Background: an optimization exercise with open tools, aiming at small area. Do not read the settings as production practice. RTL that was checked went through simulation tests only; none was proved equivalent to the original. The series may have gaps, and a smaller design here may also do less where the tests do not look. No functional check of the RTL was part of runs 3 and 4.

==> run_1/zoom.png <==
Window x 44 to 84, y 171 to 211 um. Cells in grey, sequential cells in the stronger grey; small squares are vias.
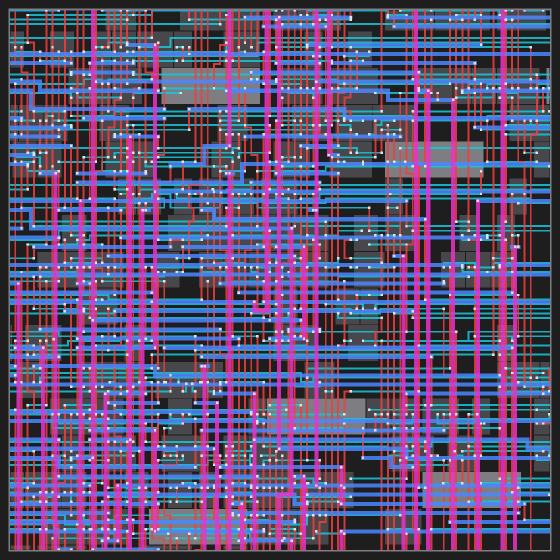
==> run_1/final_all.png <==
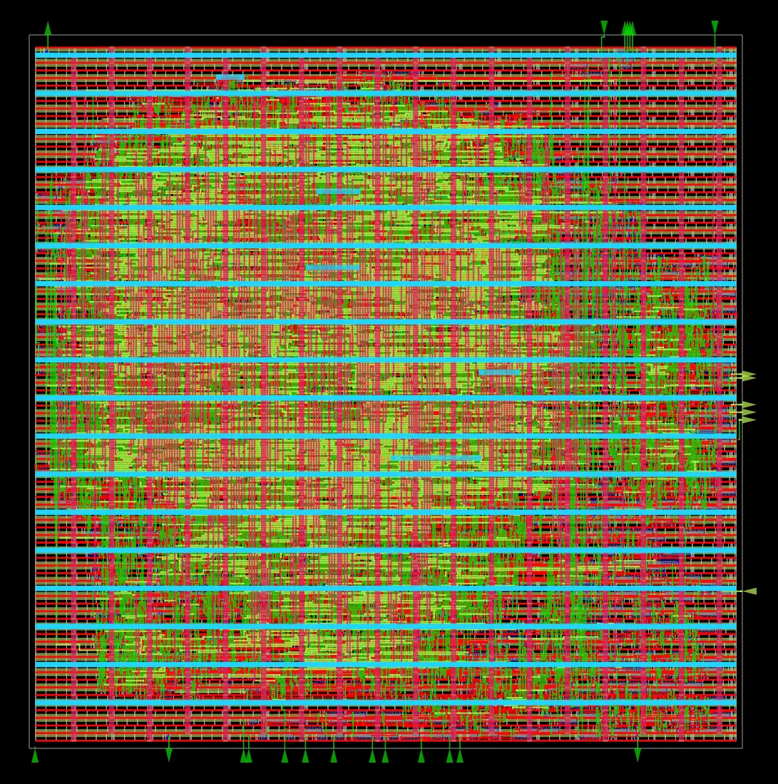
==> run_1/metal_stack.png <==
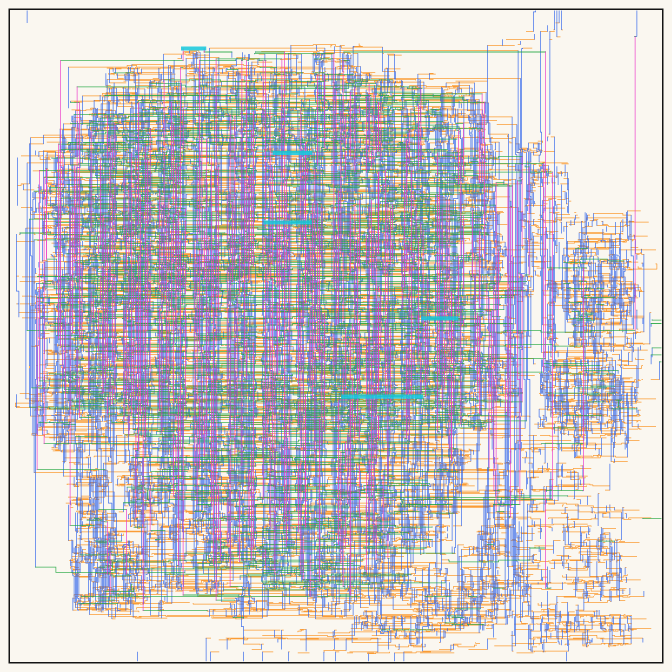
`constraint.sdc`:
```
create_clock -name core_clock -period 20.0 [get_ports {clock}]
set_input_delay 4.0000 -clock core_clock [delete_from_list [all_inputs] [get_ports {clock}]]
set_output_delay 4.0000 -clock core_clock [all_outputs]
set_load 0.01 [all_outputs]
```
`config.mk`:
```
export PLATFORM = sky130hd
export DESIGN_NAME = my_chip
export DESIGN_NICKNAME = my_chip
export VERILOG_FILES = /design/flow/design.v
export SDC_FILE = /design/flow/constraint.sdc
export NUM_CORES = 4
export LEC_CHECK = 0
export CAP_MARGIN = 20
export CORE_MARGIN = 2
export CORE_UTILIZATION = 40
export SLEW_MARGIN = 20
```
`design.v`:
```
`default_nettype none
module Board (
	row,
	col,
	is_board
);
	input wire [8:0] row;
	input wire [9:0] col;
	output wire is_board;
	wire level_0_H_Between;
	wire level_1_H_Between;
	wire level_2_H_Between;
	wire level_3_H_Between;
	wire level_4_H_Between;
	wire level_5_H_Between;
	wire level_6_H_Between;
	wire is_board_H;
	assign is_board_H = (((((level_0_H_Between | level_1_H_Between) | level_2_H_Between) | level_3_H_Between) | level_4_H_Between) | level_5_H_Between) | level_6_H_Between;
	RangeCheck #(.w(9)) level_0_H(
		.val(row),
		.high(9'd29),
		.low(9'd0),
		.is_between(level_0_H_Between)
	);
	RangeCheck #(.w(9)) level_1_H(
		.val(row),
		.high(9'd104),
		.low(9'd75),
		.is_between(level_1_H_Between)
	);
	RangeCheck #(.w(9)) level_2_H(
		.val(row),
		.high(9'd179),
		.low(9'd150),
		.is_between(level_2_H_Between)
	);
	RangeCheck #(.w(9)) level_3_H(
		.val(row),
		.high(9'd254),
		.low(9'd225),
		.is_between(level_3_H_Between)
	);
	RangeCheck #(.w(9)) level_4_H(
		.val(row),
		.high(9'd329),
		.low(9'd300),
		.is_between(level_4_H_Between)
	);
	RangeCheck #(.w(9)) level_5_H(
		.val(row),
		.high(9'd404),
		.low(9'd375),
		.is_between(level_5_H_Between)
	);
	RangeCheck #(.w(9)) level_6_H(
		.val(row),
		.high(9'd479),
		.low(9'd450),
		.is_between(level_6_H_Between)
	);
	wire level_0_V_Between;
	wire level_1_V_Between;
	wire level_2_V_Between;
	wire level_3_V_Between;
	wire level_4_V_Between;
	wire level_5_V_Between;
	wire level_6_V_Between;
	wire level_7_V_Between;
	wire is_board_V;
	assign is_board_V = ((((((level_0_V_Between | level_1_V_Between) | level_2_V_Between) | level_3_V_Between) | level_4_V_Between) | level_5_V_Between) | level_6_V_Between) | level_7_V_Between;
	RangeCheck #(.w(10)) level_0_V(
		.val(col),
		.high(10'd44),
		.low(10'd0),
		.is_between(level_0_V_Between)
	);
	RangeCheck #(.w(10)) level_1_V(
		.val(col),
		.high(10'd129),
		.low(10'd85),
		.is_between(level_1_V_Between)
	);
	RangeCheck #(.w(10)) level_2_V(
		.val(col),
		.high(10'd214),
		.low(10'd170),
		.is_between(level_2_V_Between)
	);
	RangeCheck #(.w(10)) level_3_V(
		.val(col),
		.high(10'd299),
		.low(10'd255),
		.is_between(level_3_V_Between)
	);
	RangeCheck #(.w(10)) level_4_V(
		.val(col),
		.high(10'd384),
		.low(10'd340),
		.is_between(level_4_V_Between)
	);
	RangeCheck #(.w(10)) level_5_V(
		.val(col),
		.high(10'd469),
		.low(10'd425),
		.is_between(level_5_V_Between)
	);
	RangeCheck #(.w(10)) level_6_V(
		.val(col),
		.high(10'd554),
		.low(10'd510),
		.is_between(level_6_V_Between)
	);
	RangeCheck #(.w(10)) level_7_V(
		.val(col),
		.high(10'd639),
		.low(10'd595),
		.is_between(level_7_V_Between)
	);
	assign is_board = is_board_H | is_board_V;
endmodule
`default_nettype none
module Ownership (
	player_1_input,
	player_2_input,
	player_1_confirm,
	player_2_confirm,
	switchTurn,
	clock,
	reset,
	tokens,
	newGame
);
	input wire [6:0] player_1_input;
	input wire [6:0] player_2_input;
	input wire player_1_confirm;
	input wire player_2_confirm;
	input wire switchTurn;
	input wire clock;
	input wire reset;
	output reg [83:0] tokens;
	input wire newGame;
	reg [6:0] move;
	reg confirm;
	wire [1:0] set;
	wire currentPlayer;
	wire [1:0] tokensIn [0:5][0:6];
	currentPlayerFSM fsm(
		.switchTurn(switchTurn),
		.currentPlayer(currentPlayer),
		.clock(clock),
		.reset(reset)
	);
	assign set = (~currentPlayer & confirm ? 2'b01 : (currentPlayer & confirm ? 2'b10 : 2'b00));
	always @(posedge clock)
		if (reset)
			tokens <= 84'd0;
		else if (newGame)
			tokens <= 84'd0;
		else if (~confirm || (move > 7'd6))
			tokens <= tokens;
		else if (tokens[(0 + (6 - move)) * 2+:2] == 2'b00)
			tokens[(0 + (6 - move)) * 2+:2] <= set;
		else if (tokens[(7 + (6 - move)) * 2+:2] == 2'b00)
			tokens[(7 + (6 - move)) * 2+:2] <= set;
		else if (tokens[(14 + (6 - move)) * 2+:2] == 2'b00)
			tokens[(14 + (6 - move)) * 2+:2] <= set;
		else if (tokens[(21 + (6 - move)) * 2+:2] == 2'b00)
			tokens[(21 + (6 - move)) * 2+:2] <= set;
		else if (tokens[(28 + (6 - move)) * 2+:2] == 2'b00)
			tokens[(28 + (6 - move)) * 2+:2] <= set;
		else if (tokens[(35 + (6 - move)) * 2+:2] == 2'b00)
			tokens[(35 + (6 - move)) * 2+:2] <= set;
	always @(*)
		if (~currentPlayer) begin
			case (player_1_input)
				7'd1: move = 7'd0;
				7'd2: move = 7'd1;
				7'd4: move = 7'd2;
				7'd8: move = 7'd3;
				7'd16: move = 7'd4;
				7'd32: move = 7'd5;
				7'd64: move = 7'd6;
				default: move = 7'd9;
			endcase
			confirm = player_1_confirm;
		end
		else begin
			case (player_2_input)
				7'd1: move = 7'd0;
				7'd2: move = 7'd1;
				7'd4: move = 7'd2;
				7'd8: move = 7'd3;
				7'd16: move = 7'd4;
				7'd32: move = 7'd5;
				7'd64: move = 7'd6;
				default: move = 7'd9;
			endcase
			confirm = player_2_confirm;
		end
endmodule
module currentPlayerFSM (
	switchTurn,
	currentPlayer,
	clock,
	reset
);
	input wire switchTurn;
	output reg currentPlayer;
	input wire clock;
	input wire reset;
	reg currState;
	reg nextState;
	always @(posedge clock)
		if (reset)
			currState <= 1'd0;
		else
			currState <= nextState;
	always @(*)
		case (currState)
			1'd0:
				if (switchTurn)
					nextState = 1'd1;
				else
					nextState = 1'd0;
			1'd1:
				if (~switchTurn)
					nextState = 1'd0;
				else
					nextState = 1'd1;
		endcase
	always @(*)
		case (currState)
			1'd0: currentPlayer = 0;
			1'd1: currentPlayer = 1;
		endcase
endmodule
`default_nettype none
module PvE (
	clock,
	reset,
	tokens,
	bot_turn,
	bot_move,
	bot_confirm
);
	input wire clock;
	input wire reset;
	input wire [83:0] tokens;
	input wire bot_turn;
	output wire [6:0] bot_move;
	output wire bot_confirm;
	wire [6:0] random;
	reg col0Full;
	reg col1Full;
	reg col2Full;
	reg col3Full;
	reg col4Full;
	reg col5Full;
	reg col6Full;
	reg [6:0] wantToMove;
	wire bot_confirm_FSM;
	LSFR0 rand0(
		.reset(reset),
		.clock(clock),
		.randomOut(random[0])
	);
	LSFR1 rand1(
		.reset(reset),
		.clock(clock),
		.randomOut(random[1])
	);
	LSFR2 rand2(
		.reset(reset),
		.clock(clock),
		.randomOut(random[2])
	);
	LSFR3 rand3(
		.reset(reset),
		.clock(clock),
		.randomOut(random[3])
	);
	LSFR4 rand4(
		.reset(reset),
		.clock(clock),
		.randomOut(random[4])
	);
	LSFR5 rand5(
		.reset(reset),
		.clock(clock),
		.randomOut(random[5])
	);
	LSFR6 rand6(
		.reset(reset),
		.clock(clock),
		.randomOut(random[6])
	);
	always @(*) begin
		col6Full = (tokens[70+:2] == 2'b00 ? 0 : 1);
		col5Full = (tokens[72+:2] == 2'b00 ? 0 : 1);
		col4Full = (tokens[74+:2] == 2'b00 ? 0 : 1);
		col3Full = (tokens[76+:2] == 2'b00 ? 0 : 1);
		col2Full = (tokens[78+:2] == 2'b00 ? 0 : 1);
		col1Full = (tokens[80+:2] == 2'b00 ? 0 : 1);
		col0Full = (tokens[82+:2] == 2'b00 ? 0 : 1);
	end
	always @(*) begin
		wantToMove[0] = (random[0] & ~col0Full) & bot_turn;
		wantToMove[1] = (random[1] & ~col1Full) & bot_turn;
		wantToMove[2] = (random[2] & ~col2Full) & bot_turn;
		wantToMove[3] = (random[3] & ~col3Full) & bot_turn;
		wantToMove[4] = (random[4] & ~col4Full) & bot_turn;
		wantToMove[5] = (random[5] & ~col5Full) & bot_turn;
		wantToMove[6] = (random[6] & ~col6Full) & bot_turn;
	end
	PvEFSM fsm(
		.clock(clock),
		.reset(reset),
		.wantToMove(wantToMove),
		.bot_move(bot_move),
		.bot_confirm(bot_confirm),
		.bot_turn(bot_turn)
	);
endmodule
module PvEFSM (
	clock,
	reset,
	wantToMove,
	bot_turn,
	bot_move,
	bot_confirm
);
	input wire clock;
	input wire reset;
	input wire [6:0] wantToMove;
	input wire bot_turn;
	output reg [6:0] bot_move;
	output reg bot_confirm;
	reg [6:0] selectedMove;
	reg [12:0] timeOut;
	reg timeOutEn;
	reg timeOutClear;
	wire [12:0] timeOutDelay = 13'd6250;
	reg [4:0] currState;
	reg [4:0] nextState;
	always @(posedge clock)
		if (reset) begin
			currState <= 5'd0;
			timeOut <= 13'd0;
		end
		else begin
			currState <= nextState;
			if (timeOutClear)
				timeOut <= 13'd0;
			else if (timeOutEn)
				timeOut <= timeOut + 13'd1;
		end
	always @(*)
		if (wantToMove[3])
			selectedMove = 7'd3;
		else if (wantToMove[4])
			selectedMove = 7'd4;
		else if (wantToMove[2])
			selectedMove = 7'd2;
		else if (wantToMove[5])
			selectedMove = 7'd5;
		else if (wantToMove[1])
			selectedMove = 7'd1;
		else if (wantToMove[6])
			selectedMove = 7'd6;
		else if (wantToMove[0])
			selectedMove = 7'd0;
		else
			selectedMove = 7'd10;
	always @(*) begin
		bot_move = 7'd0;
		bot_confirm = 0;
		timeOutClear = 1;
		timeOutEn = 0;
		case (currState)
			5'd0: begin
				bot_confirm = 0;
				bot_move = 7'd9;
				timeOutClear = 1;
				timeOutEn = 0;
				if (~bot_turn)
					nextState = 5'd0;
				else if (selectedMove < 7'd7)
					nextState = 5'd1;
				else
					nextState = 5'd0;
			end
			5'd1: begin
				if (selectedMove < 7'd7)
					bot_move[selectedMove] = 1;
				bot_confirm = 1;
				timeOutClear = 1;
				timeOutEn = 0;
				nextState = 5'd2;
			end
			5'd2: begin
				bot_move = 7'd9;
				bot_confirm = 0;
				timeOutEn = 1;
				timeOutClear = 0;
				if (~bot_turn && (timeOut >= timeOutDelay))
					nextState = 5'd0;
				else
					nextState = 5'd2;
			end
			default: begin
				bot_move = 7'd9;
				bot_confirm = 0;
				nextState = 5'd0;
			end
		endcase
	end
endmodule
module LSFR0 (
	reset,
	clock,
	randomOut
);
	input wire reset;
	input wire clock;
	output wire randomOut;
	reg [3:0] inputFF;
	reg [3:0] outputFF;
	assign randomOut = outputFF[3];
	always @(posedge clock)
		if (reset)
			outputFF <= 4'b1111;
		else
			outputFF <= inputFF;
	always @(*) begin
		inputFF[0] = outputFF[3] ^ outputFF[2];
		inputFF[1] = outputFF[0];
		inputFF[2] = outputFF[1];
		inputFF[3] = outputFF[2];
	end
endmodule
module LSFR1 (
	reset,
	clock,
	randomOut
);
	input wire reset;
	input wire clock;
	output wire randomOut;
	reg [3:0] inputFF;
	reg [3:0] outputFF;
	assign randomOut = outputFF[3];
	always @(posedge clock)
		if (reset)
			outputFF <= 4'b0011;
		else
			outputFF <= inputFF;
	always @(*) begin
		inputFF[0] = outputFF[3] ^ outputFF[2];
		inputFF[1] = outputFF[0];
		inputFF[2] = outputFF[1];
		inputFF[3] = outputFF[2];
	end
endmodule
module LSFR2 (
	reset,
	clock,
	randomOut
);
	input wire reset;
	input wire clock;
	output wire randomOut;
	reg [3:0] inputFF;
	reg [3:0] outputFF;
	assign randomOut = outputFF[3];
	always @(posedge clock)
		if (reset)
			outputFF <= 4'b1101;
		else
			outputFF <= inputFF;
	always @(*) begin
		inputFF[0] = outputFF[3] ^ outputFF[2];
		inputFF[1] = outputFF[0];
		inputFF[2] = outputFF[1];
		inputFF[3] = outputFF[2];
	end
endmodule
module LSFR3 (
	reset,
	clock,
	randomOut
);
	input wire reset;
	input wire clock;
	output wire randomOut;
	reg [3:0] inputFF;
	reg [3:0] outputFF;
	assign randomOut = outputFF[3];
	always @(posedge clock)
		if (reset)
			outputFF <= 4'b1100;
		else
			outputFF <= inputFF;
	always @(*) begin
		inputFF[0] = outputFF[3] ^ outputFF[2];
		inputFF[1] = outputFF[0];
		inputFF[2] = outputFF[1];
		inputFF[3] = outputFF[2];
	end
endmodule
module LSFR4 (
	reset,
	clock,
	randomOut
);
	input wire reset;
	input wire clock;
	output wire randomOut;
	reg [3:0] inputFF;
	reg [3:0] outputFF;
	assign randomOut = outputFF[3];
	always @(posedge clock)
		if (reset)
			outputFF <= 4'b1001;
		else
			outputFF <= inputFF;
	always @(*) begin
		inputFF[0] = outputFF[3] ^ outputFF[2];
		inputFF[1] = outputFF[0];
		inputFF[2] = outputFF[1];
		inputFF[3] = outputFF[2];
	end
endmodule
module LSFR5 (
	reset,
	clock,
	randomOut
);
	input wire reset;
	input wire clock;
	output wire randomOut;
	reg [3:0] inputFF;
	reg [3:0] outputFF;
	assign randomOut = outputFF[3];
	always @(posedge clock)
		if (reset)
			outputFF <= 4'b0011;
		else
			outputFF <= inputFF;
	always @(*) begin
		inputFF[0] = outputFF[3] ^ outputFF[2];
		inputFF[1] = outputFF[0];
		inputFF[2] = outputFF[1];
		inputFF[3] = outputFF[2];
	end
endmodule
module LSFR6 (
	reset,
	clock,
	randomOut
);
	input wire reset;
	input wire clock;
	output wire randomOut;
	reg [3:0] inputFF;
	reg [3:0] outputFF;
	assign randomOut = outputFF[3];
	always @(posedge clock)
		if (reset)
			outputFF <= 4'b0101;
		else
			outputFF <= inputFF;
	always @(*) begin
		inputFF[0] = outputFF[3] ^ outputFF[2];
		inputFF[1] = outputFF[0];
		inputFF[2] = outputFF[1];
		inputFF[3] = outputFF[2];
	end
endmodule
`default_nettype none
module Token (
	row,
	col,
	is_token,
	tokenRow,
	tokenCol
);
	input wire [8:0] row;
	input wire [9:0] col;
	output wire is_token;
	output wire [5:0] tokenRow;
	output wire [6:0] tokenCol;
	wire is_token_0;
	wire is_token_1;
	wire is_token_2;
	wire is_token_3;
	wire is_token_4;
	wire is_token_5;
	wire is_token_6;
	wire is_token_0_row;
	wire is_token_1_row;
	wire is_token_2_row;
	wire is_token_3_row;
	wire is_token_4_row;
	wire is_token_5_row;
	wire is_token_6_row;
	wire is_token_0_col;
	wire is_token_1_col;
	wire is_token_2_col;
	wire is_token_3_col;
	wire is_token_4_col;
	wire is_token_5_col;
	wire is_token_6_col;
	wire is_token_row_0;
	assign is_token_row_0 = (((((is_token_0 | is_token_1) | is_token_2) | is_token_3) | is_token_4) | is_token_5) | is_token_6;
	wire is_token_7;
	wire is_token_8;
	wire is_token_9;
	wire is_token_10;
	wire is_token_11;
	wire is_token_12;
	wire is_token_13;
	wire is_token_7_row;
	wire is_token_8_row;
	wire is_token_9_row;
	wire is_token_10_row;
	wire is_token_11_row;
	wire is_token_12_row;
	wire is_token_13_row;
	wire is_token_7_col;
	wire is_token_8_col;
	wire is_token_9_col;
	wire is_token_10_col;
	wire is_token_11_col;
	wire is_token_12_col;
	wire is_token_13_col;
	wire is_token_row_1;
	assign is_token_row_1 = (((((is_token_7 | is_token_8) | is_token_9) | is_token_10) | is_token_11) | is_token_12) | is_token_13;
	wire is_token_14;
	wire is_token_15;
	wire is_token_16;
	wire is_token_17;
	wire is_token_18;
	wire is_token_19;
	wire is_token_20;
	wire is_token_14_row;
	wire is_token_15_row;
	wire is_token_16_row;
	wire is_token_17_row;
	wire is_token_18_row;
	wire is_token_19_row;
	wire is_token_20_row;
	wire is_token_14_col;
	wire is_token_15_col;
	wire is_token_16_col;
	wire is_token_17_col;
	wire is_token_18_col;
	wire is_token_19_col;
	wire is_token_20_col;
	wire is_token_row_2;
	assign is_token_row_2 = (((((is_token_14 | is_token_15) | is_token_16) | is_token_17) | is_token_18) | is_token_19) | is_token_20;
	wire is_token_21;
	wire is_token_22;
	wire is_token_23;
	wire is_token_24;
	wire is_token_25;
	wire is_token_26;
	wire is_token_27;
	wire is_token_21_row;
	wire is_token_22_row;
	wire is_token_23_row;
	wire is_token_24_row;
	wire is_token_25_row;
	wire is_token_26_row;
	wire is_token_27_row;
	wire is_token_21_col;
	wire is_token_22_col;
	wire is_token_23_col;
	wire is_token_24_col;
	wire is_token_25_col;
	wire is_token_26_col;
	wire is_token_27_col;
	wire is_token_row_3;
	assign is_token_row_3 = (((((is_token_21 | is_token_22) | is_token_23) | is_token_24) | is_token_25) | is_token_26) | is_token_27;
	wire is_token_28;
	wire is_token_29;
	wire is_token_30;
	wire is_token_31;
	wire is_token_32;
	wire is_token_33;
	wire is_token_34;
	wire is_token_28_row;
	wire is_token_29_row;
	wire is_token_30_row;
	wire is_token_31_row;
	wire is_token_32_row;
	wire is_token_33_row;
	wire is_token_34_row;
	wire is_token_28_col;
	wire is_token_29_col;
	wire is_token_30_col;
	wire is_token_31_col;
	wire is_token_32_col;
	wire is_token_33_col;
	wire is_token_34_col;
	wire is_token_row_4;
	assign is_token_row_4 = (((((is_token_28 | is_token_29) | is_token_30) | is_token_31) | is_token_32) | is_token_33) | is_token_34;
	wire is_token_35;
	wire is_token_36;
	wire is_token_37;
	wire is_token_38;
	wire is_token_39;
	wire is_token_40;
	wire is_token_41;
	wire is_token_35_row;
	wire is_token_36_row;
	wire is_token_37_row;
	wire is_token_38_row;
	wire is_token_39_row;
	wire is_token_40_row;
	wire is_token_41_row;
	wire is_token_35_col;
	wire is_token_36_col;
	wire is_token_37_col;
	wire is_token_38_col;
	wire is_token_39_col;
	wire is_token_40_col;
	wire is_token_41_col;
	wire is_token_row_5;
	assign is_token_row_5 = (((((is_token_35 | is_token_36) | is_token_37) | is_token_38) | is_token_39) | is_token_40) | is_token_41;
	assign is_token = ((((is_token_row_0 | is_token_row_1) | is_token_row_2) | is_token_row_3) | is_token_row_4) | is_token_row_5;
	assign tokenRow = {is_token_row_0, is_token_row_1, is_token_row_2, is_token_row_3, is_token_row_4, is_token_row_5};
	wire is_token_col_0;
	wire is_token_col_1;
	wire is_token_col_2;
	wire is_token_col_3;
	wire is_token_col_4;
	wire is_token_col_5;
	wire is_token_col_6;
	assign is_token_col_0 = ((((is_token_0 | is_token_7) | is_token_14) | is_token_21) | is_token_28) | is_token_35;
	assign is_token_col_1 = ((((is_token_1 | is_token_8) | is_token_15) | is_token_22) | is_token_29) | is_token_36;
	assign is_token_col_2 = ((((is_token_2 | is_token_9) | is_token_16) | is_token_23) | is_token_30) | is_token_37;
	assign is_token_col_3 = ((((is_token_3 | is_token_10) | is_token_17) | is_token_24) | is_token_31) | is_token_38;
	assign is_token_col_4 = ((((is_token_4 | is_token_11) | is_token_18) | is_token_25) | is_token_32) | is_token_39;
	assign is_token_col_5 = ((((is_token_5 | is_token_12) | is_token_19) | is_token_26) | is_token_33) | is_token_40;
	assign is_token_col_6 = ((((is_token_6 | is_token_13) | is_token_20) | is_token_27) | is_token_34) | is_token_41;
	assign tokenCol = {is_token_col_0, is_token_col_1, is_token_col_2, is_token_col_3, is_token_col_4, is_token_col_5, is_token_col_6};
	RangeCheck #(.w(9)) level_0_V_0(
		.val(row),
		.high(9'd74),
		.low(9'd30),
		.is_between(is_token_0_row)
	);
	RangeCheck #(.w(10)) level_0_H_0(
		.val(col),
		.high(10'd84),
		.low(10'd45),
		.is_between(is_token_0_col)
	);
	assign is_token_0 = is_token_0_col & is_token_0_row;
	RangeCheck #(.w(9)) level_0_V_1(
		.val(row),
		.high(9'd74),
		.low(9'd30),
		.is_between(is_token_1_row)
	);
	RangeCheck #(.w(10)) level_1_H_1(
		.val(col),
		.high(10'd169),
		.low(10'd130),
		.is_between(is_token_1_col)
	);
	assign is_token_1 = is_token_1_col & is_token_1_row;
	RangeCheck #(.w(9)) level_0_V_2(
		.val(row),
		.high(9'd74),
		.low(9'd30),
		.is_between(is_token_2_row)
	);
	RangeCheck #(.w(10)) level_2_H_2(
		.val(col),
		.high(10'd254),
		.low(10'd215),
		.is_between(is_token_2_col)
	);
	assign is_token_2 = is_token_2_col & is_token_2_row;
	RangeCheck #(.w(9)) level_0_V_3(
		.val(row),
		.high(9'd74),
		.low(9'd30),
		.is_between(is_token_3_row)
	);
	RangeCheck #(.w(10)) level_3_H_3(
		.val(col),
		.high(10'd339),
		.low(10'd300),
		.is_between(is_token_3_col)
	);
	assign is_token_3 = is_token_3_col & is_token_3_row;
	RangeCheck #(.w(9)) level_0_V_4(
		.val(row),
		.high(9'd74),
		.low(9'd30),
		.is_between(is_token_4_row)
	);
	RangeCheck #(.w(10)) level_4_H_4(
		.val(col),
		.high(10'd424),
		.low(10'd385),
		.is_between(is_token_4_col)
	);
	assign is_token_4 = is_token_4_col & is_token_4_row;
	RangeCheck #(.w(9)) level_0_V_5(
		.val(row),
		.high(9'd74),
		.low(9'd30),
		.is_between(is_token_5_row)
	);
	RangeCheck #(.w(10)) level_5_H_5(
		.val(col),
		.high(10'd509),
		.low(10'd470),
		.is_between(is_token_5_col)
	);
	assign is_token_5 = is_token_5_col & is_token_5_row;
	RangeCheck #(.w(9)) level_0_V_6(
		.val(row),
		.high(9'd74),
		.low(9'd30),
		.is_between(is_token_6_row)
	);
	RangeCheck #(.w(10)) level_6_H_6(
		.val(col),
		.high(10'd594),
		.low(10'd555),
		.is_between(is_token_6_col)
	);
	assign is_token_6 = is_token_6_col & is_token_6_row;
	RangeCheck #(.w(9)) level_1_V_7(
		.val(row),
		.high(9'd149),
		.low(9'd105),
		.is_between(is_token_7_row)
	);
	RangeCheck #(.w(10)) level_0_H_7(
		.val(col),
		.high(10'd84),
		.low(10'd45),
		.is_between(is_token_7_col)
	);
	assign is_token_7 = is_token_7_col & is_token_7_row;
	RangeCheck #(.w(9)) level_1_V_8(
		.val(row),
		.high(9'd149),
		.low(9'd105),
		.is_between(is_token_8_row)
	);
	RangeCheck #(.w(10)) level_1_H_8(
		.val(col),
		.high(10'd169),
		.low(10'd130),
		.is_between(is_token_8_col)
	);
	assign is_token_8 = is_token_8_col & is_token_8_row;
	RangeCheck #(.w(9)) level_1_V_9(
		.val(row),
		.high(9'd149),
		.low(9'd105),
		.is_between(is_token_9_row)
	);
	RangeCheck #(.w(10)) level_2_H_9(
		.val(col),
		.high(10'd254),
		.low(10'd215),
		.is_between(is_token_9_col)
	);
	assign is_token_9 = is_token_9_col & is_token_9_row;
	RangeCheck #(.w(9)) level_1_V_10(
		.val(row),
		.high(9'd149),
		.low(9'd105),
		.is_between(is_token_10_row)
	);
	RangeCheck #(.w(10)) level_3_H_10(
		.val(col),
		.high(10'd339),
		.low(10'd300),
		.is_between(is_token_10_col)
	);
	assign is_token_10 = is_token_10_col & is_token_10_row;
	RangeCheck #(.w(9)) level_1_V_11(
		.val(row),
		.high(9'd149),
		.low(9'd105),
		.is_between(is_token_11_row)
	);
	RangeCheck #(.w(10)) level_4_H_11(
		.val(col),
		.high(10'd424),
		.low(10'd385),
		.is_between(is_token_11_col)
	);
	assign is_token_11 = is_token_11_col & is_token_11_row;
	RangeCheck #(.w(9)) level_1_V_12(
		.val(row),
		.high(9'd149),
		.low(9'd105),
		.is_between(is_token_12_row)
	);
	RangeCheck #(.w(10)) level_5_H_12(
		.val(col),
		.high(10'd509),
		.low(10'd470),
		.is_between(is_token_12_col)
	);
	assign is_token_12 = is_token_12_col & is_token_12_row;
	RangeCheck #(.w(9)) level_1_V_13(
		.val(row),
		.high(9'd149),
		.low(9'd105),
		.is_between(is_token_13_row)
	);
	RangeCheck #(.w(10)) level_6_H_13(
		.val(col),
		.high(10'd594),
		.low(10'd555),
		.is_between(is_token_13_col)
	);
	assign is_token_13 = is_token_13_col & is_token_13_row;
	RangeCheck #(.w(9)) level_2_V_14(
		.val(row),
		.high(9'd224),
		.low(9'd180),
		.is_between(is_token_14_row)
	);
	RangeCheck #(.w(10)) level_0_H_14(
		.val(col),
		.high(10'd84),
		.low(10'd45),
		.is_between(is_token_14_col)
	);
	assign is_token_14 = is_token_14_col & is_token_14_row;
	RangeCheck #(.w(9)) level_2_V_15(
		.val(row),
		.high(9'd224),
		.low(9'd180),
		.is_between(is_token_15_row)
	);
	RangeCheck #(.w(10)) level_1_H_15(
		.val(col),
		.high(10'd169),
		.low(10'd130),
		.is_between(is_token_15_col)
	);
	assign is_token_15 = is_token_15_col & is_token_15_row;
	RangeCheck #(.w(9)) level_2_V_16(
		.val(row),
		.high(9'd224),
		.low(9'd180),
		.is_between(is_token_16_row)
	);
	RangeCheck #(.w(10)) level_2_H_16(
		.val(col),
		.high(10'd254),
		.low(10'd215),
		.is_between(is_token_16_col)
	);
	assign is_token_16 = is_token_16_col & is_token_16_row;
	RangeCheck #(.w(9)) level_2_V_17(
		.val(row),
		.high(9'd224),
		.low(9'd180),
		.is_between(is_token_17_row)
	);
	RangeCheck #(.w(10)) level_3_H_17(
		.val(col),
		.high(10'd339),
		.low(10'd300),
		.is_between(is_token_17_col)
	);
	assign is_token_17 = is_token_17_col & is_token_17_row;
	RangeCheck #(.w(9)) level_2_V_18(
		.val(row),
		.high(9'd224),
		.low(9'd180),
		.is_between(is_token_18_row)
	);
	RangeCheck #(.w(10)) level_4_H_18(
		.val(col),
		.high(10'd424),
		.low(10'd385),
		.is_between(is_token_18_col)
	);
	assign is_token_18 = is_token_18_col & is_token_18_row;
	RangeCheck #(.w(9)) level_2_V_19(
		.val(row),
		.high(9'd224),
		.low(9'd180),
		.is_between(is_token_19_row)
	);
	RangeCheck #(.w(10)) level_5_H_19(
		.val(col),
		.high(10'd509),
		.low(10'd470),
		.is_between(is_token_19_col)
	);
	assign is_token_19 = is_token_19_col & is_token_19_row;
	RangeCheck #(.w(9)) level_2_V_20(
		.val(row),
		.high(9'd224),
		.low(9'd180),
		.is_between(is_token_20_row)
	);
	RangeCheck #(.w(10)) level_6_H_20(
		.val(col),
		.high(10'd594),
		.low(10'd555),
		.is_between(is_token_20_col)
	);
	assign is_token_20 = is_token_20_col & is_token_20_row;
	RangeCheck #(.w(9)) level_3_V_21(
		.val(row),
		.high(9'd299),
		.low(9'd255),
		.is_between(is_token_21_row)
	);
	RangeCheck #(.w(10)) level_0_H_21(
		.val(col),
		.high(10'd84),
		.low(10'd45),
		.is_between(is_token_21_col)
	);
	assign is_token_21 = is_token_21_col & is_token_21_row;
	RangeCheck #(.w(9)) level_3_V_22(
		.val(row),
		.high(9'd299),
		.low(9'd255),
		.is_between(is_token_22_row)
	);
	RangeCheck #(.w(10)) level_1_H_22(
		.val(col),
		.high(10'd169),
		.low(10'd130),
		.is_between(is_token_22_col)
	);
	assign is_token_22 = is_token_22_col & is_token_22_row;
	RangeCheck #(.w(9)) level_3_V_23(
		.val(row),
		.high(9'd299),
		.low(9'd255),
		.is_between(is_token_23_row)
	);
	RangeCheck #(.w(10)) level_2_H_23(
		.val(col),
		.high(10'd254),
		.low(10'd215),
		.is_between(is_token_23_col)
	);
	assign is_token_23 = is_token_23_col & is_token_23_row;
	RangeCheck #(.w(9)) level_3_V_24(
		.val(row),
		.high(9'd299),
		.low(9'd255),
		.is_between(is_token_24_row)
	);
	RangeCheck #(.w(10)) level_3_H_24(
		.val(col),
		.high(10'd339),
		.low(10'd300),
		.is_between(is_token_24_col)
	);
	assign is_token_24 = is_token_24_col & is_token_24_row;
	RangeCheck #(.w(9)) level_3_V_25(
		.val(row),
		.high(9'd299),
		.low(9'd255),
		.is_between(is_token_25_row)
	);
	RangeCheck #(.w(10)) level_4_H_25(
		.val(col),
		.high(10'd424),
		.low(10'd385),
		.is_between(is_token_25_col)
	);
	assign is_token_25 = is_token_25_col & is_token_25_row;
	RangeCheck #(.w(9)) level_3_V_26(
		.val(row),
		.high(9'd299),
		.low(9'd255),
		.is_between(is_token_26_row)
	);
	RangeCheck #(.w(10)) level_5_H_26(
		.val(col),
		.high(10'd509),
		.low(10'd470),
		.is_between(is_token_26_col)
	);
	assign is_token_26 = is_token_26_col & is_token_26_row;
	RangeCheck #(.w(9)) level_3_V_27(
		.val(row),
		.high(9'd299),
		.low(9'd255),
		.is_between(is_token_27_row)
	);
	RangeCheck #(.w(10)) level_6_H_27(
		.val(col),
		.high(10'd594),
		.low(10'd555),
		.is_between(is_token_27_col)
	);
	assign is_token_27 = is_token_27_col & is_token_27_row;
	RangeCheck #(.w(9)) level_4_V_28(
		.val(row),
		.high(9'd374),
		.low(9'd330),
		.is_between(is_token_28_row)
	);
	RangeCheck #(.w(10)) level_0_H_28(
		.val(col),
		.high(10'd84),
		.low(10'd45),
		.is_between(is_token_28_col)
	);
	assign is_token_28 = is_token_28_col & is_token_28_row;
	RangeCheck #(.w(9)) level_4_V_29(
		.val(row),
		.high(9'd374),
		.low(9'd330),
		.is_between(is_token_29_row)
	);
	RangeCheck #(.w(10)) level_1_H_29(
		.val(col),
		.high(10'd169),
		.low(10'd130),
		.is_between(is_token_29_col)
	);
	assign is_token_29 = is_token_29_col & is_token_29_row;
	RangeCheck #(.w(9)) level_4_V_30(
		.val(row),
		.high(9'd374),
		.low(9'd330),
		.is_between(is_token_30_row)
	);
	RangeCheck #(.w(10)) level_2_H_30(
		.val(col),
		.high(10'd254),
		.low(10'd215),
		.is_between(is_token_30_col)
	);
	assign is_token_30 = is_token_30_col & is_token_30_row;
	RangeCheck #(.w(9)) level_4_V_31(
		.val(row),
		.high(9'd374),
		.low(9'd330),
		.is_between(is_token_31_row)
	);
	RangeCheck #(.w(10)) level_3_H_31(
		.val(col),
		.high(10'd339),
		.low(10'd300),
		.is_between(is_token_31_col)
	);
	assign is_token_31 = is_token_31_col & is_token_31_row;
	RangeCheck #(.w(9)) level_4_V_32(
		.val(row),
		.high(9'd374),
		.low(9'd330),
		.is_between(is_token_32_row)
	);
	RangeCheck #(.w(10)) level_4_H_32(
		.val(col),
		.high(10'd424),
		.low(10'd385),
		.is_between(is_token_32_col)
	);
	assign is_token_32 = is_token_32_col & is_token_32_row;
	RangeCheck #(.w(9)) level_4_V_33(
		.val(row),
		.high(9'd374),
		.low(9'd330),
		.is_between(is_token_33_row)
	);
	RangeCheck #(.w(10)) level_5_H_33(
		.val(col),
		.high(10'd509),
		.low(10'd470),
		.is_between(is_token_33_col)
	);
	assign is_token_33 = is_token_33_col & is_token_33_row;
	RangeCheck #(.w(9)) level_4_V_34(
		.val(row),
		.high(9'd374),
		.low(9'd330),
		.is_between(is_token_34_row)
	);
	RangeCheck #(.w(10)) level_6_H_34(
		.val(col),
		.high(10'd594),
		.low(10'd555),
		.is_between(is_token_34_col)
	);
	assign is_token_34 = is_token_34_col & is_token_34_row;
	RangeCheck #(.w(9)) level_5_V_35(
		.val(row),
		.high(9'd449),
		.low(9'd405),
		.is_between(is_token_35_row)
	);
	RangeCheck #(.w(10)) level_0_H_35(
		.val(col),
		.high(10'd84),
		.low(10'd45),
		.is_between(is_token_35_col)
	);
	assign is_token_35 = is_token_35_col & is_token_35_row;
	RangeCheck #(.w(9)) level_5_V_36(
		.val(row),
		.high(9'd449),
		.low(9'd405),
		.is_between(is_token_36_row)
	);
	RangeCheck #(.w(10)) level_1_H_36(
		.val(col),
		.high(10'd169),
		.low(10'd130),
		.is_between(is_token_36_col)
	);
	assign is_token_36 = is_token_36_col & is_token_36_row;
	RangeCheck #(.w(9)) level_5_V_37(
		.val(row),
		.high(9'd449),
		.low(9'd405),
		.is_between(is_token_37_row)
	);
	RangeCheck #(.w(10)) level_2_H_37(
		.val(col),
		.high(10'd254),
		.low(10'd215),
		.is_between(is_token_37_col)
	);
	assign is_token_37 = is_token_37_col & is_token_37_row;
	RangeCheck #(.w(9)) level_5_V_38(
		.val(row),
		.high(9'd449),
		.low(9'd405),
		.is_between(is_token_38_row)
	);
	RangeCheck #(.w(10)) level_3_H_38(
		.val(col),
		.high(10'd339),
		.low(10'd300),
		.is_between(is_token_38_col)
	);
	assign is_token_38 = is_token_38_col & is_token_38_row;
	RangeCheck #(.w(9)) level_5_V_39(
		.val(row),
		.high(9'd449),
		.low(9'd405),
		.is_between(is_token_39_row)
	);
	RangeCheck #(.w(10)) level_4_H_39(
		.val(col),
		.high(10'd424),
		.low(10'd385),
		.is_between(is_token_39_col)
	);
	assign is_token_39 = is_token_39_col & is_token_39_row;
	RangeCheck #(.w(9)) level_5_V_40(
		.val(row),
		.high(9'd449),
		.low(9'd405),
		.is_between(is_token_40_row)
	);
	RangeCheck #(.w(10)) level_5_H_40(
		.val(col),
		.high(10'd509),
		.low(10'd470),
		.is_between(is_token_40_col)
	);
	assign is_token_40 = is_token_40_col & is_token_40_row;
	RangeCheck #(.w(9)) level_5_V_41(
		.val(row),
		.high(9'd449),
		.low(9'd405),
		.is_between(is_token_41_row)
	);
	RangeCheck #(.w(10)) level_6_H_41(
		.val(col),
		.high(10'd594),
		.low(10'd555),
		.is_between(is_token_41_col)
	);
	assign is_token_41 = is_token_41_col & is_token_41_row;
endmodule
`default_nettype none
module RangeCheck (
	val,
	high,
	low,
	is_between
);
	parameter w = 8;
	input wire [w - 1:0] val;
	input wire [w - 1:0] high;
	input wire [w - 1:0] low;
	output reg is_between;
	always @(*) is_between = ((low <= val) && (high >= val) ? 1 : 0);
endmodule
`default_nettype none
module TopChip (
	inputMoves,
	inputConfirm,
	inputSwitchPlayer,
	inputSwitchPVP,
	inputNewGame,
	inputChangeDebug,
	outputs,
	clock,
	reset
);
	input wire [6:0] inputMoves;
	input wire inputConfirm;
	input wire inputSwitchPlayer;
	input wire inputSwitchPVP;
	input wire inputNewGame;
	input wire inputChangeDebug;
	output wire [11:0] outputs;
	input wire clock;
	input wire reset;
	reg [6:0] inputMovesHalf;
	reg [6:0] inputMovesSync;
	reg inputConfirmHalf;
	reg inputConfirmSync;
	reg inputSwitchPlayerHalf;
	reg inputSwitchPlayerSync;
	reg inputSwitchPVPHalf;
	reg inputSwitchPVPSync;
	reg inputNewGameHalf;
	reg inputNewGameSync;
	reg [1:0] inputChangeDebugHalf;
	reg [1:0] inputChangeDebugSync;
	wire HS;
	wire VS;
	wire blank;
	wire [8:0] rowFromVGA;
	wire [9:0] colFromVGA;
	wire [8:0] rowToModule;
	wire [9:0] colToModule;
	wire is_board;
	wire is_token;
	wire [1:0] VGA_Red;
	wire [1:0] VGA_Green;
	wire [1:0] VGA_Blue;
	wire [83:0] tokens;
	wire [6:0] bot_input;
	wire bot_confirm;
	wire [6:0] player_2_input;
	wire player_2_confirm;
	wire [5:0] tokenRow;
	wire [6:0] tokenCol;
	reg debounceCountEn;
	reg debounceClear;
	reg [12:0] debounceCount;
	wire [12:0] debounceLimit = 13'd6250;
	assign rowToModule = rowFromVGA;
	assign colToModule = colFromVGA;
	always @(posedge clock) begin
		inputMovesSync <= inputMovesHalf;
		inputMovesHalf <= inputMoves;
		inputConfirmSync <= inputConfirmHalf;
		inputConfirmHalf <= inputConfirm;
		inputSwitchPlayerSync <= inputSwitchPlayerHalf;
		inputSwitchPlayerHalf <= inputSwitchPlayer;
		inputSwitchPVPSync <= inputSwitchPVPHalf;
		inputSwitchPVPHalf <= inputSwitchPVP;
		inputNewGameSync <= inputNewGameHalf;
		inputNewGameHalf <= inputNewGame;
		inputChangeDebugSync <= inputChangeDebugHalf;
		inputChangeDebugHalf <= inputChangeDebug;
	end
	reg inputConfirmLimited;
	reg [1:0] currStateConfirm;
	reg [1:0] nextStateConfirm;
	always @(posedge clock)
		if (reset) begin
			currStateConfirm <= 2'd2;
			debounceCount <= 0;
		end
		else begin
			currStateConfirm <= nextStateConfirm;
			if (debounceCountEn)
				debounceCount <= debounceCount + 13'd1;
			else if (debounceClear)
				debounceCount <= 13'd0;
		end
	always @(*) begin
		inputConfirmLimited = 0;
		debounceCountEn = 0;
		case (currStateConfirm)
			2'd0: begin
				inputConfirmLimited = 1;
				nextStateConfirm = 2'd1;
				debounceCountEn = 0;
				debounceClear = 1;
			end
			2'd2: begin
				inputConfirmLimited = 0;
				debounceCountEn = 0;
				debounceClear = 1;
				if (inputConfirmSync)
					nextStateConfirm = 2'd0;
				else
					nextStateConfirm = 2'd2;
			end
			2'd1: begin
				inputConfirmLimited = 0;
				debounceCountEn = 1;
				debounceClear = 0;
				if (~inputConfirmSync && (debounceCount >= debounceLimit))
					nextStateConfirm = 2'd2;
				else
					nextStateConfirm = 2'd1;
			end
			default: begin
				inputConfirmLimited = 0;
				debounceCountEn = 0;
				debounceClear = 1;
				nextStateConfirm = 2'd2;
			end
		endcase
	end
	assign player_2_input = (inputSwitchPVPSync ? inputMovesSync : bot_input);
	assign player_2_confirm = (inputSwitchPVPSync ? inputConfirmLimited : bot_confirm);
	assign outputs[0] = VS;
	assign outputs[1] = HS;
	assign outputs[2] = blank;
	assign outputs[4] = VGA_Red[1];
	assign outputs[5] = VGA_Red[0];
	assign outputs[6] = VGA_Green[1];
	assign outputs[7] = VGA_Green[0];
	assign outputs[8] = VGA_Blue[1];
	assign outputs[9] = VGA_Blue[0];
	assign outputs[3] = 1'b0;
	assign outputs[11:10] = 2'b00;
	vga vga(
		.clk(clock),
		.rst(reset),
		.hsync(HS),
		.vsync(VS),
		.valid(blank),
		.v_idx(rowFromVGA),
		.h_idx(colFromVGA)
	);
	Board board(
		.row(rowToModule),
		.col(colToModule),
		.is_board(is_board)
	);
	Token token(
		.row(rowToModule),
		.col(colToModule),
		.is_token(is_token),
		.tokenRow(tokenRow),
		.tokenCol(tokenCol)
	);
	Colors colors(
		.is_board(is_board),
		.is_token(is_token),
		.tokens(tokens),
		.red(VGA_Red),
		.blue(VGA_Blue),
		.green(VGA_Green),
		.clock(clock),
		.reset(reset),
		.tokenRow(tokenRow),
		.tokenCol(tokenCol)
	);
	Ownership owner(
		.player_1_input(inputMovesSync),
		.player_1_confirm(inputConfirmLimited),
		.player_2_input(player_2_input),
		.player_2_confirm(player_2_confirm),
		.switchTurn(inputSwitchPlayerSync),
		.clock(clock),
		.reset(reset),
		.tokens(tokens),
		.newGame(inputNewGameSync)
	);
	PvE pve(
		.clock(clock),
		.reset(reset),
		.tokens(tokens),
		.bot_turn(inputSwitchPlayerSync),
		.bot_move(bot_input),
		.bot_confirm(bot_confirm)
	);
endmodule
module Colors (
	is_board,
	is_token,
	clock,
	reset,
	tokens,
	red,
	blue,
	green,
	tokenRow,
	tokenCol
);
	input wire is_board;
	input wire is_token;
	input wire clock;
	input wire reset;
	input wire [83:0] tokens;
	output reg [1:0] red;
	output reg [1:0] blue;
	output reg [1:0] green;
	input wire [5:0] tokenRow;
	input wire [6:0] tokenCol;
	wire is_player_1;
	wire is_player_2;
	reg [5:0] currentTokenRow;
	reg [6:0] currentTokenCol;
	always @(*)
		case (tokenRow)
			6'b100000: currentTokenRow = 6'd0;
			6'b010000: currentTokenRow = 6'd1;
			6'b001000: currentTokenRow = 6'd2;
			6'b000100: currentTokenRow = 6'd3;
			6'b000010: currentTokenRow = 6'd4;
			6'b000001: currentTokenRow = 6'd5;
			default: currentTokenRow = 6'd0;
		endcase
	always @(*)
		case (tokenCol)
			7'b1000000: currentTokenCol = 7'd0;
			7'b0100000: currentTokenCol = 7'd1;
			7'b0010000: currentTokenCol = 7'd2;
			7'b0001000: currentTokenCol = 7'd3;
			7'b0000100: currentTokenCol = 7'd4;
			7'b0000010: currentTokenCol = 7'd5;
			7'b0000001: currentTokenCol = 7'd6;
			default: currentTokenCol = 7'd0;
		endcase
	assign is_player_1 = (tokens[(((5 - currentTokenRow) * 7) + (6 - currentTokenCol)) * 2+:2] == 2'b01 ? 1 : 0);
	assign is_player_2 = (tokens[(((5 - currentTokenRow) * 7) + (6 - currentTokenCol)) * 2+:2] == 2'b10 ? 1 : 0);
	always @(*) begin
		red = 2'b00;
		green = 2'b00;
		blue = 2'b00;
		if (is_board) begin
			red = 2'b00;
			green = 2'b00;
			blue = 2'b11;
		end
		else if (is_token && is_player_1) begin
			red = 2'b11;
			green = 2'b00;
			blue = 2'b00;
		end
		else if (is_token && is_player_2) begin
			red = 2'b11;
			green = 2'b11;
			blue = 2'b00;
		end
		else if (is_token) begin
			red = 2'b00;
			green = 2'b00;
			blue = 2'b00;
		end
	end
endmodule
module vga (
	v_idx,
	h_idx,
	valid,
	vsync,
	hsync,
	rst,
	clk
);
	output reg [9:0] v_idx;
	output reg [9:0] h_idx;
	output wire valid;
	output reg vsync;
	output reg hsync;
	input wire rst;
	input wire clk;
	assign valid = (v_idx < 480) && (h_idx < 640);
	always @(posedge clk)
		if (rst) begin
			v_idx <= 0;
			h_idx <= 0;
			vsync <= 1;
			hsync <= 1;
		end
		else begin
			hsync <= 1;
			h_idx <= h_idx + 1;
			if ((h_idx >= 656) && (h_idx < 752))
				hsync <= 1'b0;
			if (h_idx >= 800) begin
				h_idx <= 0;
				v_idx <= v_idx + 1;
				if ((v_idx >= 490) && (v_idx < 492))
					vsync <= 0;
				else
					vsync <= 1;
				if (v_idx >= 525)
					v_idx <= 0;
			end
		end
endmodule
`default_nettype none
module my_chip (
    input logic [11:0] io_in,  
    output logic [11:0] io_out,  
    input logic clock,
    input logic reset  
);
    TopChip top_i (.clock(clock), .reset(reset), .inputMoves(io_in[6:0]), .inputConfirm(io_in[7]),
                .inputSwitchPlayer(io_in[8]), .inputSwitchPVP(io_in[9]), .inputNewGame(io_in[10]),
                .inputChangeDebug(io_in[11]),
                .outputs(io_out));
endmodule
```
`run.sh`:
```
#!/bin/bash
# synth_recipe.tcl (not shown) runs the flow's synth.tcl, then flattens the netlist and writes it again
# the make line also repeats each setting of config.mk as NAME=value (left out here)
make -C /OpenROAD-flow-scripts/flow DESIGN_CONFIG=/design/flow/config.mk WORK_HOME=/design/flow/orfs CLKGATE_MAP_FILE= SYNTH_SCRIPT=/design/flow/synth_recipe.tcl finish
```
==> run summary, run 1 <==
----------------------------------------------------
[Routing]
  WL per Instance ... 32.1 um
  First-pass detailed-route iteration total ... 12

[Setup path]
  Crit path kind ... reg2reg
  Crit Path Max Fanout ... 43
  Data required time of the critical path ... 20.49 ns
  Critical path startpoint category ... flip-flop
  Cell depth of the worst flop-to-flop path ... 38

[STA]
  Total count of max-transition violations in the final report ... 0
  Ratio of final minimum period to clock period ... 62.6%
  Final critical-path setup slack ... 7.48 ns

[Yosys]
  Number of storage elements in the synthesis netlist ... 187
  Combined area of all synthesized cells ... 25200 um2
  Sequential cell area fraction in the yosys report ... 14.9%
  Post-Syn Instances ... around 3500
  Async S/R FF share, synth ... 0%
  Average cell area after synthesis ... 7.10 um2
  Number of enable-type register cells in the synthesized netlist ... 0

[Global routing]
  Largest net degree at the start of global routing ... a little under 80
  Global route overflow ... 0
  Number of antenna violations at the first check in global routing ... 9

[Cells and area]
  Layout overhead on the synthesized area ... 5.62%
  Post-layout nets ... 3418

[Floorplanning]
  Effective utilization at floorplan ... 40.6%

[Min path]
  Cells on Worst Hold Path ... 0
  Type of the most critical hold path ... reg2reg

[Run status]
  Status ... no timing/DRC/antenna violations

[Clock network]
  TritonCTS clock tree ... built
  Post_cts resized ... 0
  Master cell of the clock root buffer ... sky130_fd_sc_hd__clkbuf_16

[Placement]
  Half-perimeter wire length after detailed placement ... 92900 um
  RD Place Congestion ... around 1.1

[Job]
  Max-cap violation count ... 0

----------------------------------------------------
About zoom.png:
Magenta marks met4. Cyan marks met1. Red marks met2. Blue marks met3.
Netlist names of flops here include top_i.owner.tokens (5). Most frequent: nand2_1 (12), nand3_1 (12), a21oi_1 (11). 120 logic cells have their middle in the window. Sequential cells in the window: 5.

About final_all.png:
overall die width: 255 um
die outline area: 64900 um2

About metal_stack.png:
Cyan marks met5, wire length 82.6 um. Green marks met3, wire length 21.8 mm. Blue marks met2, wire length 51.1 mm. Orange marks met1, wire length 48.2 mm. Magenta marks met4, wire length 13300 um.
detailed-route wire length: 134000 um
overall global routing resource usage: 40.5%
via count: 31074

[run 1: worst max-delay path: cells and delay by family, from the launching register on]
kind / cells / cell delay, ns
compound gates: 13 / 3.46
fa+ha+maj: 4 / 2.00
buf+inv: 9 / 2.39
flops: 1 / 0.61
simple gates: 12 / 3.86
[run 1: worst paths after layout]
path                                                             to                           startpoint
worst max-delay path            top_i.owner.tokens[75]$_SDFFE_PP0P_  top_i.inputSwitchPlayerSync$_DFF_P_
worst min-delay path                top_i.inputMovesSync[0]$_DFF_P_      top_i.inputMovesHalf[0]$_DFF_P_
worst max register to register  top_i.owner.tokens[75]$_SDFFE_PP0P_  top_i.inputSwitchPlayerSync$_DFF_P_
worst min register to register      top_i.inputMovesSync[0]$_DFF_P_      top_i.inputMovesHalf[0]$_DFF_P_
[run 1: area by class of cell]
class,count,area [um2]
Antenna cell,6,15.0
Clock buffer,17,425
Clock inverter,15,233
Fill cell,6534,35400
Inverter,73,277
Multi-Input combinational cell,2917,19800
Sequential cell,187,3740
Tap cell,837,1050
Timing Repair Buffer,131,1040
[run 1: cells in the mapped netlist, drive strengths merged, types with 28 or more instances]
| master | count | area share (%) |
|---|---|---|
| dfxtp | 187 | 15 |
| nor2b | 36 | 0.90 |
| o31ai | 29 | 0.91 |
| xnor2 | 43 | 1.6 |
| ha | 72 | 3.6 |
| and3 | 40 | 1.0 |
| o221ai | 28 | 0.98 |
| a21oi | 230 | 4.7 |
| nand2 | 383 | 5.8 |
| or3 | 28 | 0.70 |
| o211ai | 51 | 1.5 |
| o21ai | 220 | 4.4 |
| nand4 | 51 | 1.4 |
| mux2 | 35 | 1.6 |
| nand3 | 150 | 3.1 |
| or2 | 32 | 0.80 |
| a211oi | 77 | 2.3 |
| a21o | 28 | 0.84 |
| nand2b | 30 | 0.75 |
| mux2i | 85 | 3.4 |
| buf | 115 | 2.3 |
| a22oi | 98 | 2.9 |
| nor2 | 314 | 4.7 |
| nor4 | 57 | 1.9 |
| xor2 | 35 | 1.2 |
| a221oi | 88 | 3.1 |
| mux4 | 37 | 3.3 |
| nor3 | 111 | 2.3 |
| clkbuf | 255 | 3.8 |
| a31oi | 61 | 1.6 |
| inv | 72 | 1.1 |
| and2 | 46 | 1.1 |
[run 1: through the flow]
stage                     cell area [um2]  hold slack, ns
after floorplan                     25200           0.310
after detailed placement            25900           0.312
after CTS                           26500           0.329
after global placement              25900           0.312
final                               26600           0.329
after global routing                26500           0.328
[run 1: sequential cells by signal (all words and copies together) (netlist names), 7 cells and up]
signal                 count
top_i.owner.tokens        84
top_i.debounceCount       13
top_i.pve.fsm.timeOut     13
top_i.vga.h_idx           10
top_i.vga.v_idx           10
top_i.inputMovesHalf       7
top_i.inputMovesSync       7
[run 1: cells by family (layout without fill, tap and decap cells)]
family	after synthesis	in the layout	synth area share, %
and+or+nand+nor	1357	1357	27.5
AOI/OAI and AO/OA	1239	1239	35.1
buffers and inverters	443	236	7.25
DFF	187	187	14.9
muxes	157	157	8.29
xor gates and xnor gates	80	80	2.96
adders and majority gates	77	77	3.98
other	2	13	0.0299
[run 1: layer usage]
metal  vias to the layer above  share of wire, %  GRT usage (%)
met4                        10               9.9           30.7
met1                     14333                36           48.6
met5                         -             0.061          0.376
li1                      13110                 -              -
met3                       823                16           18.7
met2                      2798                38           55.7
--- run 2 (changed files replaced; the others as in run 1) ---
==> design.v <==
`default_nettype none
module TopChip (
	input wire clock,
	input wire reset,
	input wire [11:0] io_in,
	output wire [11:0] io_out
);
	reg [6:0] mv_h, mv_s;
	reg cf_h, cf_s, sp_h, sp_s, pvp_h, pvp_s, ng_h, ng_s;
	always @(posedge clock) begin
		mv_h <= io_in[6:0];
		mv_s <= mv_h;
		cf_h <= io_in[7];
		cf_s <= cf_h;
		sp_h <= io_in[8];
		sp_s <= sp_h;
		pvp_h <= io_in[9];
		pvp_s <= pvp_h;
		ng_h <= io_in[10];
		ng_s <= ng_h;
	end
	reg cp;
	always @(posedge clock)
		if (reset)
			cp <= 1'b0;
		else
			cp <= sp_s;
	reg c_pulse, c_lock;
	reg [12:0] dcnt;
	wire d_done = ~cf_s & (dcnt >= 13'd6250);
	always @(posedge clock) begin
		if (reset) begin
			c_pulse <= 1'b0;
			c_lock <= 1'b0;
		end
		else begin
			c_pulse <= ~c_pulse & ~c_lock & cf_s;
			c_lock <= c_pulse | (c_lock & ~d_done);
		end
		dcnt <= c_lock ? dcnt + 13'd1 : 13'd0;
	end
	reg [48:0] bd;
	wire [6:0] full;
	genvar gc;
	generate
		for (gc = 0; gc < 7; gc = gc + 1) begin : g_full
			assign full[gc] = bd[7 * gc + 6];
		end
	endgenerate
	reg [3:0] lf;
	always @(posedge clock)
		if (reset)
			lf <= 4'b1001;
		else
			lf <= {lf[2:0], lf[3] ^ lf[2]};
	wire x21 = lf[2] ^ lf[1];
	wire [6:0] rnd = {x21, lf[2], lf[3], lf[3] ^ x21, lf[0], lf[2], lf[3] ^ lf[1]};
	wire [6:0] want = rnd & ~full & {7{sp_s}};
	wire [6:0] bsel;
	assign bsel[3] = want[3];
	assign bsel[4] = want[4] & ~want[3];
	assign bsel[2] = want[2] & ~(want[3] | want[4]);
	assign bsel[5] = want[5] & ~(want[3] | want[4] | want[2]);
	assign bsel[1] = want[1] & ~(want[3] | want[4] | want[2] | want[5]);
	assign bsel[6] = want[6] & ~(want[3] | want[4] | want[2] | want[5] | want[1]);
	assign bsel[0] = want[0] & ~(want[3] | want[4] | want[2] | want[5] | want[1] | want[6]);
	reg b1, b2;
	reg [12:0] tcnt;
	wire t_done = ~sp_s & (tcnt >= 13'd6250);
	always @(posedge clock) begin
		if (reset) begin
			b1 <= 1'b0;
			b2 <= 1'b0;
		end
		else begin
			b1 <= ~b1 & ~b2 & (|want);
			b2 <= b1 | (b2 & ~t_done);
		end
		tcnt <= b2 ? tcnt + 13'd1 : 13'd0;
	end
	wire human = ~cp | pvp_s;
	wire [6:0] mvec = human ? mv_s : bsel;
	wire conf = human ? c_pulse : b1;
	reg m_any, m_multi;
	integer i;
	always @(*) begin
		m_any = 1'b0;
		m_multi = 1'b0;
		for (i = 0; i < 7; i = i + 1) begin
			m_multi = m_multi | (m_any & mvec[i]);
			m_any = m_any | mvec[i];
		end
	end
	wire do_move = conf & m_any & ~m_multi;
	reg [48:0] bd_push;
	integer c, b;
	reg above;
	always @(*) begin
		bd_push = bd;
		for (c = 0; c < 7; c = c + 1) begin
			above = 1'b0;
			for (b = 6; b >= 0; b = b - 1) begin
				if (mvec[c] & ~bd[7 * c + 6] & ~above) begin
					if (bd[7 * c + b])
						bd_push[7 * c + b] = cp;
					else if (b > 0)
						bd_push[7 * c + b] = bd[7 * c + ((b > 0) ? b - 1 : 0)];
				end
				above = above | bd[7 * c + b];
			end
		end
	end
	always @(posedge clock)
		if (reset | ng_s)
			bd <= {7{7'b0000001}};
		else if (do_move)
			bd <= bd_push;
	reg [6:0] hm;
	reg [3:0] hk;
	reg [6:0] vn;
	reg [2:0] vj;
	wire eol = (hk == 4'd9) & (hm == 7'd35);
	always @(posedge clock)
		if (reset) begin
			hm <= 7'd0;
			hk <= 4'd0;
			vn <= 7'd0;
			vj <= 3'd0;
		end
		else begin
			if (eol) begin
				hm <= 7'd0;
				hk <= 4'd0;
			end
			else if (hm == 7'd84) begin
				hm <= 7'd0;
				hk <= hk + 4'd1;
			end
			else
				hm <= hm + 7'd1;
			if (eol) begin
				if (vj == 3'd7) begin
					vn <= 7'd0;
					vj <= 3'd0;
				end
				else if (vn == 7'd74) begin
					vn <= 7'd0;
					vj <= vj + 3'd1;
				end
				else
					vn <= vn + 7'd1;
			end
		end
	wire hsync = ~(((hk == 4'd7) & (hm >= 7'd62)) | ((hk == 4'd8) & (hm <= 7'd72)));
	wire vsync = ~((vj == 3'd6) & ((vn == 7'd41) | (vn == 7'd42)));
	wire valid = ((hk < 4'd7) | ((hk == 4'd7) & (hm < 7'd45))) &
	             ((vj < 3'd6) | ((vj == 3'd6) & (vn < 7'd30)));
	wire is_board = (hm < 7'd45) | (vn < 7'd30);
	reg [6:0] w;
	always @(*)
		case (hk[2:0])
			3'd0: w = bd[6:0];
			3'd1: w = bd[13:7];
			3'd2: w = bd[20:14];
			3'd3: w = bd[27:21];
			3'd4: w = bd[34:28];
			3'd5: w = bd[41:35];
			default: w = bd[48:42];
		endcase
	reg occ, p2;
	always @(*)
		case (vj)
			3'd0: begin occ = w[6]; p2 = w[5]; end
			3'd1: begin occ = |w[6:5]; p2 = w[4]; end
			3'd2: begin occ = |w[6:4]; p2 = w[3]; end
			3'd3: begin occ = |w[6:3]; p2 = w[2]; end
			3'd4: begin occ = |w[6:2]; p2 = w[1]; end
			default: begin occ = |w[6:1]; p2 = w[0]; end
		endcase
	wire red = ~is_board & occ;
	wire green = red & p2;
	assign io_out[0] = vsync;
	assign io_out[1] = hsync;
	assign io_out[2] = valid;
	assign io_out[3] = 1'b0;
	assign io_out[5:4] = {2{red}};
	assign io_out[7:6] = {2{green}};
	assign io_out[9:8] = {2{is_board}};
	assign io_out[11:10] = 2'b00;
endmodule
`default_nettype none
module my_chip (
    input logic [11:0] io_in,  
    output logic [11:0] io_out,  
    input logic clock,
    input logic reset  
);
    TopChip top_i (.clock(clock), .reset(reset), .io_in(io_in), .io_out(io_out));
endmodule
==> run_2/met1.png <==
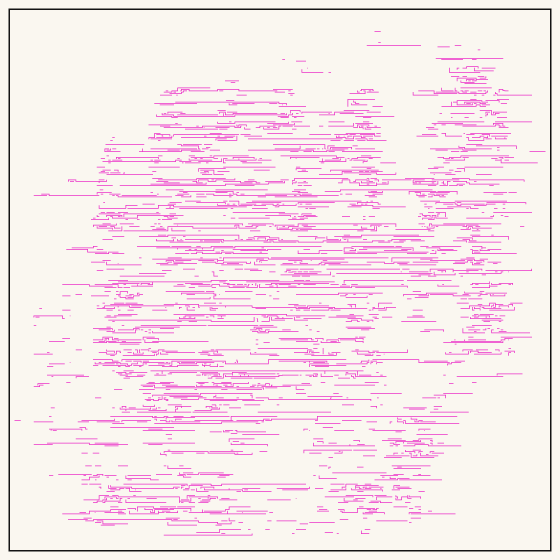
The layer carries 7070 um of wire. The longest straight run is 51.1 um. The wires run mostly horizontal. 690 nets have wire on it. The layer holds 49% of the routed length.
met1 Track Usage GR: 25.0%
detailed-route wire length: 14600 um
via count: 5223

==> run_2/final_all.png <==
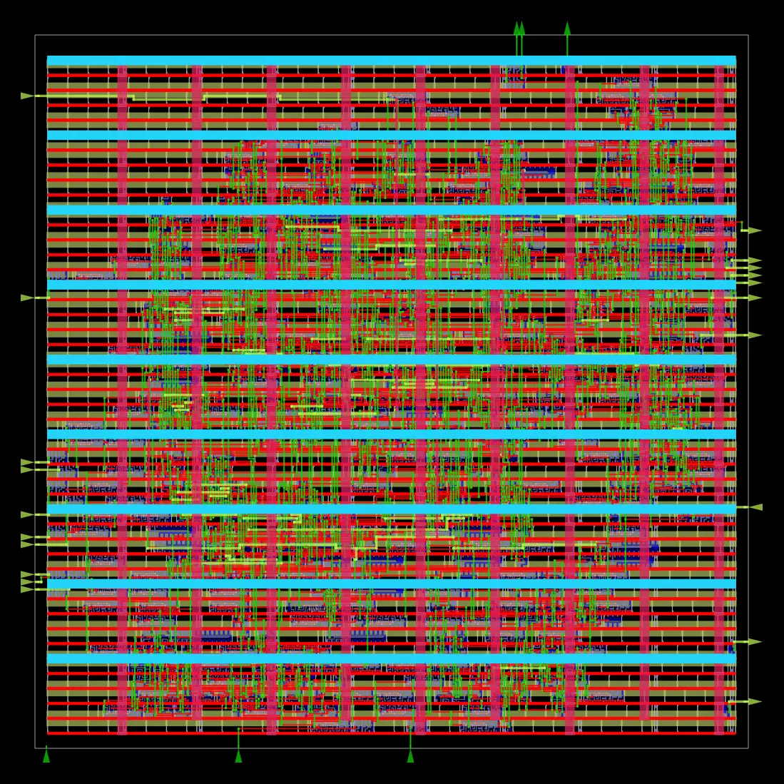
final standard cell utilization of the core: 47.2%
overall die width: 130 um
Row Count: 45
die extent in y: 130 um

==> run 2 against run 1 <==
Global-route usage shrank 22 points. Highest routed layer is now met4. Largest cell class unchanged. Die area shrank 74%. Synthesized cell count shrank 80%. Register-to-register slack gained 8.7 ns. Sequential share of layout area grew 21 points. Area after synthesis shrank 75%.
==> run summary, run 2 <==
----------------------------------------------------
[Cells and area]
  Largest registers ... top_i.bd: 49 flops, top_i.dcnt: 13 flops, top_i.tcnt: 13 flops
  Post-layout nets ... 748 (-78%)
  Largest register by flop count ... top_i.bd
  Leading cell type in the layout, fill and taps excluded ... sky130_fd_sc_hd__dfxtp_1
  Layout overhead on the synthesized area ... 14.2%
  Number of diodes ... 0 (-6)
  Filler cells ... 1443 (-78%)
  Flip-flop count of the largest register, all copies and words added ... 49 (-42%)

[Min path]
  Type of the most critical hold path ... reg2reg
  Start point of the worst min-delay path ... top_i.pvp_h$_DFF_P_

[Placement]
  RD Place Congestion ... 0.865 (-21%)
  Half-perimeter wire length after detailed placement ... 9940 um (-89%)

[Clock network]
  TritonCTS clock tree ... built
  # hold bufs at CTS ... 0
  Master cell of the clock root buffer ... sky130_fd_sc_hd__clkbuf_16
  Post_cts resized ... 0 (unchanged)

[Yosys]
  Number of storage elements in the synthesis netlist ... 127 (-32%)
  Dominant cells by area after synthesis ... sky130_fd_sc_hd__dfxtp_1, sky130_fd_sc_hd__ha_1, sky130_fd_sc_hd__nor2_1
  Top cells by count, synth ... sky130_fd_sc_hd__dfxtp_1, sky130_fd_sc_hd__nor2_1, sky130_fd_sc_hd__inv_1, sky130_fd_sc_hd__nand2_1, sky130_fd_sc_hd__a21oi_1
  Most frequent cell after synthesis ... sky130_fd_sc_hd__dfxtp_1
  Average cell area after synthesis ... 8.86 um2 (+25%)
  Sequential cell area fraction in the yosys report ... 40.2% (+25 points)
  Number of enable-type register cells in the synthesized netlist ... 0 (unchanged)
  Area share of the largest cell type after synthesis ... 40.2% (+25 points)
  Post-Syn Instances ... 714 (-80%)
  Area leader, netlist ... sky130_fd_sc_hd__dfxtp_1
  Async S/R FF share, synth ... 0% (unchanged)
  Combined area of all synthesized cells ... 6320 um2 (-75%)

[Routing]
  Met1 routed wirelength after detailed routing ... 7070 um (-85%)
  WL met2 ... 6600 um (-87%)
  Routed wl met3 ... 707 um (-97%)
  Highest layer used for signal routing ... met4
  First-pass detailed-route iteration total ... 5 (-7)

[Setup path]
  Startpoint of the worst register-to-register path ... top_i.cp$_SDFF_PP0_
  Launching element of the worst setup path ... top_i.hk[2]$_SDFFE_PP0P_
  Critical path startpoint category ... flip-flop
  Crit path kind ... reg2out
  Cell class contributing the biggest share of worst-path delay ... compound AO/OA/AOI/OAI gates
  Slack of the worst reg-to-reg path ... roughly 16 ns
  Crit Path Max Fanout ... 21 (-51%)
  Worst path buffer plus inverter count ... 2 (-7)
  Data required time of the critical path ... 16.00 ns (-4.49 ns)

[Job]
  Max-cap violation count ... 0 (unchanged)

[STA]
  Ratio of final minimum period to clock period ... 41.4% (-21 points)
  Worst slew pin tran ... 1.14 ns
  Total count of max-transition violations in the final report ... 0 (unchanged)
  Top achievable clock speed ... 121 MHz

[Global routing]
  Largest net degree at the start of global routing ... 34 (-56%)
  Global route overflow ... 0 (unchanged)
  Number of antenna violations at the first check in global routing ... 0 (-9)

[Floorplanning]
  Die outline area ... 16800 um2 (-74%)

[Run status]
  Status ... no timing/DRC/antenna violations

----------------------------------------------------
==> run_2/metal_stack.png <==
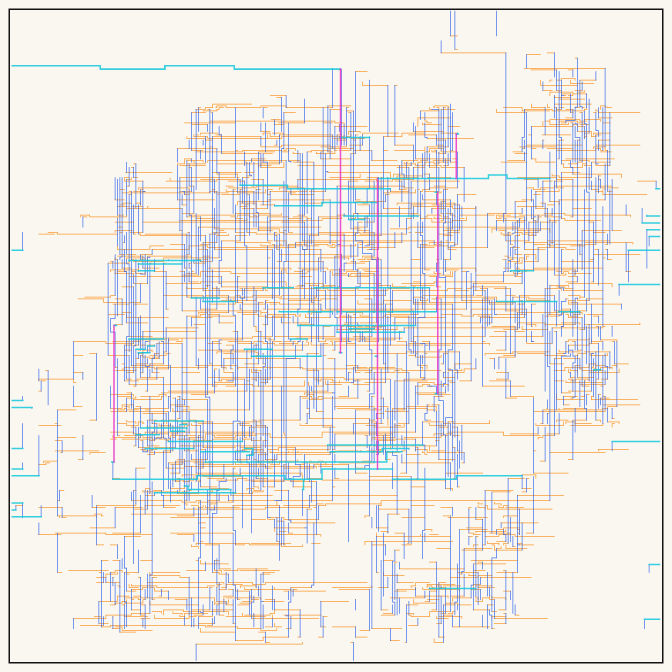
Cyan marks met3, wire length 708 um. Orange marks met1, wire length 7070 um. Blue marks met2, wire length 6600 um. Magenta marks met4, wire length 190 um.
WL per Instance: 15.5 um
overall global routing resource usage: 18.0%

==> run_2/density.png <==
13 x 13 tiles, from black (low) to pale yellow (high), 0 to 100% covered.
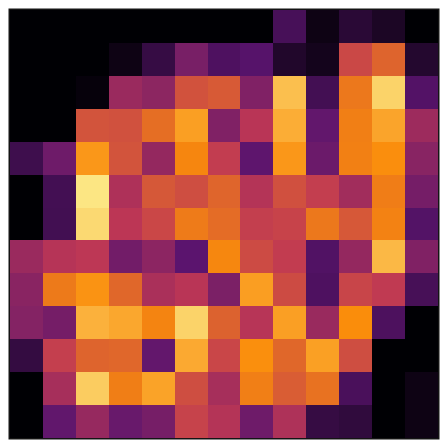
The fullest tile reaches 95%. 14% of the tiles are over 75% full. 15% of the tiles are nearly empty. The mean over all tiles is 41%. The emptiest ninth of the die: north-west.
core area: 15300 um2
effective utilization at floorplan: 41.3%

[run 2: metal layers]
layer | track usage [%] | vias up
met3 | 4.14 | 12
li1 | - | 2603
met1 | 25.0 | 2479
met2 | 27.8 | 129
met4 | 6.07 | 0
met5 | 0 | -
[run 2: through the flow]
| step | setup slack, ns | cell area (um2) | instances | hold slack [ns] |
|---|---|---|---|---|
| 2_1_floorplan | 13.08 | 6330 | 716 | 0.310 |
| 3_5_place_dp | 12.19 | 6590 | 906 | 0.312 |
| 3_3_place_gp | 12.18 | 6590 | 906 | 0.311 |
| 5_1_grt | 11.47 | 7220 | 937 | 0.333 |
| 6_report | 11.72 | 7220 | 937 | 0.326 |
| 4_1_cts | 11.72 | 7220 | 937 | 0.326 |
[run 2: final timing paths]
path         depth (start not counted)                        to
max                                 10                 io_out[7]
min                                  0       top_i.pvp_s$_DFF_P_
max reg2reg                          7  top_i.bd[8]$_SDFFE_PP0P_
min reg2reg                          0       top_i.pvp_s$_DFF_P_
[run 2: cells by family (layout without fill, tap and decap cells)]
logic type / after synthesis / count (layout) / share of synthesized area [%]
adder cells (fa/ha/maj): 20 / 20 / 3.96
flip-flops: 127 / 127 / 40.2
XOR/XNOR: 36 / 36 / 5.22
other: 1 / 3 / 0.0593
AND/OR/NAND/NOR: 263 / 263 / 23.0
buffers and inverters: 86 / 96 / 6.15
multiplexers: 10 / 10 / 1.66
AO/OA/AOI/OAI: 171 / 171 / 19.8
[run 2: cell type report]
cell class / instances / area, um2 / share of cell area [%]
clock buffer: 18 / 439 / 6.08
clock inverter: 13 / 189 / 2.62
inverter: 41 / 154 / 2.13
multi-input combinational: 503 / 3400 / 47.1
sequential: 127 / 2540 / 35.2
tap: 211 / 264 / 3.66
timing repair buffer: 24 / 233 / 3.22
==> run 3: a larger rewrite; changed files in full <==
==> design.v <==
`default_nettype none
module ConfirmCtl (
	input wire clock,
	input wire reset,
	input wire cf_s,
	output reg c_pulse
);
	reg c_lock;
	reg [12:0] dcnt;
	wire d_done = ~cf_s & (dcnt >= 13'd6250);
	always @(posedge clock) begin
		if (reset) begin
			c_pulse <= 1'b0;
			c_lock <= 1'b0;
		end
		else begin
			c_pulse <= ~c_pulse & ~c_lock & cf_s;
			c_lock <= c_pulse | (c_lock & ~d_done);
		end
		dcnt <= c_lock ? dcnt + 13'd1 : 13'd0;
	end
endmodule
module Bot (
	input wire clock,
	input wire reset,
	input wire sp_s,
	input wire [6:0] full,
	output reg [2:0] bcode,
	output reg b1
);
	reg [3:0] lf;
	always @(posedge clock)
		if (reset)
			lf <= 4'b1001;
		else
			lf <= {lf[2:0], lf[3] ^ lf[2]};
	wire x21 = lf[2] ^ lf[1];
	wire [6:0] rnd = {x21, lf[2], lf[3], lf[3] ^ x21, lf[0], lf[2], lf[3] ^ lf[1]};
	wire [6:0] want = rnd & ~full & {7{sp_s}};
	always @(*)
		if (want[3])
			bcode = 3'd3;
		else if (want[4])
			bcode = 3'd4;
		else if (want[2])
			bcode = 3'd2;
		else if (want[5])
			bcode = 3'd5;
		else if (want[1])
			bcode = 3'd1;
		else if (want[6])
			bcode = 3'd6;
		else if (want[0])
			bcode = 3'd0;
		else
			bcode = 3'd7;
	reg b2;
	reg [12:0] tcnt;
	wire t_done = ~sp_s & (tcnt >= 13'd6250);
	always @(posedge clock) begin
		if (reset) begin
			b1 <= 1'b0;
			b2 <= 1'b0;
		end
		else begin
			b1 <= ~b1 & ~b2 & (|want);
			b2 <= b1 | (b2 & ~t_done);
		end
		tcnt <= b2 ? tcnt + 13'd1 : 13'd0;
	end
endmodule
module BoardStore (
	input wire clock,
	input wire clear,
	input wire do_move,
	input wire [2:0] code,
	input wire cp,
	output reg [48:0] bd
);
	integer c;
	always @(posedge clock)
		if (clear)
			bd <= {7{7'b0000001}};
		else if (do_move)
			for (c = 0; c < 7; c = c + 1)
				if ((code == c) & ~bd[7 * c + 6])
					bd[7 * c +: 7] <= {bd[7 * c +: 6], cp};
endmodule
module Vga (
	input wire clock,
	input wire reset,
	output reg [3:0] hk,
	output reg hp,
	output reg [2:0] vj,
	output reg vq,
	output wire hsync,
	output wire vsync,
	output wire valid
);
	reg [5:0] hc;
	reg [5:0] vr;
	wire eol = (hk == 4'd9) & ~hp & (hc == 6'd35);
	always @(posedge clock)
		if (reset) begin
			hk <= 4'd0;
			hp <= 1'b0;
			hc <= 6'd0;
			vj <= 3'd0;
			vq <= 1'b0;
			vr <= 6'd0;
		end
		else begin
			if (eol) begin
				hk <= 4'd0;
				hc <= 6'd0;
			end
			else if (~hp & (hc == 6'd44)) begin
				hp <= 1'b1;
				hc <= 6'd0;
			end
			else if (hp & (hc == 6'd39)) begin
				hp <= 1'b0;
				hc <= 6'd0;
				hk <= hk + 4'd1;
			end
			else
				hc <= hc + 6'd1;
			if (eol) begin
				if (vj == 3'd7) begin
					vj <= 3'd0;
					vr <= 6'd0;
				end
				else if (~vq & (vr == 6'd29)) begin
					vq <= 1'b1;
					vr <= 6'd0;
				end
				else if (vq & (vr == 6'd44)) begin
					vq <= 1'b0;
					vr <= 6'd0;
					vj <= vj + 3'd1;
				end
				else
					vr <= vr + 6'd1;
			end
		end
	assign hsync = ~(((hk == 4'd7) & hp & (hc >= 6'd17)) | ((hk == 4'd8) & (~hp | (hc <= 6'd27))));
	assign vsync = ~((vj == 3'd6) & vq & ((vr == 6'd11) | (vr == 6'd12)));
	assign valid = ((hk < 4'd7) | ((hk == 4'd7) & ~hp)) & ((vj < 3'd6) | ((vj == 3'd6) & ~vq));
endmodule
module Pixel (
	input wire [48:0] bd,
	input wire hp,
	input wire [3:0] hk,
	input wire vq,
	input wire [2:0] vj,
	output wire red,
	output wire green,
	output wire blue
);
	wire is_board = ~hp | ~vq;
	reg [6:0] w;
	always @(*)
		case (hk[2:0])
			3'd0: w = bd[6:0];
			3'd1: w = bd[13:7];
			3'd2: w = bd[20:14];
			3'd3: w = bd[27:21];
			3'd4: w = bd[34:28];
			3'd5: w = bd[41:35];
			default: w = bd[48:42];
		endcase
	wire [6:0] mk;
	assign mk[6] = w[6];
	assign mk[5] = w[5] & ~w[6];
	assign mk[4] = w[4] & ~(|w[6:5]);
	assign mk[3] = w[3] & ~(|w[6:4]);
	assign mk[2] = w[2] & ~(|w[6:3]);
	assign mk[1] = w[1] & ~(|w[6:2]);
	assign mk[0] = w[0] & ~(|w[6:1]);
	reg occ, p2;
	always @(*)
		case (vj)
			3'd0: begin
				occ = w[6];
				p2 = (mk[6] & w[0]);
			end
			3'd1: begin
				occ = |w[6:5];
				p2 = (mk[6] & w[1]) | (mk[5] & w[0]);
			end
			3'd2: begin
				occ = |w[6:4];
				p2 = (mk[6] & w[2]) | (mk[5] & w[1]) | (mk[4] & w[0]);
			end
			3'd3: begin
				occ = |w[6:3];
				p2 = (mk[6] & w[3]) | (mk[5] & w[2]) | (mk[4] & w[1]) | (mk[3] & w[0]);
			end
			3'd4: begin
				occ = |w[6:2];
				p2 = (mk[6] & w[4]) | (mk[5] & w[3]) | (mk[4] & w[2]) | (mk[3] & w[1]) | (mk[2] & w[0]);
			end
			default: begin
				occ = |w[6:1];
				p2 = (mk[6] & w[5]) | (mk[5] & w[4]) | (mk[4] & w[3]) | (mk[3] & w[2]) | (mk[2] & w[1]) | (mk[1] & w[0]);
			end
		endcase
	assign blue = is_board;
	assign red = ~is_board & occ;
	assign green = red & p2;
endmodule
module TopChip (
	input wire clock,
	input wire reset,
	input wire [11:0] io_in,
	output wire [11:0] io_out
);
	reg [2:0] mv_code;
	always @(*)
		case (mv_h)
			7'b0000001: mv_code = 3'd0;
			7'b0000010: mv_code = 3'd1;
			7'b0000100: mv_code = 3'd2;
			7'b0001000: mv_code = 3'd3;
			7'b0010000: mv_code = 3'd4;
			7'b0100000: mv_code = 3'd5;
			7'b1000000: mv_code = 3'd6;
			default: mv_code = 3'd7;
		endcase
	reg [6:0] mv_h;
	reg [2:0] mv_s;
	reg cf_h, cf_s, sp_h, sp_s, pvp_h, pvp_s, ng_h, ng_s;
	always @(posedge clock) begin
		mv_h <= io_in[6:0];
		mv_s <= mv_code;
		cf_h <= io_in[7];
		cf_s <= cf_h;
		sp_h <= io_in[8];
		sp_s <= sp_h;
		pvp_h <= io_in[9];
		pvp_s <= pvp_h;
		ng_h <= io_in[10];
		ng_s <= ng_h;
	end
	reg cp;
	always @(posedge clock)
		if (reset)
			cp <= 1'b0;
		else
			cp <= sp_s;
	wire c_pulse;
	ConfirmCtl confirm (.clock(clock), .reset(reset), .cf_s(cf_s), .c_pulse(c_pulse));
	wire [48:0] bd;
	wire [6:0] full;
	genvar gc;
	generate
		for (gc = 0; gc < 7; gc = gc + 1) begin : g_full
			assign full[gc] = bd[7 * gc + 6];
		end
	endgenerate
	wire [2:0] bcode;
	wire b1;
	Bot bot (.clock(clock), .reset(reset), .sp_s(sp_s), .full(full), .bcode(bcode), .b1(b1));
	wire human = ~cp | pvp_s;
	wire [2:0] code = human ? mv_s : bcode;
	wire do_move = human ? c_pulse : b1;
	BoardStore board (.clock(clock), .clear(reset | ng_s), .do_move(do_move), .code(code),
	                  .cp(cp), .bd(bd));
	wire hp, vq;
	wire [3:0] hk;
	wire [2:0] vj;
	wire hsync, vsync, valid;
	Vga vga (.clock(clock), .reset(reset), .hp(hp), .hk(hk), .vq(vq), .vj(vj),
	         .hsync(hsync), .vsync(vsync), .valid(valid));
	wire red, green, blue;
	Pixel pixel (.bd(bd), .hp(hp), .hk(hk), .vq(vq), .vj(vj), .red(red), .green(green), .blue(blue));
	assign io_out[0] = vsync;
	assign io_out[1] = hsync;
	assign io_out[2] = valid;
	assign io_out[3] = 1'b0;
	assign io_out[5:4] = {2{red}};
	assign io_out[7:6] = {2{green}};
	assign io_out[9:8] = {2{blue}};
	assign io_out[11:10] = 2'b00;
endmodule
`default_nettype none
module my_chip (
    input logic [11:0] io_in,  
    output logic [11:0] io_out,  
    input logic clock,
    input logic reset  
);
    TopChip top_i (.clock(clock), .reset(reset), .io_in(io_in), .io_out(io_out));
endmodule
==> config.mk <==
export PLATFORM = sky130hd
export DESIGN_NAME = my_chip
export DESIGN_NICKNAME = my_chip
export VERILOG_FILES = /design/flow/design.v
export SDC_FILE = /design/flow/constraint.sdc
export NUM_CORES = 4
export LEC_CHECK = 0
export CAP_MARGIN = 20
export CORE_MARGIN = 2
export CORE_UTILIZATION = 40
export CTS_BUF_LIST = sky130_fd_sc_hd__clkbuf_4
export SLEW_MARGIN = 20
==> run_3/zoom.png <==
Window x 12 to 52, y 75 to 115 um. Cells in grey, sequential cells in the stronger grey; small squares are vias.
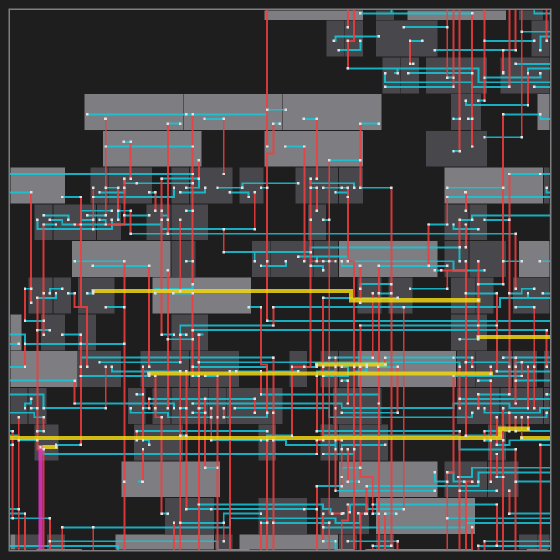
Yellow marks met3. Red marks met2. Cyan marks met1. Magenta marks met4.
Sequential cells in the window: 15. 88 logic cells have their middle in the window. Most frequent: dfxtp_1 (15), nand2_1 (13). Netlist names of flops here include top_i.board.bd (15).

==> run_3/final_all.png <==
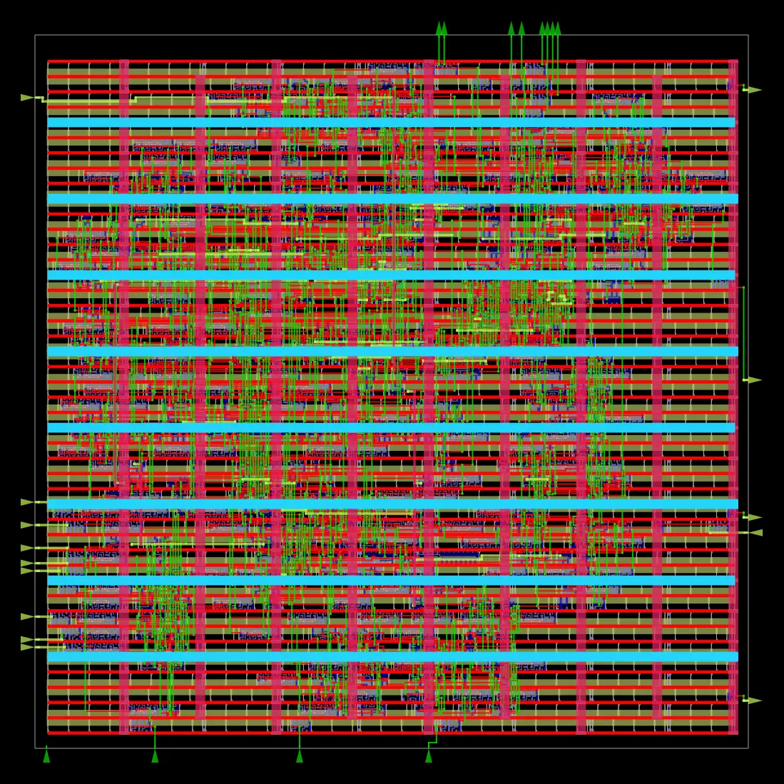
die extent in y: 127 um
overall die width: 127 um

==> run 3 against run 2 <==
Clock skew increased by 0.0077 ns. Setup slack worse by 0.34 ns. First-iteration DRC count is 27% lower. Still clean on timing, DRC and antenna. Global-route usage down 1.4 points. Highest routed layer unchanged. Largest cell class unchanged. Wire length down 9.4%. Count of clock-buffer cells in the layout unchanged. Die area down 4.0%. Via count decreased by 6.1%.
==> run summary, run 3 <==
----------------------------------------------------
[Clock network]
  # hold bufs at CTS ... 0 (unchanged)
  Post_cts resized ... 0 (unchanged)
  Master cell of the clock root buffer ... sky130_fd_sc_hd__clkbuf_4
  TritonCTS clock tree ... built

[Setup path]
  End of the worst register-to-register path ... top_i.board.bd[5]$_SDFFE_PP0P_
  Slack of the worst reg-to-reg path ... 17.34 ns (+1.21 ns)
  Crit path kind ... reg2out
  Worst path buffer plus inverter count ... 2 (unchanged)
  Critical path startpoint category ... flip-flop

[Job]
  Max-cap violation count ... 0 (unchanged)

[Yosys]
  Adder and majority cell fraction of the synthesized area ... 4.34% (+0.38 points)
  Number of enable-type register cells in the synthesized netlist ... 0 (unchanged)
  Async S/R FF share, synth ... 0% (unchanged)
  Combined area of all synthesized cells ... 6060 um2 (-4.2%)
  Most frequent cell after synthesis ... sky130_fd_sc_hd__dfxtp_1
  Top cells by count, synth ... sky130_fd_sc_hd__dfxtp_1, sky130_fd_sc_hd__nand2_1, sky130_fd_sc_hd__nand3_1, sky130_fd_sc_hd__o21ai_0, sky130_fd_sc_hd__nor2_1
  Basic-gate share of the synthesized area counting and, or, nand and nor cells ... 23.6% (+0.61 points)
  Dominant cells by area after synthesis ... sky130_fd_sc_hd__dfxtp_1, sky130_fd_sc_hd__nand2_1, sky130_fd_sc_hd__ha_1

[Floorplanning]
  Die outline area ... 16200 um2 (-4.0%)

[Min path]
  Cells on Worst Hold Path ... 0 (unchanged)
  Type of the most critical hold path ... reg2reg

[Global routing]
  Overall global routing resource usage ... 16.7% (-1.4 points)
  Global route overflow ... 0 (unchanged)

[STA]
  Top achievable clock speed ... 116 MHz (-3.9%)
  Total count of max-transition violations in the final report ... 0 (unchanged)
  Ratio of final minimum period to clock period ... 43.1% (+1.7 points)

[Run status]
  Status ... no timing/DRC/antenna violations

[Routing]
  First-pass detailed-route iteration total ... 5 (unchanged)
  WL per Instance ... 14.7 um (-5.5%)

[Cells and area]
  Number of diodes ... 0 (unchanged)
  Filler cells ... 1401 (-2.9%)
  Leading cell type in the layout, fill and taps excluded ... sky130_fd_sc_hd__dfxtp_1

----------------------------------------------------
==> run_3/met1.png <==
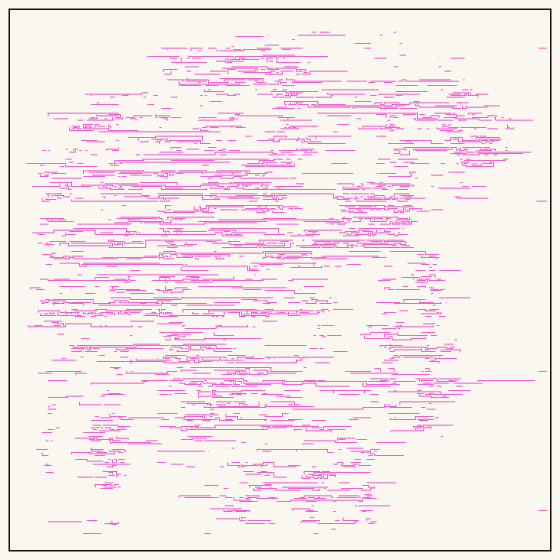
The layer holds 49% of the routed length. The longest straight run is 29.9 um.
detailed-route wire length: 13200 um
met1 Track Usage GR: 22.2%
via count: 4902

==> run_3/density.png <==
13 x 13 tiles, from black (low) to pale yellow (high), 0 to 100% covered.
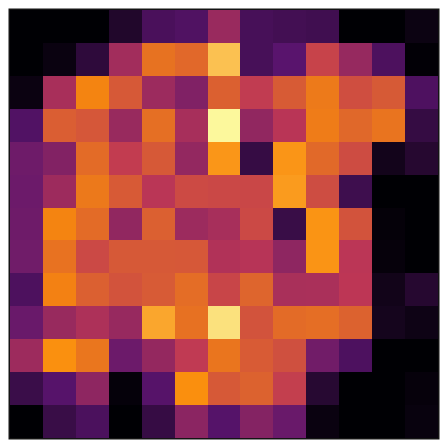
The mean over all tiles is 39%. The emptiest ninth of the die: south-east. The fullest tile reaches 99%.
core area: 14600 um2
final standard cell utilization of the core: 44.6%

-- run 3: worst register-to-register path, stage by stage, from the launching register on --
cell and delay (ns):
sky130_fd_sc_hd__dfxtp_1 0.60, sky130_fd_sc_hd__nor2b_1 0.33, sky130_fd_sc_hd__nand2_1 0.14, sky130_fd_sc_hd__o31ai_1 0.51, sky130_fd_sc_hd__nand4b_1 0.57, sky130_fd_sc_hd__nand3_1 0.26, sky130_fd_sc_hd__o21ai_0 0.12
-- run 3: layout make-up --
cell class	count	area share, %
clock inverters	13	1.59
well taps	184	3.52
clock buffers	18	2.07
flip-flops and latches	123	37.7
inverters	22	1.26
repair buffers	23	3.44
multi-input cells	515	50.4
-- run 3: cell families (layout without fill, tap and decap cells) --
kind of cell / Yosys count / in the layout
buffers and inverters: 67 / 76
adder cells (fa/ha/maj): 21 / 21
flip-flops: 123 / 123
XOR/XNOR: 33 / 33
AND/OR/NAND/NOR: 281 / 281
AO/OA/AOI/OAI: 154 / 154
other: 1 / 3
multiplexers: 23 / 23
-- run 3: how the worst max path moves through the flow --
stage,from,endpoint,cells after the start
final,top_i.vga.hk[2]$_SDFFE_PP0P_,io_out[6],9
after global routing,top_i.vga.hk[2]$_SDFFE_PP0P_,io_out[6],9
after CTS,top_i.vga.hk[2]$_SDFFE_PP0P_,io_out[6],9
after detailed placement,top_i.vga.hk[2]$_SDFFE_PP0P_,io_out[7],9
after global placement,top_i.vga.hk[2]$_SDFFE_PP0P_,io_out[7],9
after floorplan,top_i.vga.hk[2]$_SDFFE_PP0P_,io_out[6],12
-- run 3: metrics by stage --
stage / util (%) / hold slack (ns) / cells / setup WS [ns] / instance area [um2]
after global placement: 43.0 / 0.313 / 867 / 11.95 / 6300
final: 44.6 / 0.337 / 898 / 11.38 / 6540
after CTS: 44.6 / 0.339 / 898 / 11.33 / 6540
after global routing: 44.6 / 0.355 / 898 / 11.10 / 6540
after floorplan: - / 0.310 / 705 / 13.02 / 6070
after detailed placement: 43.0 / 0.313 / 867 / 11.93 / 6300
-- run 3: per-layer routing --
metal  track usage [%]  wire length, um
met2              26.9             6120
met4              5.04              136
met5                 0                0
met3              4.15              498
met1              22.2             6430
==> inputs of run 4 (changes only) <==
--- a/design.v
+++ b/design.v
@@ -100,5 +100,9 @@
 	reg [5:0] hc;
 	reg [5:0] vr;
-	wire eol = (hk == 4'd9) & ~hp & (hc == 6'd35);
+	wire h_last = hk[3] ? (hc == 6'd47) :
+	              hp ? ((hk[2:0] == 3'd7) ? (hc == 6'd16) : (hc == 6'd39)) : (hc == 6'd44);
+	wire eol = h_last & (hk == 4'd9);
+	wire v_last = (vj == 3'd7) ? (vq ? (vr == 6'd32) : (vr == 6'd1)) :
+	              vq ? ((vj == 3'd6) ? (vr == 6'd10) : (vr == 6'd44)) : (vr == 6'd29);
 	always @(posedge clock)
 		if (reset) begin
@@ -111,32 +115,20 @@
 		end
 		else begin
-			if (eol) begin
-				hk <= 4'd0;
+			if (h_last) begin
 				hc <= 6'd0;
-			end
-			else if (~hp & (hc == 6'd44)) begin
-				hp <= 1'b1;
-				hc <= 6'd0;
-			end
-			else if (hp & (hc == 6'd39)) begin
-				hp <= 1'b0;
-				hc <= 6'd0;
-				hk <= hk + 4'd1;
+				hp <= ~hp & ~eol;
+				if (eol)
+					hk <= 4'd0;
+				else if (hp)
+					hk <= hk + 4'd1;
 			end
 			else
 				hc <= hc + 6'd1;
 			if (eol) begin
-				if (vj == 3'd7) begin
-					vj <= 3'd0;
+				if (v_last) begin
 					vr <= 6'd0;
-				end
-				else if (~vq & (vr == 6'd29)) begin
-					vq <= 1'b1;
-					vr <= 6'd0;
-				end
-				else if (vq & (vr == 6'd44)) begin
-					vq <= 1'b0;
-					vr <= 6'd0;
-					vj <= vj + 3'd1;
+					vq <= ~vq;
+					if (vq)
+						vj <= vj + 3'd1;
 				end
 				else
@@ -144,6 +136,6 @@
 			end
 		end
-	assign hsync = ~(((hk == 4'd7) & hp & (hc >= 6'd17)) | ((hk == 4'd8) & (~hp | (hc <= 6'd27))));
-	assign vsync = ~((vj == 3'd6) & vq & ((vr == 6'd11) | (vr == 6'd12)));
+	assign hsync = ~(hk == 4'd8);
+	assign vsync = ~((vj == 3'd7) & ~vq);
 	assign valid = ((hk < 4'd7) | ((hk == 4'd7) & ~hp)) & ((vj < 3'd6) | ((vj == 3'd6) & ~vq));
 endmodule
==> flow/run.sh (new file) <==
#!/bin/bash
# Own flow: the standard layout (standard.sh: unchanged synthesis, floorplan,
# placement and routing) with two changes:
#  - port buffers use the smallest buffer cell (buf_1) instead of clkdlybuf4s50_1;
#  - the clock tree uses clkbuf_4 buffers and no dummy balancing loads.
# Every tool's output goes to the ORFS logs under orfs/logs and to flow.log here.
set -euo pipefail
export BUFFER_PORTS_ARGS="-buffer_cell sky130_fd_sc_hd__buf_1"
export CTS_ARGS="-sink_clustering_enable -repair_clock_nets -dont_use_dummy_load -buf_list sky130_fd_sc_hd__clkbuf_4"
bash standard.sh finish > flow.log 2>&1
==> standard.sh (new file) <==
#!/bin/bash
# synth_recipe.tcl (not shown) runs the flow's synth.tcl, then flattens the netlist and writes it again
# the make line also repeats each setting of config.mk as NAME=value (left out here)
make -C /OpenROAD-flow-scripts/flow DESIGN_CONFIG=/design/flow/config.mk WORK_HOME=/design/flow/orfs CLKGATE_MAP_FILE= SYNTH_SCRIPT=/design/flow/synth_recipe.tcl "${@:-finish}"
--- a/config.mk
+++ b/config.mk
@@ -8,5 +8,4 @@
 export CAP_MARGIN = 20
 export CORE_MARGIN = 2
-export CORE_UTILIZATION = 40
-export CTS_BUF_LIST = sky130_fd_sc_hd__clkbuf_4
+export CORE_UTILIZATION = 60
 export SLEW_MARGIN = 20
removed: run.sh
==> run_4/met1.png <==
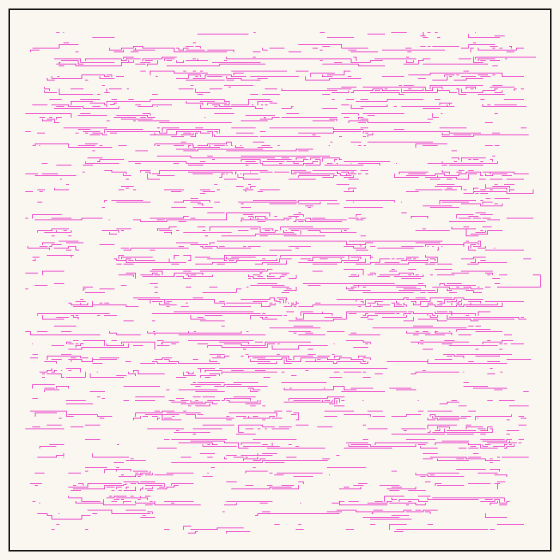
662 nets have wire on it. The layer holds 47% of the routed length. The longest straight run is 32.2 um. The layer carries 5440 um of wire.
via count: 4768
detailed-route wire length: 11600 um
met1 Track Usage GR: 29.6%

==> run_4/final_all.png <==
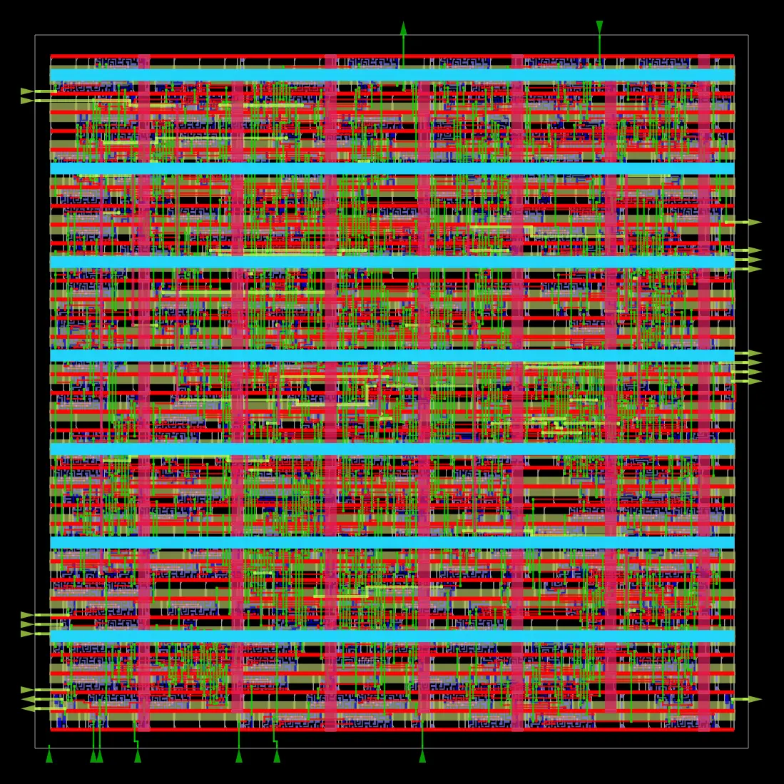
final standard cell utilization of the core: 63.1%
non-filler cells, final: 820

==> run 4 against run 3 <==
Area after synthesis fell by 1.5%. Via count fell by 2.7%. Utilization rose by 18 points. Critical path depth rose by 1. First-iteration DRC count fell by 37%. Critical path type unchanged.
==> run summary, run 4 <==
----------------------------------------------------
[Run status]
  Status ... no timing/DRC/antenna violations

[Job]
  Max-cap violation count ... 0 (unchanged)

[Yosys]
  Number of enable-type register cells in the synthesized netlist ... 0 (unchanged)
  Top cells by count, synth ... sky130_fd_sc_hd__dfxtp_1, sky130_fd_sc_hd__nand2_1, sky130_fd_sc_hd__nand3_1
  Warning count from the yosys run ... 6
  Combined area of all synthesized cells ... 5970 um2 (-1.5%)
  Most frequent cell after synthesis ... sky130_fd_sc_hd__dfxtp_1
  Async S/R FF share, synth ... 0% (unchanged)

[Floorplanning]
  Overall die width ... 104 um (-18%)
  Die extent in y ... 104 um (-18%)

[STA]
  Total count of max-transition violations in the final report ... 0 (unchanged)
  Ratio of final minimum period to clock period ... 41.2% (-1.8 points)
  Final Hold Slack ... 0.330 ns (-0.00653 ns)
  Top achievable clock speed ... 121 MHz (+4.4%)

[Setup path]
  Critical path startpoint category ... flip-flop
  Crit path kind ... reg2out

[Min path]
  Type of the most critical hold path ... reg2reg

[Clock network]
  # hold bufs at CTS ... 0 (unchanged)
  Master cell of the clock root buffer ... sky130_fd_sc_hd__clkbuf_4
  Post_cts resized ... 0 (unchanged)

[Cells and area]
  Leading cell type in the layout, fill and taps excluded ... sky130_fd_sc_hd__dfxtp_1
  Number of diodes ... 0 (unchanged)

[Routing]
  First-pass detailed-route iteration total ... 5 (unchanged)

[Global routing]
  Global route overflow ... 0 (unchanged)

----------------------------------------------------
==> run_4/metal_stack.png <==
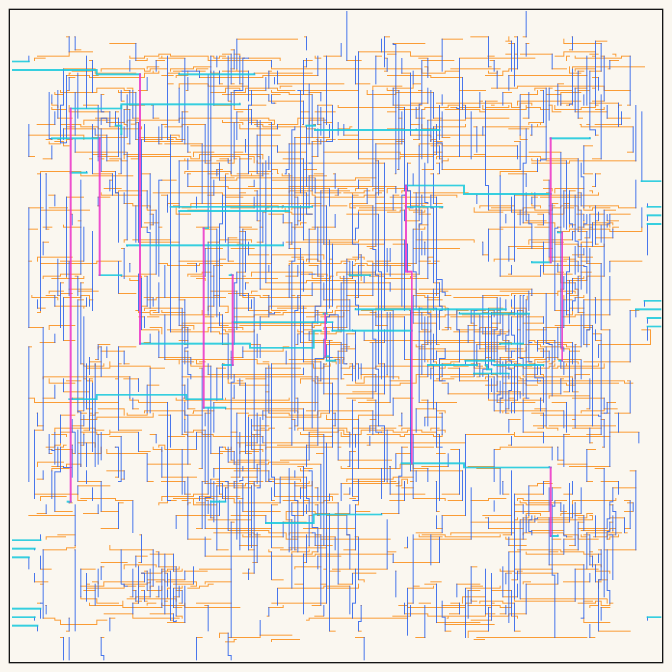
Orange marks met1, wire length 5440 um. Blue marks met2, wire length 5380 um. Cyan marks met3, wire length 460 um. Magenta marks met4, wire length 273 um.
overall global routing resource usage: 23.3%
WL per Instance: 14.1 um

==> run_4/density.png <==
10 x 10 tiles, from black (low) to pale yellow (high), 0 to 100% covered.
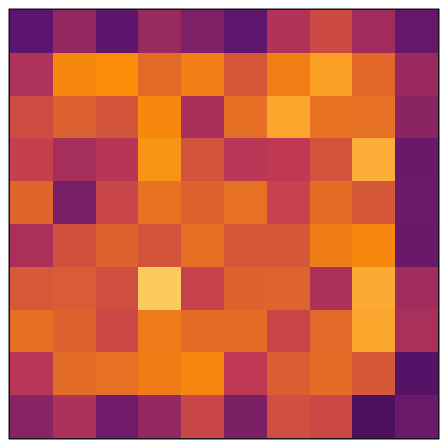
7.0% of the tiles are over 75% full. The fullest tile reaches 89%. The mean over all tiles is 56%.
effective utilization at floorplan: 61.3%
core area: 9730 um2

[run 4: cell count changes in the layout (fill, tap and decap cells not counted), moves of 8 or more]
cell                              change
sky130_fd_sc_hd__o21ai_1             +30
sky130_fd_sc_hd__o21ai_0             -23
sky130_fd_sc_hd__buf_1               +21
sky130_fd_sc_hd__clkdlybuf4s50_1     -21
sky130_fd_sc_hd__mux2i_1             -13
sky130_fd_sc_hd__nor3_1               +9
sky130_fd_sc_hd__xnor2_1              +8
[run 4: cell type report]
cell class	instances	area, um2
Fill cell	917	3590
Multi-Input combinational cell	503	3200
Sequential cell	123	2460
Tap cell	133	166
Clock buffer	17	128
Timing Repair Buffer	24	101
Inverter	20	75.1
[run 4: worst max-delay path, delay by kind of cell (launching register included)]
family / cells / cell delay [ns]
buf+inv: 2 / 0.48
simple gates: 1 / 0.26
compound gates: 6 / 1.83
fa+ha+maj: 1 / 0.40
flops: 1 / 0.74
[run 4: final timing paths]
| check | from | to | slack, ns | depth (start not counted) |
|---|---|---|---|---|
| min reg2reg | top_i.sp_h$_DFF_P_ | top_i.sp_s$_DFF_P_ | 0.33 | 0 |
| max reg2reg | top_i.vga.hk[2]$_SDFFE_PP0P_ | top_i.vga.vj[2]$_SDFFE_PP0P_ | 17.01 | 9 |
| max | top_i.vga.hk[2]$_SDFFE_PP0P_ | io_out[7] | 11.75 | 10 |
| min | top_i.sp_h$_DFF_P_ | top_i.sp_s$_DFF_P_ | 0.33 | 0 |
[run 4: stage by stage]
step	area (um2)	std cells	setup slack [ns]
floorplan	5980	695	13.16
global placement	6000	803	12.43
CTS	6130	820	11.78
global route	6140	820	11.38
detailed placement	6000	803	12.37
finish	6140	820	11.75
[run 4: cells by family after synthesis]
kind of cell	Yosys count	share of synthesized area (%)
buffers and inverters	69	5.47
adders and majority gates	18	3.77
xor gates and xnor gates	41	6.25
muxes	12	2.14
AOI/OAI and AO/OA	152	17.2
DFF	123	41.3
other	1	0.0628
and+or+nand+nor	277	23.8
[run 4: routing by layer]
layer | part of all wire, % | GRT usage (%) | vias up | wire [um]
met1 | 47 | 29.6 | 2241 | 5440
met3 | 4.0 | 5.92 | 26 | 460
met4 | 2.4 | 11.0 | 0 | 272
li1 | - | - | 2414 | -
met5 | 0 | 0 | - | 0
met2 | 47 | 37.3 | 87 | 5380
==> inputs of run 5 (changes only) <==
--- a/design.v
+++ b/design.v
@@ -1,3 +1,16 @@
 `default_nettype none
+module Count6250 (
+	input wire clock,
+	input wire run,
+	output reg done
+);
+	reg [12:0] s;
+	wire low_zero = (s[11:0] == 12'd0);
+	wire fb = s[12] ^ s[3] ^ s[2] ^ s[0] ^ low_zero;
+	always @(posedge clock) begin
+		s <= run ? {s[11:0], fb} : 13'd0;
+		done <= run & ((s == 13'b1011011110111) | (done & ~(s[12] & low_zero)));
+	end
+endmodule
 module ConfirmCtl (
 	input wire clock,
@@ -7,6 +20,7 @@
 );
 	reg c_lock;
-	reg [12:0] dcnt;
-	wire d_done = ~cf_s & (dcnt >= 13'd6250);
+	wire d_cnt_done;
+	Count6250 dcnt (.clock(clock), .run(c_lock), .done(d_cnt_done));
+	wire d_done = ~cf_s & d_cnt_done;
 	always @(posedge clock) begin
 		if (reset) begin
@@ -18,5 +32,4 @@
 			c_lock <= c_pulse | (c_lock & ~d_done);
 		end
-		dcnt <= c_lock ? dcnt + 13'd1 : 13'd0;
 	end
 endmodule
@@ -56,6 +69,7 @@
 			bcode = 3'd7;
 	reg b2;
-	reg [12:0] tcnt;
-	wire t_done = ~sp_s & (tcnt >= 13'd6250);
+	wire t_cnt_done;
+	Count6250 tcnt (.clock(clock), .run(b2), .done(t_cnt_done));
+	wire t_done = ~sp_s & t_cnt_done;
 	always @(posedge clock) begin
 		if (reset) begin
@@ -67,5 +81,4 @@
 			b2 <= b1 | (b2 & ~t_done);
 		end
-		tcnt <= b2 ? tcnt + 13'd1 : 13'd0;
 	end
 endmodule
@@ -100,21 +113,26 @@
 	reg [5:0] hc;
 	reg [5:0] vr;
-	wire h_last = hk[3] ? (hc == 6'd47) :
-	              hp ? ((hk[2:0] == 3'd7) ? (hc == 6'd16) : (hc == 6'd39)) : (hc == 6'd44);
+	wire h_last = hk[3] ? (hc == 6'b100110) :                 
+	              hp ? ((hk[2:0] == 3'd7) ? (hc == 6'b010011) :  
+	                                        (hc == 6'b110111)) :  
+	                   (hc == 6'b101100);                       
 	wire eol = h_last & (hk == 4'd9);
-	wire v_last = (vj == 3'd7) ? (vq ? (vr == 6'd32) : (vr == 6'd1)) :
-	              vq ? ((vj == 3'd6) ? (vr == 6'd10) : (vr == 6'd44)) : (vr == 6'd29);
+	wire v_last = (vj == 3'd7) ? (vq ? (vr == 6'b001001) :       
+	                                   (vr == 6'b000010)) :       
+	              vq ? ((vj == 3'd6) ? (vr == 6'b110001) :       
+	                                   (vr == 6'b101100)) :       
+	                   (vr == 6'b111001);                       
 	always @(posedge clock)
 		if (reset) begin
 			hk <= 4'd0;
 			hp <= 1'b0;
-			hc <= 6'd0;
+			hc <= 6'b000001;
 			vj <= 3'd0;
 			vq <= 1'b0;
-			vr <= 6'd0;
+			vr <= 6'b000001;
 		end
 		else begin
 			if (h_last) begin
-				hc <= 6'd0;
+				hc <= 6'b000001;
 				hp <= ~hp & ~eol;
 				if (eol)
@@ -124,8 +142,8 @@
 			end
 			else
-				hc <= hc + 6'd1;
+				hc <= {hc[4:0], hc[5] ^ hc[4]};
 			if (eol) begin
 				if (v_last) begin
-					vr <= 6'd0;
+					vr <= 6'b000001;
 					vq <= ~vq;
 					if (vq)
@@ -133,5 +151,5 @@
 				end
 				else
-					vr <= vr + 6'd1;
+					vr <= {vr[4:0], vr[5] ^ vr[4]};
 			end
 		end
==> flow/run.sh (replaced) <==
#!/bin/bash
# Own flow: the standard layout (standard.sh) with these changes:
#  - synthesis is the standard flow's script (synth_recipe.tcl, so -nofsm -noshare, flatten and
#    the same renaming; registers are mapped before ABC and keep their names and
#    cells) with ABC's cell mapping run by an area-oriented script (abc_area.script)
#    instead of ORFS's speed script;
#  - port buffers use the smallest buffer cell (buf_1);
#  - the clock tree uses clkbuf_4 buffers and no dummy balancing loads.
# Every tool's output goes to the ORFS logs under orfs/logs and to flow.log here.
set -euo pipefail
here=$(pwd)
# The standard flow's synthesis script with ABC's -script argument pointed at ours
{
  head -n 1 synth_recipe.tcl
  cat flow/abc_override.tcl
  tail -n +2 synth_recipe.tcl
} > synth_area.tcl
sed "s#SYNTH_SCRIPT=[^ ]*#SYNTH_SCRIPT=$here/synth_area.tcl#" standard.sh > standard_area.sh
export AREA_ABC_SCRIPT="$here/flow/abc_area.script"
export BUFFER_PORTS_ARGS="-buffer_cell sky130_fd_sc_hd__buf_1"
export CTS_ARGS="-sink_clustering_enable -repair_clock_nets -dont_use_dummy_load -buf_list sky130_fd_sc_hd__clkbuf_4 -root_buf sky130_fd_sc_hd__clkbuf_8"
bash standard_area.sh finish > flow.log 2>&1
==> flow/abc_area.script (new file) <==
strash
dc2
&get -n
&deepsyn -I 10 -J 3
&put
dch -f
amap
topo
stime -c
==> flow/abc_override.tcl (new file) <==
# run ABC's cell mapping with the script named by AREA_ABC_SCRIPT
proc abc {args} {
  set i [lsearch -exact $args -script]
  if {$i >= 0 && [info exists ::env(AREA_ABC_SCRIPT)]} {
    lset args [expr {$i + 1}] $::env(AREA_ABC_SCRIPT)
  }
  yosys abc {*}$args
}
==> run_5/final_all.png <==
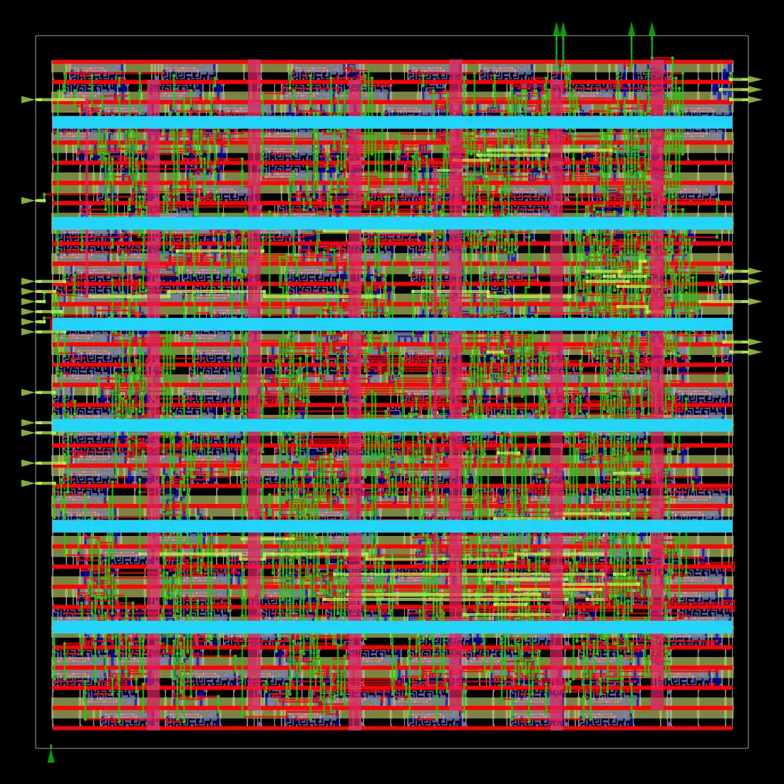
die extent in y: 96 um
Final Cell Area: 5340 um2

==> run_5/met1.png <==
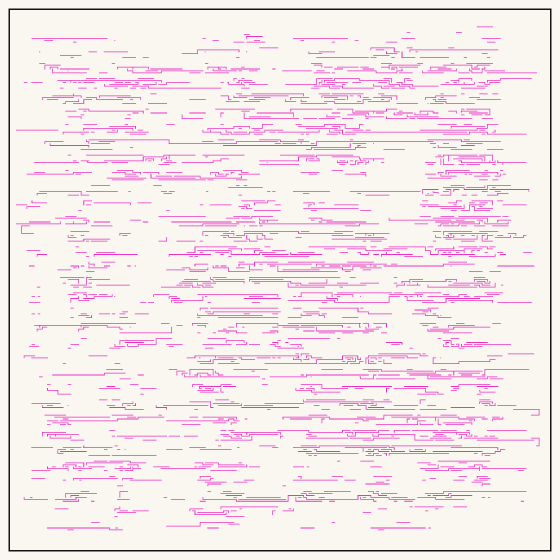
The wires run mostly horizontal. The layer carries 4670 um of wire.
detailed-route wire length: 9920 um
via count: 4228
met1 Track Usage GR: 30.7%

==> run 5 against run 4 <==
Still clean. Global-route usage rose by 0.47 points. Register-to-register slack barely moved. Setup slack improved by 0.42 ns. Utilization rose by 1.9 points. Non-clock buffer count fell by 3. Final area fell by 13%. Synthesized cell count fell by 9.8%. Flip-flop and latch count rose by 2. Sequential share of layout area rose by 6.7 points. Count of clock-buffer cells in the layout did not move. Area after synthesis fell by 15%.
==> run summary, run 5 <==
----------------------------------------------------
[Floorplanning]
  Overall die width ... 96 um (-7.5%)
  Die outline area ... 9220 um2
  Core area ... 8220 um2 (-16%)
  Row Count ... 33

[Routing]
  Violation count after the first detailed-route iteration ... approximately 150
  First-pass detailed-route iteration total ... 4 (-1)
  WL per Instance ... 13.1 um (-7.2%)
  Drt drc ... 0

[Placement]
  Placed Cells incl. Taps ... 741 (-7.7%)
  Placed inst area ... 5210 um2 (-13%)

[Cells and area]
  Filler cells ... 745 (-19%)
  Area used by multi-input combinational logic ... 2040 um2 (-36%)
  Reg area ... 2500 um2 (+1.6%)
  Leading cell type in the layout, fill and taps excluded ... sky130_fd_sc_hd__dfxtp_1
  Most frequent cells in the layout ... sky130_fd_sc_hd__dfxtp_1, sky130_fd_sc_hd__clkinv_1, sky130_fd_sc_hd__nor2_1
  Fraction of layout instances using a drive strength above 1 ... 2.60%
  Number of diodes ... 0 (unchanged)
  Non-filler cells, final ... 758 (-7.6%)

[Yosys]
  Most frequent cell after synthesis ... sky130_fd_sc_hd__dfxtp_1
  Number of enable-type register cells in the synthesized netlist ... 0 (unchanged)
  Combined area of all synthesized cells ... 5080 um2 (-15%)
  Area share of the largest cell type after synthesis ... 49.3%
  Number of storage elements in the synthesis netlist ... 125
  Warning count from the yosys run ... 7 (+1)
  Async S/R FF share, synth ... 0% (unchanged)
  Top cells by count, synth ... sky130_fd_sc_hd__dfxtp_1, sky130_fd_sc_hd__clkinv_1, sky130_fd_sc_hd__nor2_1
  Area leader, netlist ... sky130_fd_sc_hd__dfxtp_1
  Average cell area after synthesis ... 8.13 um2

[Setup path]
  Critical path startpoint category ... flip-flop
  CP endpoint ... io_out[7]
  Crit Path Max Fanout ... 9
  Crit path kind ... reg2out
  Startpoint of the worst register-to-register path ... top_i.bot.lf[2]$_SDFF_PP0_
  End of the worst register-to-register path ... top_i.board.bd[39]$_SDFFE_PP0P_
  Launching element of the worst setup path ... top_i.vga.hk[2]$_SDFFE_PP0P_
  Data required time of the critical path ... 16.00 ns
  Slack of the worst reg-to-reg path ... 17.02 ns (about the same)
  Cell depth of the worst flop-to-flop path ... 11 (+2)

[Job]
  Max-cap violation count ... 0 (unchanged)

[Run status]
  Status ... no timing/DRC/antenna violations

[Clock network]
  Post_cts resized ... 0 (unchanged)
  Master cell of the clock root buffer ... sky130_fd_sc_hd__clkbuf_8
  # hold bufs at CTS ... 0 (unchanged)

[Global routing]
  Global route overflow ... 0 (unchanged)
  Overall global routing resource usage ... 23.8% (+0.47 points)

[STA]
  Total count of max-transition violations in the final report ... 0 (unchanged)
  Top achievable clock speed ... 128 MHz (+5.3%)
  Ratio of final minimum period to clock period ... 39.2% (-2.1 points)
  Unrepaired setup endpoints after global routing ... no
  Clock period minus worst slack ... 7.83 ns
  Worst-case clock skew ... just over 0.03 ns

[Min path]
  Type of the most critical hold path ... reg2reg

----------------------------------------------------
==> run_5/zoom.png <==
Window x 4 to 44, y 52 to 92 um. Cells in grey, sequential cells in the stronger grey; small squares are vias.
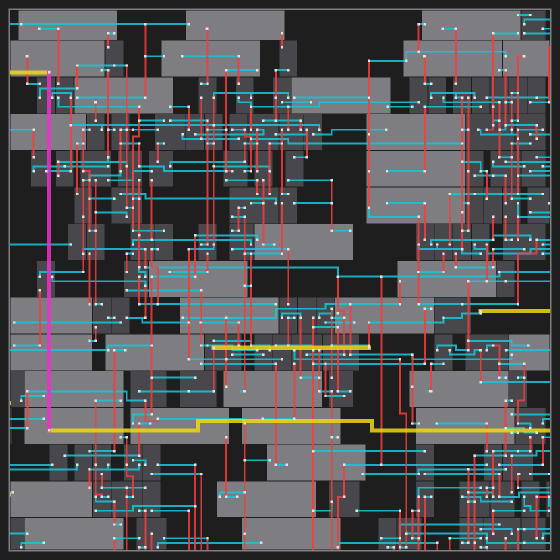
Magenta marks met4. Yellow marks met3. Red marks met2. Cyan marks met1.
Most frequent: dfxtp_1 (32), nor2_1 (27), clkinv_1 (24). 133 logic cells have their middle in the window. Sequential cells in the window: 32. Netlist names of flops here include top_i.bot.tcnt.s (13), top_i.vga.hc (5), top_i.mv_h (4).

==> run_5/density.png <==
10 x 10 tiles, from black (low) to pale yellow (high), 0 to 100% covered.
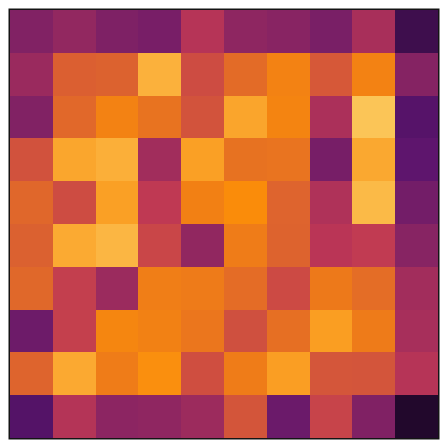
The mean over all tiles is 56%. 16% of the tiles are over 75% full. The fullest tile reaches 87%.
final standard cell utilization of the core: 65.0%
effective utilization at floorplan: 61.8%

==> run 5: worst max-delay path, cell delays in order, from the launching register on <==
cell and delay, ns:
sky130_fd_sc_hd__dfxtp_1 0.44, sky130_fd_sc_hd__clkinv_1 0.21, sky130_fd_sc_hd__ha_1 0.26, sky130_fd_sc_hd__nor3_1 0.18, sky130_fd_sc_hd__nand2_1 0.16, sky130_fd_sc_hd__o21ai_0 0.82, sky130_fd_sc_hd__clkinv_1 0.38, sky130_fd_sc_hd__and3_1 0.27
sky130_fd_sc_hd__o21ai_0 0.16, sky130_fd_sc_hd__nand2_1 0.08, sky130_fd_sc_hd__o32ai_1 0.17, sky130_fd_sc_hd__o21a_1 0.18, sky130_fd_sc_hd__nor2_1 0.05, sky130_fd_sc_hd__buf_1 0.12
==> run 5: worst min-delay path by stage <==
| stage | start | end | slack [ns] | depth (start not counted) |
|---|---|---|---|---|
| finish | top_i.pvp_h$_DFF_P_ | top_i.pvp_s$_DFF_P_ | 0.34 | 0 |
| global route | top_i.cf_h$_DFF_P_ | top_i.cf_s$_DFF_P_ | 0.36 | 0 |
| CTS | top_i.pvp_h$_DFF_P_ | top_i.pvp_s$_DFF_P_ | 0.34 | 0 |
| detailed placement | top_i.pvp_h$_DFF_P_ | top_i.pvp_s$_DFF_P_ | 0.31 | 0 |
| global placement | top_i.cf_h$_DFF_P_ | top_i.cf_s$_DFF_P_ | 0.31 | 0 |
| floorplan | top_i.cf_h$_DFF_P_ | top_i.cf_s$_DFF_P_ | 0.31 | 0 |
==> run 5: layer usage <==
metal,wire (um),global-route usage (%)
met5,0,0
met4,87,7.86
met1,4670,30.7
met2,4690,39.4
met3,467,5.40
==> run 5: final cells by class <==
class | count | share of cell area, %
multi-input cells | 368 | 38.1
repair buffers | 21 | 1.48
inverters | 122 | 8.58
flip-flops and latches | 125 | 46.9
well taps | 105 | 2.46
clock buffers | 17 | 2.51
==> run 5: metrics by stage <==
stage                     hold WS, ns  util [%]  setup WS [ns]
after floorplan                 0.310         -          13.24
after global placement          0.311      63.4          12.79
after detailed placement        0.312      63.4          12.67
after CTS                       0.339      65.0          12.25
after global routing            0.356      65.0          11.76
final                           0.337      65.0          12.17
==> run 5: logic make-up (layout without fill, tap and decap cells) <==
family / count (synthesis) / after routing / share of synthesized area [%]
other: 1 / 3 / 0.0738
adder cells (fa/ha/maj): 12 / 12 / 2.96
flip-flops: 125 / 125 / 49.3
AND/OR/NAND/NOR: 207 / 207 / 18.4
buffers and inverters: 134 / 160 / 10.8
AO/OA/AOI/OAI: 146 / 146 / 18.5
==> inputs of run 6 (changes only) <==
==> flow/abc_area.script (replaced) <==
strash
dc2
&get -n
&deepsyn -I 10 -J 3
&dch -f
&nf -R 1000 -p -F 8 -A 4
&put
topo
stime -c
==> run_6/metal_stack.png <==
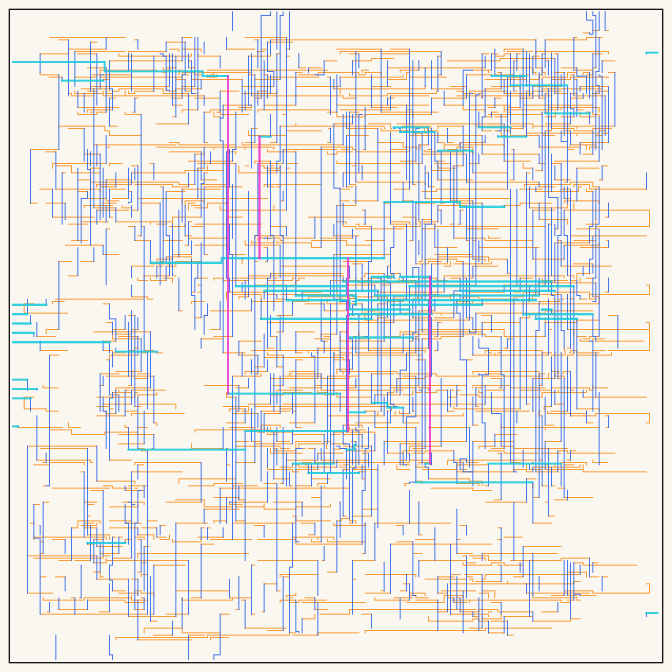
Blue marks met2, wire length 4310 um. Orange marks met1, wire length 4830 um. Magenta marks met4, wire length 116 um. Cyan marks met3, wire length 543 um.
overall global routing resource usage: 23.6%
WL per Instance: 15.2 um
detailed-route wire length: 9800 um
via count: 3812

==> run_6/met1.png <==
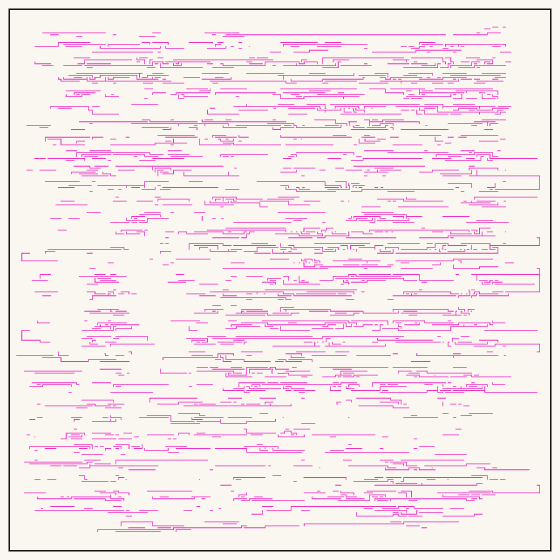
The wires run mostly horizontal. The longest straight run is 38.6 um.
met1 Track Usage GR: 33.2%

==> run 6 against run 5 <==
Maximum frequency is 1.5% higher. Synthesized cell count is 18% lower. Highest routed layer unchanged. Utilization decreased by 0.66 points. Cell count is 15% lower. Largest cell class unchanged. Area after synthesis decreased by 2.2%.
==> run summary, run 6 <==
----------------------------------------------------
[Floorplanning]
  Core area ... 8130 um2 (-1.0%)
  Die extent in y ... 95.0 um (-1.1%)
  Effective utilization at floorplan ... 61.0% (-0.77 points)
  Overall die width ... 95.0 um (-1.1%)

[Yosys]
  Combined area of all synthesized cells ... 4960 um2 (-2.2%)
  Share of the synthesized area in compound gates (AO/OA/AOI/OAI) ... 21.3% (+2.8 points)
  Number of storage elements in the synthesis netlist ... 125 (unchanged)
  Most frequent cell after synthesis ... sky130_fd_sc_hd__dfxtp_1
  Average cell area after synthesis ... 9.73 um2 (+20%)
  Area share of the largest cell type after synthesis ... 50.4% (+1.1 points)
  Dominant combinational cell family by area after synthesis ... compound AO/OA/AOI/OAI gates
  Warning count from the yosys run ... 7 (unchanged)
  Adder and majority cell fraction of the synthesized area ... 3.02% (+0.068 points)
  Area leader, netlist ... sky130_fd_sc_hd__dfxtp_1
  Async S/R FF share, synth ... 0% (unchanged)
  Synth Area in XOR/XNOR ... 1.41% (+1.4 points)
  Number of enable-type register cells in the synthesized netlist ... 0 (unchanged)
  Basic-gate share of the synthesized area counting and, or, nand and nor cells ... 19.9% (+1.5 points)

[Setup path]
  Crit Path Max Fanout ... 10 (+1)
  Crit path kind ... reg2out
  Critical path startpoint category ... flip-flop
  Data required time of the critical path ... 16.00 ns (about the same)

[Cells and area]
  Most frequent cells in the layout ... sky130_fd_sc_hd__dfxtp_1, sky130_fd_sc_hd__a22o_1, sky130_fd_sc_hd__nor2_1
  Fraction of layout instances using a drive strength above 1 ... 3.35% (+0.74 points)
  Leading cell type in the layout, fill and taps excluded ... sky130_fd_sc_hd__dfxtp_1

[Run status]
  Status ... no timing/DRC/antenna violations

[STA]
  Total count of max-transition violations in the final report ... 0 (unchanged)
  Unrepaired setup endpoints after global routing ... no
  Ratio of final minimum period to clock period ... 38.6% (-0.58 points)
  Worst-case clock skew ... 0.0359 ns (+0.00564 ns)

[Routing]
  Violation count after the first detailed-route iteration ... 303 (+110%)
  First-pass detailed-route iteration total ... 6 (+2)
  WL met2 ... 4310 um (-8.1%)
  Drt drc ... 0 (unchanged)
  Met1 routed wirelength after detailed routing ... 4830 um (+3.4%)
  Highest layer used for signal routing ... met4

[Placement]
  Placed inst area ... 5090 um2 (-2.2%)
  Placed Cells incl. Taps ... 626 (-16%)

[Min path]
  Type of the most critical hold path ... reg2reg

[Global routing]
  Global route overflow ... 0 (unchanged)

[Job]
  Max-cap violation count ... 0 (unchanged)

[Clock network]
  # hold bufs at CTS ... 0 (unchanged)
  Master cell of the clock root buffer ... sky130_fd_sc_hd__clkbuf_8
  Post_cts resized ... 0 (unchanged)

----------------------------------------------------
==> run_6/final_all.png <==
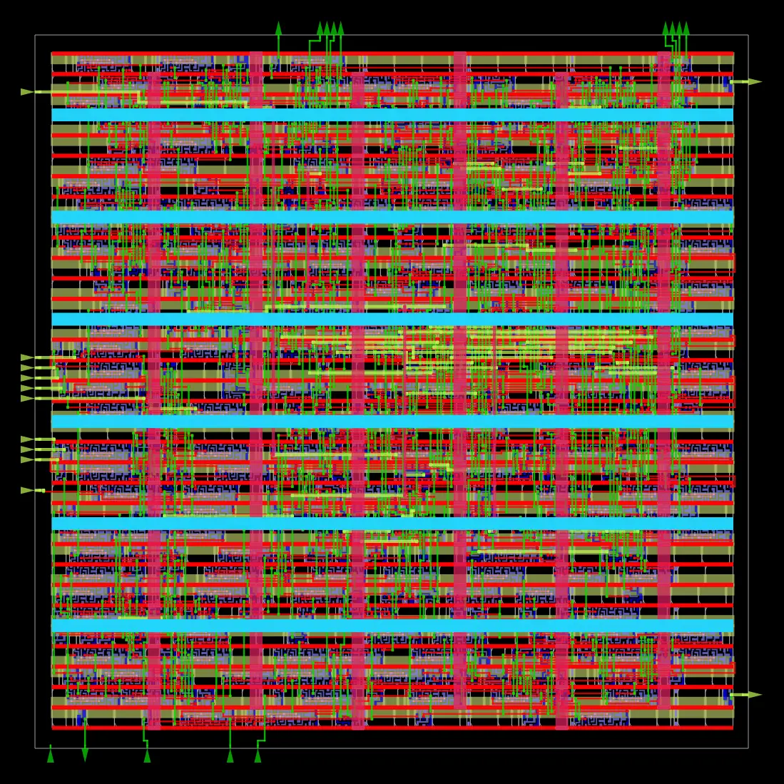
Row Count: 33
final standard cell utilization of the core: 64.3%
total I/O pin count: 26
Final Cell Area: 5230 um2
non-filler cells, final: 643

==> run_6/zoom.png <==
Window x 4 to 44, y 51 to 91 um. Cells in grey, sequential cells in the stronger grey; small squares are vias.
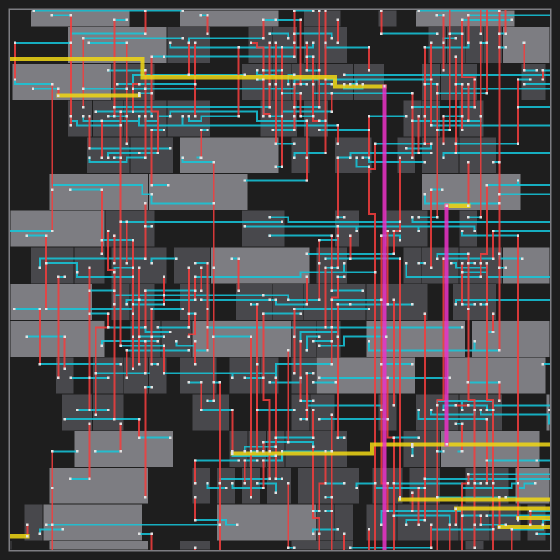
Cyan marks met1. Magenta marks met4. Red marks met2. Yellow marks met3.
Sequential cells in the window: 20. 115 logic cells have their middle in the window. Most frequent: dfxtp_1 (20), nand2_1 (10), a22o_1 (10). Netlist names of flops here include top_i.vga.hc (6), top_i.board.bd (4), top_i.vga.hk (4).

## run 6: cell families after synthesis
logic type      after synthesis
compound gates              140
xor+xnor                      8
fa+ha+maj                    12
buf+inv                      34
flops                       125
mux                           2
other cells                   1
simple gates                188
## run 6: final timing paths
kind | start | to | slack, ns | cells after the start
setup / recovery | top_i.vga.hk[2]$_SDFFE_PP0P_ | io_out[7] | 12.29 | 14
hold / removal | top_i.cf_h$_DFF_P_ | top_i.cf_s$_DFF_P_ | 0.34 | 0
setup reg to reg | top_i.bot.lf[3]$_SDFF_PP1_ | top_i.board.bd[0]$_SDFFE_PP1P_ | 16.99 | 10
hold reg to reg | top_i.cf_h$_DFF_P_ | top_i.cf_s$_DFF_P_ | 0.34 | 0
## run 6: worst max-delay path, cell delays in order (launching register included)
cell	delay, ns
sky130_fd_sc_hd__dfxtp_1	0.48
sky130_fd_sc_hd__clkinv_1	0.15
sky130_fd_sc_hd__ha_1	0.35
sky130_fd_sc_hd__nor4_2	0.74
sky130_fd_sc_hd__nand2_1	0.12
sky130_fd_sc_hd__nand3_1	0.33
sky130_fd_sc_hd__nor2b_1	0.15
sky130_fd_sc_hd__nand2_1	0.09
sky130_fd_sc_hd__a21oi_1	0.06
sky130_fd_sc_hd__a2111o_1	0.28
sky130_fd_sc_hd__a21oi_1	0.14
sky130_fd_sc_hd__a31oi_1	0.06
sky130_fd_sc_hd__o21ai_0	0.16
sky130_fd_sc_hd__a31oi_1	0.07
sky130_fd_sc_hd__buf_1	0.16
## run 6: final cells by class
cell class,instances,area [um2]
clock buffer,17,134
fill,700,2900
inverter,22,82.6
multi-input combinational,353,2300
sequential,125,2500
tap,105,131
timing repair buffer,21,78.8
## run 6: per-stage QoR
step	util [%]	setup slack, ns
floorplan	-	13.17
global placement	62.6	12.50
detailed placement	62.6	12.43
CTS	64.3	12.01
global route	64.3	11.79
finish	64.3	12.29
## run 6: metal layers
layer  global-route usage [%]  vias to the layer above
met5                        0                        -
met2                     34.9                       96
met3                     6.30                        9
met4                     8.09                        0
met1                     33.2                     1761
li1                         -                     1946
==> inputs of run 7 (changes only) <==
--- a/flow/run.sh
+++ b/flow/run.sh
@@ -19,4 +19,4 @@
 export AREA_ABC_SCRIPT="$here/flow/abc_area.script"
 export BUFFER_PORTS_ARGS="-buffer_cell sky130_fd_sc_hd__buf_1"
-export CTS_ARGS="-sink_clustering_enable -repair_clock_nets -dont_use_dummy_load -buf_list sky130_fd_sc_hd__clkbuf_4 -root_buf sky130_fd_sc_hd__clkbuf_8"
+export CTS_ARGS="-sink_clustering_enable -repair_clock_nets -dont_use_dummy_load -buf_list sky130_fd_sc_hd__clkbuf_4"
 bash standard_area.sh finish > flow.log 2>&1
==> flow/abc_area.script (replaced) <==
strash
dc2
&get -n
&deepsyn -I 10 -J 3
&put
dch -f
amap
topo
stime -c
--- a/config.mk
+++ b/config.mk
@@ -8,4 +8,4 @@
 export CAP_MARGIN = 20
 export CORE_MARGIN = 2
-export CORE_UTILIZATION = 60
+export CORE_UTILIZATION = 55
 export SLEW_MARGIN = 20
==> run_7/final_all.png <==
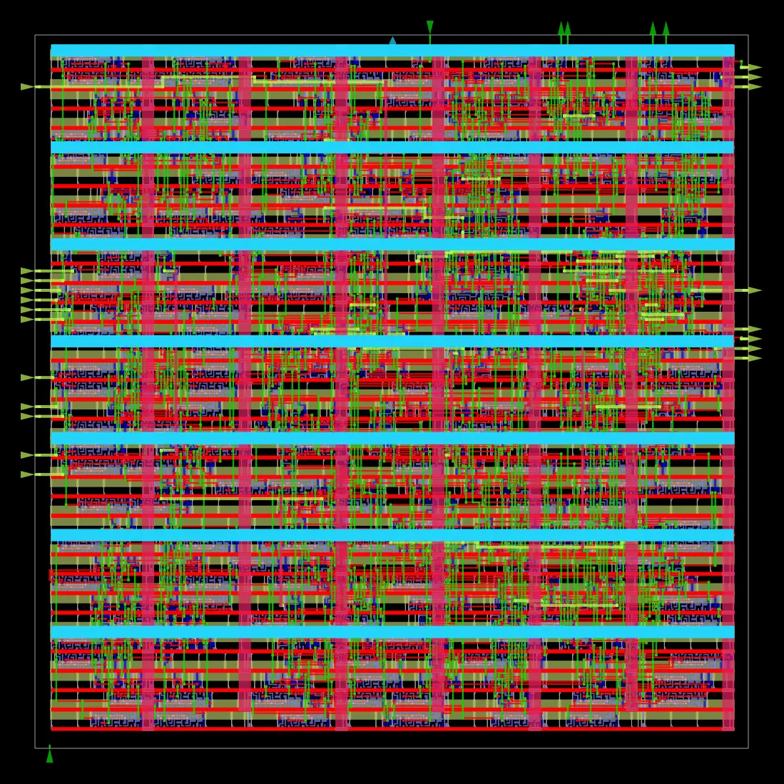
overall die width: 100 um
die extent in y: 100 um
detailed-route wire length: 9970 um
final standard cell utilization of the core: 58.6%

==> run_7/met1.png <==
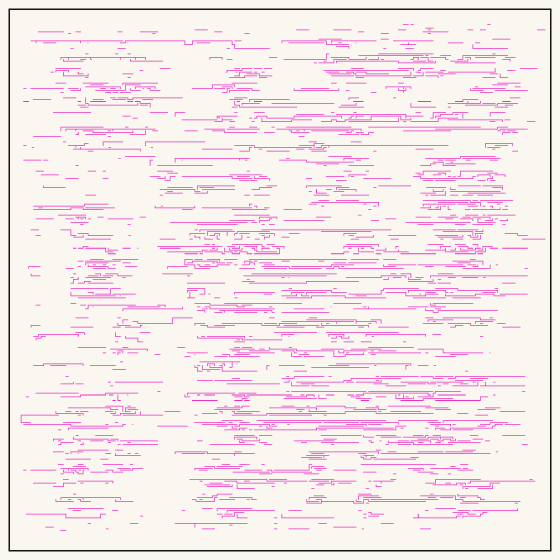
The longest straight run is 23.9 um. The layer holds 49% of the routed length. The wires run mostly horizontal. The layer carries 4920 um of wire.
via count: 4218
met1 Track Usage GR: 28.2%

==> run 7 against run 6 <==
Still clean on timing, DRC and antenna. Area after synthesis increased by 2.3%. Count of clock-buffer cells in the layout unchanged. Wire length increased by 1.7%. Utilization decreased by 5.7 points. Flip-flop and latch count unchanged. Critical path type unchanged. Largest cell class unchanged. Highest routed layer unchanged.
==> run summary, run 7 <==
----------------------------------------------------
[Run status]
  Status ... no timing/DRC/antenna violations

[Routing]
  Violation count after the first detailed-route iteration ... 165 (-46%)
  WL per Instance ... 13.0 um (-14%)
  Drt drc ... 0 (unchanged)
  First-pass detailed-route iteration total ... 4 (-2)

[STA]
  Worst-case clock skew ... 0.0495 ns (+0.0137 ns)
  Unrepaired setup endpoints after global routing ... no
  Ratio of final minimum period to clock period ... 39.2% (+0.65 points)
  Total count of max-transition violations in the final report ... 0 (unchanged)

[Clock network]
  # hold bufs at CTS ... 0 (unchanged)
  Post_cts resized ... 0 (unchanged)
  Master cell of the clock root buffer ... sky130_fd_sc_hd__clkbuf_4

[Yosys]
  Area share of the largest cell type after synthesis ... 49.3% (-1.1 points)
  Number of storage elements in the synthesis netlist ... 125 (unchanged)
  Number of enable-type register cells in the synthesized netlist ... 0 (unchanged)
  Average cell area after synthesis ... 8.13 um2 (-17%)
  Most frequent cell after synthesis ... sky130_fd_sc_hd__dfxtp_1
  Async S/R FF share, synth ... 0% (unchanged)
  Area leader, netlist ... sky130_fd_sc_hd__dfxtp_1
  Combined area of all synthesized cells ... 5080 um2 (+2.3%)
  Warning count from the yosys run ... 7 (unchanged)

[Setup path]
  Cell depth of the worst flop-to-flop path ... 13 (+3)
  Stage delay of the slowest cell on the critical path ... 0.81 ns (+0.07 ns)
  Slack of the worst reg-to-reg path ... 16.94 ns (-0.05 ns)
  End of the worst register-to-register path ... top_i.board.bd[18]$_SDFFE_PP0P_
  Worst path buffer plus inverter count ... 3 (+1)
  Critical path startpoint category ... flip-flop
  Critical-path cell list ... clkinv_1, ha_1, nor3_1, nand2_1, o21ai_0, clkinv_1, and3_1, o21ai_0, nand2_1, o32ai_1, o21a_1, nor2_1, buf_1
  Launching element of the worst setup path ... top_i.vga.hk[2]$_SDFFE_PP0P_
  CP endpoint ... io_out[7]
  Cell class contributing the biggest share of worst-path delay ... compound AO/OA/AOI/OAI gates
  Crit Path Max Fanout ... 9 (-1)
  Data required time of the critical path ... 16.00 ns (about the same)
  Slowest stage cell, crit path ... sky130_fd_sc_hd__o21ai_0
  Crit path depth ... 13 (-1)
  Startpoint of the worst register-to-register path ... top_i.bot.lf[2]$_SDFF_PP0_
  Crit path kind ... reg2out

[Cells and area]
  Non-filler cells, final ... 764 (+19%)
  Most frequent cells in the layout ... sky130_fd_sc_hd__dfxtp_1, sky130_fd_sc_hd__clkinv_1, sky130_fd_sc_hd__nor2_1
  Filler cells ... 852 (+22%)
  Leading cell type in the layout, fill and taps excluded ... sky130_fd_sc_hd__dfxtp_1

[Placement]
  Placed Cells incl. Taps ... 747 (+19%)

[Global routing]
  Overall global routing resource usage ... 21.4% (-2.2 points)

[Floorplanning]
  Row Count ... 35 (+6.1%)
  Total I/O pin count ... 26 (unchanged)

[Job]
  Max-cap violation count ... 0 (unchanged)

[Min path]
  Type of the most critical hold path ... reg2reg

----------------------------------------------------
==> run_7/density.png <==
10 x 10 tiles, from black (low) to pale yellow (high), 0 to 100% covered.
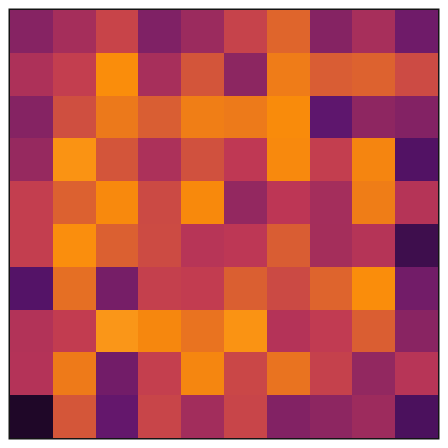
The fullest tile reaches 77%. The mean over all tiles is 52%. 6.0% of the tiles are over 75% full.
core area: 9110 um2
effective utilization at floorplan: 55.8%

==> run_7/zoom.png <==
Window x 5 to 45, y 55 to 95 um. Cells in grey, sequential cells in the stronger grey; small squares are vias.
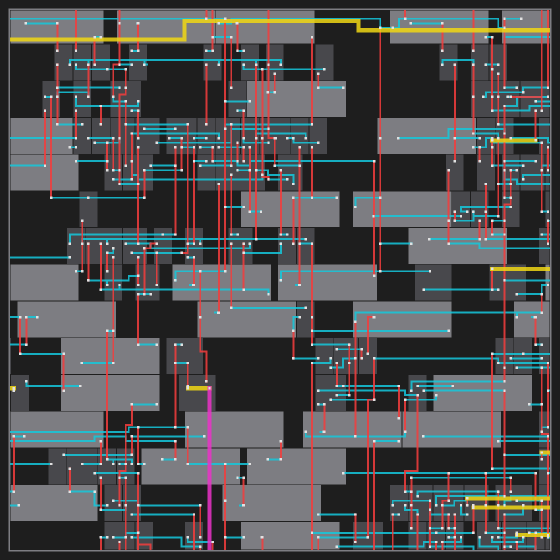
Yellow marks met3. Magenta marks met4. Cyan marks met1. Red marks met2.
Sequential cells in the window: 29. 117 logic cells have their middle in the window. Netlist names of flops here include top_i.bot.tcnt.s (11), top_i.mv_h (4), top_i.vga.hc (4). Most frequent: dfxtp_1 (29), nor2_1 (27), clkinv_1 (21).

## run 7: how the worst min path moves through the flow
stage                        from                  to  cells after the start
2_1_floorplan  top_i.cf_h$_DFF_P_  top_i.cf_s$_DFF_P_                      0
3_3_place_gp   top_i.cf_h$_DFF_P_  top_i.cf_s$_DFF_P_                      0
3_5_place_dp   top_i.cf_h$_DFF_P_  top_i.cf_s$_DFF_P_                      0
4_1_cts        top_i.sp_h$_DFF_P_  top_i.sp_s$_DFF_P_                      0
5_1_grt        top_i.ng_h$_DFF_P_  top_i.ng_s$_DFF_P_                      0
6_report       top_i.sp_h$_DFF_P_  top_i.sp_s$_DFF_P_                      0
## run 7: metal layers
layer  track usage (%)  up-vias  wire, um
met5                 0        -         0
met4              6.95        0       123
met3              4.60       11       347
met2              35.2       77      4580
met1              28.2     1939      4920
li1                  -     2191         -
## run 7: layout make-up
class	count	area, um2	area share [%]
tap	111	139	2.60
multi-input combinational	368	2040	38.1
timing repair buffer	21	78.8	1.48
sequential	125	2500	46.8
clock buffer	17	128	2.39
inverter	122	458	8.57
## run 7: cell families (layout without fill, tap and decap cells)
group,Yosys count,count (layout),share of synthesized area [%]
AO/OA/AOI/OAI,146,146,18.5
adder cells (fa/ha/maj),12,12,2.96
buffers and inverters,134,160,10.8
flip-flops,125,125,49.3
other,1,3,0.0738
AND/OR/NAND/NOR,207,207,18.4
## run 7: through the flow
stage | hold WS, ns | instance area [um2] | setup WS (ns)
final | 0.333 | 5340 | 12.16
after global routing | 0.347 | 5340 | 11.66
after CTS | 0.337 | 5340 | 12.18
after detailed placement | 0.312 | 5210 | 12.73
after global placement | 0.311 | 5210 | 12.75
after floorplan | 0.310 | 5090 | 13.24
==> inputs of run 8 (changes only) <==
==> flow/abc_area.script (replaced) <==
strash
dc2
dch -f
amap
topo
stime -c
--- a/config.mk
+++ b/config.mk
@@ -8,4 +8,4 @@
 export CAP_MARGIN = 20
 export CORE_MARGIN = 2
-export CORE_UTILIZATION = 55
+export CORE_UTILIZATION = 60
 export SLEW_MARGIN = 20
==> run_8/final_all.png <==
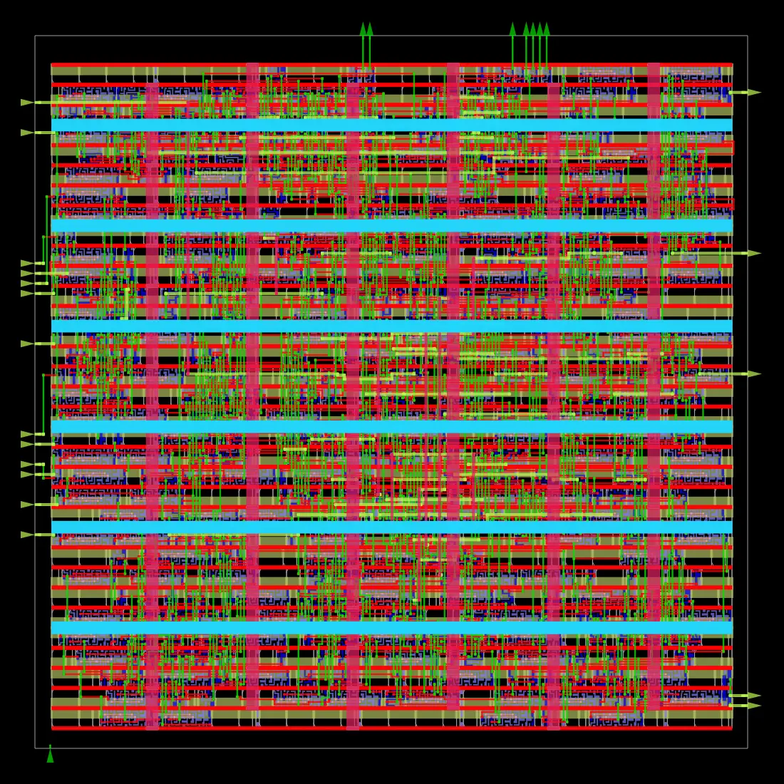
die extent in y: 96.4 um
die outline area: 9300 um2

==> run_8/metal_stack.png <==
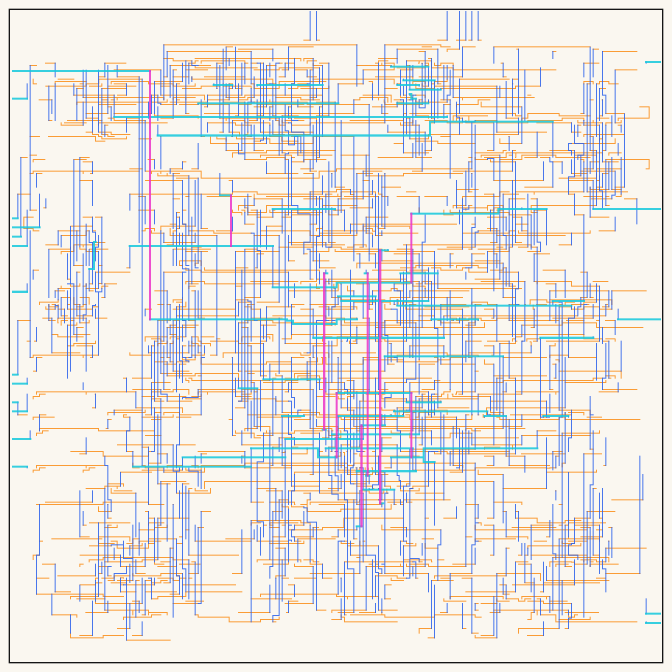
Blue marks met2, wire length 4760 um. Magenta marks met4, wire length 179 um. Cyan marks met3, wire length 638 um. Orange marks met1, wire length 5130 um.
via count: 4380
WL per Instance: 14.3 um
overall global routing resource usage: 23.7%
detailed-route wire length: 10700 um

==> run 8 against run 7 <==
Still clean on timing, DRC and antenna. Critical path depth rose by 5. Non-clock buffer count rose by 4. Final area rose by 1.3%. Clock skew rose by 0.0012 ns. Utilization rose by 6.9 points. Register-to-register slack got worse by 0.82 ns. Global-route usage rose by 2.4 points. Area after synthesis rose by 0.91%. Die area fell by 7.2%. Critical path type unchanged.
==> run summary, run 8 <==
----------------------------------------------------
[Routing]
  Drt drc ... 0 (unchanged)
  Number of routed nets with antenna violations ... 0
  Violation count after the first detailed-route iteration ... 268 (+62%)
  Vias per cell ... 5.86
  First-pass detailed-route iteration total ... 8 (+4)

[STA]
  Total count of max-transition violations in the final report ... 0 (unchanged)
  Final critical-path setup slack ... 11.46 ns (-0.692 ns)
  Worst slew pin tran ... 1.10 ns
  Clock period minus worst slack ... 8.54 ns
  Slew headroom ... 25.8%
  Unrepaired setup endpoints after global routing ... no
  Number of hold-slack violations in the final timing report ... 0
  Final Hold Slack ... 0.338 ns (+0.00472 ns)
  Total Neg Setup Slack ... 0 ns
  Worst-case clock skew ... 0.0507 ns (+0.00115 ns)
  Ratio of final minimum period to clock period ... 42.7% (+3.5 points)

[Cells and area]
  Post-layout nets ... 670
  Leading cell type in the layout, fill and taps excluded ... sky130_fd_sc_hd__dfxtp_1
  Most frequent cells in the layout ... sky130_fd_sc_hd__dfxtp_1, sky130_fd_sc_hd__nor2_1, sky130_fd_sc_hd__clkinv_1
  Fraction of layout instances using a drive strength above 1 ... around 3.3%
  Largest registers ... top_i.board.bd: 49 flops, top_i.bot.tcnt.s: 13 flops, top_i.confirm.dcnt.s: 13 flops
  Number of diodes ... 0
  Layout overhead on the synthesized area ... 5.57%

[Setup path]
  Crit Path Max Fanout ... 8 (-1)
  Crit path kind ... reg2out
  Critical path startpoint category ... flip-flop
  Data required time of the critical path ... 16.00 ns (about the same)

[Yosys]
  Dominant cells by area after synthesis ... sky130_fd_sc_hd__dfxtp_1, sky130_fd_sc_hd__nor2_1, sky130_fd_sc_hd__clkinv_1
  Async S/R FF share, synth ... 0% (unchanged)
  Combined area of all synthesized cells ... 5120 um2 (+0.91%)
  Most used DFF post-synth ... sky130_fd_sc_hd__dfxtp_1
  Sequential cell area fraction in the yosys report ... about half
  Area leader, netlist ... sky130_fd_sc_hd__dfxtp_1
  Most frequent cell after synthesis ... sky130_fd_sc_hd__dfxtp_1
  Count of cell types in the netlist ... 36
  Warning count from the yosys run ... 7 (unchanged)
  Post-Syn Instances ... 610
  Number of enable-type register cells in the synthesized netlist ... 0 (unchanged)
  Number of storage elements in the synthesis netlist ... 125 (unchanged)
  Area share of the largest cell type after synthesis ... 48.8% (-0.45 points)
  Average cell area after synthesis ... 8.40 um2 (+3.4%)

[Floorplanning]
  Total I/O pin count ... 26 (unchanged)
  Overall die width ... 96.4 um (-3.7%)
  Row Count ... 33 (-5.7%)

[Job]
  Max-cap violation count ... 0 (unchanged)

[Clock network]
  # hold bufs at CTS ... 0 (unchanged)
  Master cell of the clock root buffer ... sky130_fd_sc_hd__clkbuf_4
  Post_cts resized ... 0 (unchanged)
  Clock tree sinks ... 125
  TritonCTS clock tree ... built
  Total CTS buffers ... 17

[Global routing]
  Global route overflow ... 0

[Placement]
  Half-perimeter wire length after detailed placement ... 7980 um
  Post-placement worst setup slack ... 12.08 ns (-0.650 ns)

[Run status]
  Status ... no timing/DRC/antenna violations

[Min path]
  Type of the most critical hold path ... reg2reg

----------------------------------------------------
==> run_8/density.png <==
10 x 10 tiles, from black (low) to pale yellow (high), 0 to 100% covered.
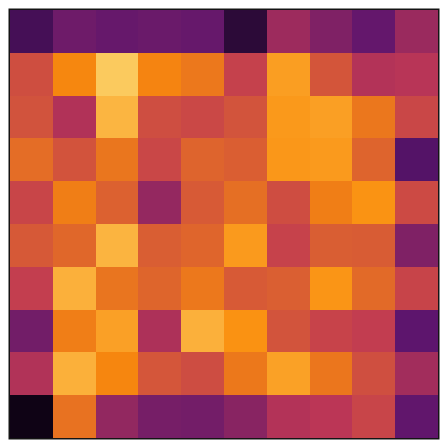
17% of the tiles are over 75% full. The fullest tile reaches 89%. The mean over all tiles is 57%.
effective utilization at floorplan: 62.1%
core area: 8260 um2
final standard cell utilization of the core: 65.5%

==> run_8/zoom.png <==
Window x 4 to 44, y 52 to 92 um. Cells in grey, sequential cells in the stronger grey; small squares are vias.
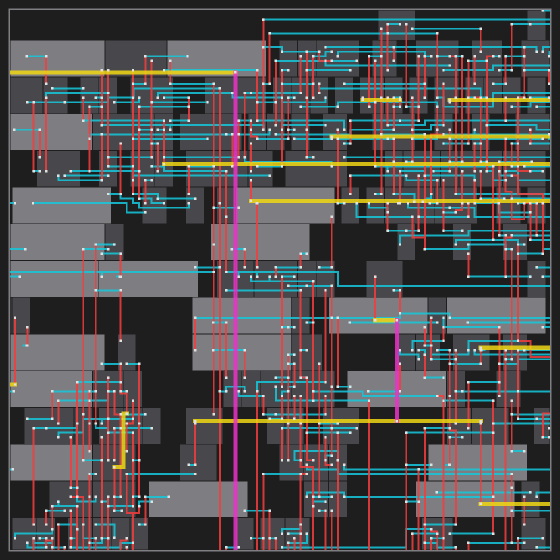
Magenta marks met4. Red marks met2. Cyan marks met1. Yellow marks met3.
141 logic cells have their middle in the window. Sequential cells in the window: 20. Most frequent: clkinv_1 (28), nor2_1 (21), dfxtp_1 (20). Netlist names of flops here include top_i.board.bd (5), top_i.bot.lf (4), top_i.mv_h (4).

run 8: changes by cell type after synthesis, moves of 5 or more:
cell and delta:
sky130_fd_sc_hd__a22oi_1 +34, sky130_fd_sc_hd__a21oi_1 +6, sky130_fd_sc_hd__clkinv_1 -24, sky130_fd_sc_hd__o22a_1 -7, sky130_fd_sc_hd__a221oi_1 +6, sky130_fd_sc_hd__nor2b_1 +8, sky130_fd_sc_hd__a222oi_1 +14, sky130_fd_sc_hd__o2111ai_1 +5
sky130_fd_sc_hd__nand2b_1 -7, sky130_fd_sc_hd__nor2_1 +13, sky130_fd_sc_hd__or2_0 -7, sky130_fd_sc_hd__o22ai_1 -65, sky130_fd_sc_hd__o21ai_0 +8
run 8: logic make-up (layout without fill, tap and decap cells):
logic type	count (synthesis)	after routing	synth area share, %
other	1	3	0.0732
AOI/OAI and AO/OA	154	154	21.4
and+or+nand+nor	208	208	17.8
adders and majority gates	12	12	2.93
DFF	125	125	48.8
buffers and inverters	110	140	8.94
run 8: worst max-delay path, stage by stage (launching register included):
cell,delay (ns)
sky130_fd_sc_hd__dfxtp_1,0.35
sky130_fd_sc_hd__clkinv_1,0.10
sky130_fd_sc_hd__ha_1,0.16
sky130_fd_sc_hd__clkinv_1,0.07
sky130_fd_sc_hd__nor2_1,0.49
sky130_fd_sc_hd__clkinv_1,0.19
sky130_fd_sc_hd__nand3_1,0.18
sky130_fd_sc_hd__clkinv_1,0.19
sky130_fd_sc_hd__o22ai_1,0.41
sky130_fd_sc_hd__nand2_1,0.20
sky130_fd_sc_hd__nor2_1,0.28
sky130_fd_sc_hd__clkinv_1,0.14
sky130_fd_sc_hd__nor2_1,0.22
sky130_fd_sc_hd__clkinv_1,0.12
sky130_fd_sc_hd__a2111oi_0,0.47
sky130_fd_sc_hd__nor2_1,0.15
sky130_fd_sc_hd__o41ai_1,0.10
sky130_fd_sc_hd__a31oi_1,0.10
sky130_fd_sc_hd__buf_1,0.14
run 8: through the flow:
step | util, % | cell area, um2 | instances
after CTS | 65.5 | 5410 | 747
after global placement | 64.0 | 5280 | 730
after floorplan | - | 5130 | 612
after global routing | 65.5 | 5410 | 747
after detailed placement | 64.0 | 5280 | 730
final | 65.5 | 5410 | 747
run 8: layout make-up:
class	count	area, um2
fill	727	2850
tap	105	131
clock buffer	17	128
multi-input combinational	377	2170
timing repair buffer	25	109
sequential	125	2500
inverter	98	368
run 8: path summary, 6_finish.rpt:
kind | start | endpoint | slack [ns] | cells after the start
hold / removal | top_i.sp_h$_DFF_P_ | top_i.sp_s$_DFF_P_ | 0.34 | 0
setup reg to reg | top_i.sp_s$_DFF_P_ | top_i.board.bd[9]$_SDFFE_PP0P_ | 16.12 | 12
hold reg to reg | top_i.sp_h$_DFF_P_ | top_i.sp_s$_DFF_P_ | 0.34 | 0
setup / recovery | top_i.vga.hk[0]$_SDFFE_PP0P_ | io_out[7] | 11.46 | 18
run 8: metal layers:
metal  vias to the layer above  share of wire, %  routed length [um]  GRT usage, %
met5                         -                 0                   0             0
met2                       121                44                4760          36.0
met3                        18               5.9                 637          7.84
li1                       2219                 -                   -             -
met4                         0               1.7                 178          8.10
met1                      2022                48                5130          32.0
==> inputs of run 9 (changes only) <==
--- a/design.v
+++ b/design.v
@@ -113,4 +113,7 @@
 	reg [5:0] hc;
 	reg [5:0] vr;
+	wire [3:0] hk_inc = {hk[3] | (hk[2] & hk[1] & hk[0]), hk[2] ^ (hk[1] & hk[0]),
+	                     hk[1] ^ hk[0], ~hk[0]};
+	wire [2:0] vj_inc = {vj[2] ^ (vj[1] & vj[0]), vj[1] ^ vj[0], ~vj[0]};
 	wire h_last = hk[3] ? (hc == 6'b100110) :                 
 	              hp ? ((hk[2:0] == 3'd7) ? (hc == 6'b010011) :  
@@ -139,5 +142,5 @@
 					hk <= 4'd0;
 				else if (hp)
-					hk <= hk + 4'd1;
+					hk <= hk_inc;
 			end
 			else
@@ -148,5 +151,5 @@
 					vq <= ~vq;
 					if (vq)
-						vj <= vj + 3'd1;
+						vj <= vj_inc;
 				end
 				else
==> flow/run.sh (replaced) <==
#!/bin/bash
# Own flow: the standard layout (standard.sh) with these changes:
#  - synthesis is the standard flow's script (synth_recipe.tcl: -nofsm -noshare, flatten and the
#    same renaming; registers are mapped before ABC and keep their names and cells)
#    with the changes in synth_override.tcl: ABC maps cells with an area-oriented
#    script (abc_area.script) instead of ORFS's speed script, and adders are not
#    extracted into half/full adder cells;
#  - port buffers use the smallest buffer cell (buf_1);
#  - the clock tree uses clkbuf_4 buffers under a clkbuf_8 root and no dummy
#    balancing loads.
# Every tool's output goes to the ORFS logs under orfs/logs and to flow.log here.
set -euo pipefail
here=$(pwd)
{
  head -n 1 synth_recipe.tcl
  cat flow/synth_override.tcl
  tail -n +2 synth_recipe.tcl
} > synth_area.tcl
sed "s#SYNTH_SCRIPT=[^ ]*#SYNTH_SCRIPT=$here/synth_area.tcl#" standard.sh > standard_area.sh
export AREA_ABC_SCRIPT="$here/flow/abc_area.script"
export BUFFER_PORTS_ARGS="-buffer_cell sky130_fd_sc_hd__buf_1"
export CTS_ARGS="-sink_clustering_enable -repair_clock_nets -dont_use_dummy_load -buf_list sky130_fd_sc_hd__clkbuf_4 -root_buf sky130_fd_sc_hd__clkbuf_8"
bash standard_area.sh finish > flow.log 2>&1
==> flow/abc_area.script (replaced) <==
strash
dc2
&get -n
&deepsyn -I 10 -J 3
&dch -f
&nf -R 1000 -p -F 8 -A 4
&put
topo
stime -c
==> flow/synth_override.tcl (new file) <==
# Changes to the standard flow's synthesis script (synth_recipe.tcl), sourced after its first line.
# Registers are mapped by dfflibmap as before, so they keep their names and cells.
# 1. Run ABC's cell mapping with the script named by AREA_ABC_SCRIPT.
proc abc {args} {
  set i [lsearch -exact $args -script]
  if {$i >= 0 && [info exists ::env(AREA_ABC_SCRIPT)]} {
    lset args [expr {$i + 1}] $::env(AREA_ABC_SCRIPT)
  }
  yosys abc {*}$args
}
# 2. Leave small adders to ABC instead of fixing them as half/full adder cells.
proc extract_fa {args} {}
removed: flow/abc_override.tcl
==> run_9/zoom.png <==
Window x 3 to 43, y 50 to 90 um. Cells in grey, sequential cells in the stronger grey; small squares are vias.
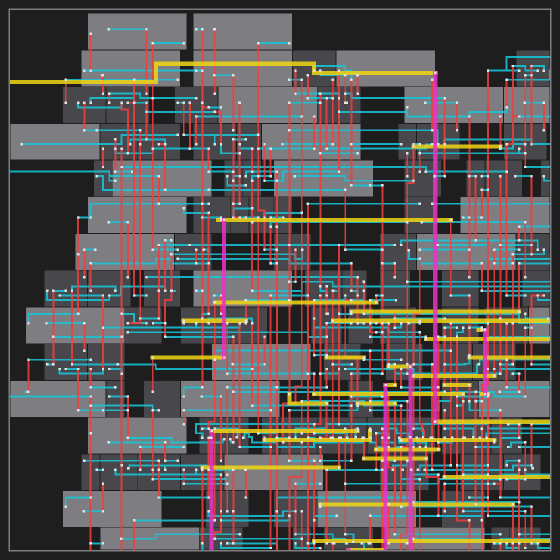
Red marks met2. Cyan marks met1. Magenta marks met4. Yellow marks met3.
Netlist names of flops here include top_i.board.bd (27). Most frequent: dfxtp_1 (27), a22o_1 (23), a22oi_1 (17). 104 logic cells have their middle in the window. Sequential cells in the window: 27.

==> run_9/final_all.png <==
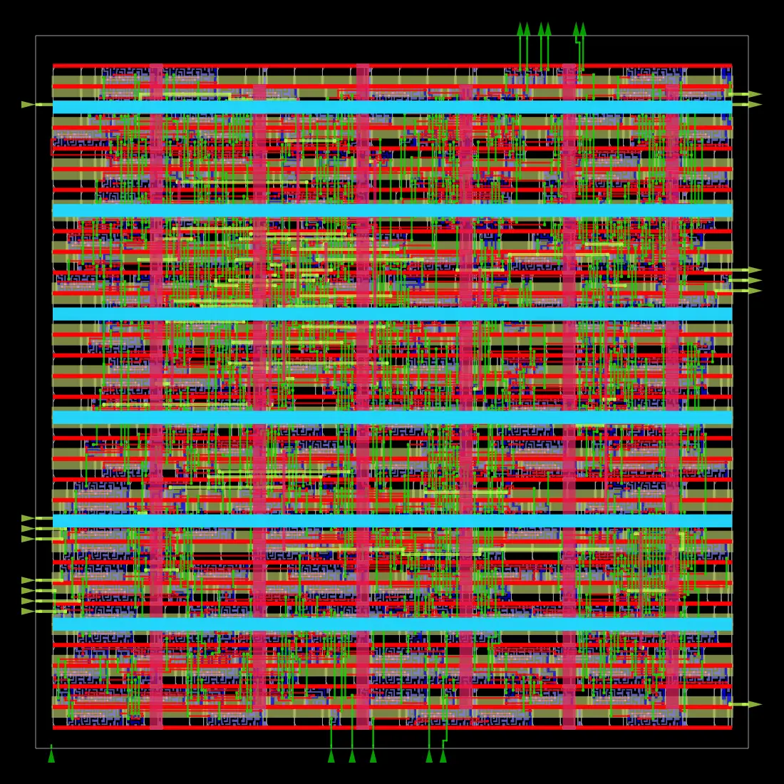
die extent in y: 93.7 um
Final Cell Area: 5090 um2
die outline area: 8780 um2
Row Count: 32
overall die width: 93.7 um

==> run 9 against run 8 <==
Still clean on timing, DRC and antenna. Cell count shrank 15%. Area after synthesis down 5.8%. Non-clock buffer count shrank 3. Global-route usage grew 0.55 points. First-iteration DRC count decreased by 34%. Via count fell by 12%. Synthesized cell count is 17% lower. Die area down 5.5%. Clock skew increased by 0.00059 ns. Hold slack worse by 0.0062 ns. Largest cell class unchanged.
==> run summary, run 9 <==
----------------------------------------------------
[Routing]
  Vias per cell ... 6.04 (+2.9%)
  Drt drc ... 0 (unchanged)
  WL per Instance ... 15.3 um (+6.9%)
  First-pass detailed-route iteration total ... 6 (-2)
  Number of routed nets with antenna violations ... 0 (unchanged)
  Violation count after the first detailed-route iteration ... 176 (-34%)

[Clock network]
  # hold bufs at CTS ... 0 (unchanged)
  Clock tree sinks ... 125 (unchanged)

[Placement]
  Post-placement worst setup slack ... 12.99 ns (+0.907 ns)
  Placed inst area ... 4960 um2 (-6.1%)

[Yosys]
  Area share of the largest cell type after synthesis ... 51.8% (+3.0 points)
  Most used DFF post-synth ... sky130_fd_sc_hd__dfxtp_1
  Area leader, netlist ... sky130_fd_sc_hd__dfxtp_1
  Average cell area after synthesis ... 9.58 um2 (+14%)
  Number of enable-type register cells in the synthesized netlist ... 0 (unchanged)
  Combined area of all synthesized cells ... 4830 um2 (-5.8%)
  Post-Syn Instances ... 504 (-17%)
  Sequential cell area fraction in the yosys report ... 51.8% (+3.0 points)
  Async S/R FF share, synth ... 0% (unchanged)
  Warning count from the yosys run ... 7 (unchanged)

[Run status]
  Status ... no timing/DRC/antenna violations

[Setup path]
  Data required time of the critical path ... 16.00 ns (about the same)
  Crit path kind ... reg2out
  Crit Path Max Fanout ... 14 (+6)

[Global routing]
  Overall global routing resource usage ... 24.3% (+0.55 points)
  Global route overflow ... 0 (unchanged)

[STA]
  Clock period minus worst slack ... 7.44 ns (-1.10 ns)
  Worst-case clock skew ... 0.0513 ns (+0.000586 ns)
  Worst slew pin tran ... 0.920 ns (-0.182 ns)
  Total Neg Setup Slack ... 0 ns (unchanged)
  Unrepaired setup endpoints after global routing ... no
  Final critical-path setup slack ... 12.56 ns (+1.10 ns)
  Slew headroom ... 38.2% (+12 points)
  Final Hold Slack ... 0.332 ns (-0.00616 ns)
  Number of hold-slack violations in the final timing report ... 0 (unchanged)

[Cells and area]
  Fraction of layout instances using a drive strength above 1 ... 3.38% (+0.11 points)
  Area used by multi-input combinational logic ... 2180 um2 (+0.40%)
  Non-filler cells, final ... 635 (-15%)
  Largest registers ... top_i.board.bd: 49 flops, top_i.bot.tcnt.s: 13 flops, top_i.confirm.dcnt.s: 13 flops
  Leading cell type in the layout, fill and taps excluded ... sky130_fd_sc_hd__dfxtp_1
  Number of diodes ... 0 (unchanged)
  Layout overhead on the synthesized area ... 5.49% (about the same)
  Reg area ... 2500 um2 (unchanged)

[Floorplanning]
  Total I/O pin count ... 26 (unchanged)

----------------------------------------------------
==> run_9/met1.png <==
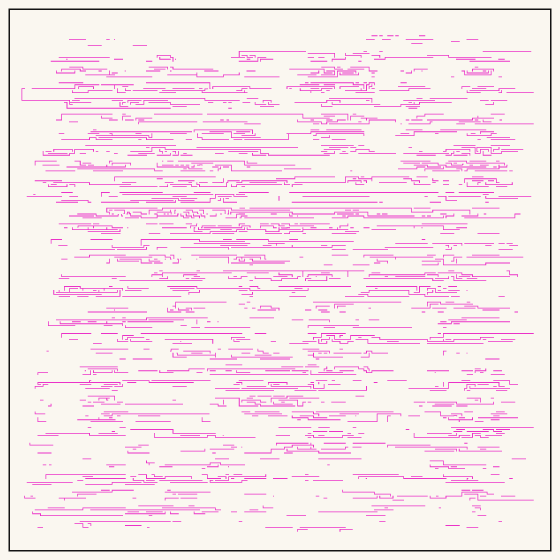
The longest straight run is 28.0 um. The wires run mostly horizontal. The layer carries 4700 um of wire. The layer holds 48% of the routed length. 519 nets have wire on it.
via count: 3833
detailed-route wire length: 9730 um
met1 Track Usage GR: 32.2%

==> run_9/density.png <==
9 x 9 tiles, from black (low) to pale yellow (high), 0 to 100% covered.
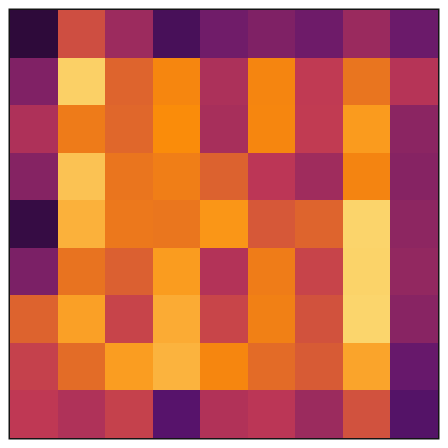
17% of the tiles are over 75% full. The fullest tile reaches 91%. The mean over all tiles is 57%.
effective utilization at floorplan: 62.2%
final standard cell utilization of the core: 65.6%
core area: 7770 um2

[run 9: changes by cell type after synthesis, sizes merged, moves of 10 or more]
cell / change
and2: +35
a22o: +40
a22oi: -17
o22ai: -12
o21ai: -10
clkinv: -81
ha: -12
nor2: -58
[run 9: cell families after synthesis]
| family | count (synthesis) | share of synthesized area, % |
|---|---|---|
| AO/OA/AOI/OAI | 137 | 20.8 |
| flip-flops | 125 | 51.8 |
| buffers and inverters | 29 | 3.19 |
| multiplexers | 2 | 0.440 |
| AND/OR/NAND/NOR | 198 | 21.6 |
| XOR/XNOR | 12 | 2.18 |
| other | 1 | 0.0776 |
[run 9: per-layer routing]
metal	vias up	GRT usage (%)	wire length (um)
met5	-	0	0
met4	0	9.18	192
met3	25	7.14	491
met2	115	37.6	4340
met1	1786	32.2	4700
li1	1907	-	-
[run 9: critical path, stage by stage (launching register included)]
cell	delay, ns
sky130_fd_sc_hd__dfxtp_1	0.46
sky130_fd_sc_hd__nor3_1	0.82
sky130_fd_sc_hd__a22oi_1	0.20
sky130_fd_sc_hd__and3_1	0.34
sky130_fd_sc_hd__mux2_1	0.35
sky130_fd_sc_hd__o211ai_1	0.15
sky130_fd_sc_hd__nand3_1	0.09
sky130_fd_sc_hd__o311ai_0	0.11
sky130_fd_sc_hd__a21oi_1	0.07
sky130_fd_sc_hd__nor4_1	0.29
sky130_fd_sc_hd__buf_1	0.19
[run 9: final cells by class]
type                            instances  share of cell area, %
Timing Repair Buffer                   22                   1.69
Clock buffer                           17                   2.63
Multi-Input combinational cell        352                   42.8
Sequential cell                       125                   49.1
Tap cell                              102                   2.50
Inverter                               17                   1.25
[run 9: path summary, 6_finish.rpt]
kind,startpoint,end,depth (start not counted)
worst min register to register,top_i.cf_h$_DFF_P_,top_i.cf_s$_DFF_P_,0
worst max register to register,top_i.vga.hk[1]$_SDFFE_PP0P_,top_i.vga.vr[1]$_SDFFE_PP0P_,6
worst min-delay path,top_i.cf_h$_DFF_P_,top_i.cf_s$_DFF_P_,0
worst max-delay path,top_i.vga.hk[0]$_SDFFE_PP0P_,io_out[7],10
==> inputs of run 10 (changes only) <==
==> flow/abc_area.script (replaced) <==
strash
dc2
&get -n
&deepsyn -I 20 -J 5
&dch -f
&nf -R 1000 -p -F 16 -A 8 -C 32
&put
topo
stime -c
--- a/config.mk
+++ b/config.mk
@@ -8,4 +8,4 @@
 export CAP_MARGIN = 20
 export CORE_MARGIN = 2
-export CORE_UTILIZATION = 60
+export CORE_UTILIZATION = 50
 export SLEW_MARGIN = 20
==> run_10/met1.png <==
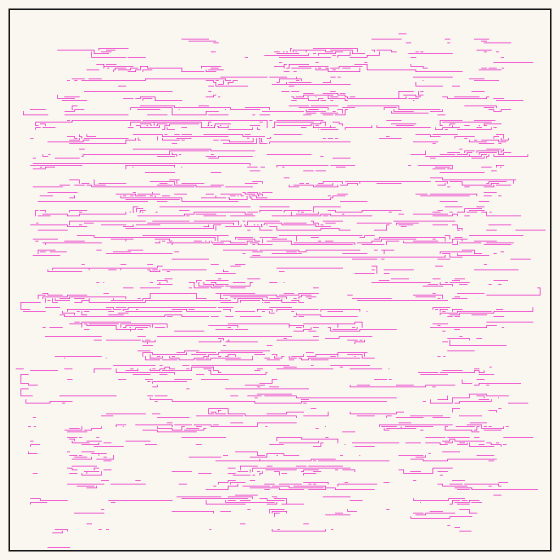
The layer carries 4810 um of wire. 517 nets have wire on it. The longest straight run is 40.9 um. The wires run mostly horizontal.
met1 Track Usage GR: 26.7%
via count: 3752
detailed-route wire length: 9820 um

==> run_10/zoom.png <==
Window x 5 to 45, y 56 to 96 um. Cells in grey, sequential cells in the stronger grey; small squares are vias.
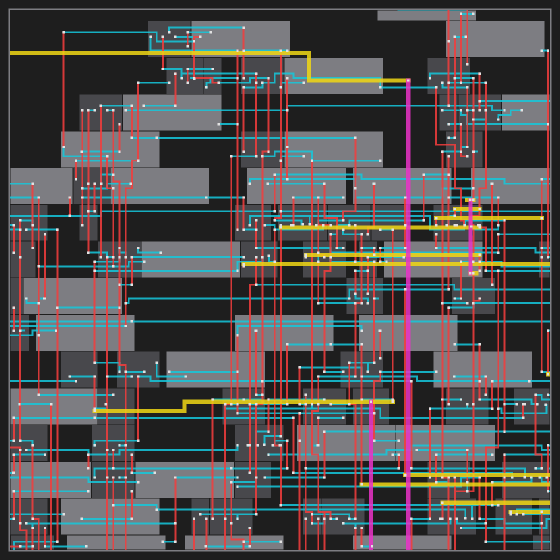
Magenta marks met4. Cyan marks met1. Yellow marks met3. Red marks met2.
75 logic cells have their middle in the window. Netlist names of flops here include top_i.board.bd (25). Most frequent: dfxtp_1 (25), a22o_1 (24), a22oi_1 (8). Sequential cells in the window: 25.

==> run 10 against run 9 <==
Flip-flop and latch count unchanged. Register-to-register slack got worse by 0.31 ns. Global-route usage down 4.0 points. Wire length grew 0.91%. Utilization fell by 11 points. Largest cell class unchanged.
==> run summary, run 10 <==
----------------------------------------------------
[Run status]
  Status ... no timing/DRC/antenna violations

[Setup path]
  Cell depth of the worst flop-to-flop path ... 11 (+5)
  Crit path kind ... reg2out
  End of the worst register-to-register path ... top_i.board.bd[19]$_SDFFE_PP0P_

[STA]
  Slew headroom ... 33.2% (-5.0 points)
  Number of hold-slack violations in the final timing report ... 0 (unchanged)

[Clock network]
  # hold bufs at CTS ... 0 (unchanged)
  Clock tree sinks ... 125 (unchanged)

[Min path]
  Cells on Worst Hold Path ... 0 (unchanged)
  Start point of the worst min-delay path ... top_i.sp_h$_DFF_P_

[Global routing]
  Global route overflow ... 0 (unchanged)
  Overall global routing resource usage ... 20.3% (-4.0 points)
  Most utilized layer in the global route result ... met2

[Cells and area]
  Area used by multi-input combinational logic ... 2140 um2 (-1.8%)
  Number of diodes ... 0 (unchanged)
  Leading cell type in the layout, fill and taps excluded ... sky130_fd_sc_hd__dfxtp_1
  Reg area ... 2500 um2 (unchanged)
  Largest registers ... top_i.board.bd: 49 flops, top_i.bot.tcnt.s: 13 flops, top_i.confirm.dcnt.s: 13 flops

[Yosys]
  Post-Syn Instances ... 503 (-0.20%)
  Average cell area after synthesis ... 9.53 um2 (-0.55%)
  Sequential cell area fraction in the yosys report ... 52.2% (+0.39 points)
  Most used DFF post-synth ... sky130_fd_sc_hd__dfxtp_1

[Placement]
  Placed inst area ... 4960 um2 (about the same)
  Post-placement worst setup slack ... 13.02 ns (+0.0385 ns)

[Routing]
  WL per Instance ... 14.9 um (-3.1%)
  Vias per cell ... 5.68 (-6.0%)

[Floorplanning]
  Total I/O pin count ... 26 (unchanged)

----------------------------------------------------
==> run_10/density.png <==
10 x 10 tiles, from black (low) to pale yellow (high), 0 to 100% covered.
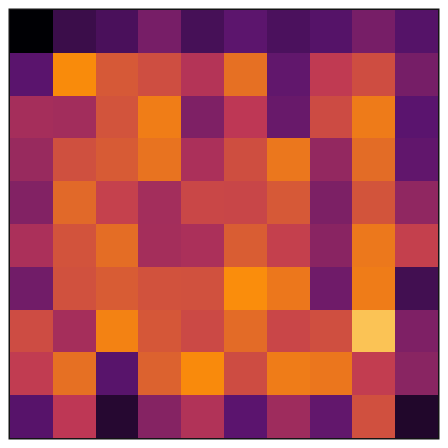
2.0% of the tiles are over 75% full. 1.0% of the tiles are nearly empty. The fullest tile reaches 87%. The mean over all tiles is 48%.
final standard cell utilization of the core: 54.9%
effective utilization at floorplan: 51.6%
core area: 9280 um2

==> run_10/final_all.png <==
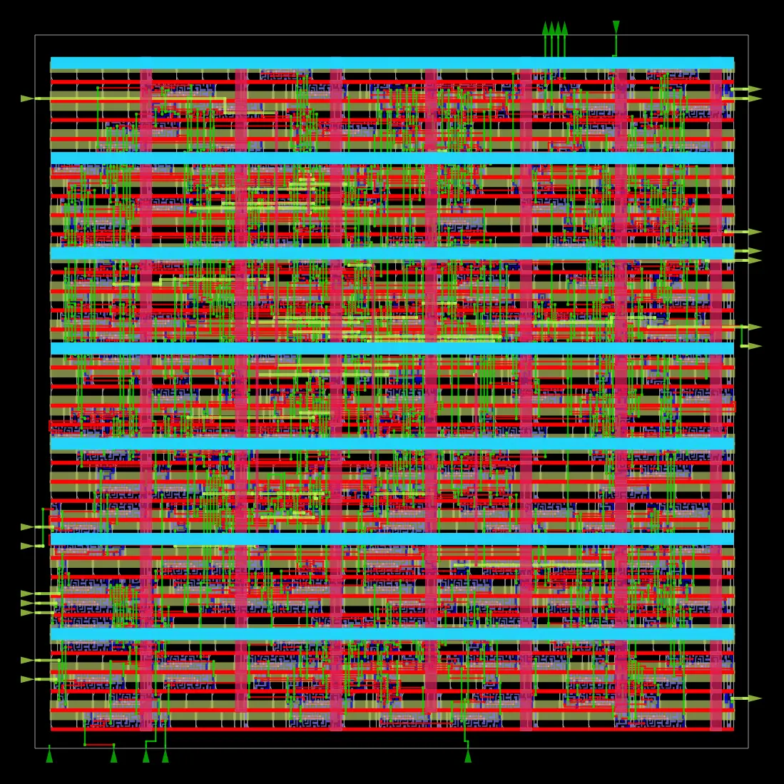
Row Count: 35
die extent in y: 102 um
Final Cell Area: 5090 um2
non-filler cells, final: 661
die outline area: 10400 um2

-- run 10: cell type report --
cell class,count,share of cell area (%)
Sequential cell,125,49.1
Multi-Input combinational cell,350,42.0
Tap cell,129,3.17
Clock buffer,17,2.63
Timing Repair Buffer,22,1.70
Inverter,18,1.33
-- run 10: logic make-up after synthesis --
| family | Yosys count | synth area share (%) |
|---|---|---|
| AND/OR/NAND/NOR | 197 | 21.5 |
| AO/OA/AOI/OAI | 140 | 21.1 |
| flip-flops | 125 | 52.2 |
| buffers and inverters | 30 | 3.29 |
| XOR/XNOR | 9 | 1.64 |
| multiplexers | 1 | 0.209 |
| other | 1 | 0.0782 |
-- run 10: routing by layer --
metal | wire, um | vias to the layer above
met5 | 0 | -
met4 | 139 | 0
met1 | 4810 | 1769
met3 | 422 | 11
li1 | - | 1896
met2 | 4450 | 76
-- run 10: critical path, stage by stage, from the launching register on --
cell	delay, ns
sky130_fd_sc_hd__dfxtp_1	0.49
sky130_fd_sc_hd__nor3_1	0.81
sky130_fd_sc_hd__a22oi_1	0.22
sky130_fd_sc_hd__and3_1	0.28
sky130_fd_sc_hd__o21bai_1	0.16
sky130_fd_sc_hd__a31oi_1	0.18
sky130_fd_sc_hd__nor3_1	0.07
sky130_fd_sc_hd__a21oi_1	0.12
sky130_fd_sc_hd__nor2_1	0.05
sky130_fd_sc_hd__nor2_1	0.19
sky130_fd_sc_hd__o21ai_0	0.10
sky130_fd_sc_hd__nor2_1	0.12
sky130_fd_sc_hd__buf_1	0.17
-- run 10: worst max-delay path by stage --
stage / start / endpoint / slack, ns / depth (start not counted)
5_1_grt: top_i.vga.hk[0]$_SDFFE_PP0P_ / io_out[6] / 12.31 / 12
6_report: top_i.vga.hk[0]$_SDFFE_PP0P_ / io_out[6] / 12.65 / 12
3_3_place_gp: top_i.vga.hk[0]$_SDFFE_PP0P_ / io_out[6] / 13.07 / 12
4_1_cts: top_i.vga.hk[0]$_SDFFE_PP0P_ / io_out[6] / 12.60 / 12
2_1_floorplan: top_i.vga.hk[0]$_SDFFE_PP0P_ / io_out[6] / 13.69 / 12
3_5_place_dp: top_i.vga.hk[0]$_SDFFE_PP0P_ / io_out[6] / 13.02 / 12
==> inputs of run 11 (changes only) <==
--- a/flow/run.sh
+++ b/flow/run.sh
@@ -7,5 +7,5 @@
 #    extracted into half/full adder cells;
 #  - port buffers use the smallest buffer cell (buf_1);
-#  - the clock tree uses clkbuf_4 buffers under a clkbuf_8 root and no dummy
+#  - the clock tree uses clkbuf_4 buffers under a clkbuf_16 root and no dummy
 #    balancing loads.
 # Every tool's output goes to the ORFS logs under orfs/logs and to flow.log here.
@@ -20,4 +20,4 @@
 export AREA_ABC_SCRIPT="$here/flow/abc_area.script"
 export BUFFER_PORTS_ARGS="-buffer_cell sky130_fd_sc_hd__buf_1"
-export CTS_ARGS="-sink_clustering_enable -repair_clock_nets -dont_use_dummy_load -buf_list sky130_fd_sc_hd__clkbuf_4 -root_buf sky130_fd_sc_hd__clkbuf_8"
+export CTS_ARGS="-sink_clustering_enable -repair_clock_nets -dont_use_dummy_load -buf_list sky130_fd_sc_hd__clkbuf_4 -root_buf sky130_fd_sc_hd__clkbuf_16"
 bash standard_area.sh finish > flow.log 2>&1
==> flow/abc_area.script (replaced) <==
strash
dc2
&get -n
&deepsyn -I 10 -J 3
&dch -f
&nf -R 1000 -p -F 8 -A 4
&put
topo
stime -c
--- a/config.mk
+++ b/config.mk
@@ -8,4 +8,4 @@
 export CAP_MARGIN = 20
 export CORE_MARGIN = 2
-export CORE_UTILIZATION = 50
+export CORE_UTILIZATION = 60
 export SLEW_MARGIN = 20
==> run_11/metal_stack.png <==
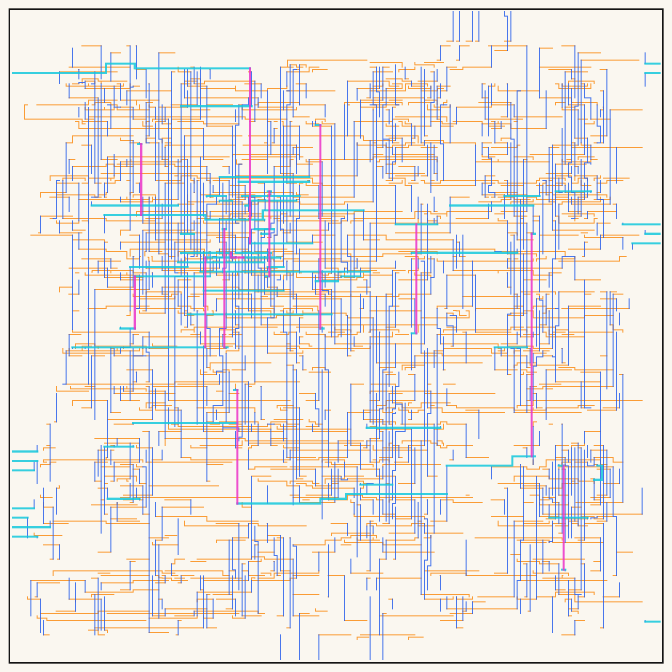
Blue marks met2, wire length 4360 um. Orange marks met1, wire length 4670 um. Magenta marks met4, wire length 196 um. Cyan marks met3, wire length 483 um.
via count: 3837
overall global routing resource usage: 24.3%
detailed-route wire length: 9710 um
WL per Instance: 15.3 um

==> run_11/final_all.png <==
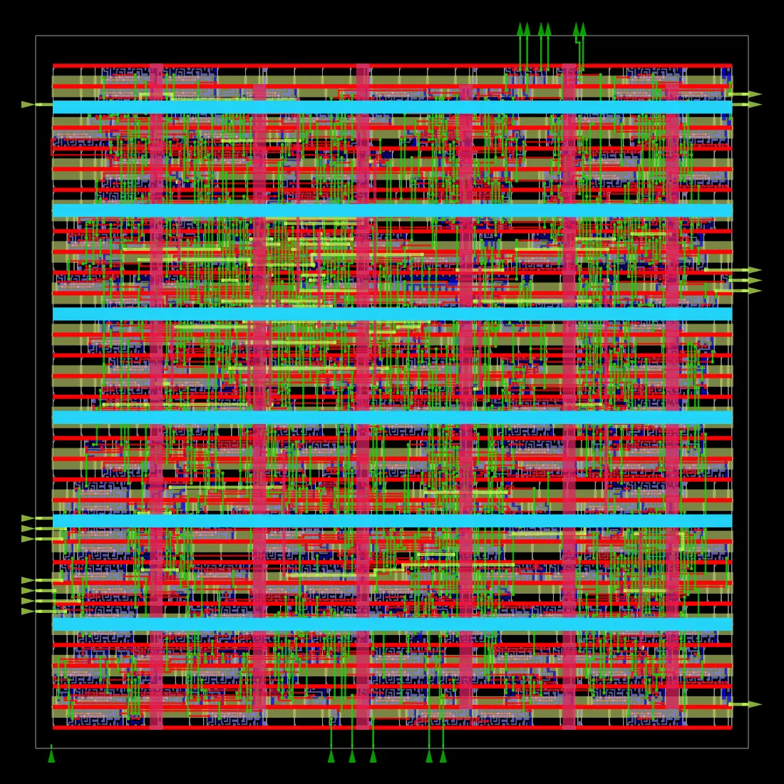
Final Cell Area: 5110 um2
die outline area: 8780 um2
Row Count: 32

==> run 11 against run 10 <==
Still clean on timing, DRC and antenna. Utilization rose by 11 points. Synthesized cell count up 0.20%. Setup slack worse by 0.084 ns. Clock skew is 0.024 ns higher. Via count up 2.3%. Area after synthesis increased by 0.76%. Count of clock-buffer cells in the layout unchanged. Cell count is 3.9% lower. Highest routed layer unchanged.
==> run summary, run 11 <==
----------------------------------------------------
[Run status]
  Status ... no timing/DRC/antenna violations

[Yosys]
  Sequential cell area fraction in the yosys report ... 51.8% (-0.39 points)
  Post-Syn Instances ... 504 (+0.20%)
  Most used DFF post-synth ... sky130_fd_sc_hd__dfxtp_1
  Average cell area after synthesis ... 9.58 um2 (+0.56%)
  Number of enable-type register cells in the synthesized netlist ... 0
  Number of storage elements in the synthesis netlist ... 125

[Floorplanning]
  Die extent in y ... 93.7 um (-8.0%)
  Core area ... 7770 um2 (-16%)
  Effective utilization at floorplan ... 62.2% (+11 points)
  Total I/O pin count ... 26 (unchanged)

[Routing]
  Number of routed nets with antenna violations ... 0
  Vias per cell ... 6.04 (+6.5%)

[Global routing]
  Largest net degree at the start of global routing ... 22
  Global route overflow ... 0 (unchanged)

[Clock network]
  H-tree depth ... 4
  TritonCTS clock tree ... built
  # hold bufs at CTS ... 0 (unchanged)
  Clock tree sinks ... 125 (unchanged)

[Setup path]
  Crit path kind ... reg2out

[STA]
  Slew headroom ... 34.4% (+1.2 points)
  Number of hold-slack violations in the final timing report ... 0 (unchanged)

[Cells and area]
  Largest registers ... top_i.board.bd: 49 flops, top_i.bot.tcnt.s: 13 flops, top_i.confirm.dcnt.s: 13 flops
  Leading cell type in the layout, fill and taps excluded ... sky130_fd_sc_hd__dfxtp_1
  Number of diodes ... 0 (unchanged)

----------------------------------------------------
==> run_11/zoom.png <==
Window x 3 to 43, y 50 to 90 um. Cells in grey, sequential cells in the stronger grey; small squares are vias.
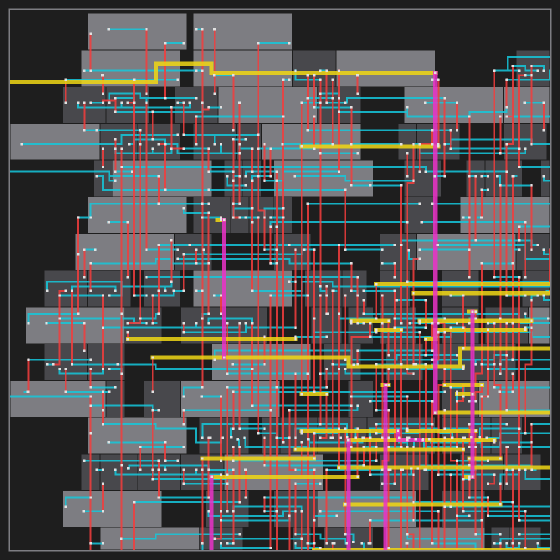
Magenta marks met4. Red marks met2. Yellow marks met3. Cyan marks met1.
104 logic cells have their middle in the window. Most frequent: dfxtp_1 (27), a22o_1 (23), a22oi_1 (17). Netlist names of flops here include top_i.board.bd (27). Sequential cells in the window: 27.

==> run_11/met1.png <==
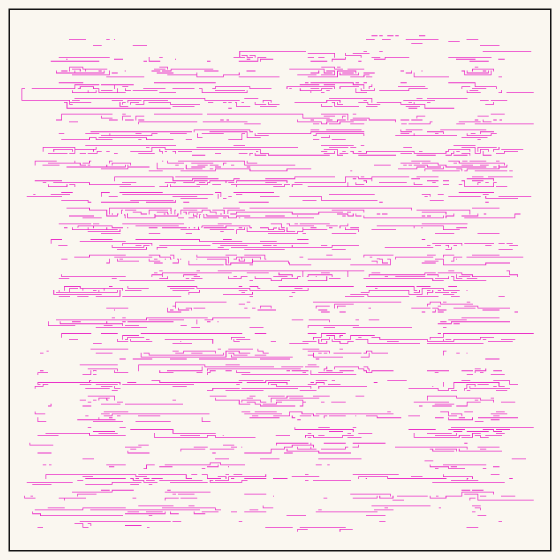
The longest straight run is 28.1 um. The layer carries 4670 um of wire. 516 nets have wire on it.
met1 Track Usage GR: 32.2%

-- run 11: cell count changes in the layout (fill, tap and decap cells not counted), moves of 4 or more --
cell,before,now
sky130_fd_sc_hd__nor3_1,14,20
sky130_fd_sc_hd__o211ai_1,0,6
sky130_fd_sc_hd__a31oi_1,6,10
sky130_fd_sc_hd__o21ai_0,17,11
sky130_fd_sc_hd__nand2b_1,4,8
sky130_fd_sc_hd__o22ai_1,4,0
-- run 11: final cells by class --
cell class	count	area [um2]
multi-input combinational	352	2180
inverter	17	63.8
tap	102	128
sequential	125	2500
timing repair buffer	22	86.3
clock buffer	17	145
fill	641	2660
-- run 11: kinds of logic (layout without fill, tap and decap cells) --
family / count (synthesis) / in the layout / share of synthesized area, %
compound gates: 137 / 137 / 20.8
xor+xnor: 12 / 12 / 2.18
buf+inv: 29 / 56 / 3.19
flops: 125 / 125 / 51.8
mux: 2 / 2 / 0.440
other cells: 1 / 3 / 0.0776
simple gates: 198 / 198 / 21.6
-- run 11: per-layer routing --
layer / track usage, % / routed length, um / up-vias / part of all wire (%)
li1: - / - / 1905 / -
met1: 32.2 / 4670 / 1796 / 48
met2: 37.6 / 4360 / 110 / 45
met3: 7.14 / 482 / 26 / 5.0
met4: 9.18 / 195 / 0 / 2.0
met5: 0 / 0 / - / 0
-- run 11: worst max-delay path, cell delays in order (launching register included) --
cell and delay (ns):
sky130_fd_sc_hd__dfxtp_1 0.47, sky130_fd_sc_hd__nor3_1 0.86, sky130_fd_sc_hd__a22oi_1 0.19, sky130_fd_sc_hd__and3_1 0.34, sky130_fd_sc_hd__mux2_1 0.35, sky130_fd_sc_hd__o211ai_1 0.15, sky130_fd_sc_hd__nand3_1 0.09, sky130_fd_sc_hd__o311ai_0 0.12
sky130_fd_sc_hd__a21oi_1 0.07, sky130_fd_sc_hd__nor4_1 0.29, sky130_fd_sc_hd__buf_1 0.19
-- run 11: through the flow --
step	hold WS [ns]	area (um2)	utilization [%]	worst slack, ns	cells
2_1_floorplan	0.310	4840	-	13.42	506
3_3_place_gp	0.311	4960	63.9	13.02	618
3_5_place_dp	0.313	4960	63.9	12.99	618
4_1_cts	0.333	5110	65.7	12.63	635
5_1_grt	0.335	5110	65.7	12.26	635
6_report	0.331	5110	65.7	12.57	635
-- run 11: worst paths after layout --
kind,slack [ns],from,depth (start not counted),to
min,0.33,top_i.cf_h$_DFF_P_,0,top_i.cf_s$_DFF_P_
max reg2reg,17.02,top_i.vga.hk[1]$_SDFFE_PP0P_,6,top_i.vga.vr[1]$_SDFFE_PP0P_
min reg2reg,0.33,top_i.cf_h$_DFF_P_,0,top_i.cf_s$_DFF_P_
max,12.57,top_i.vga.hk[0]$_SDFFE_PP0P_,10,io_out[7]
==> inputs of run 12 (changes only) <==
--- a/config.mk
+++ b/config.mk
@@ -8,4 +8,4 @@
 export CAP_MARGIN = 20
 export CORE_MARGIN = 2
-export CORE_UTILIZATION = 60
+export CORE_UTILIZATION = 50
 export SLEW_MARGIN = 20
==> run_12/density.png <==
10 x 10 tiles, from black (low) to pale yellow (high), 0 to 100% covered.
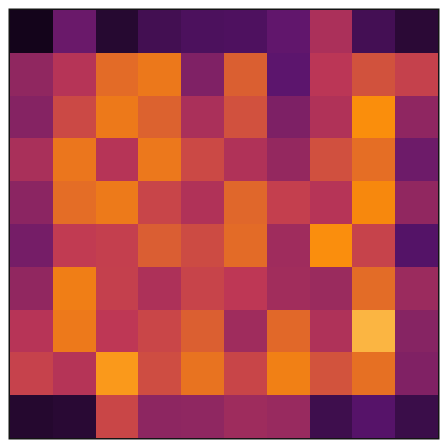
The mean over all tiles is 48%. The fullest tile reaches 84%. 4.0% of the tiles are over 75% full.
final standard cell utilization of the core: 55.1%
effective utilization at floorplan: 51.8%
core area: 9330 um2

==> run_12/final_all.png <==
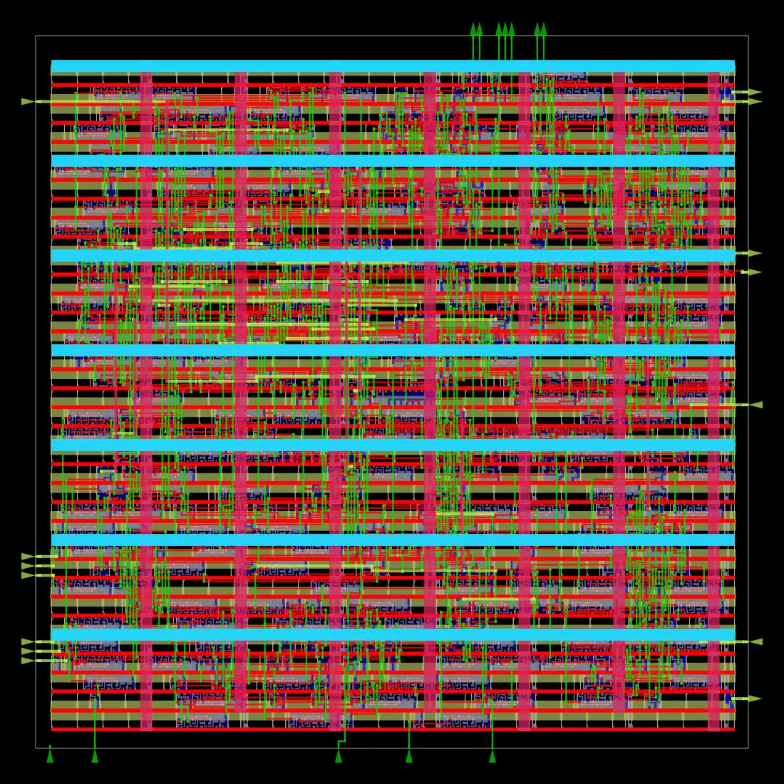
non-filler cells, final: 662
Row Count: 35
die outline area: 10500 um2

==> run 12 against run 11 <==
Still clean on timing, DRC and antenna. Clock skew fell by 0.017 ns. Count of clock-buffer cells in the layout did not move. Final area rose by 0.66%. Maximum frequency rose by 0.21%. Area after synthesis did not move. First-iteration DRC count rose by 12%.
==> run summary, run 12 <==
----------------------------------------------------
[Setup path]
  Cell depth of the worst flop-to-flop path ... 6 (unchanged)
  Cell class contributing the biggest share of worst-path delay ... simple AND/OR/NAND/NOR gates
  Slowest stage cell, crit path ... sky130_fd_sc_hd__nor3b_1
  Slack of the worst reg-to-reg path ... 17.05 ns (+0.03 ns)
  Stage delay of the slowest cell on the critical path ... 0.79 ns (-0.07 ns)

[Min path]
  Start point of the worst min-delay path ... top_i.ng_h$_DFF_P_
  Cells on Worst Hold Path ... 0 (unchanged)

[Clock network]
  Clock tree sinks ... 125 (unchanged)
  H-tree depth ... 4 (unchanged)
  # hold bufs at CTS ... 0 (unchanged)

[Yosys]
  Post-Syn Instances ... 504 (unchanged)
  Average cell area after synthesis ... 9.58 um2 (unchanged)
  Sequential cell area fraction in the yosys report ... 51.8% (unchanged)
  Most used DFF post-synth ... sky130_fd_sc_hd__dfxtp_1

[Cells and area]
  Filler cells ... 885 (+38%)
  Leading cell type in the layout, fill and taps excluded ... sky130_fd_sc_hd__dfxtp_1
  Reg area ... 2500 um2 (unchanged)
  Largest registers ... top_i.board.bd: 49 flops, top_i.bot.tcnt.s: 13 flops, top_i.confirm.dcnt.s: 13 flops

[Routing]
  Number of routed nets with antenna violations ... 0 (unchanged)

[Floorplanning]
  Total I/O pin count ... 26 (unchanged)
  Die extent in y ... 102 um (+9.1%)

[STA]
  Number of hold-slack violations in the final timing report ... 0 (unchanged)

[Global routing]
  Largest net degree at the start of global routing ... 22 (unchanged)
  Global route overflow ... 0 (unchanged)

[Placement]
  Placed Cells incl. Taps ... 645 (+4.4%)

[Run status]
  Status ... no timing/DRC/antenna violations

----------------------------------------------------
==> run_12/met1.png <==
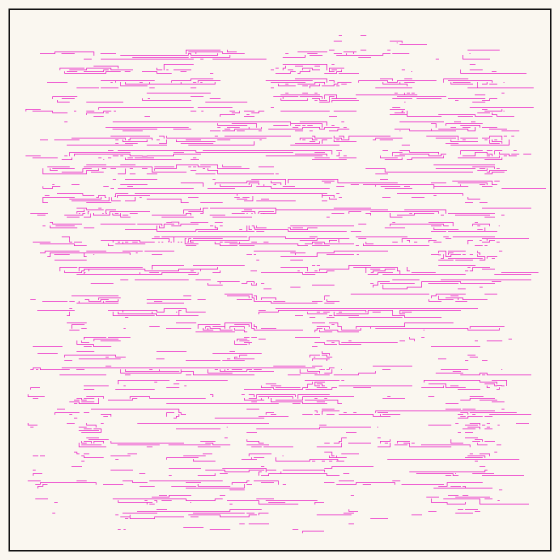
520 nets have wire on it. The layer holds 50% of the routed length. The longest straight run is 47.8 um. The layer carries 4970 um of wire.
met1 Track Usage GR: 28.5%
detailed-route wire length: 9930 um
via count: 3736

==> run_12/metal_stack.png <==
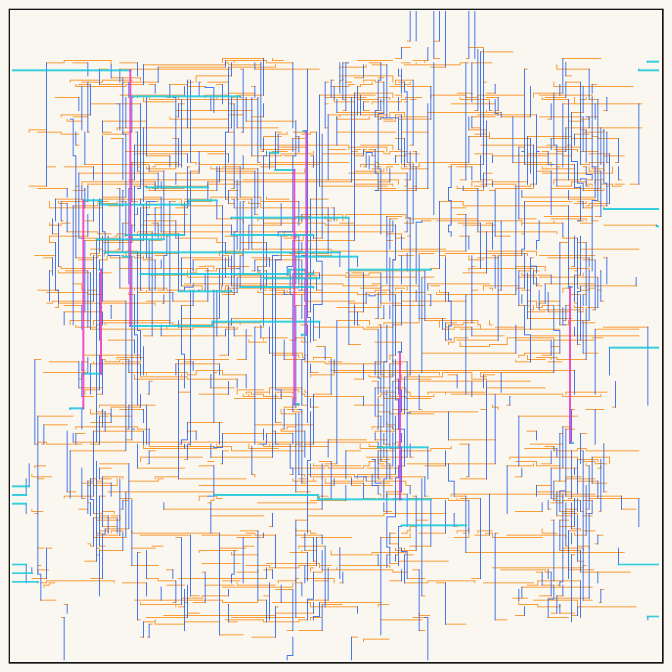
Orange marks met1, wire length 4970 um. Cyan marks met3, wire length 377 um. Magenta marks met4, wire length 205 um. Blue marks met2, wire length 4370 um.
overall global routing resource usage: 20.9%
WL per Instance: 15.0 um

-- run 12: worst max path at each step --
| stage | start | end | slack, ns | depth (start not counted) |
|---|---|---|---|---|
| 2_1_floorplan | top_i.vga.hk[1]$_SDFFE_PP0P_ | io_out[6] | 13.42 | 11 |
| 3_3_place_gp | top_i.vga.hk[1]$_SDFFE_PP0P_ | io_out[7] | 12.96 | 10 |
| 3_5_place_dp | top_i.vga.hk[1]$_SDFFE_PP0P_ | io_out[7] | 12.96 | 10 |
| 4_1_cts | top_i.vga.hk[1]$_SDFFE_PP0P_ | io_out[7] | 12.58 | 10 |
| 5_1_grt | top_i.vga.hk[1]$_SDFFE_PP0P_ | io_out[7] | 12.17 | 10 |
| 6_report | top_i.vga.hk[1]$_SDFFE_PP0P_ | io_out[7] | 12.58 | 10 |
-- run 12: worst register-to-register path, stage by stage (launching register included) --
cell,delay [ns]
sky130_fd_sc_hd__dfxtp_1,0.51
sky130_fd_sc_hd__and2_0,0.65
sky130_fd_sc_hd__a41oi_1,0.20
sky130_fd_sc_hd__nor3_1,0.39
sky130_fd_sc_hd__and3_1,0.31
sky130_fd_sc_hd__nor3b_1,0.61
sky130_fd_sc_hd__a21oi_1,0.16
-- run 12: per-stage QoR --
stage / instance area, um2 / hold WS (ns) / worst slack [ns]
after floorplan: 4840 / 0.310 / 13.42
after global placement: 4990 / 0.312 / 12.96
after detailed placement: 4990 / 0.312 / 12.96
after CTS: 5140 / 0.337 / 12.58
after global routing: 5140 / 0.341 / 12.17
final: 5140 / 0.329 / 12.58
-- run 12: layout make-up --
cell class,instances,area share [%]
Clock buffer,17,2.82
Inverter,17,1.24
Multi-Input combinational cell,352,42.4
Sequential cell,125,48.7
Tap cell,129,3.14
Timing Repair Buffer,22,1.68
-- run 12: cells by family after synthesis --
family          after synthesis  share of synthesized area, %
xor+xnor                     12                          2.18
flops                       125                          51.8
other cells                   1                        0.0776
compound gates              137                          20.8
mux                           2                         0.440
simple gates                198                          21.6
buf+inv                      29                          3.19
-- run 12: routing by layer --
metal | global-route usage [%] | vias to the layer above | wire, um
met5 | 0 | - | 0
met4 | 9.64 | 0 | 205
met3 | 5.40 | 14 | 376
met2 | 31.3 | 71 | 4370
met1 | 28.5 | 1745 | 4970
li1 | - | 1906 | -

==> separate check: timing with driven ports <==
The flow's constraints put no driver on any port. The routed layouts listed below were extracted and timed again, unchanged, in two steps.
Step 1 (the two cells are an assumption about what drives the block):
set clk [get_ports {clock}]
set_driving_cell -lib_cell sky130_fd_sc_hd__clkbuf_16 $clk
set_driving_cell -lib_cell sky130_fd_sc_hd__buf_2 [delete_from_list [all_inputs] $clk]
Step 2, shift: input delay + t, output delay - t, t = (earliest + latest rising clock arrival at the registers) / 2. This alone moves slack from input paths to output paths.
Slacks: ideal ports / drivers / drivers and shift; pairs: ideal ports / drivers.
run | t (ns) | setup WS [ns] | worst hold slack (ns) | worst setup path at the end | clock arrival spread, ns
run 1 | 0.603 | 7.478 / 7.478 / 7.478 | 0.329 / 0.329 / 0.329 | register to register | 0.031 / 0.031
run 2 | 0.450 | 11.722 / 11.682 / 12.132 | 0.326 / 0.326 / 0.326 | register to output | 0.010 / 0.010
run 3 | 0.546 | 11.385 / 11.347 / 11.892 | 0.337 / 0.337 / 0.337 | register to output | 0.019 / 0.019
run 4 | 0.561 | 11.752 / 11.718 / 12.279 | 0.330 / 0.330 / 0.330 | register to output | 0.036 / 0.037
run 5 | 0.415 | 12.169 / 12.140 / 12.555 | 0.337 / 0.337 / 0.337 | register to output | 0.038 / 0.038
run 6 | 0.411 | 12.286 / 12.249 / 12.661 | 0.340 / 0.340 / 0.340 | register to output | 0.038 / 0.037
run 7 | 0.519 | 12.156 / 12.126 / 12.645 | 0.333 / 0.333 / 0.333 | register to output | 0.053 / 0.054
run 8 | 0.516 | 11.464 / 11.431 / 11.947 | 0.338 / 0.338 / 0.338 | register to output | 0.051 / 0.050
run 9 | 0.409 | 12.561 / 12.530 / 12.939 | 0.332 / 0.332 / 0.332 | register to output | 0.059 / 0.059
run 10 | 0.411 | 12.652 / 12.618 / 13.030 | 0.331 / 0.331 / 0.331 | register to output | 0.033 / 0.033
run 11 | 0.369 | 12.568 / 12.533 / 12.901 | 0.331 / 0.331 / 0.331 | register to output | 0.059 / 0.059
run 12 | 0.381 | 12.583 / 12.544 / 12.925 | 0.329 / 0.329 / 0.329 | register to output | 0.036 / 0.036
After both steps every run listed still meets setup and hold.
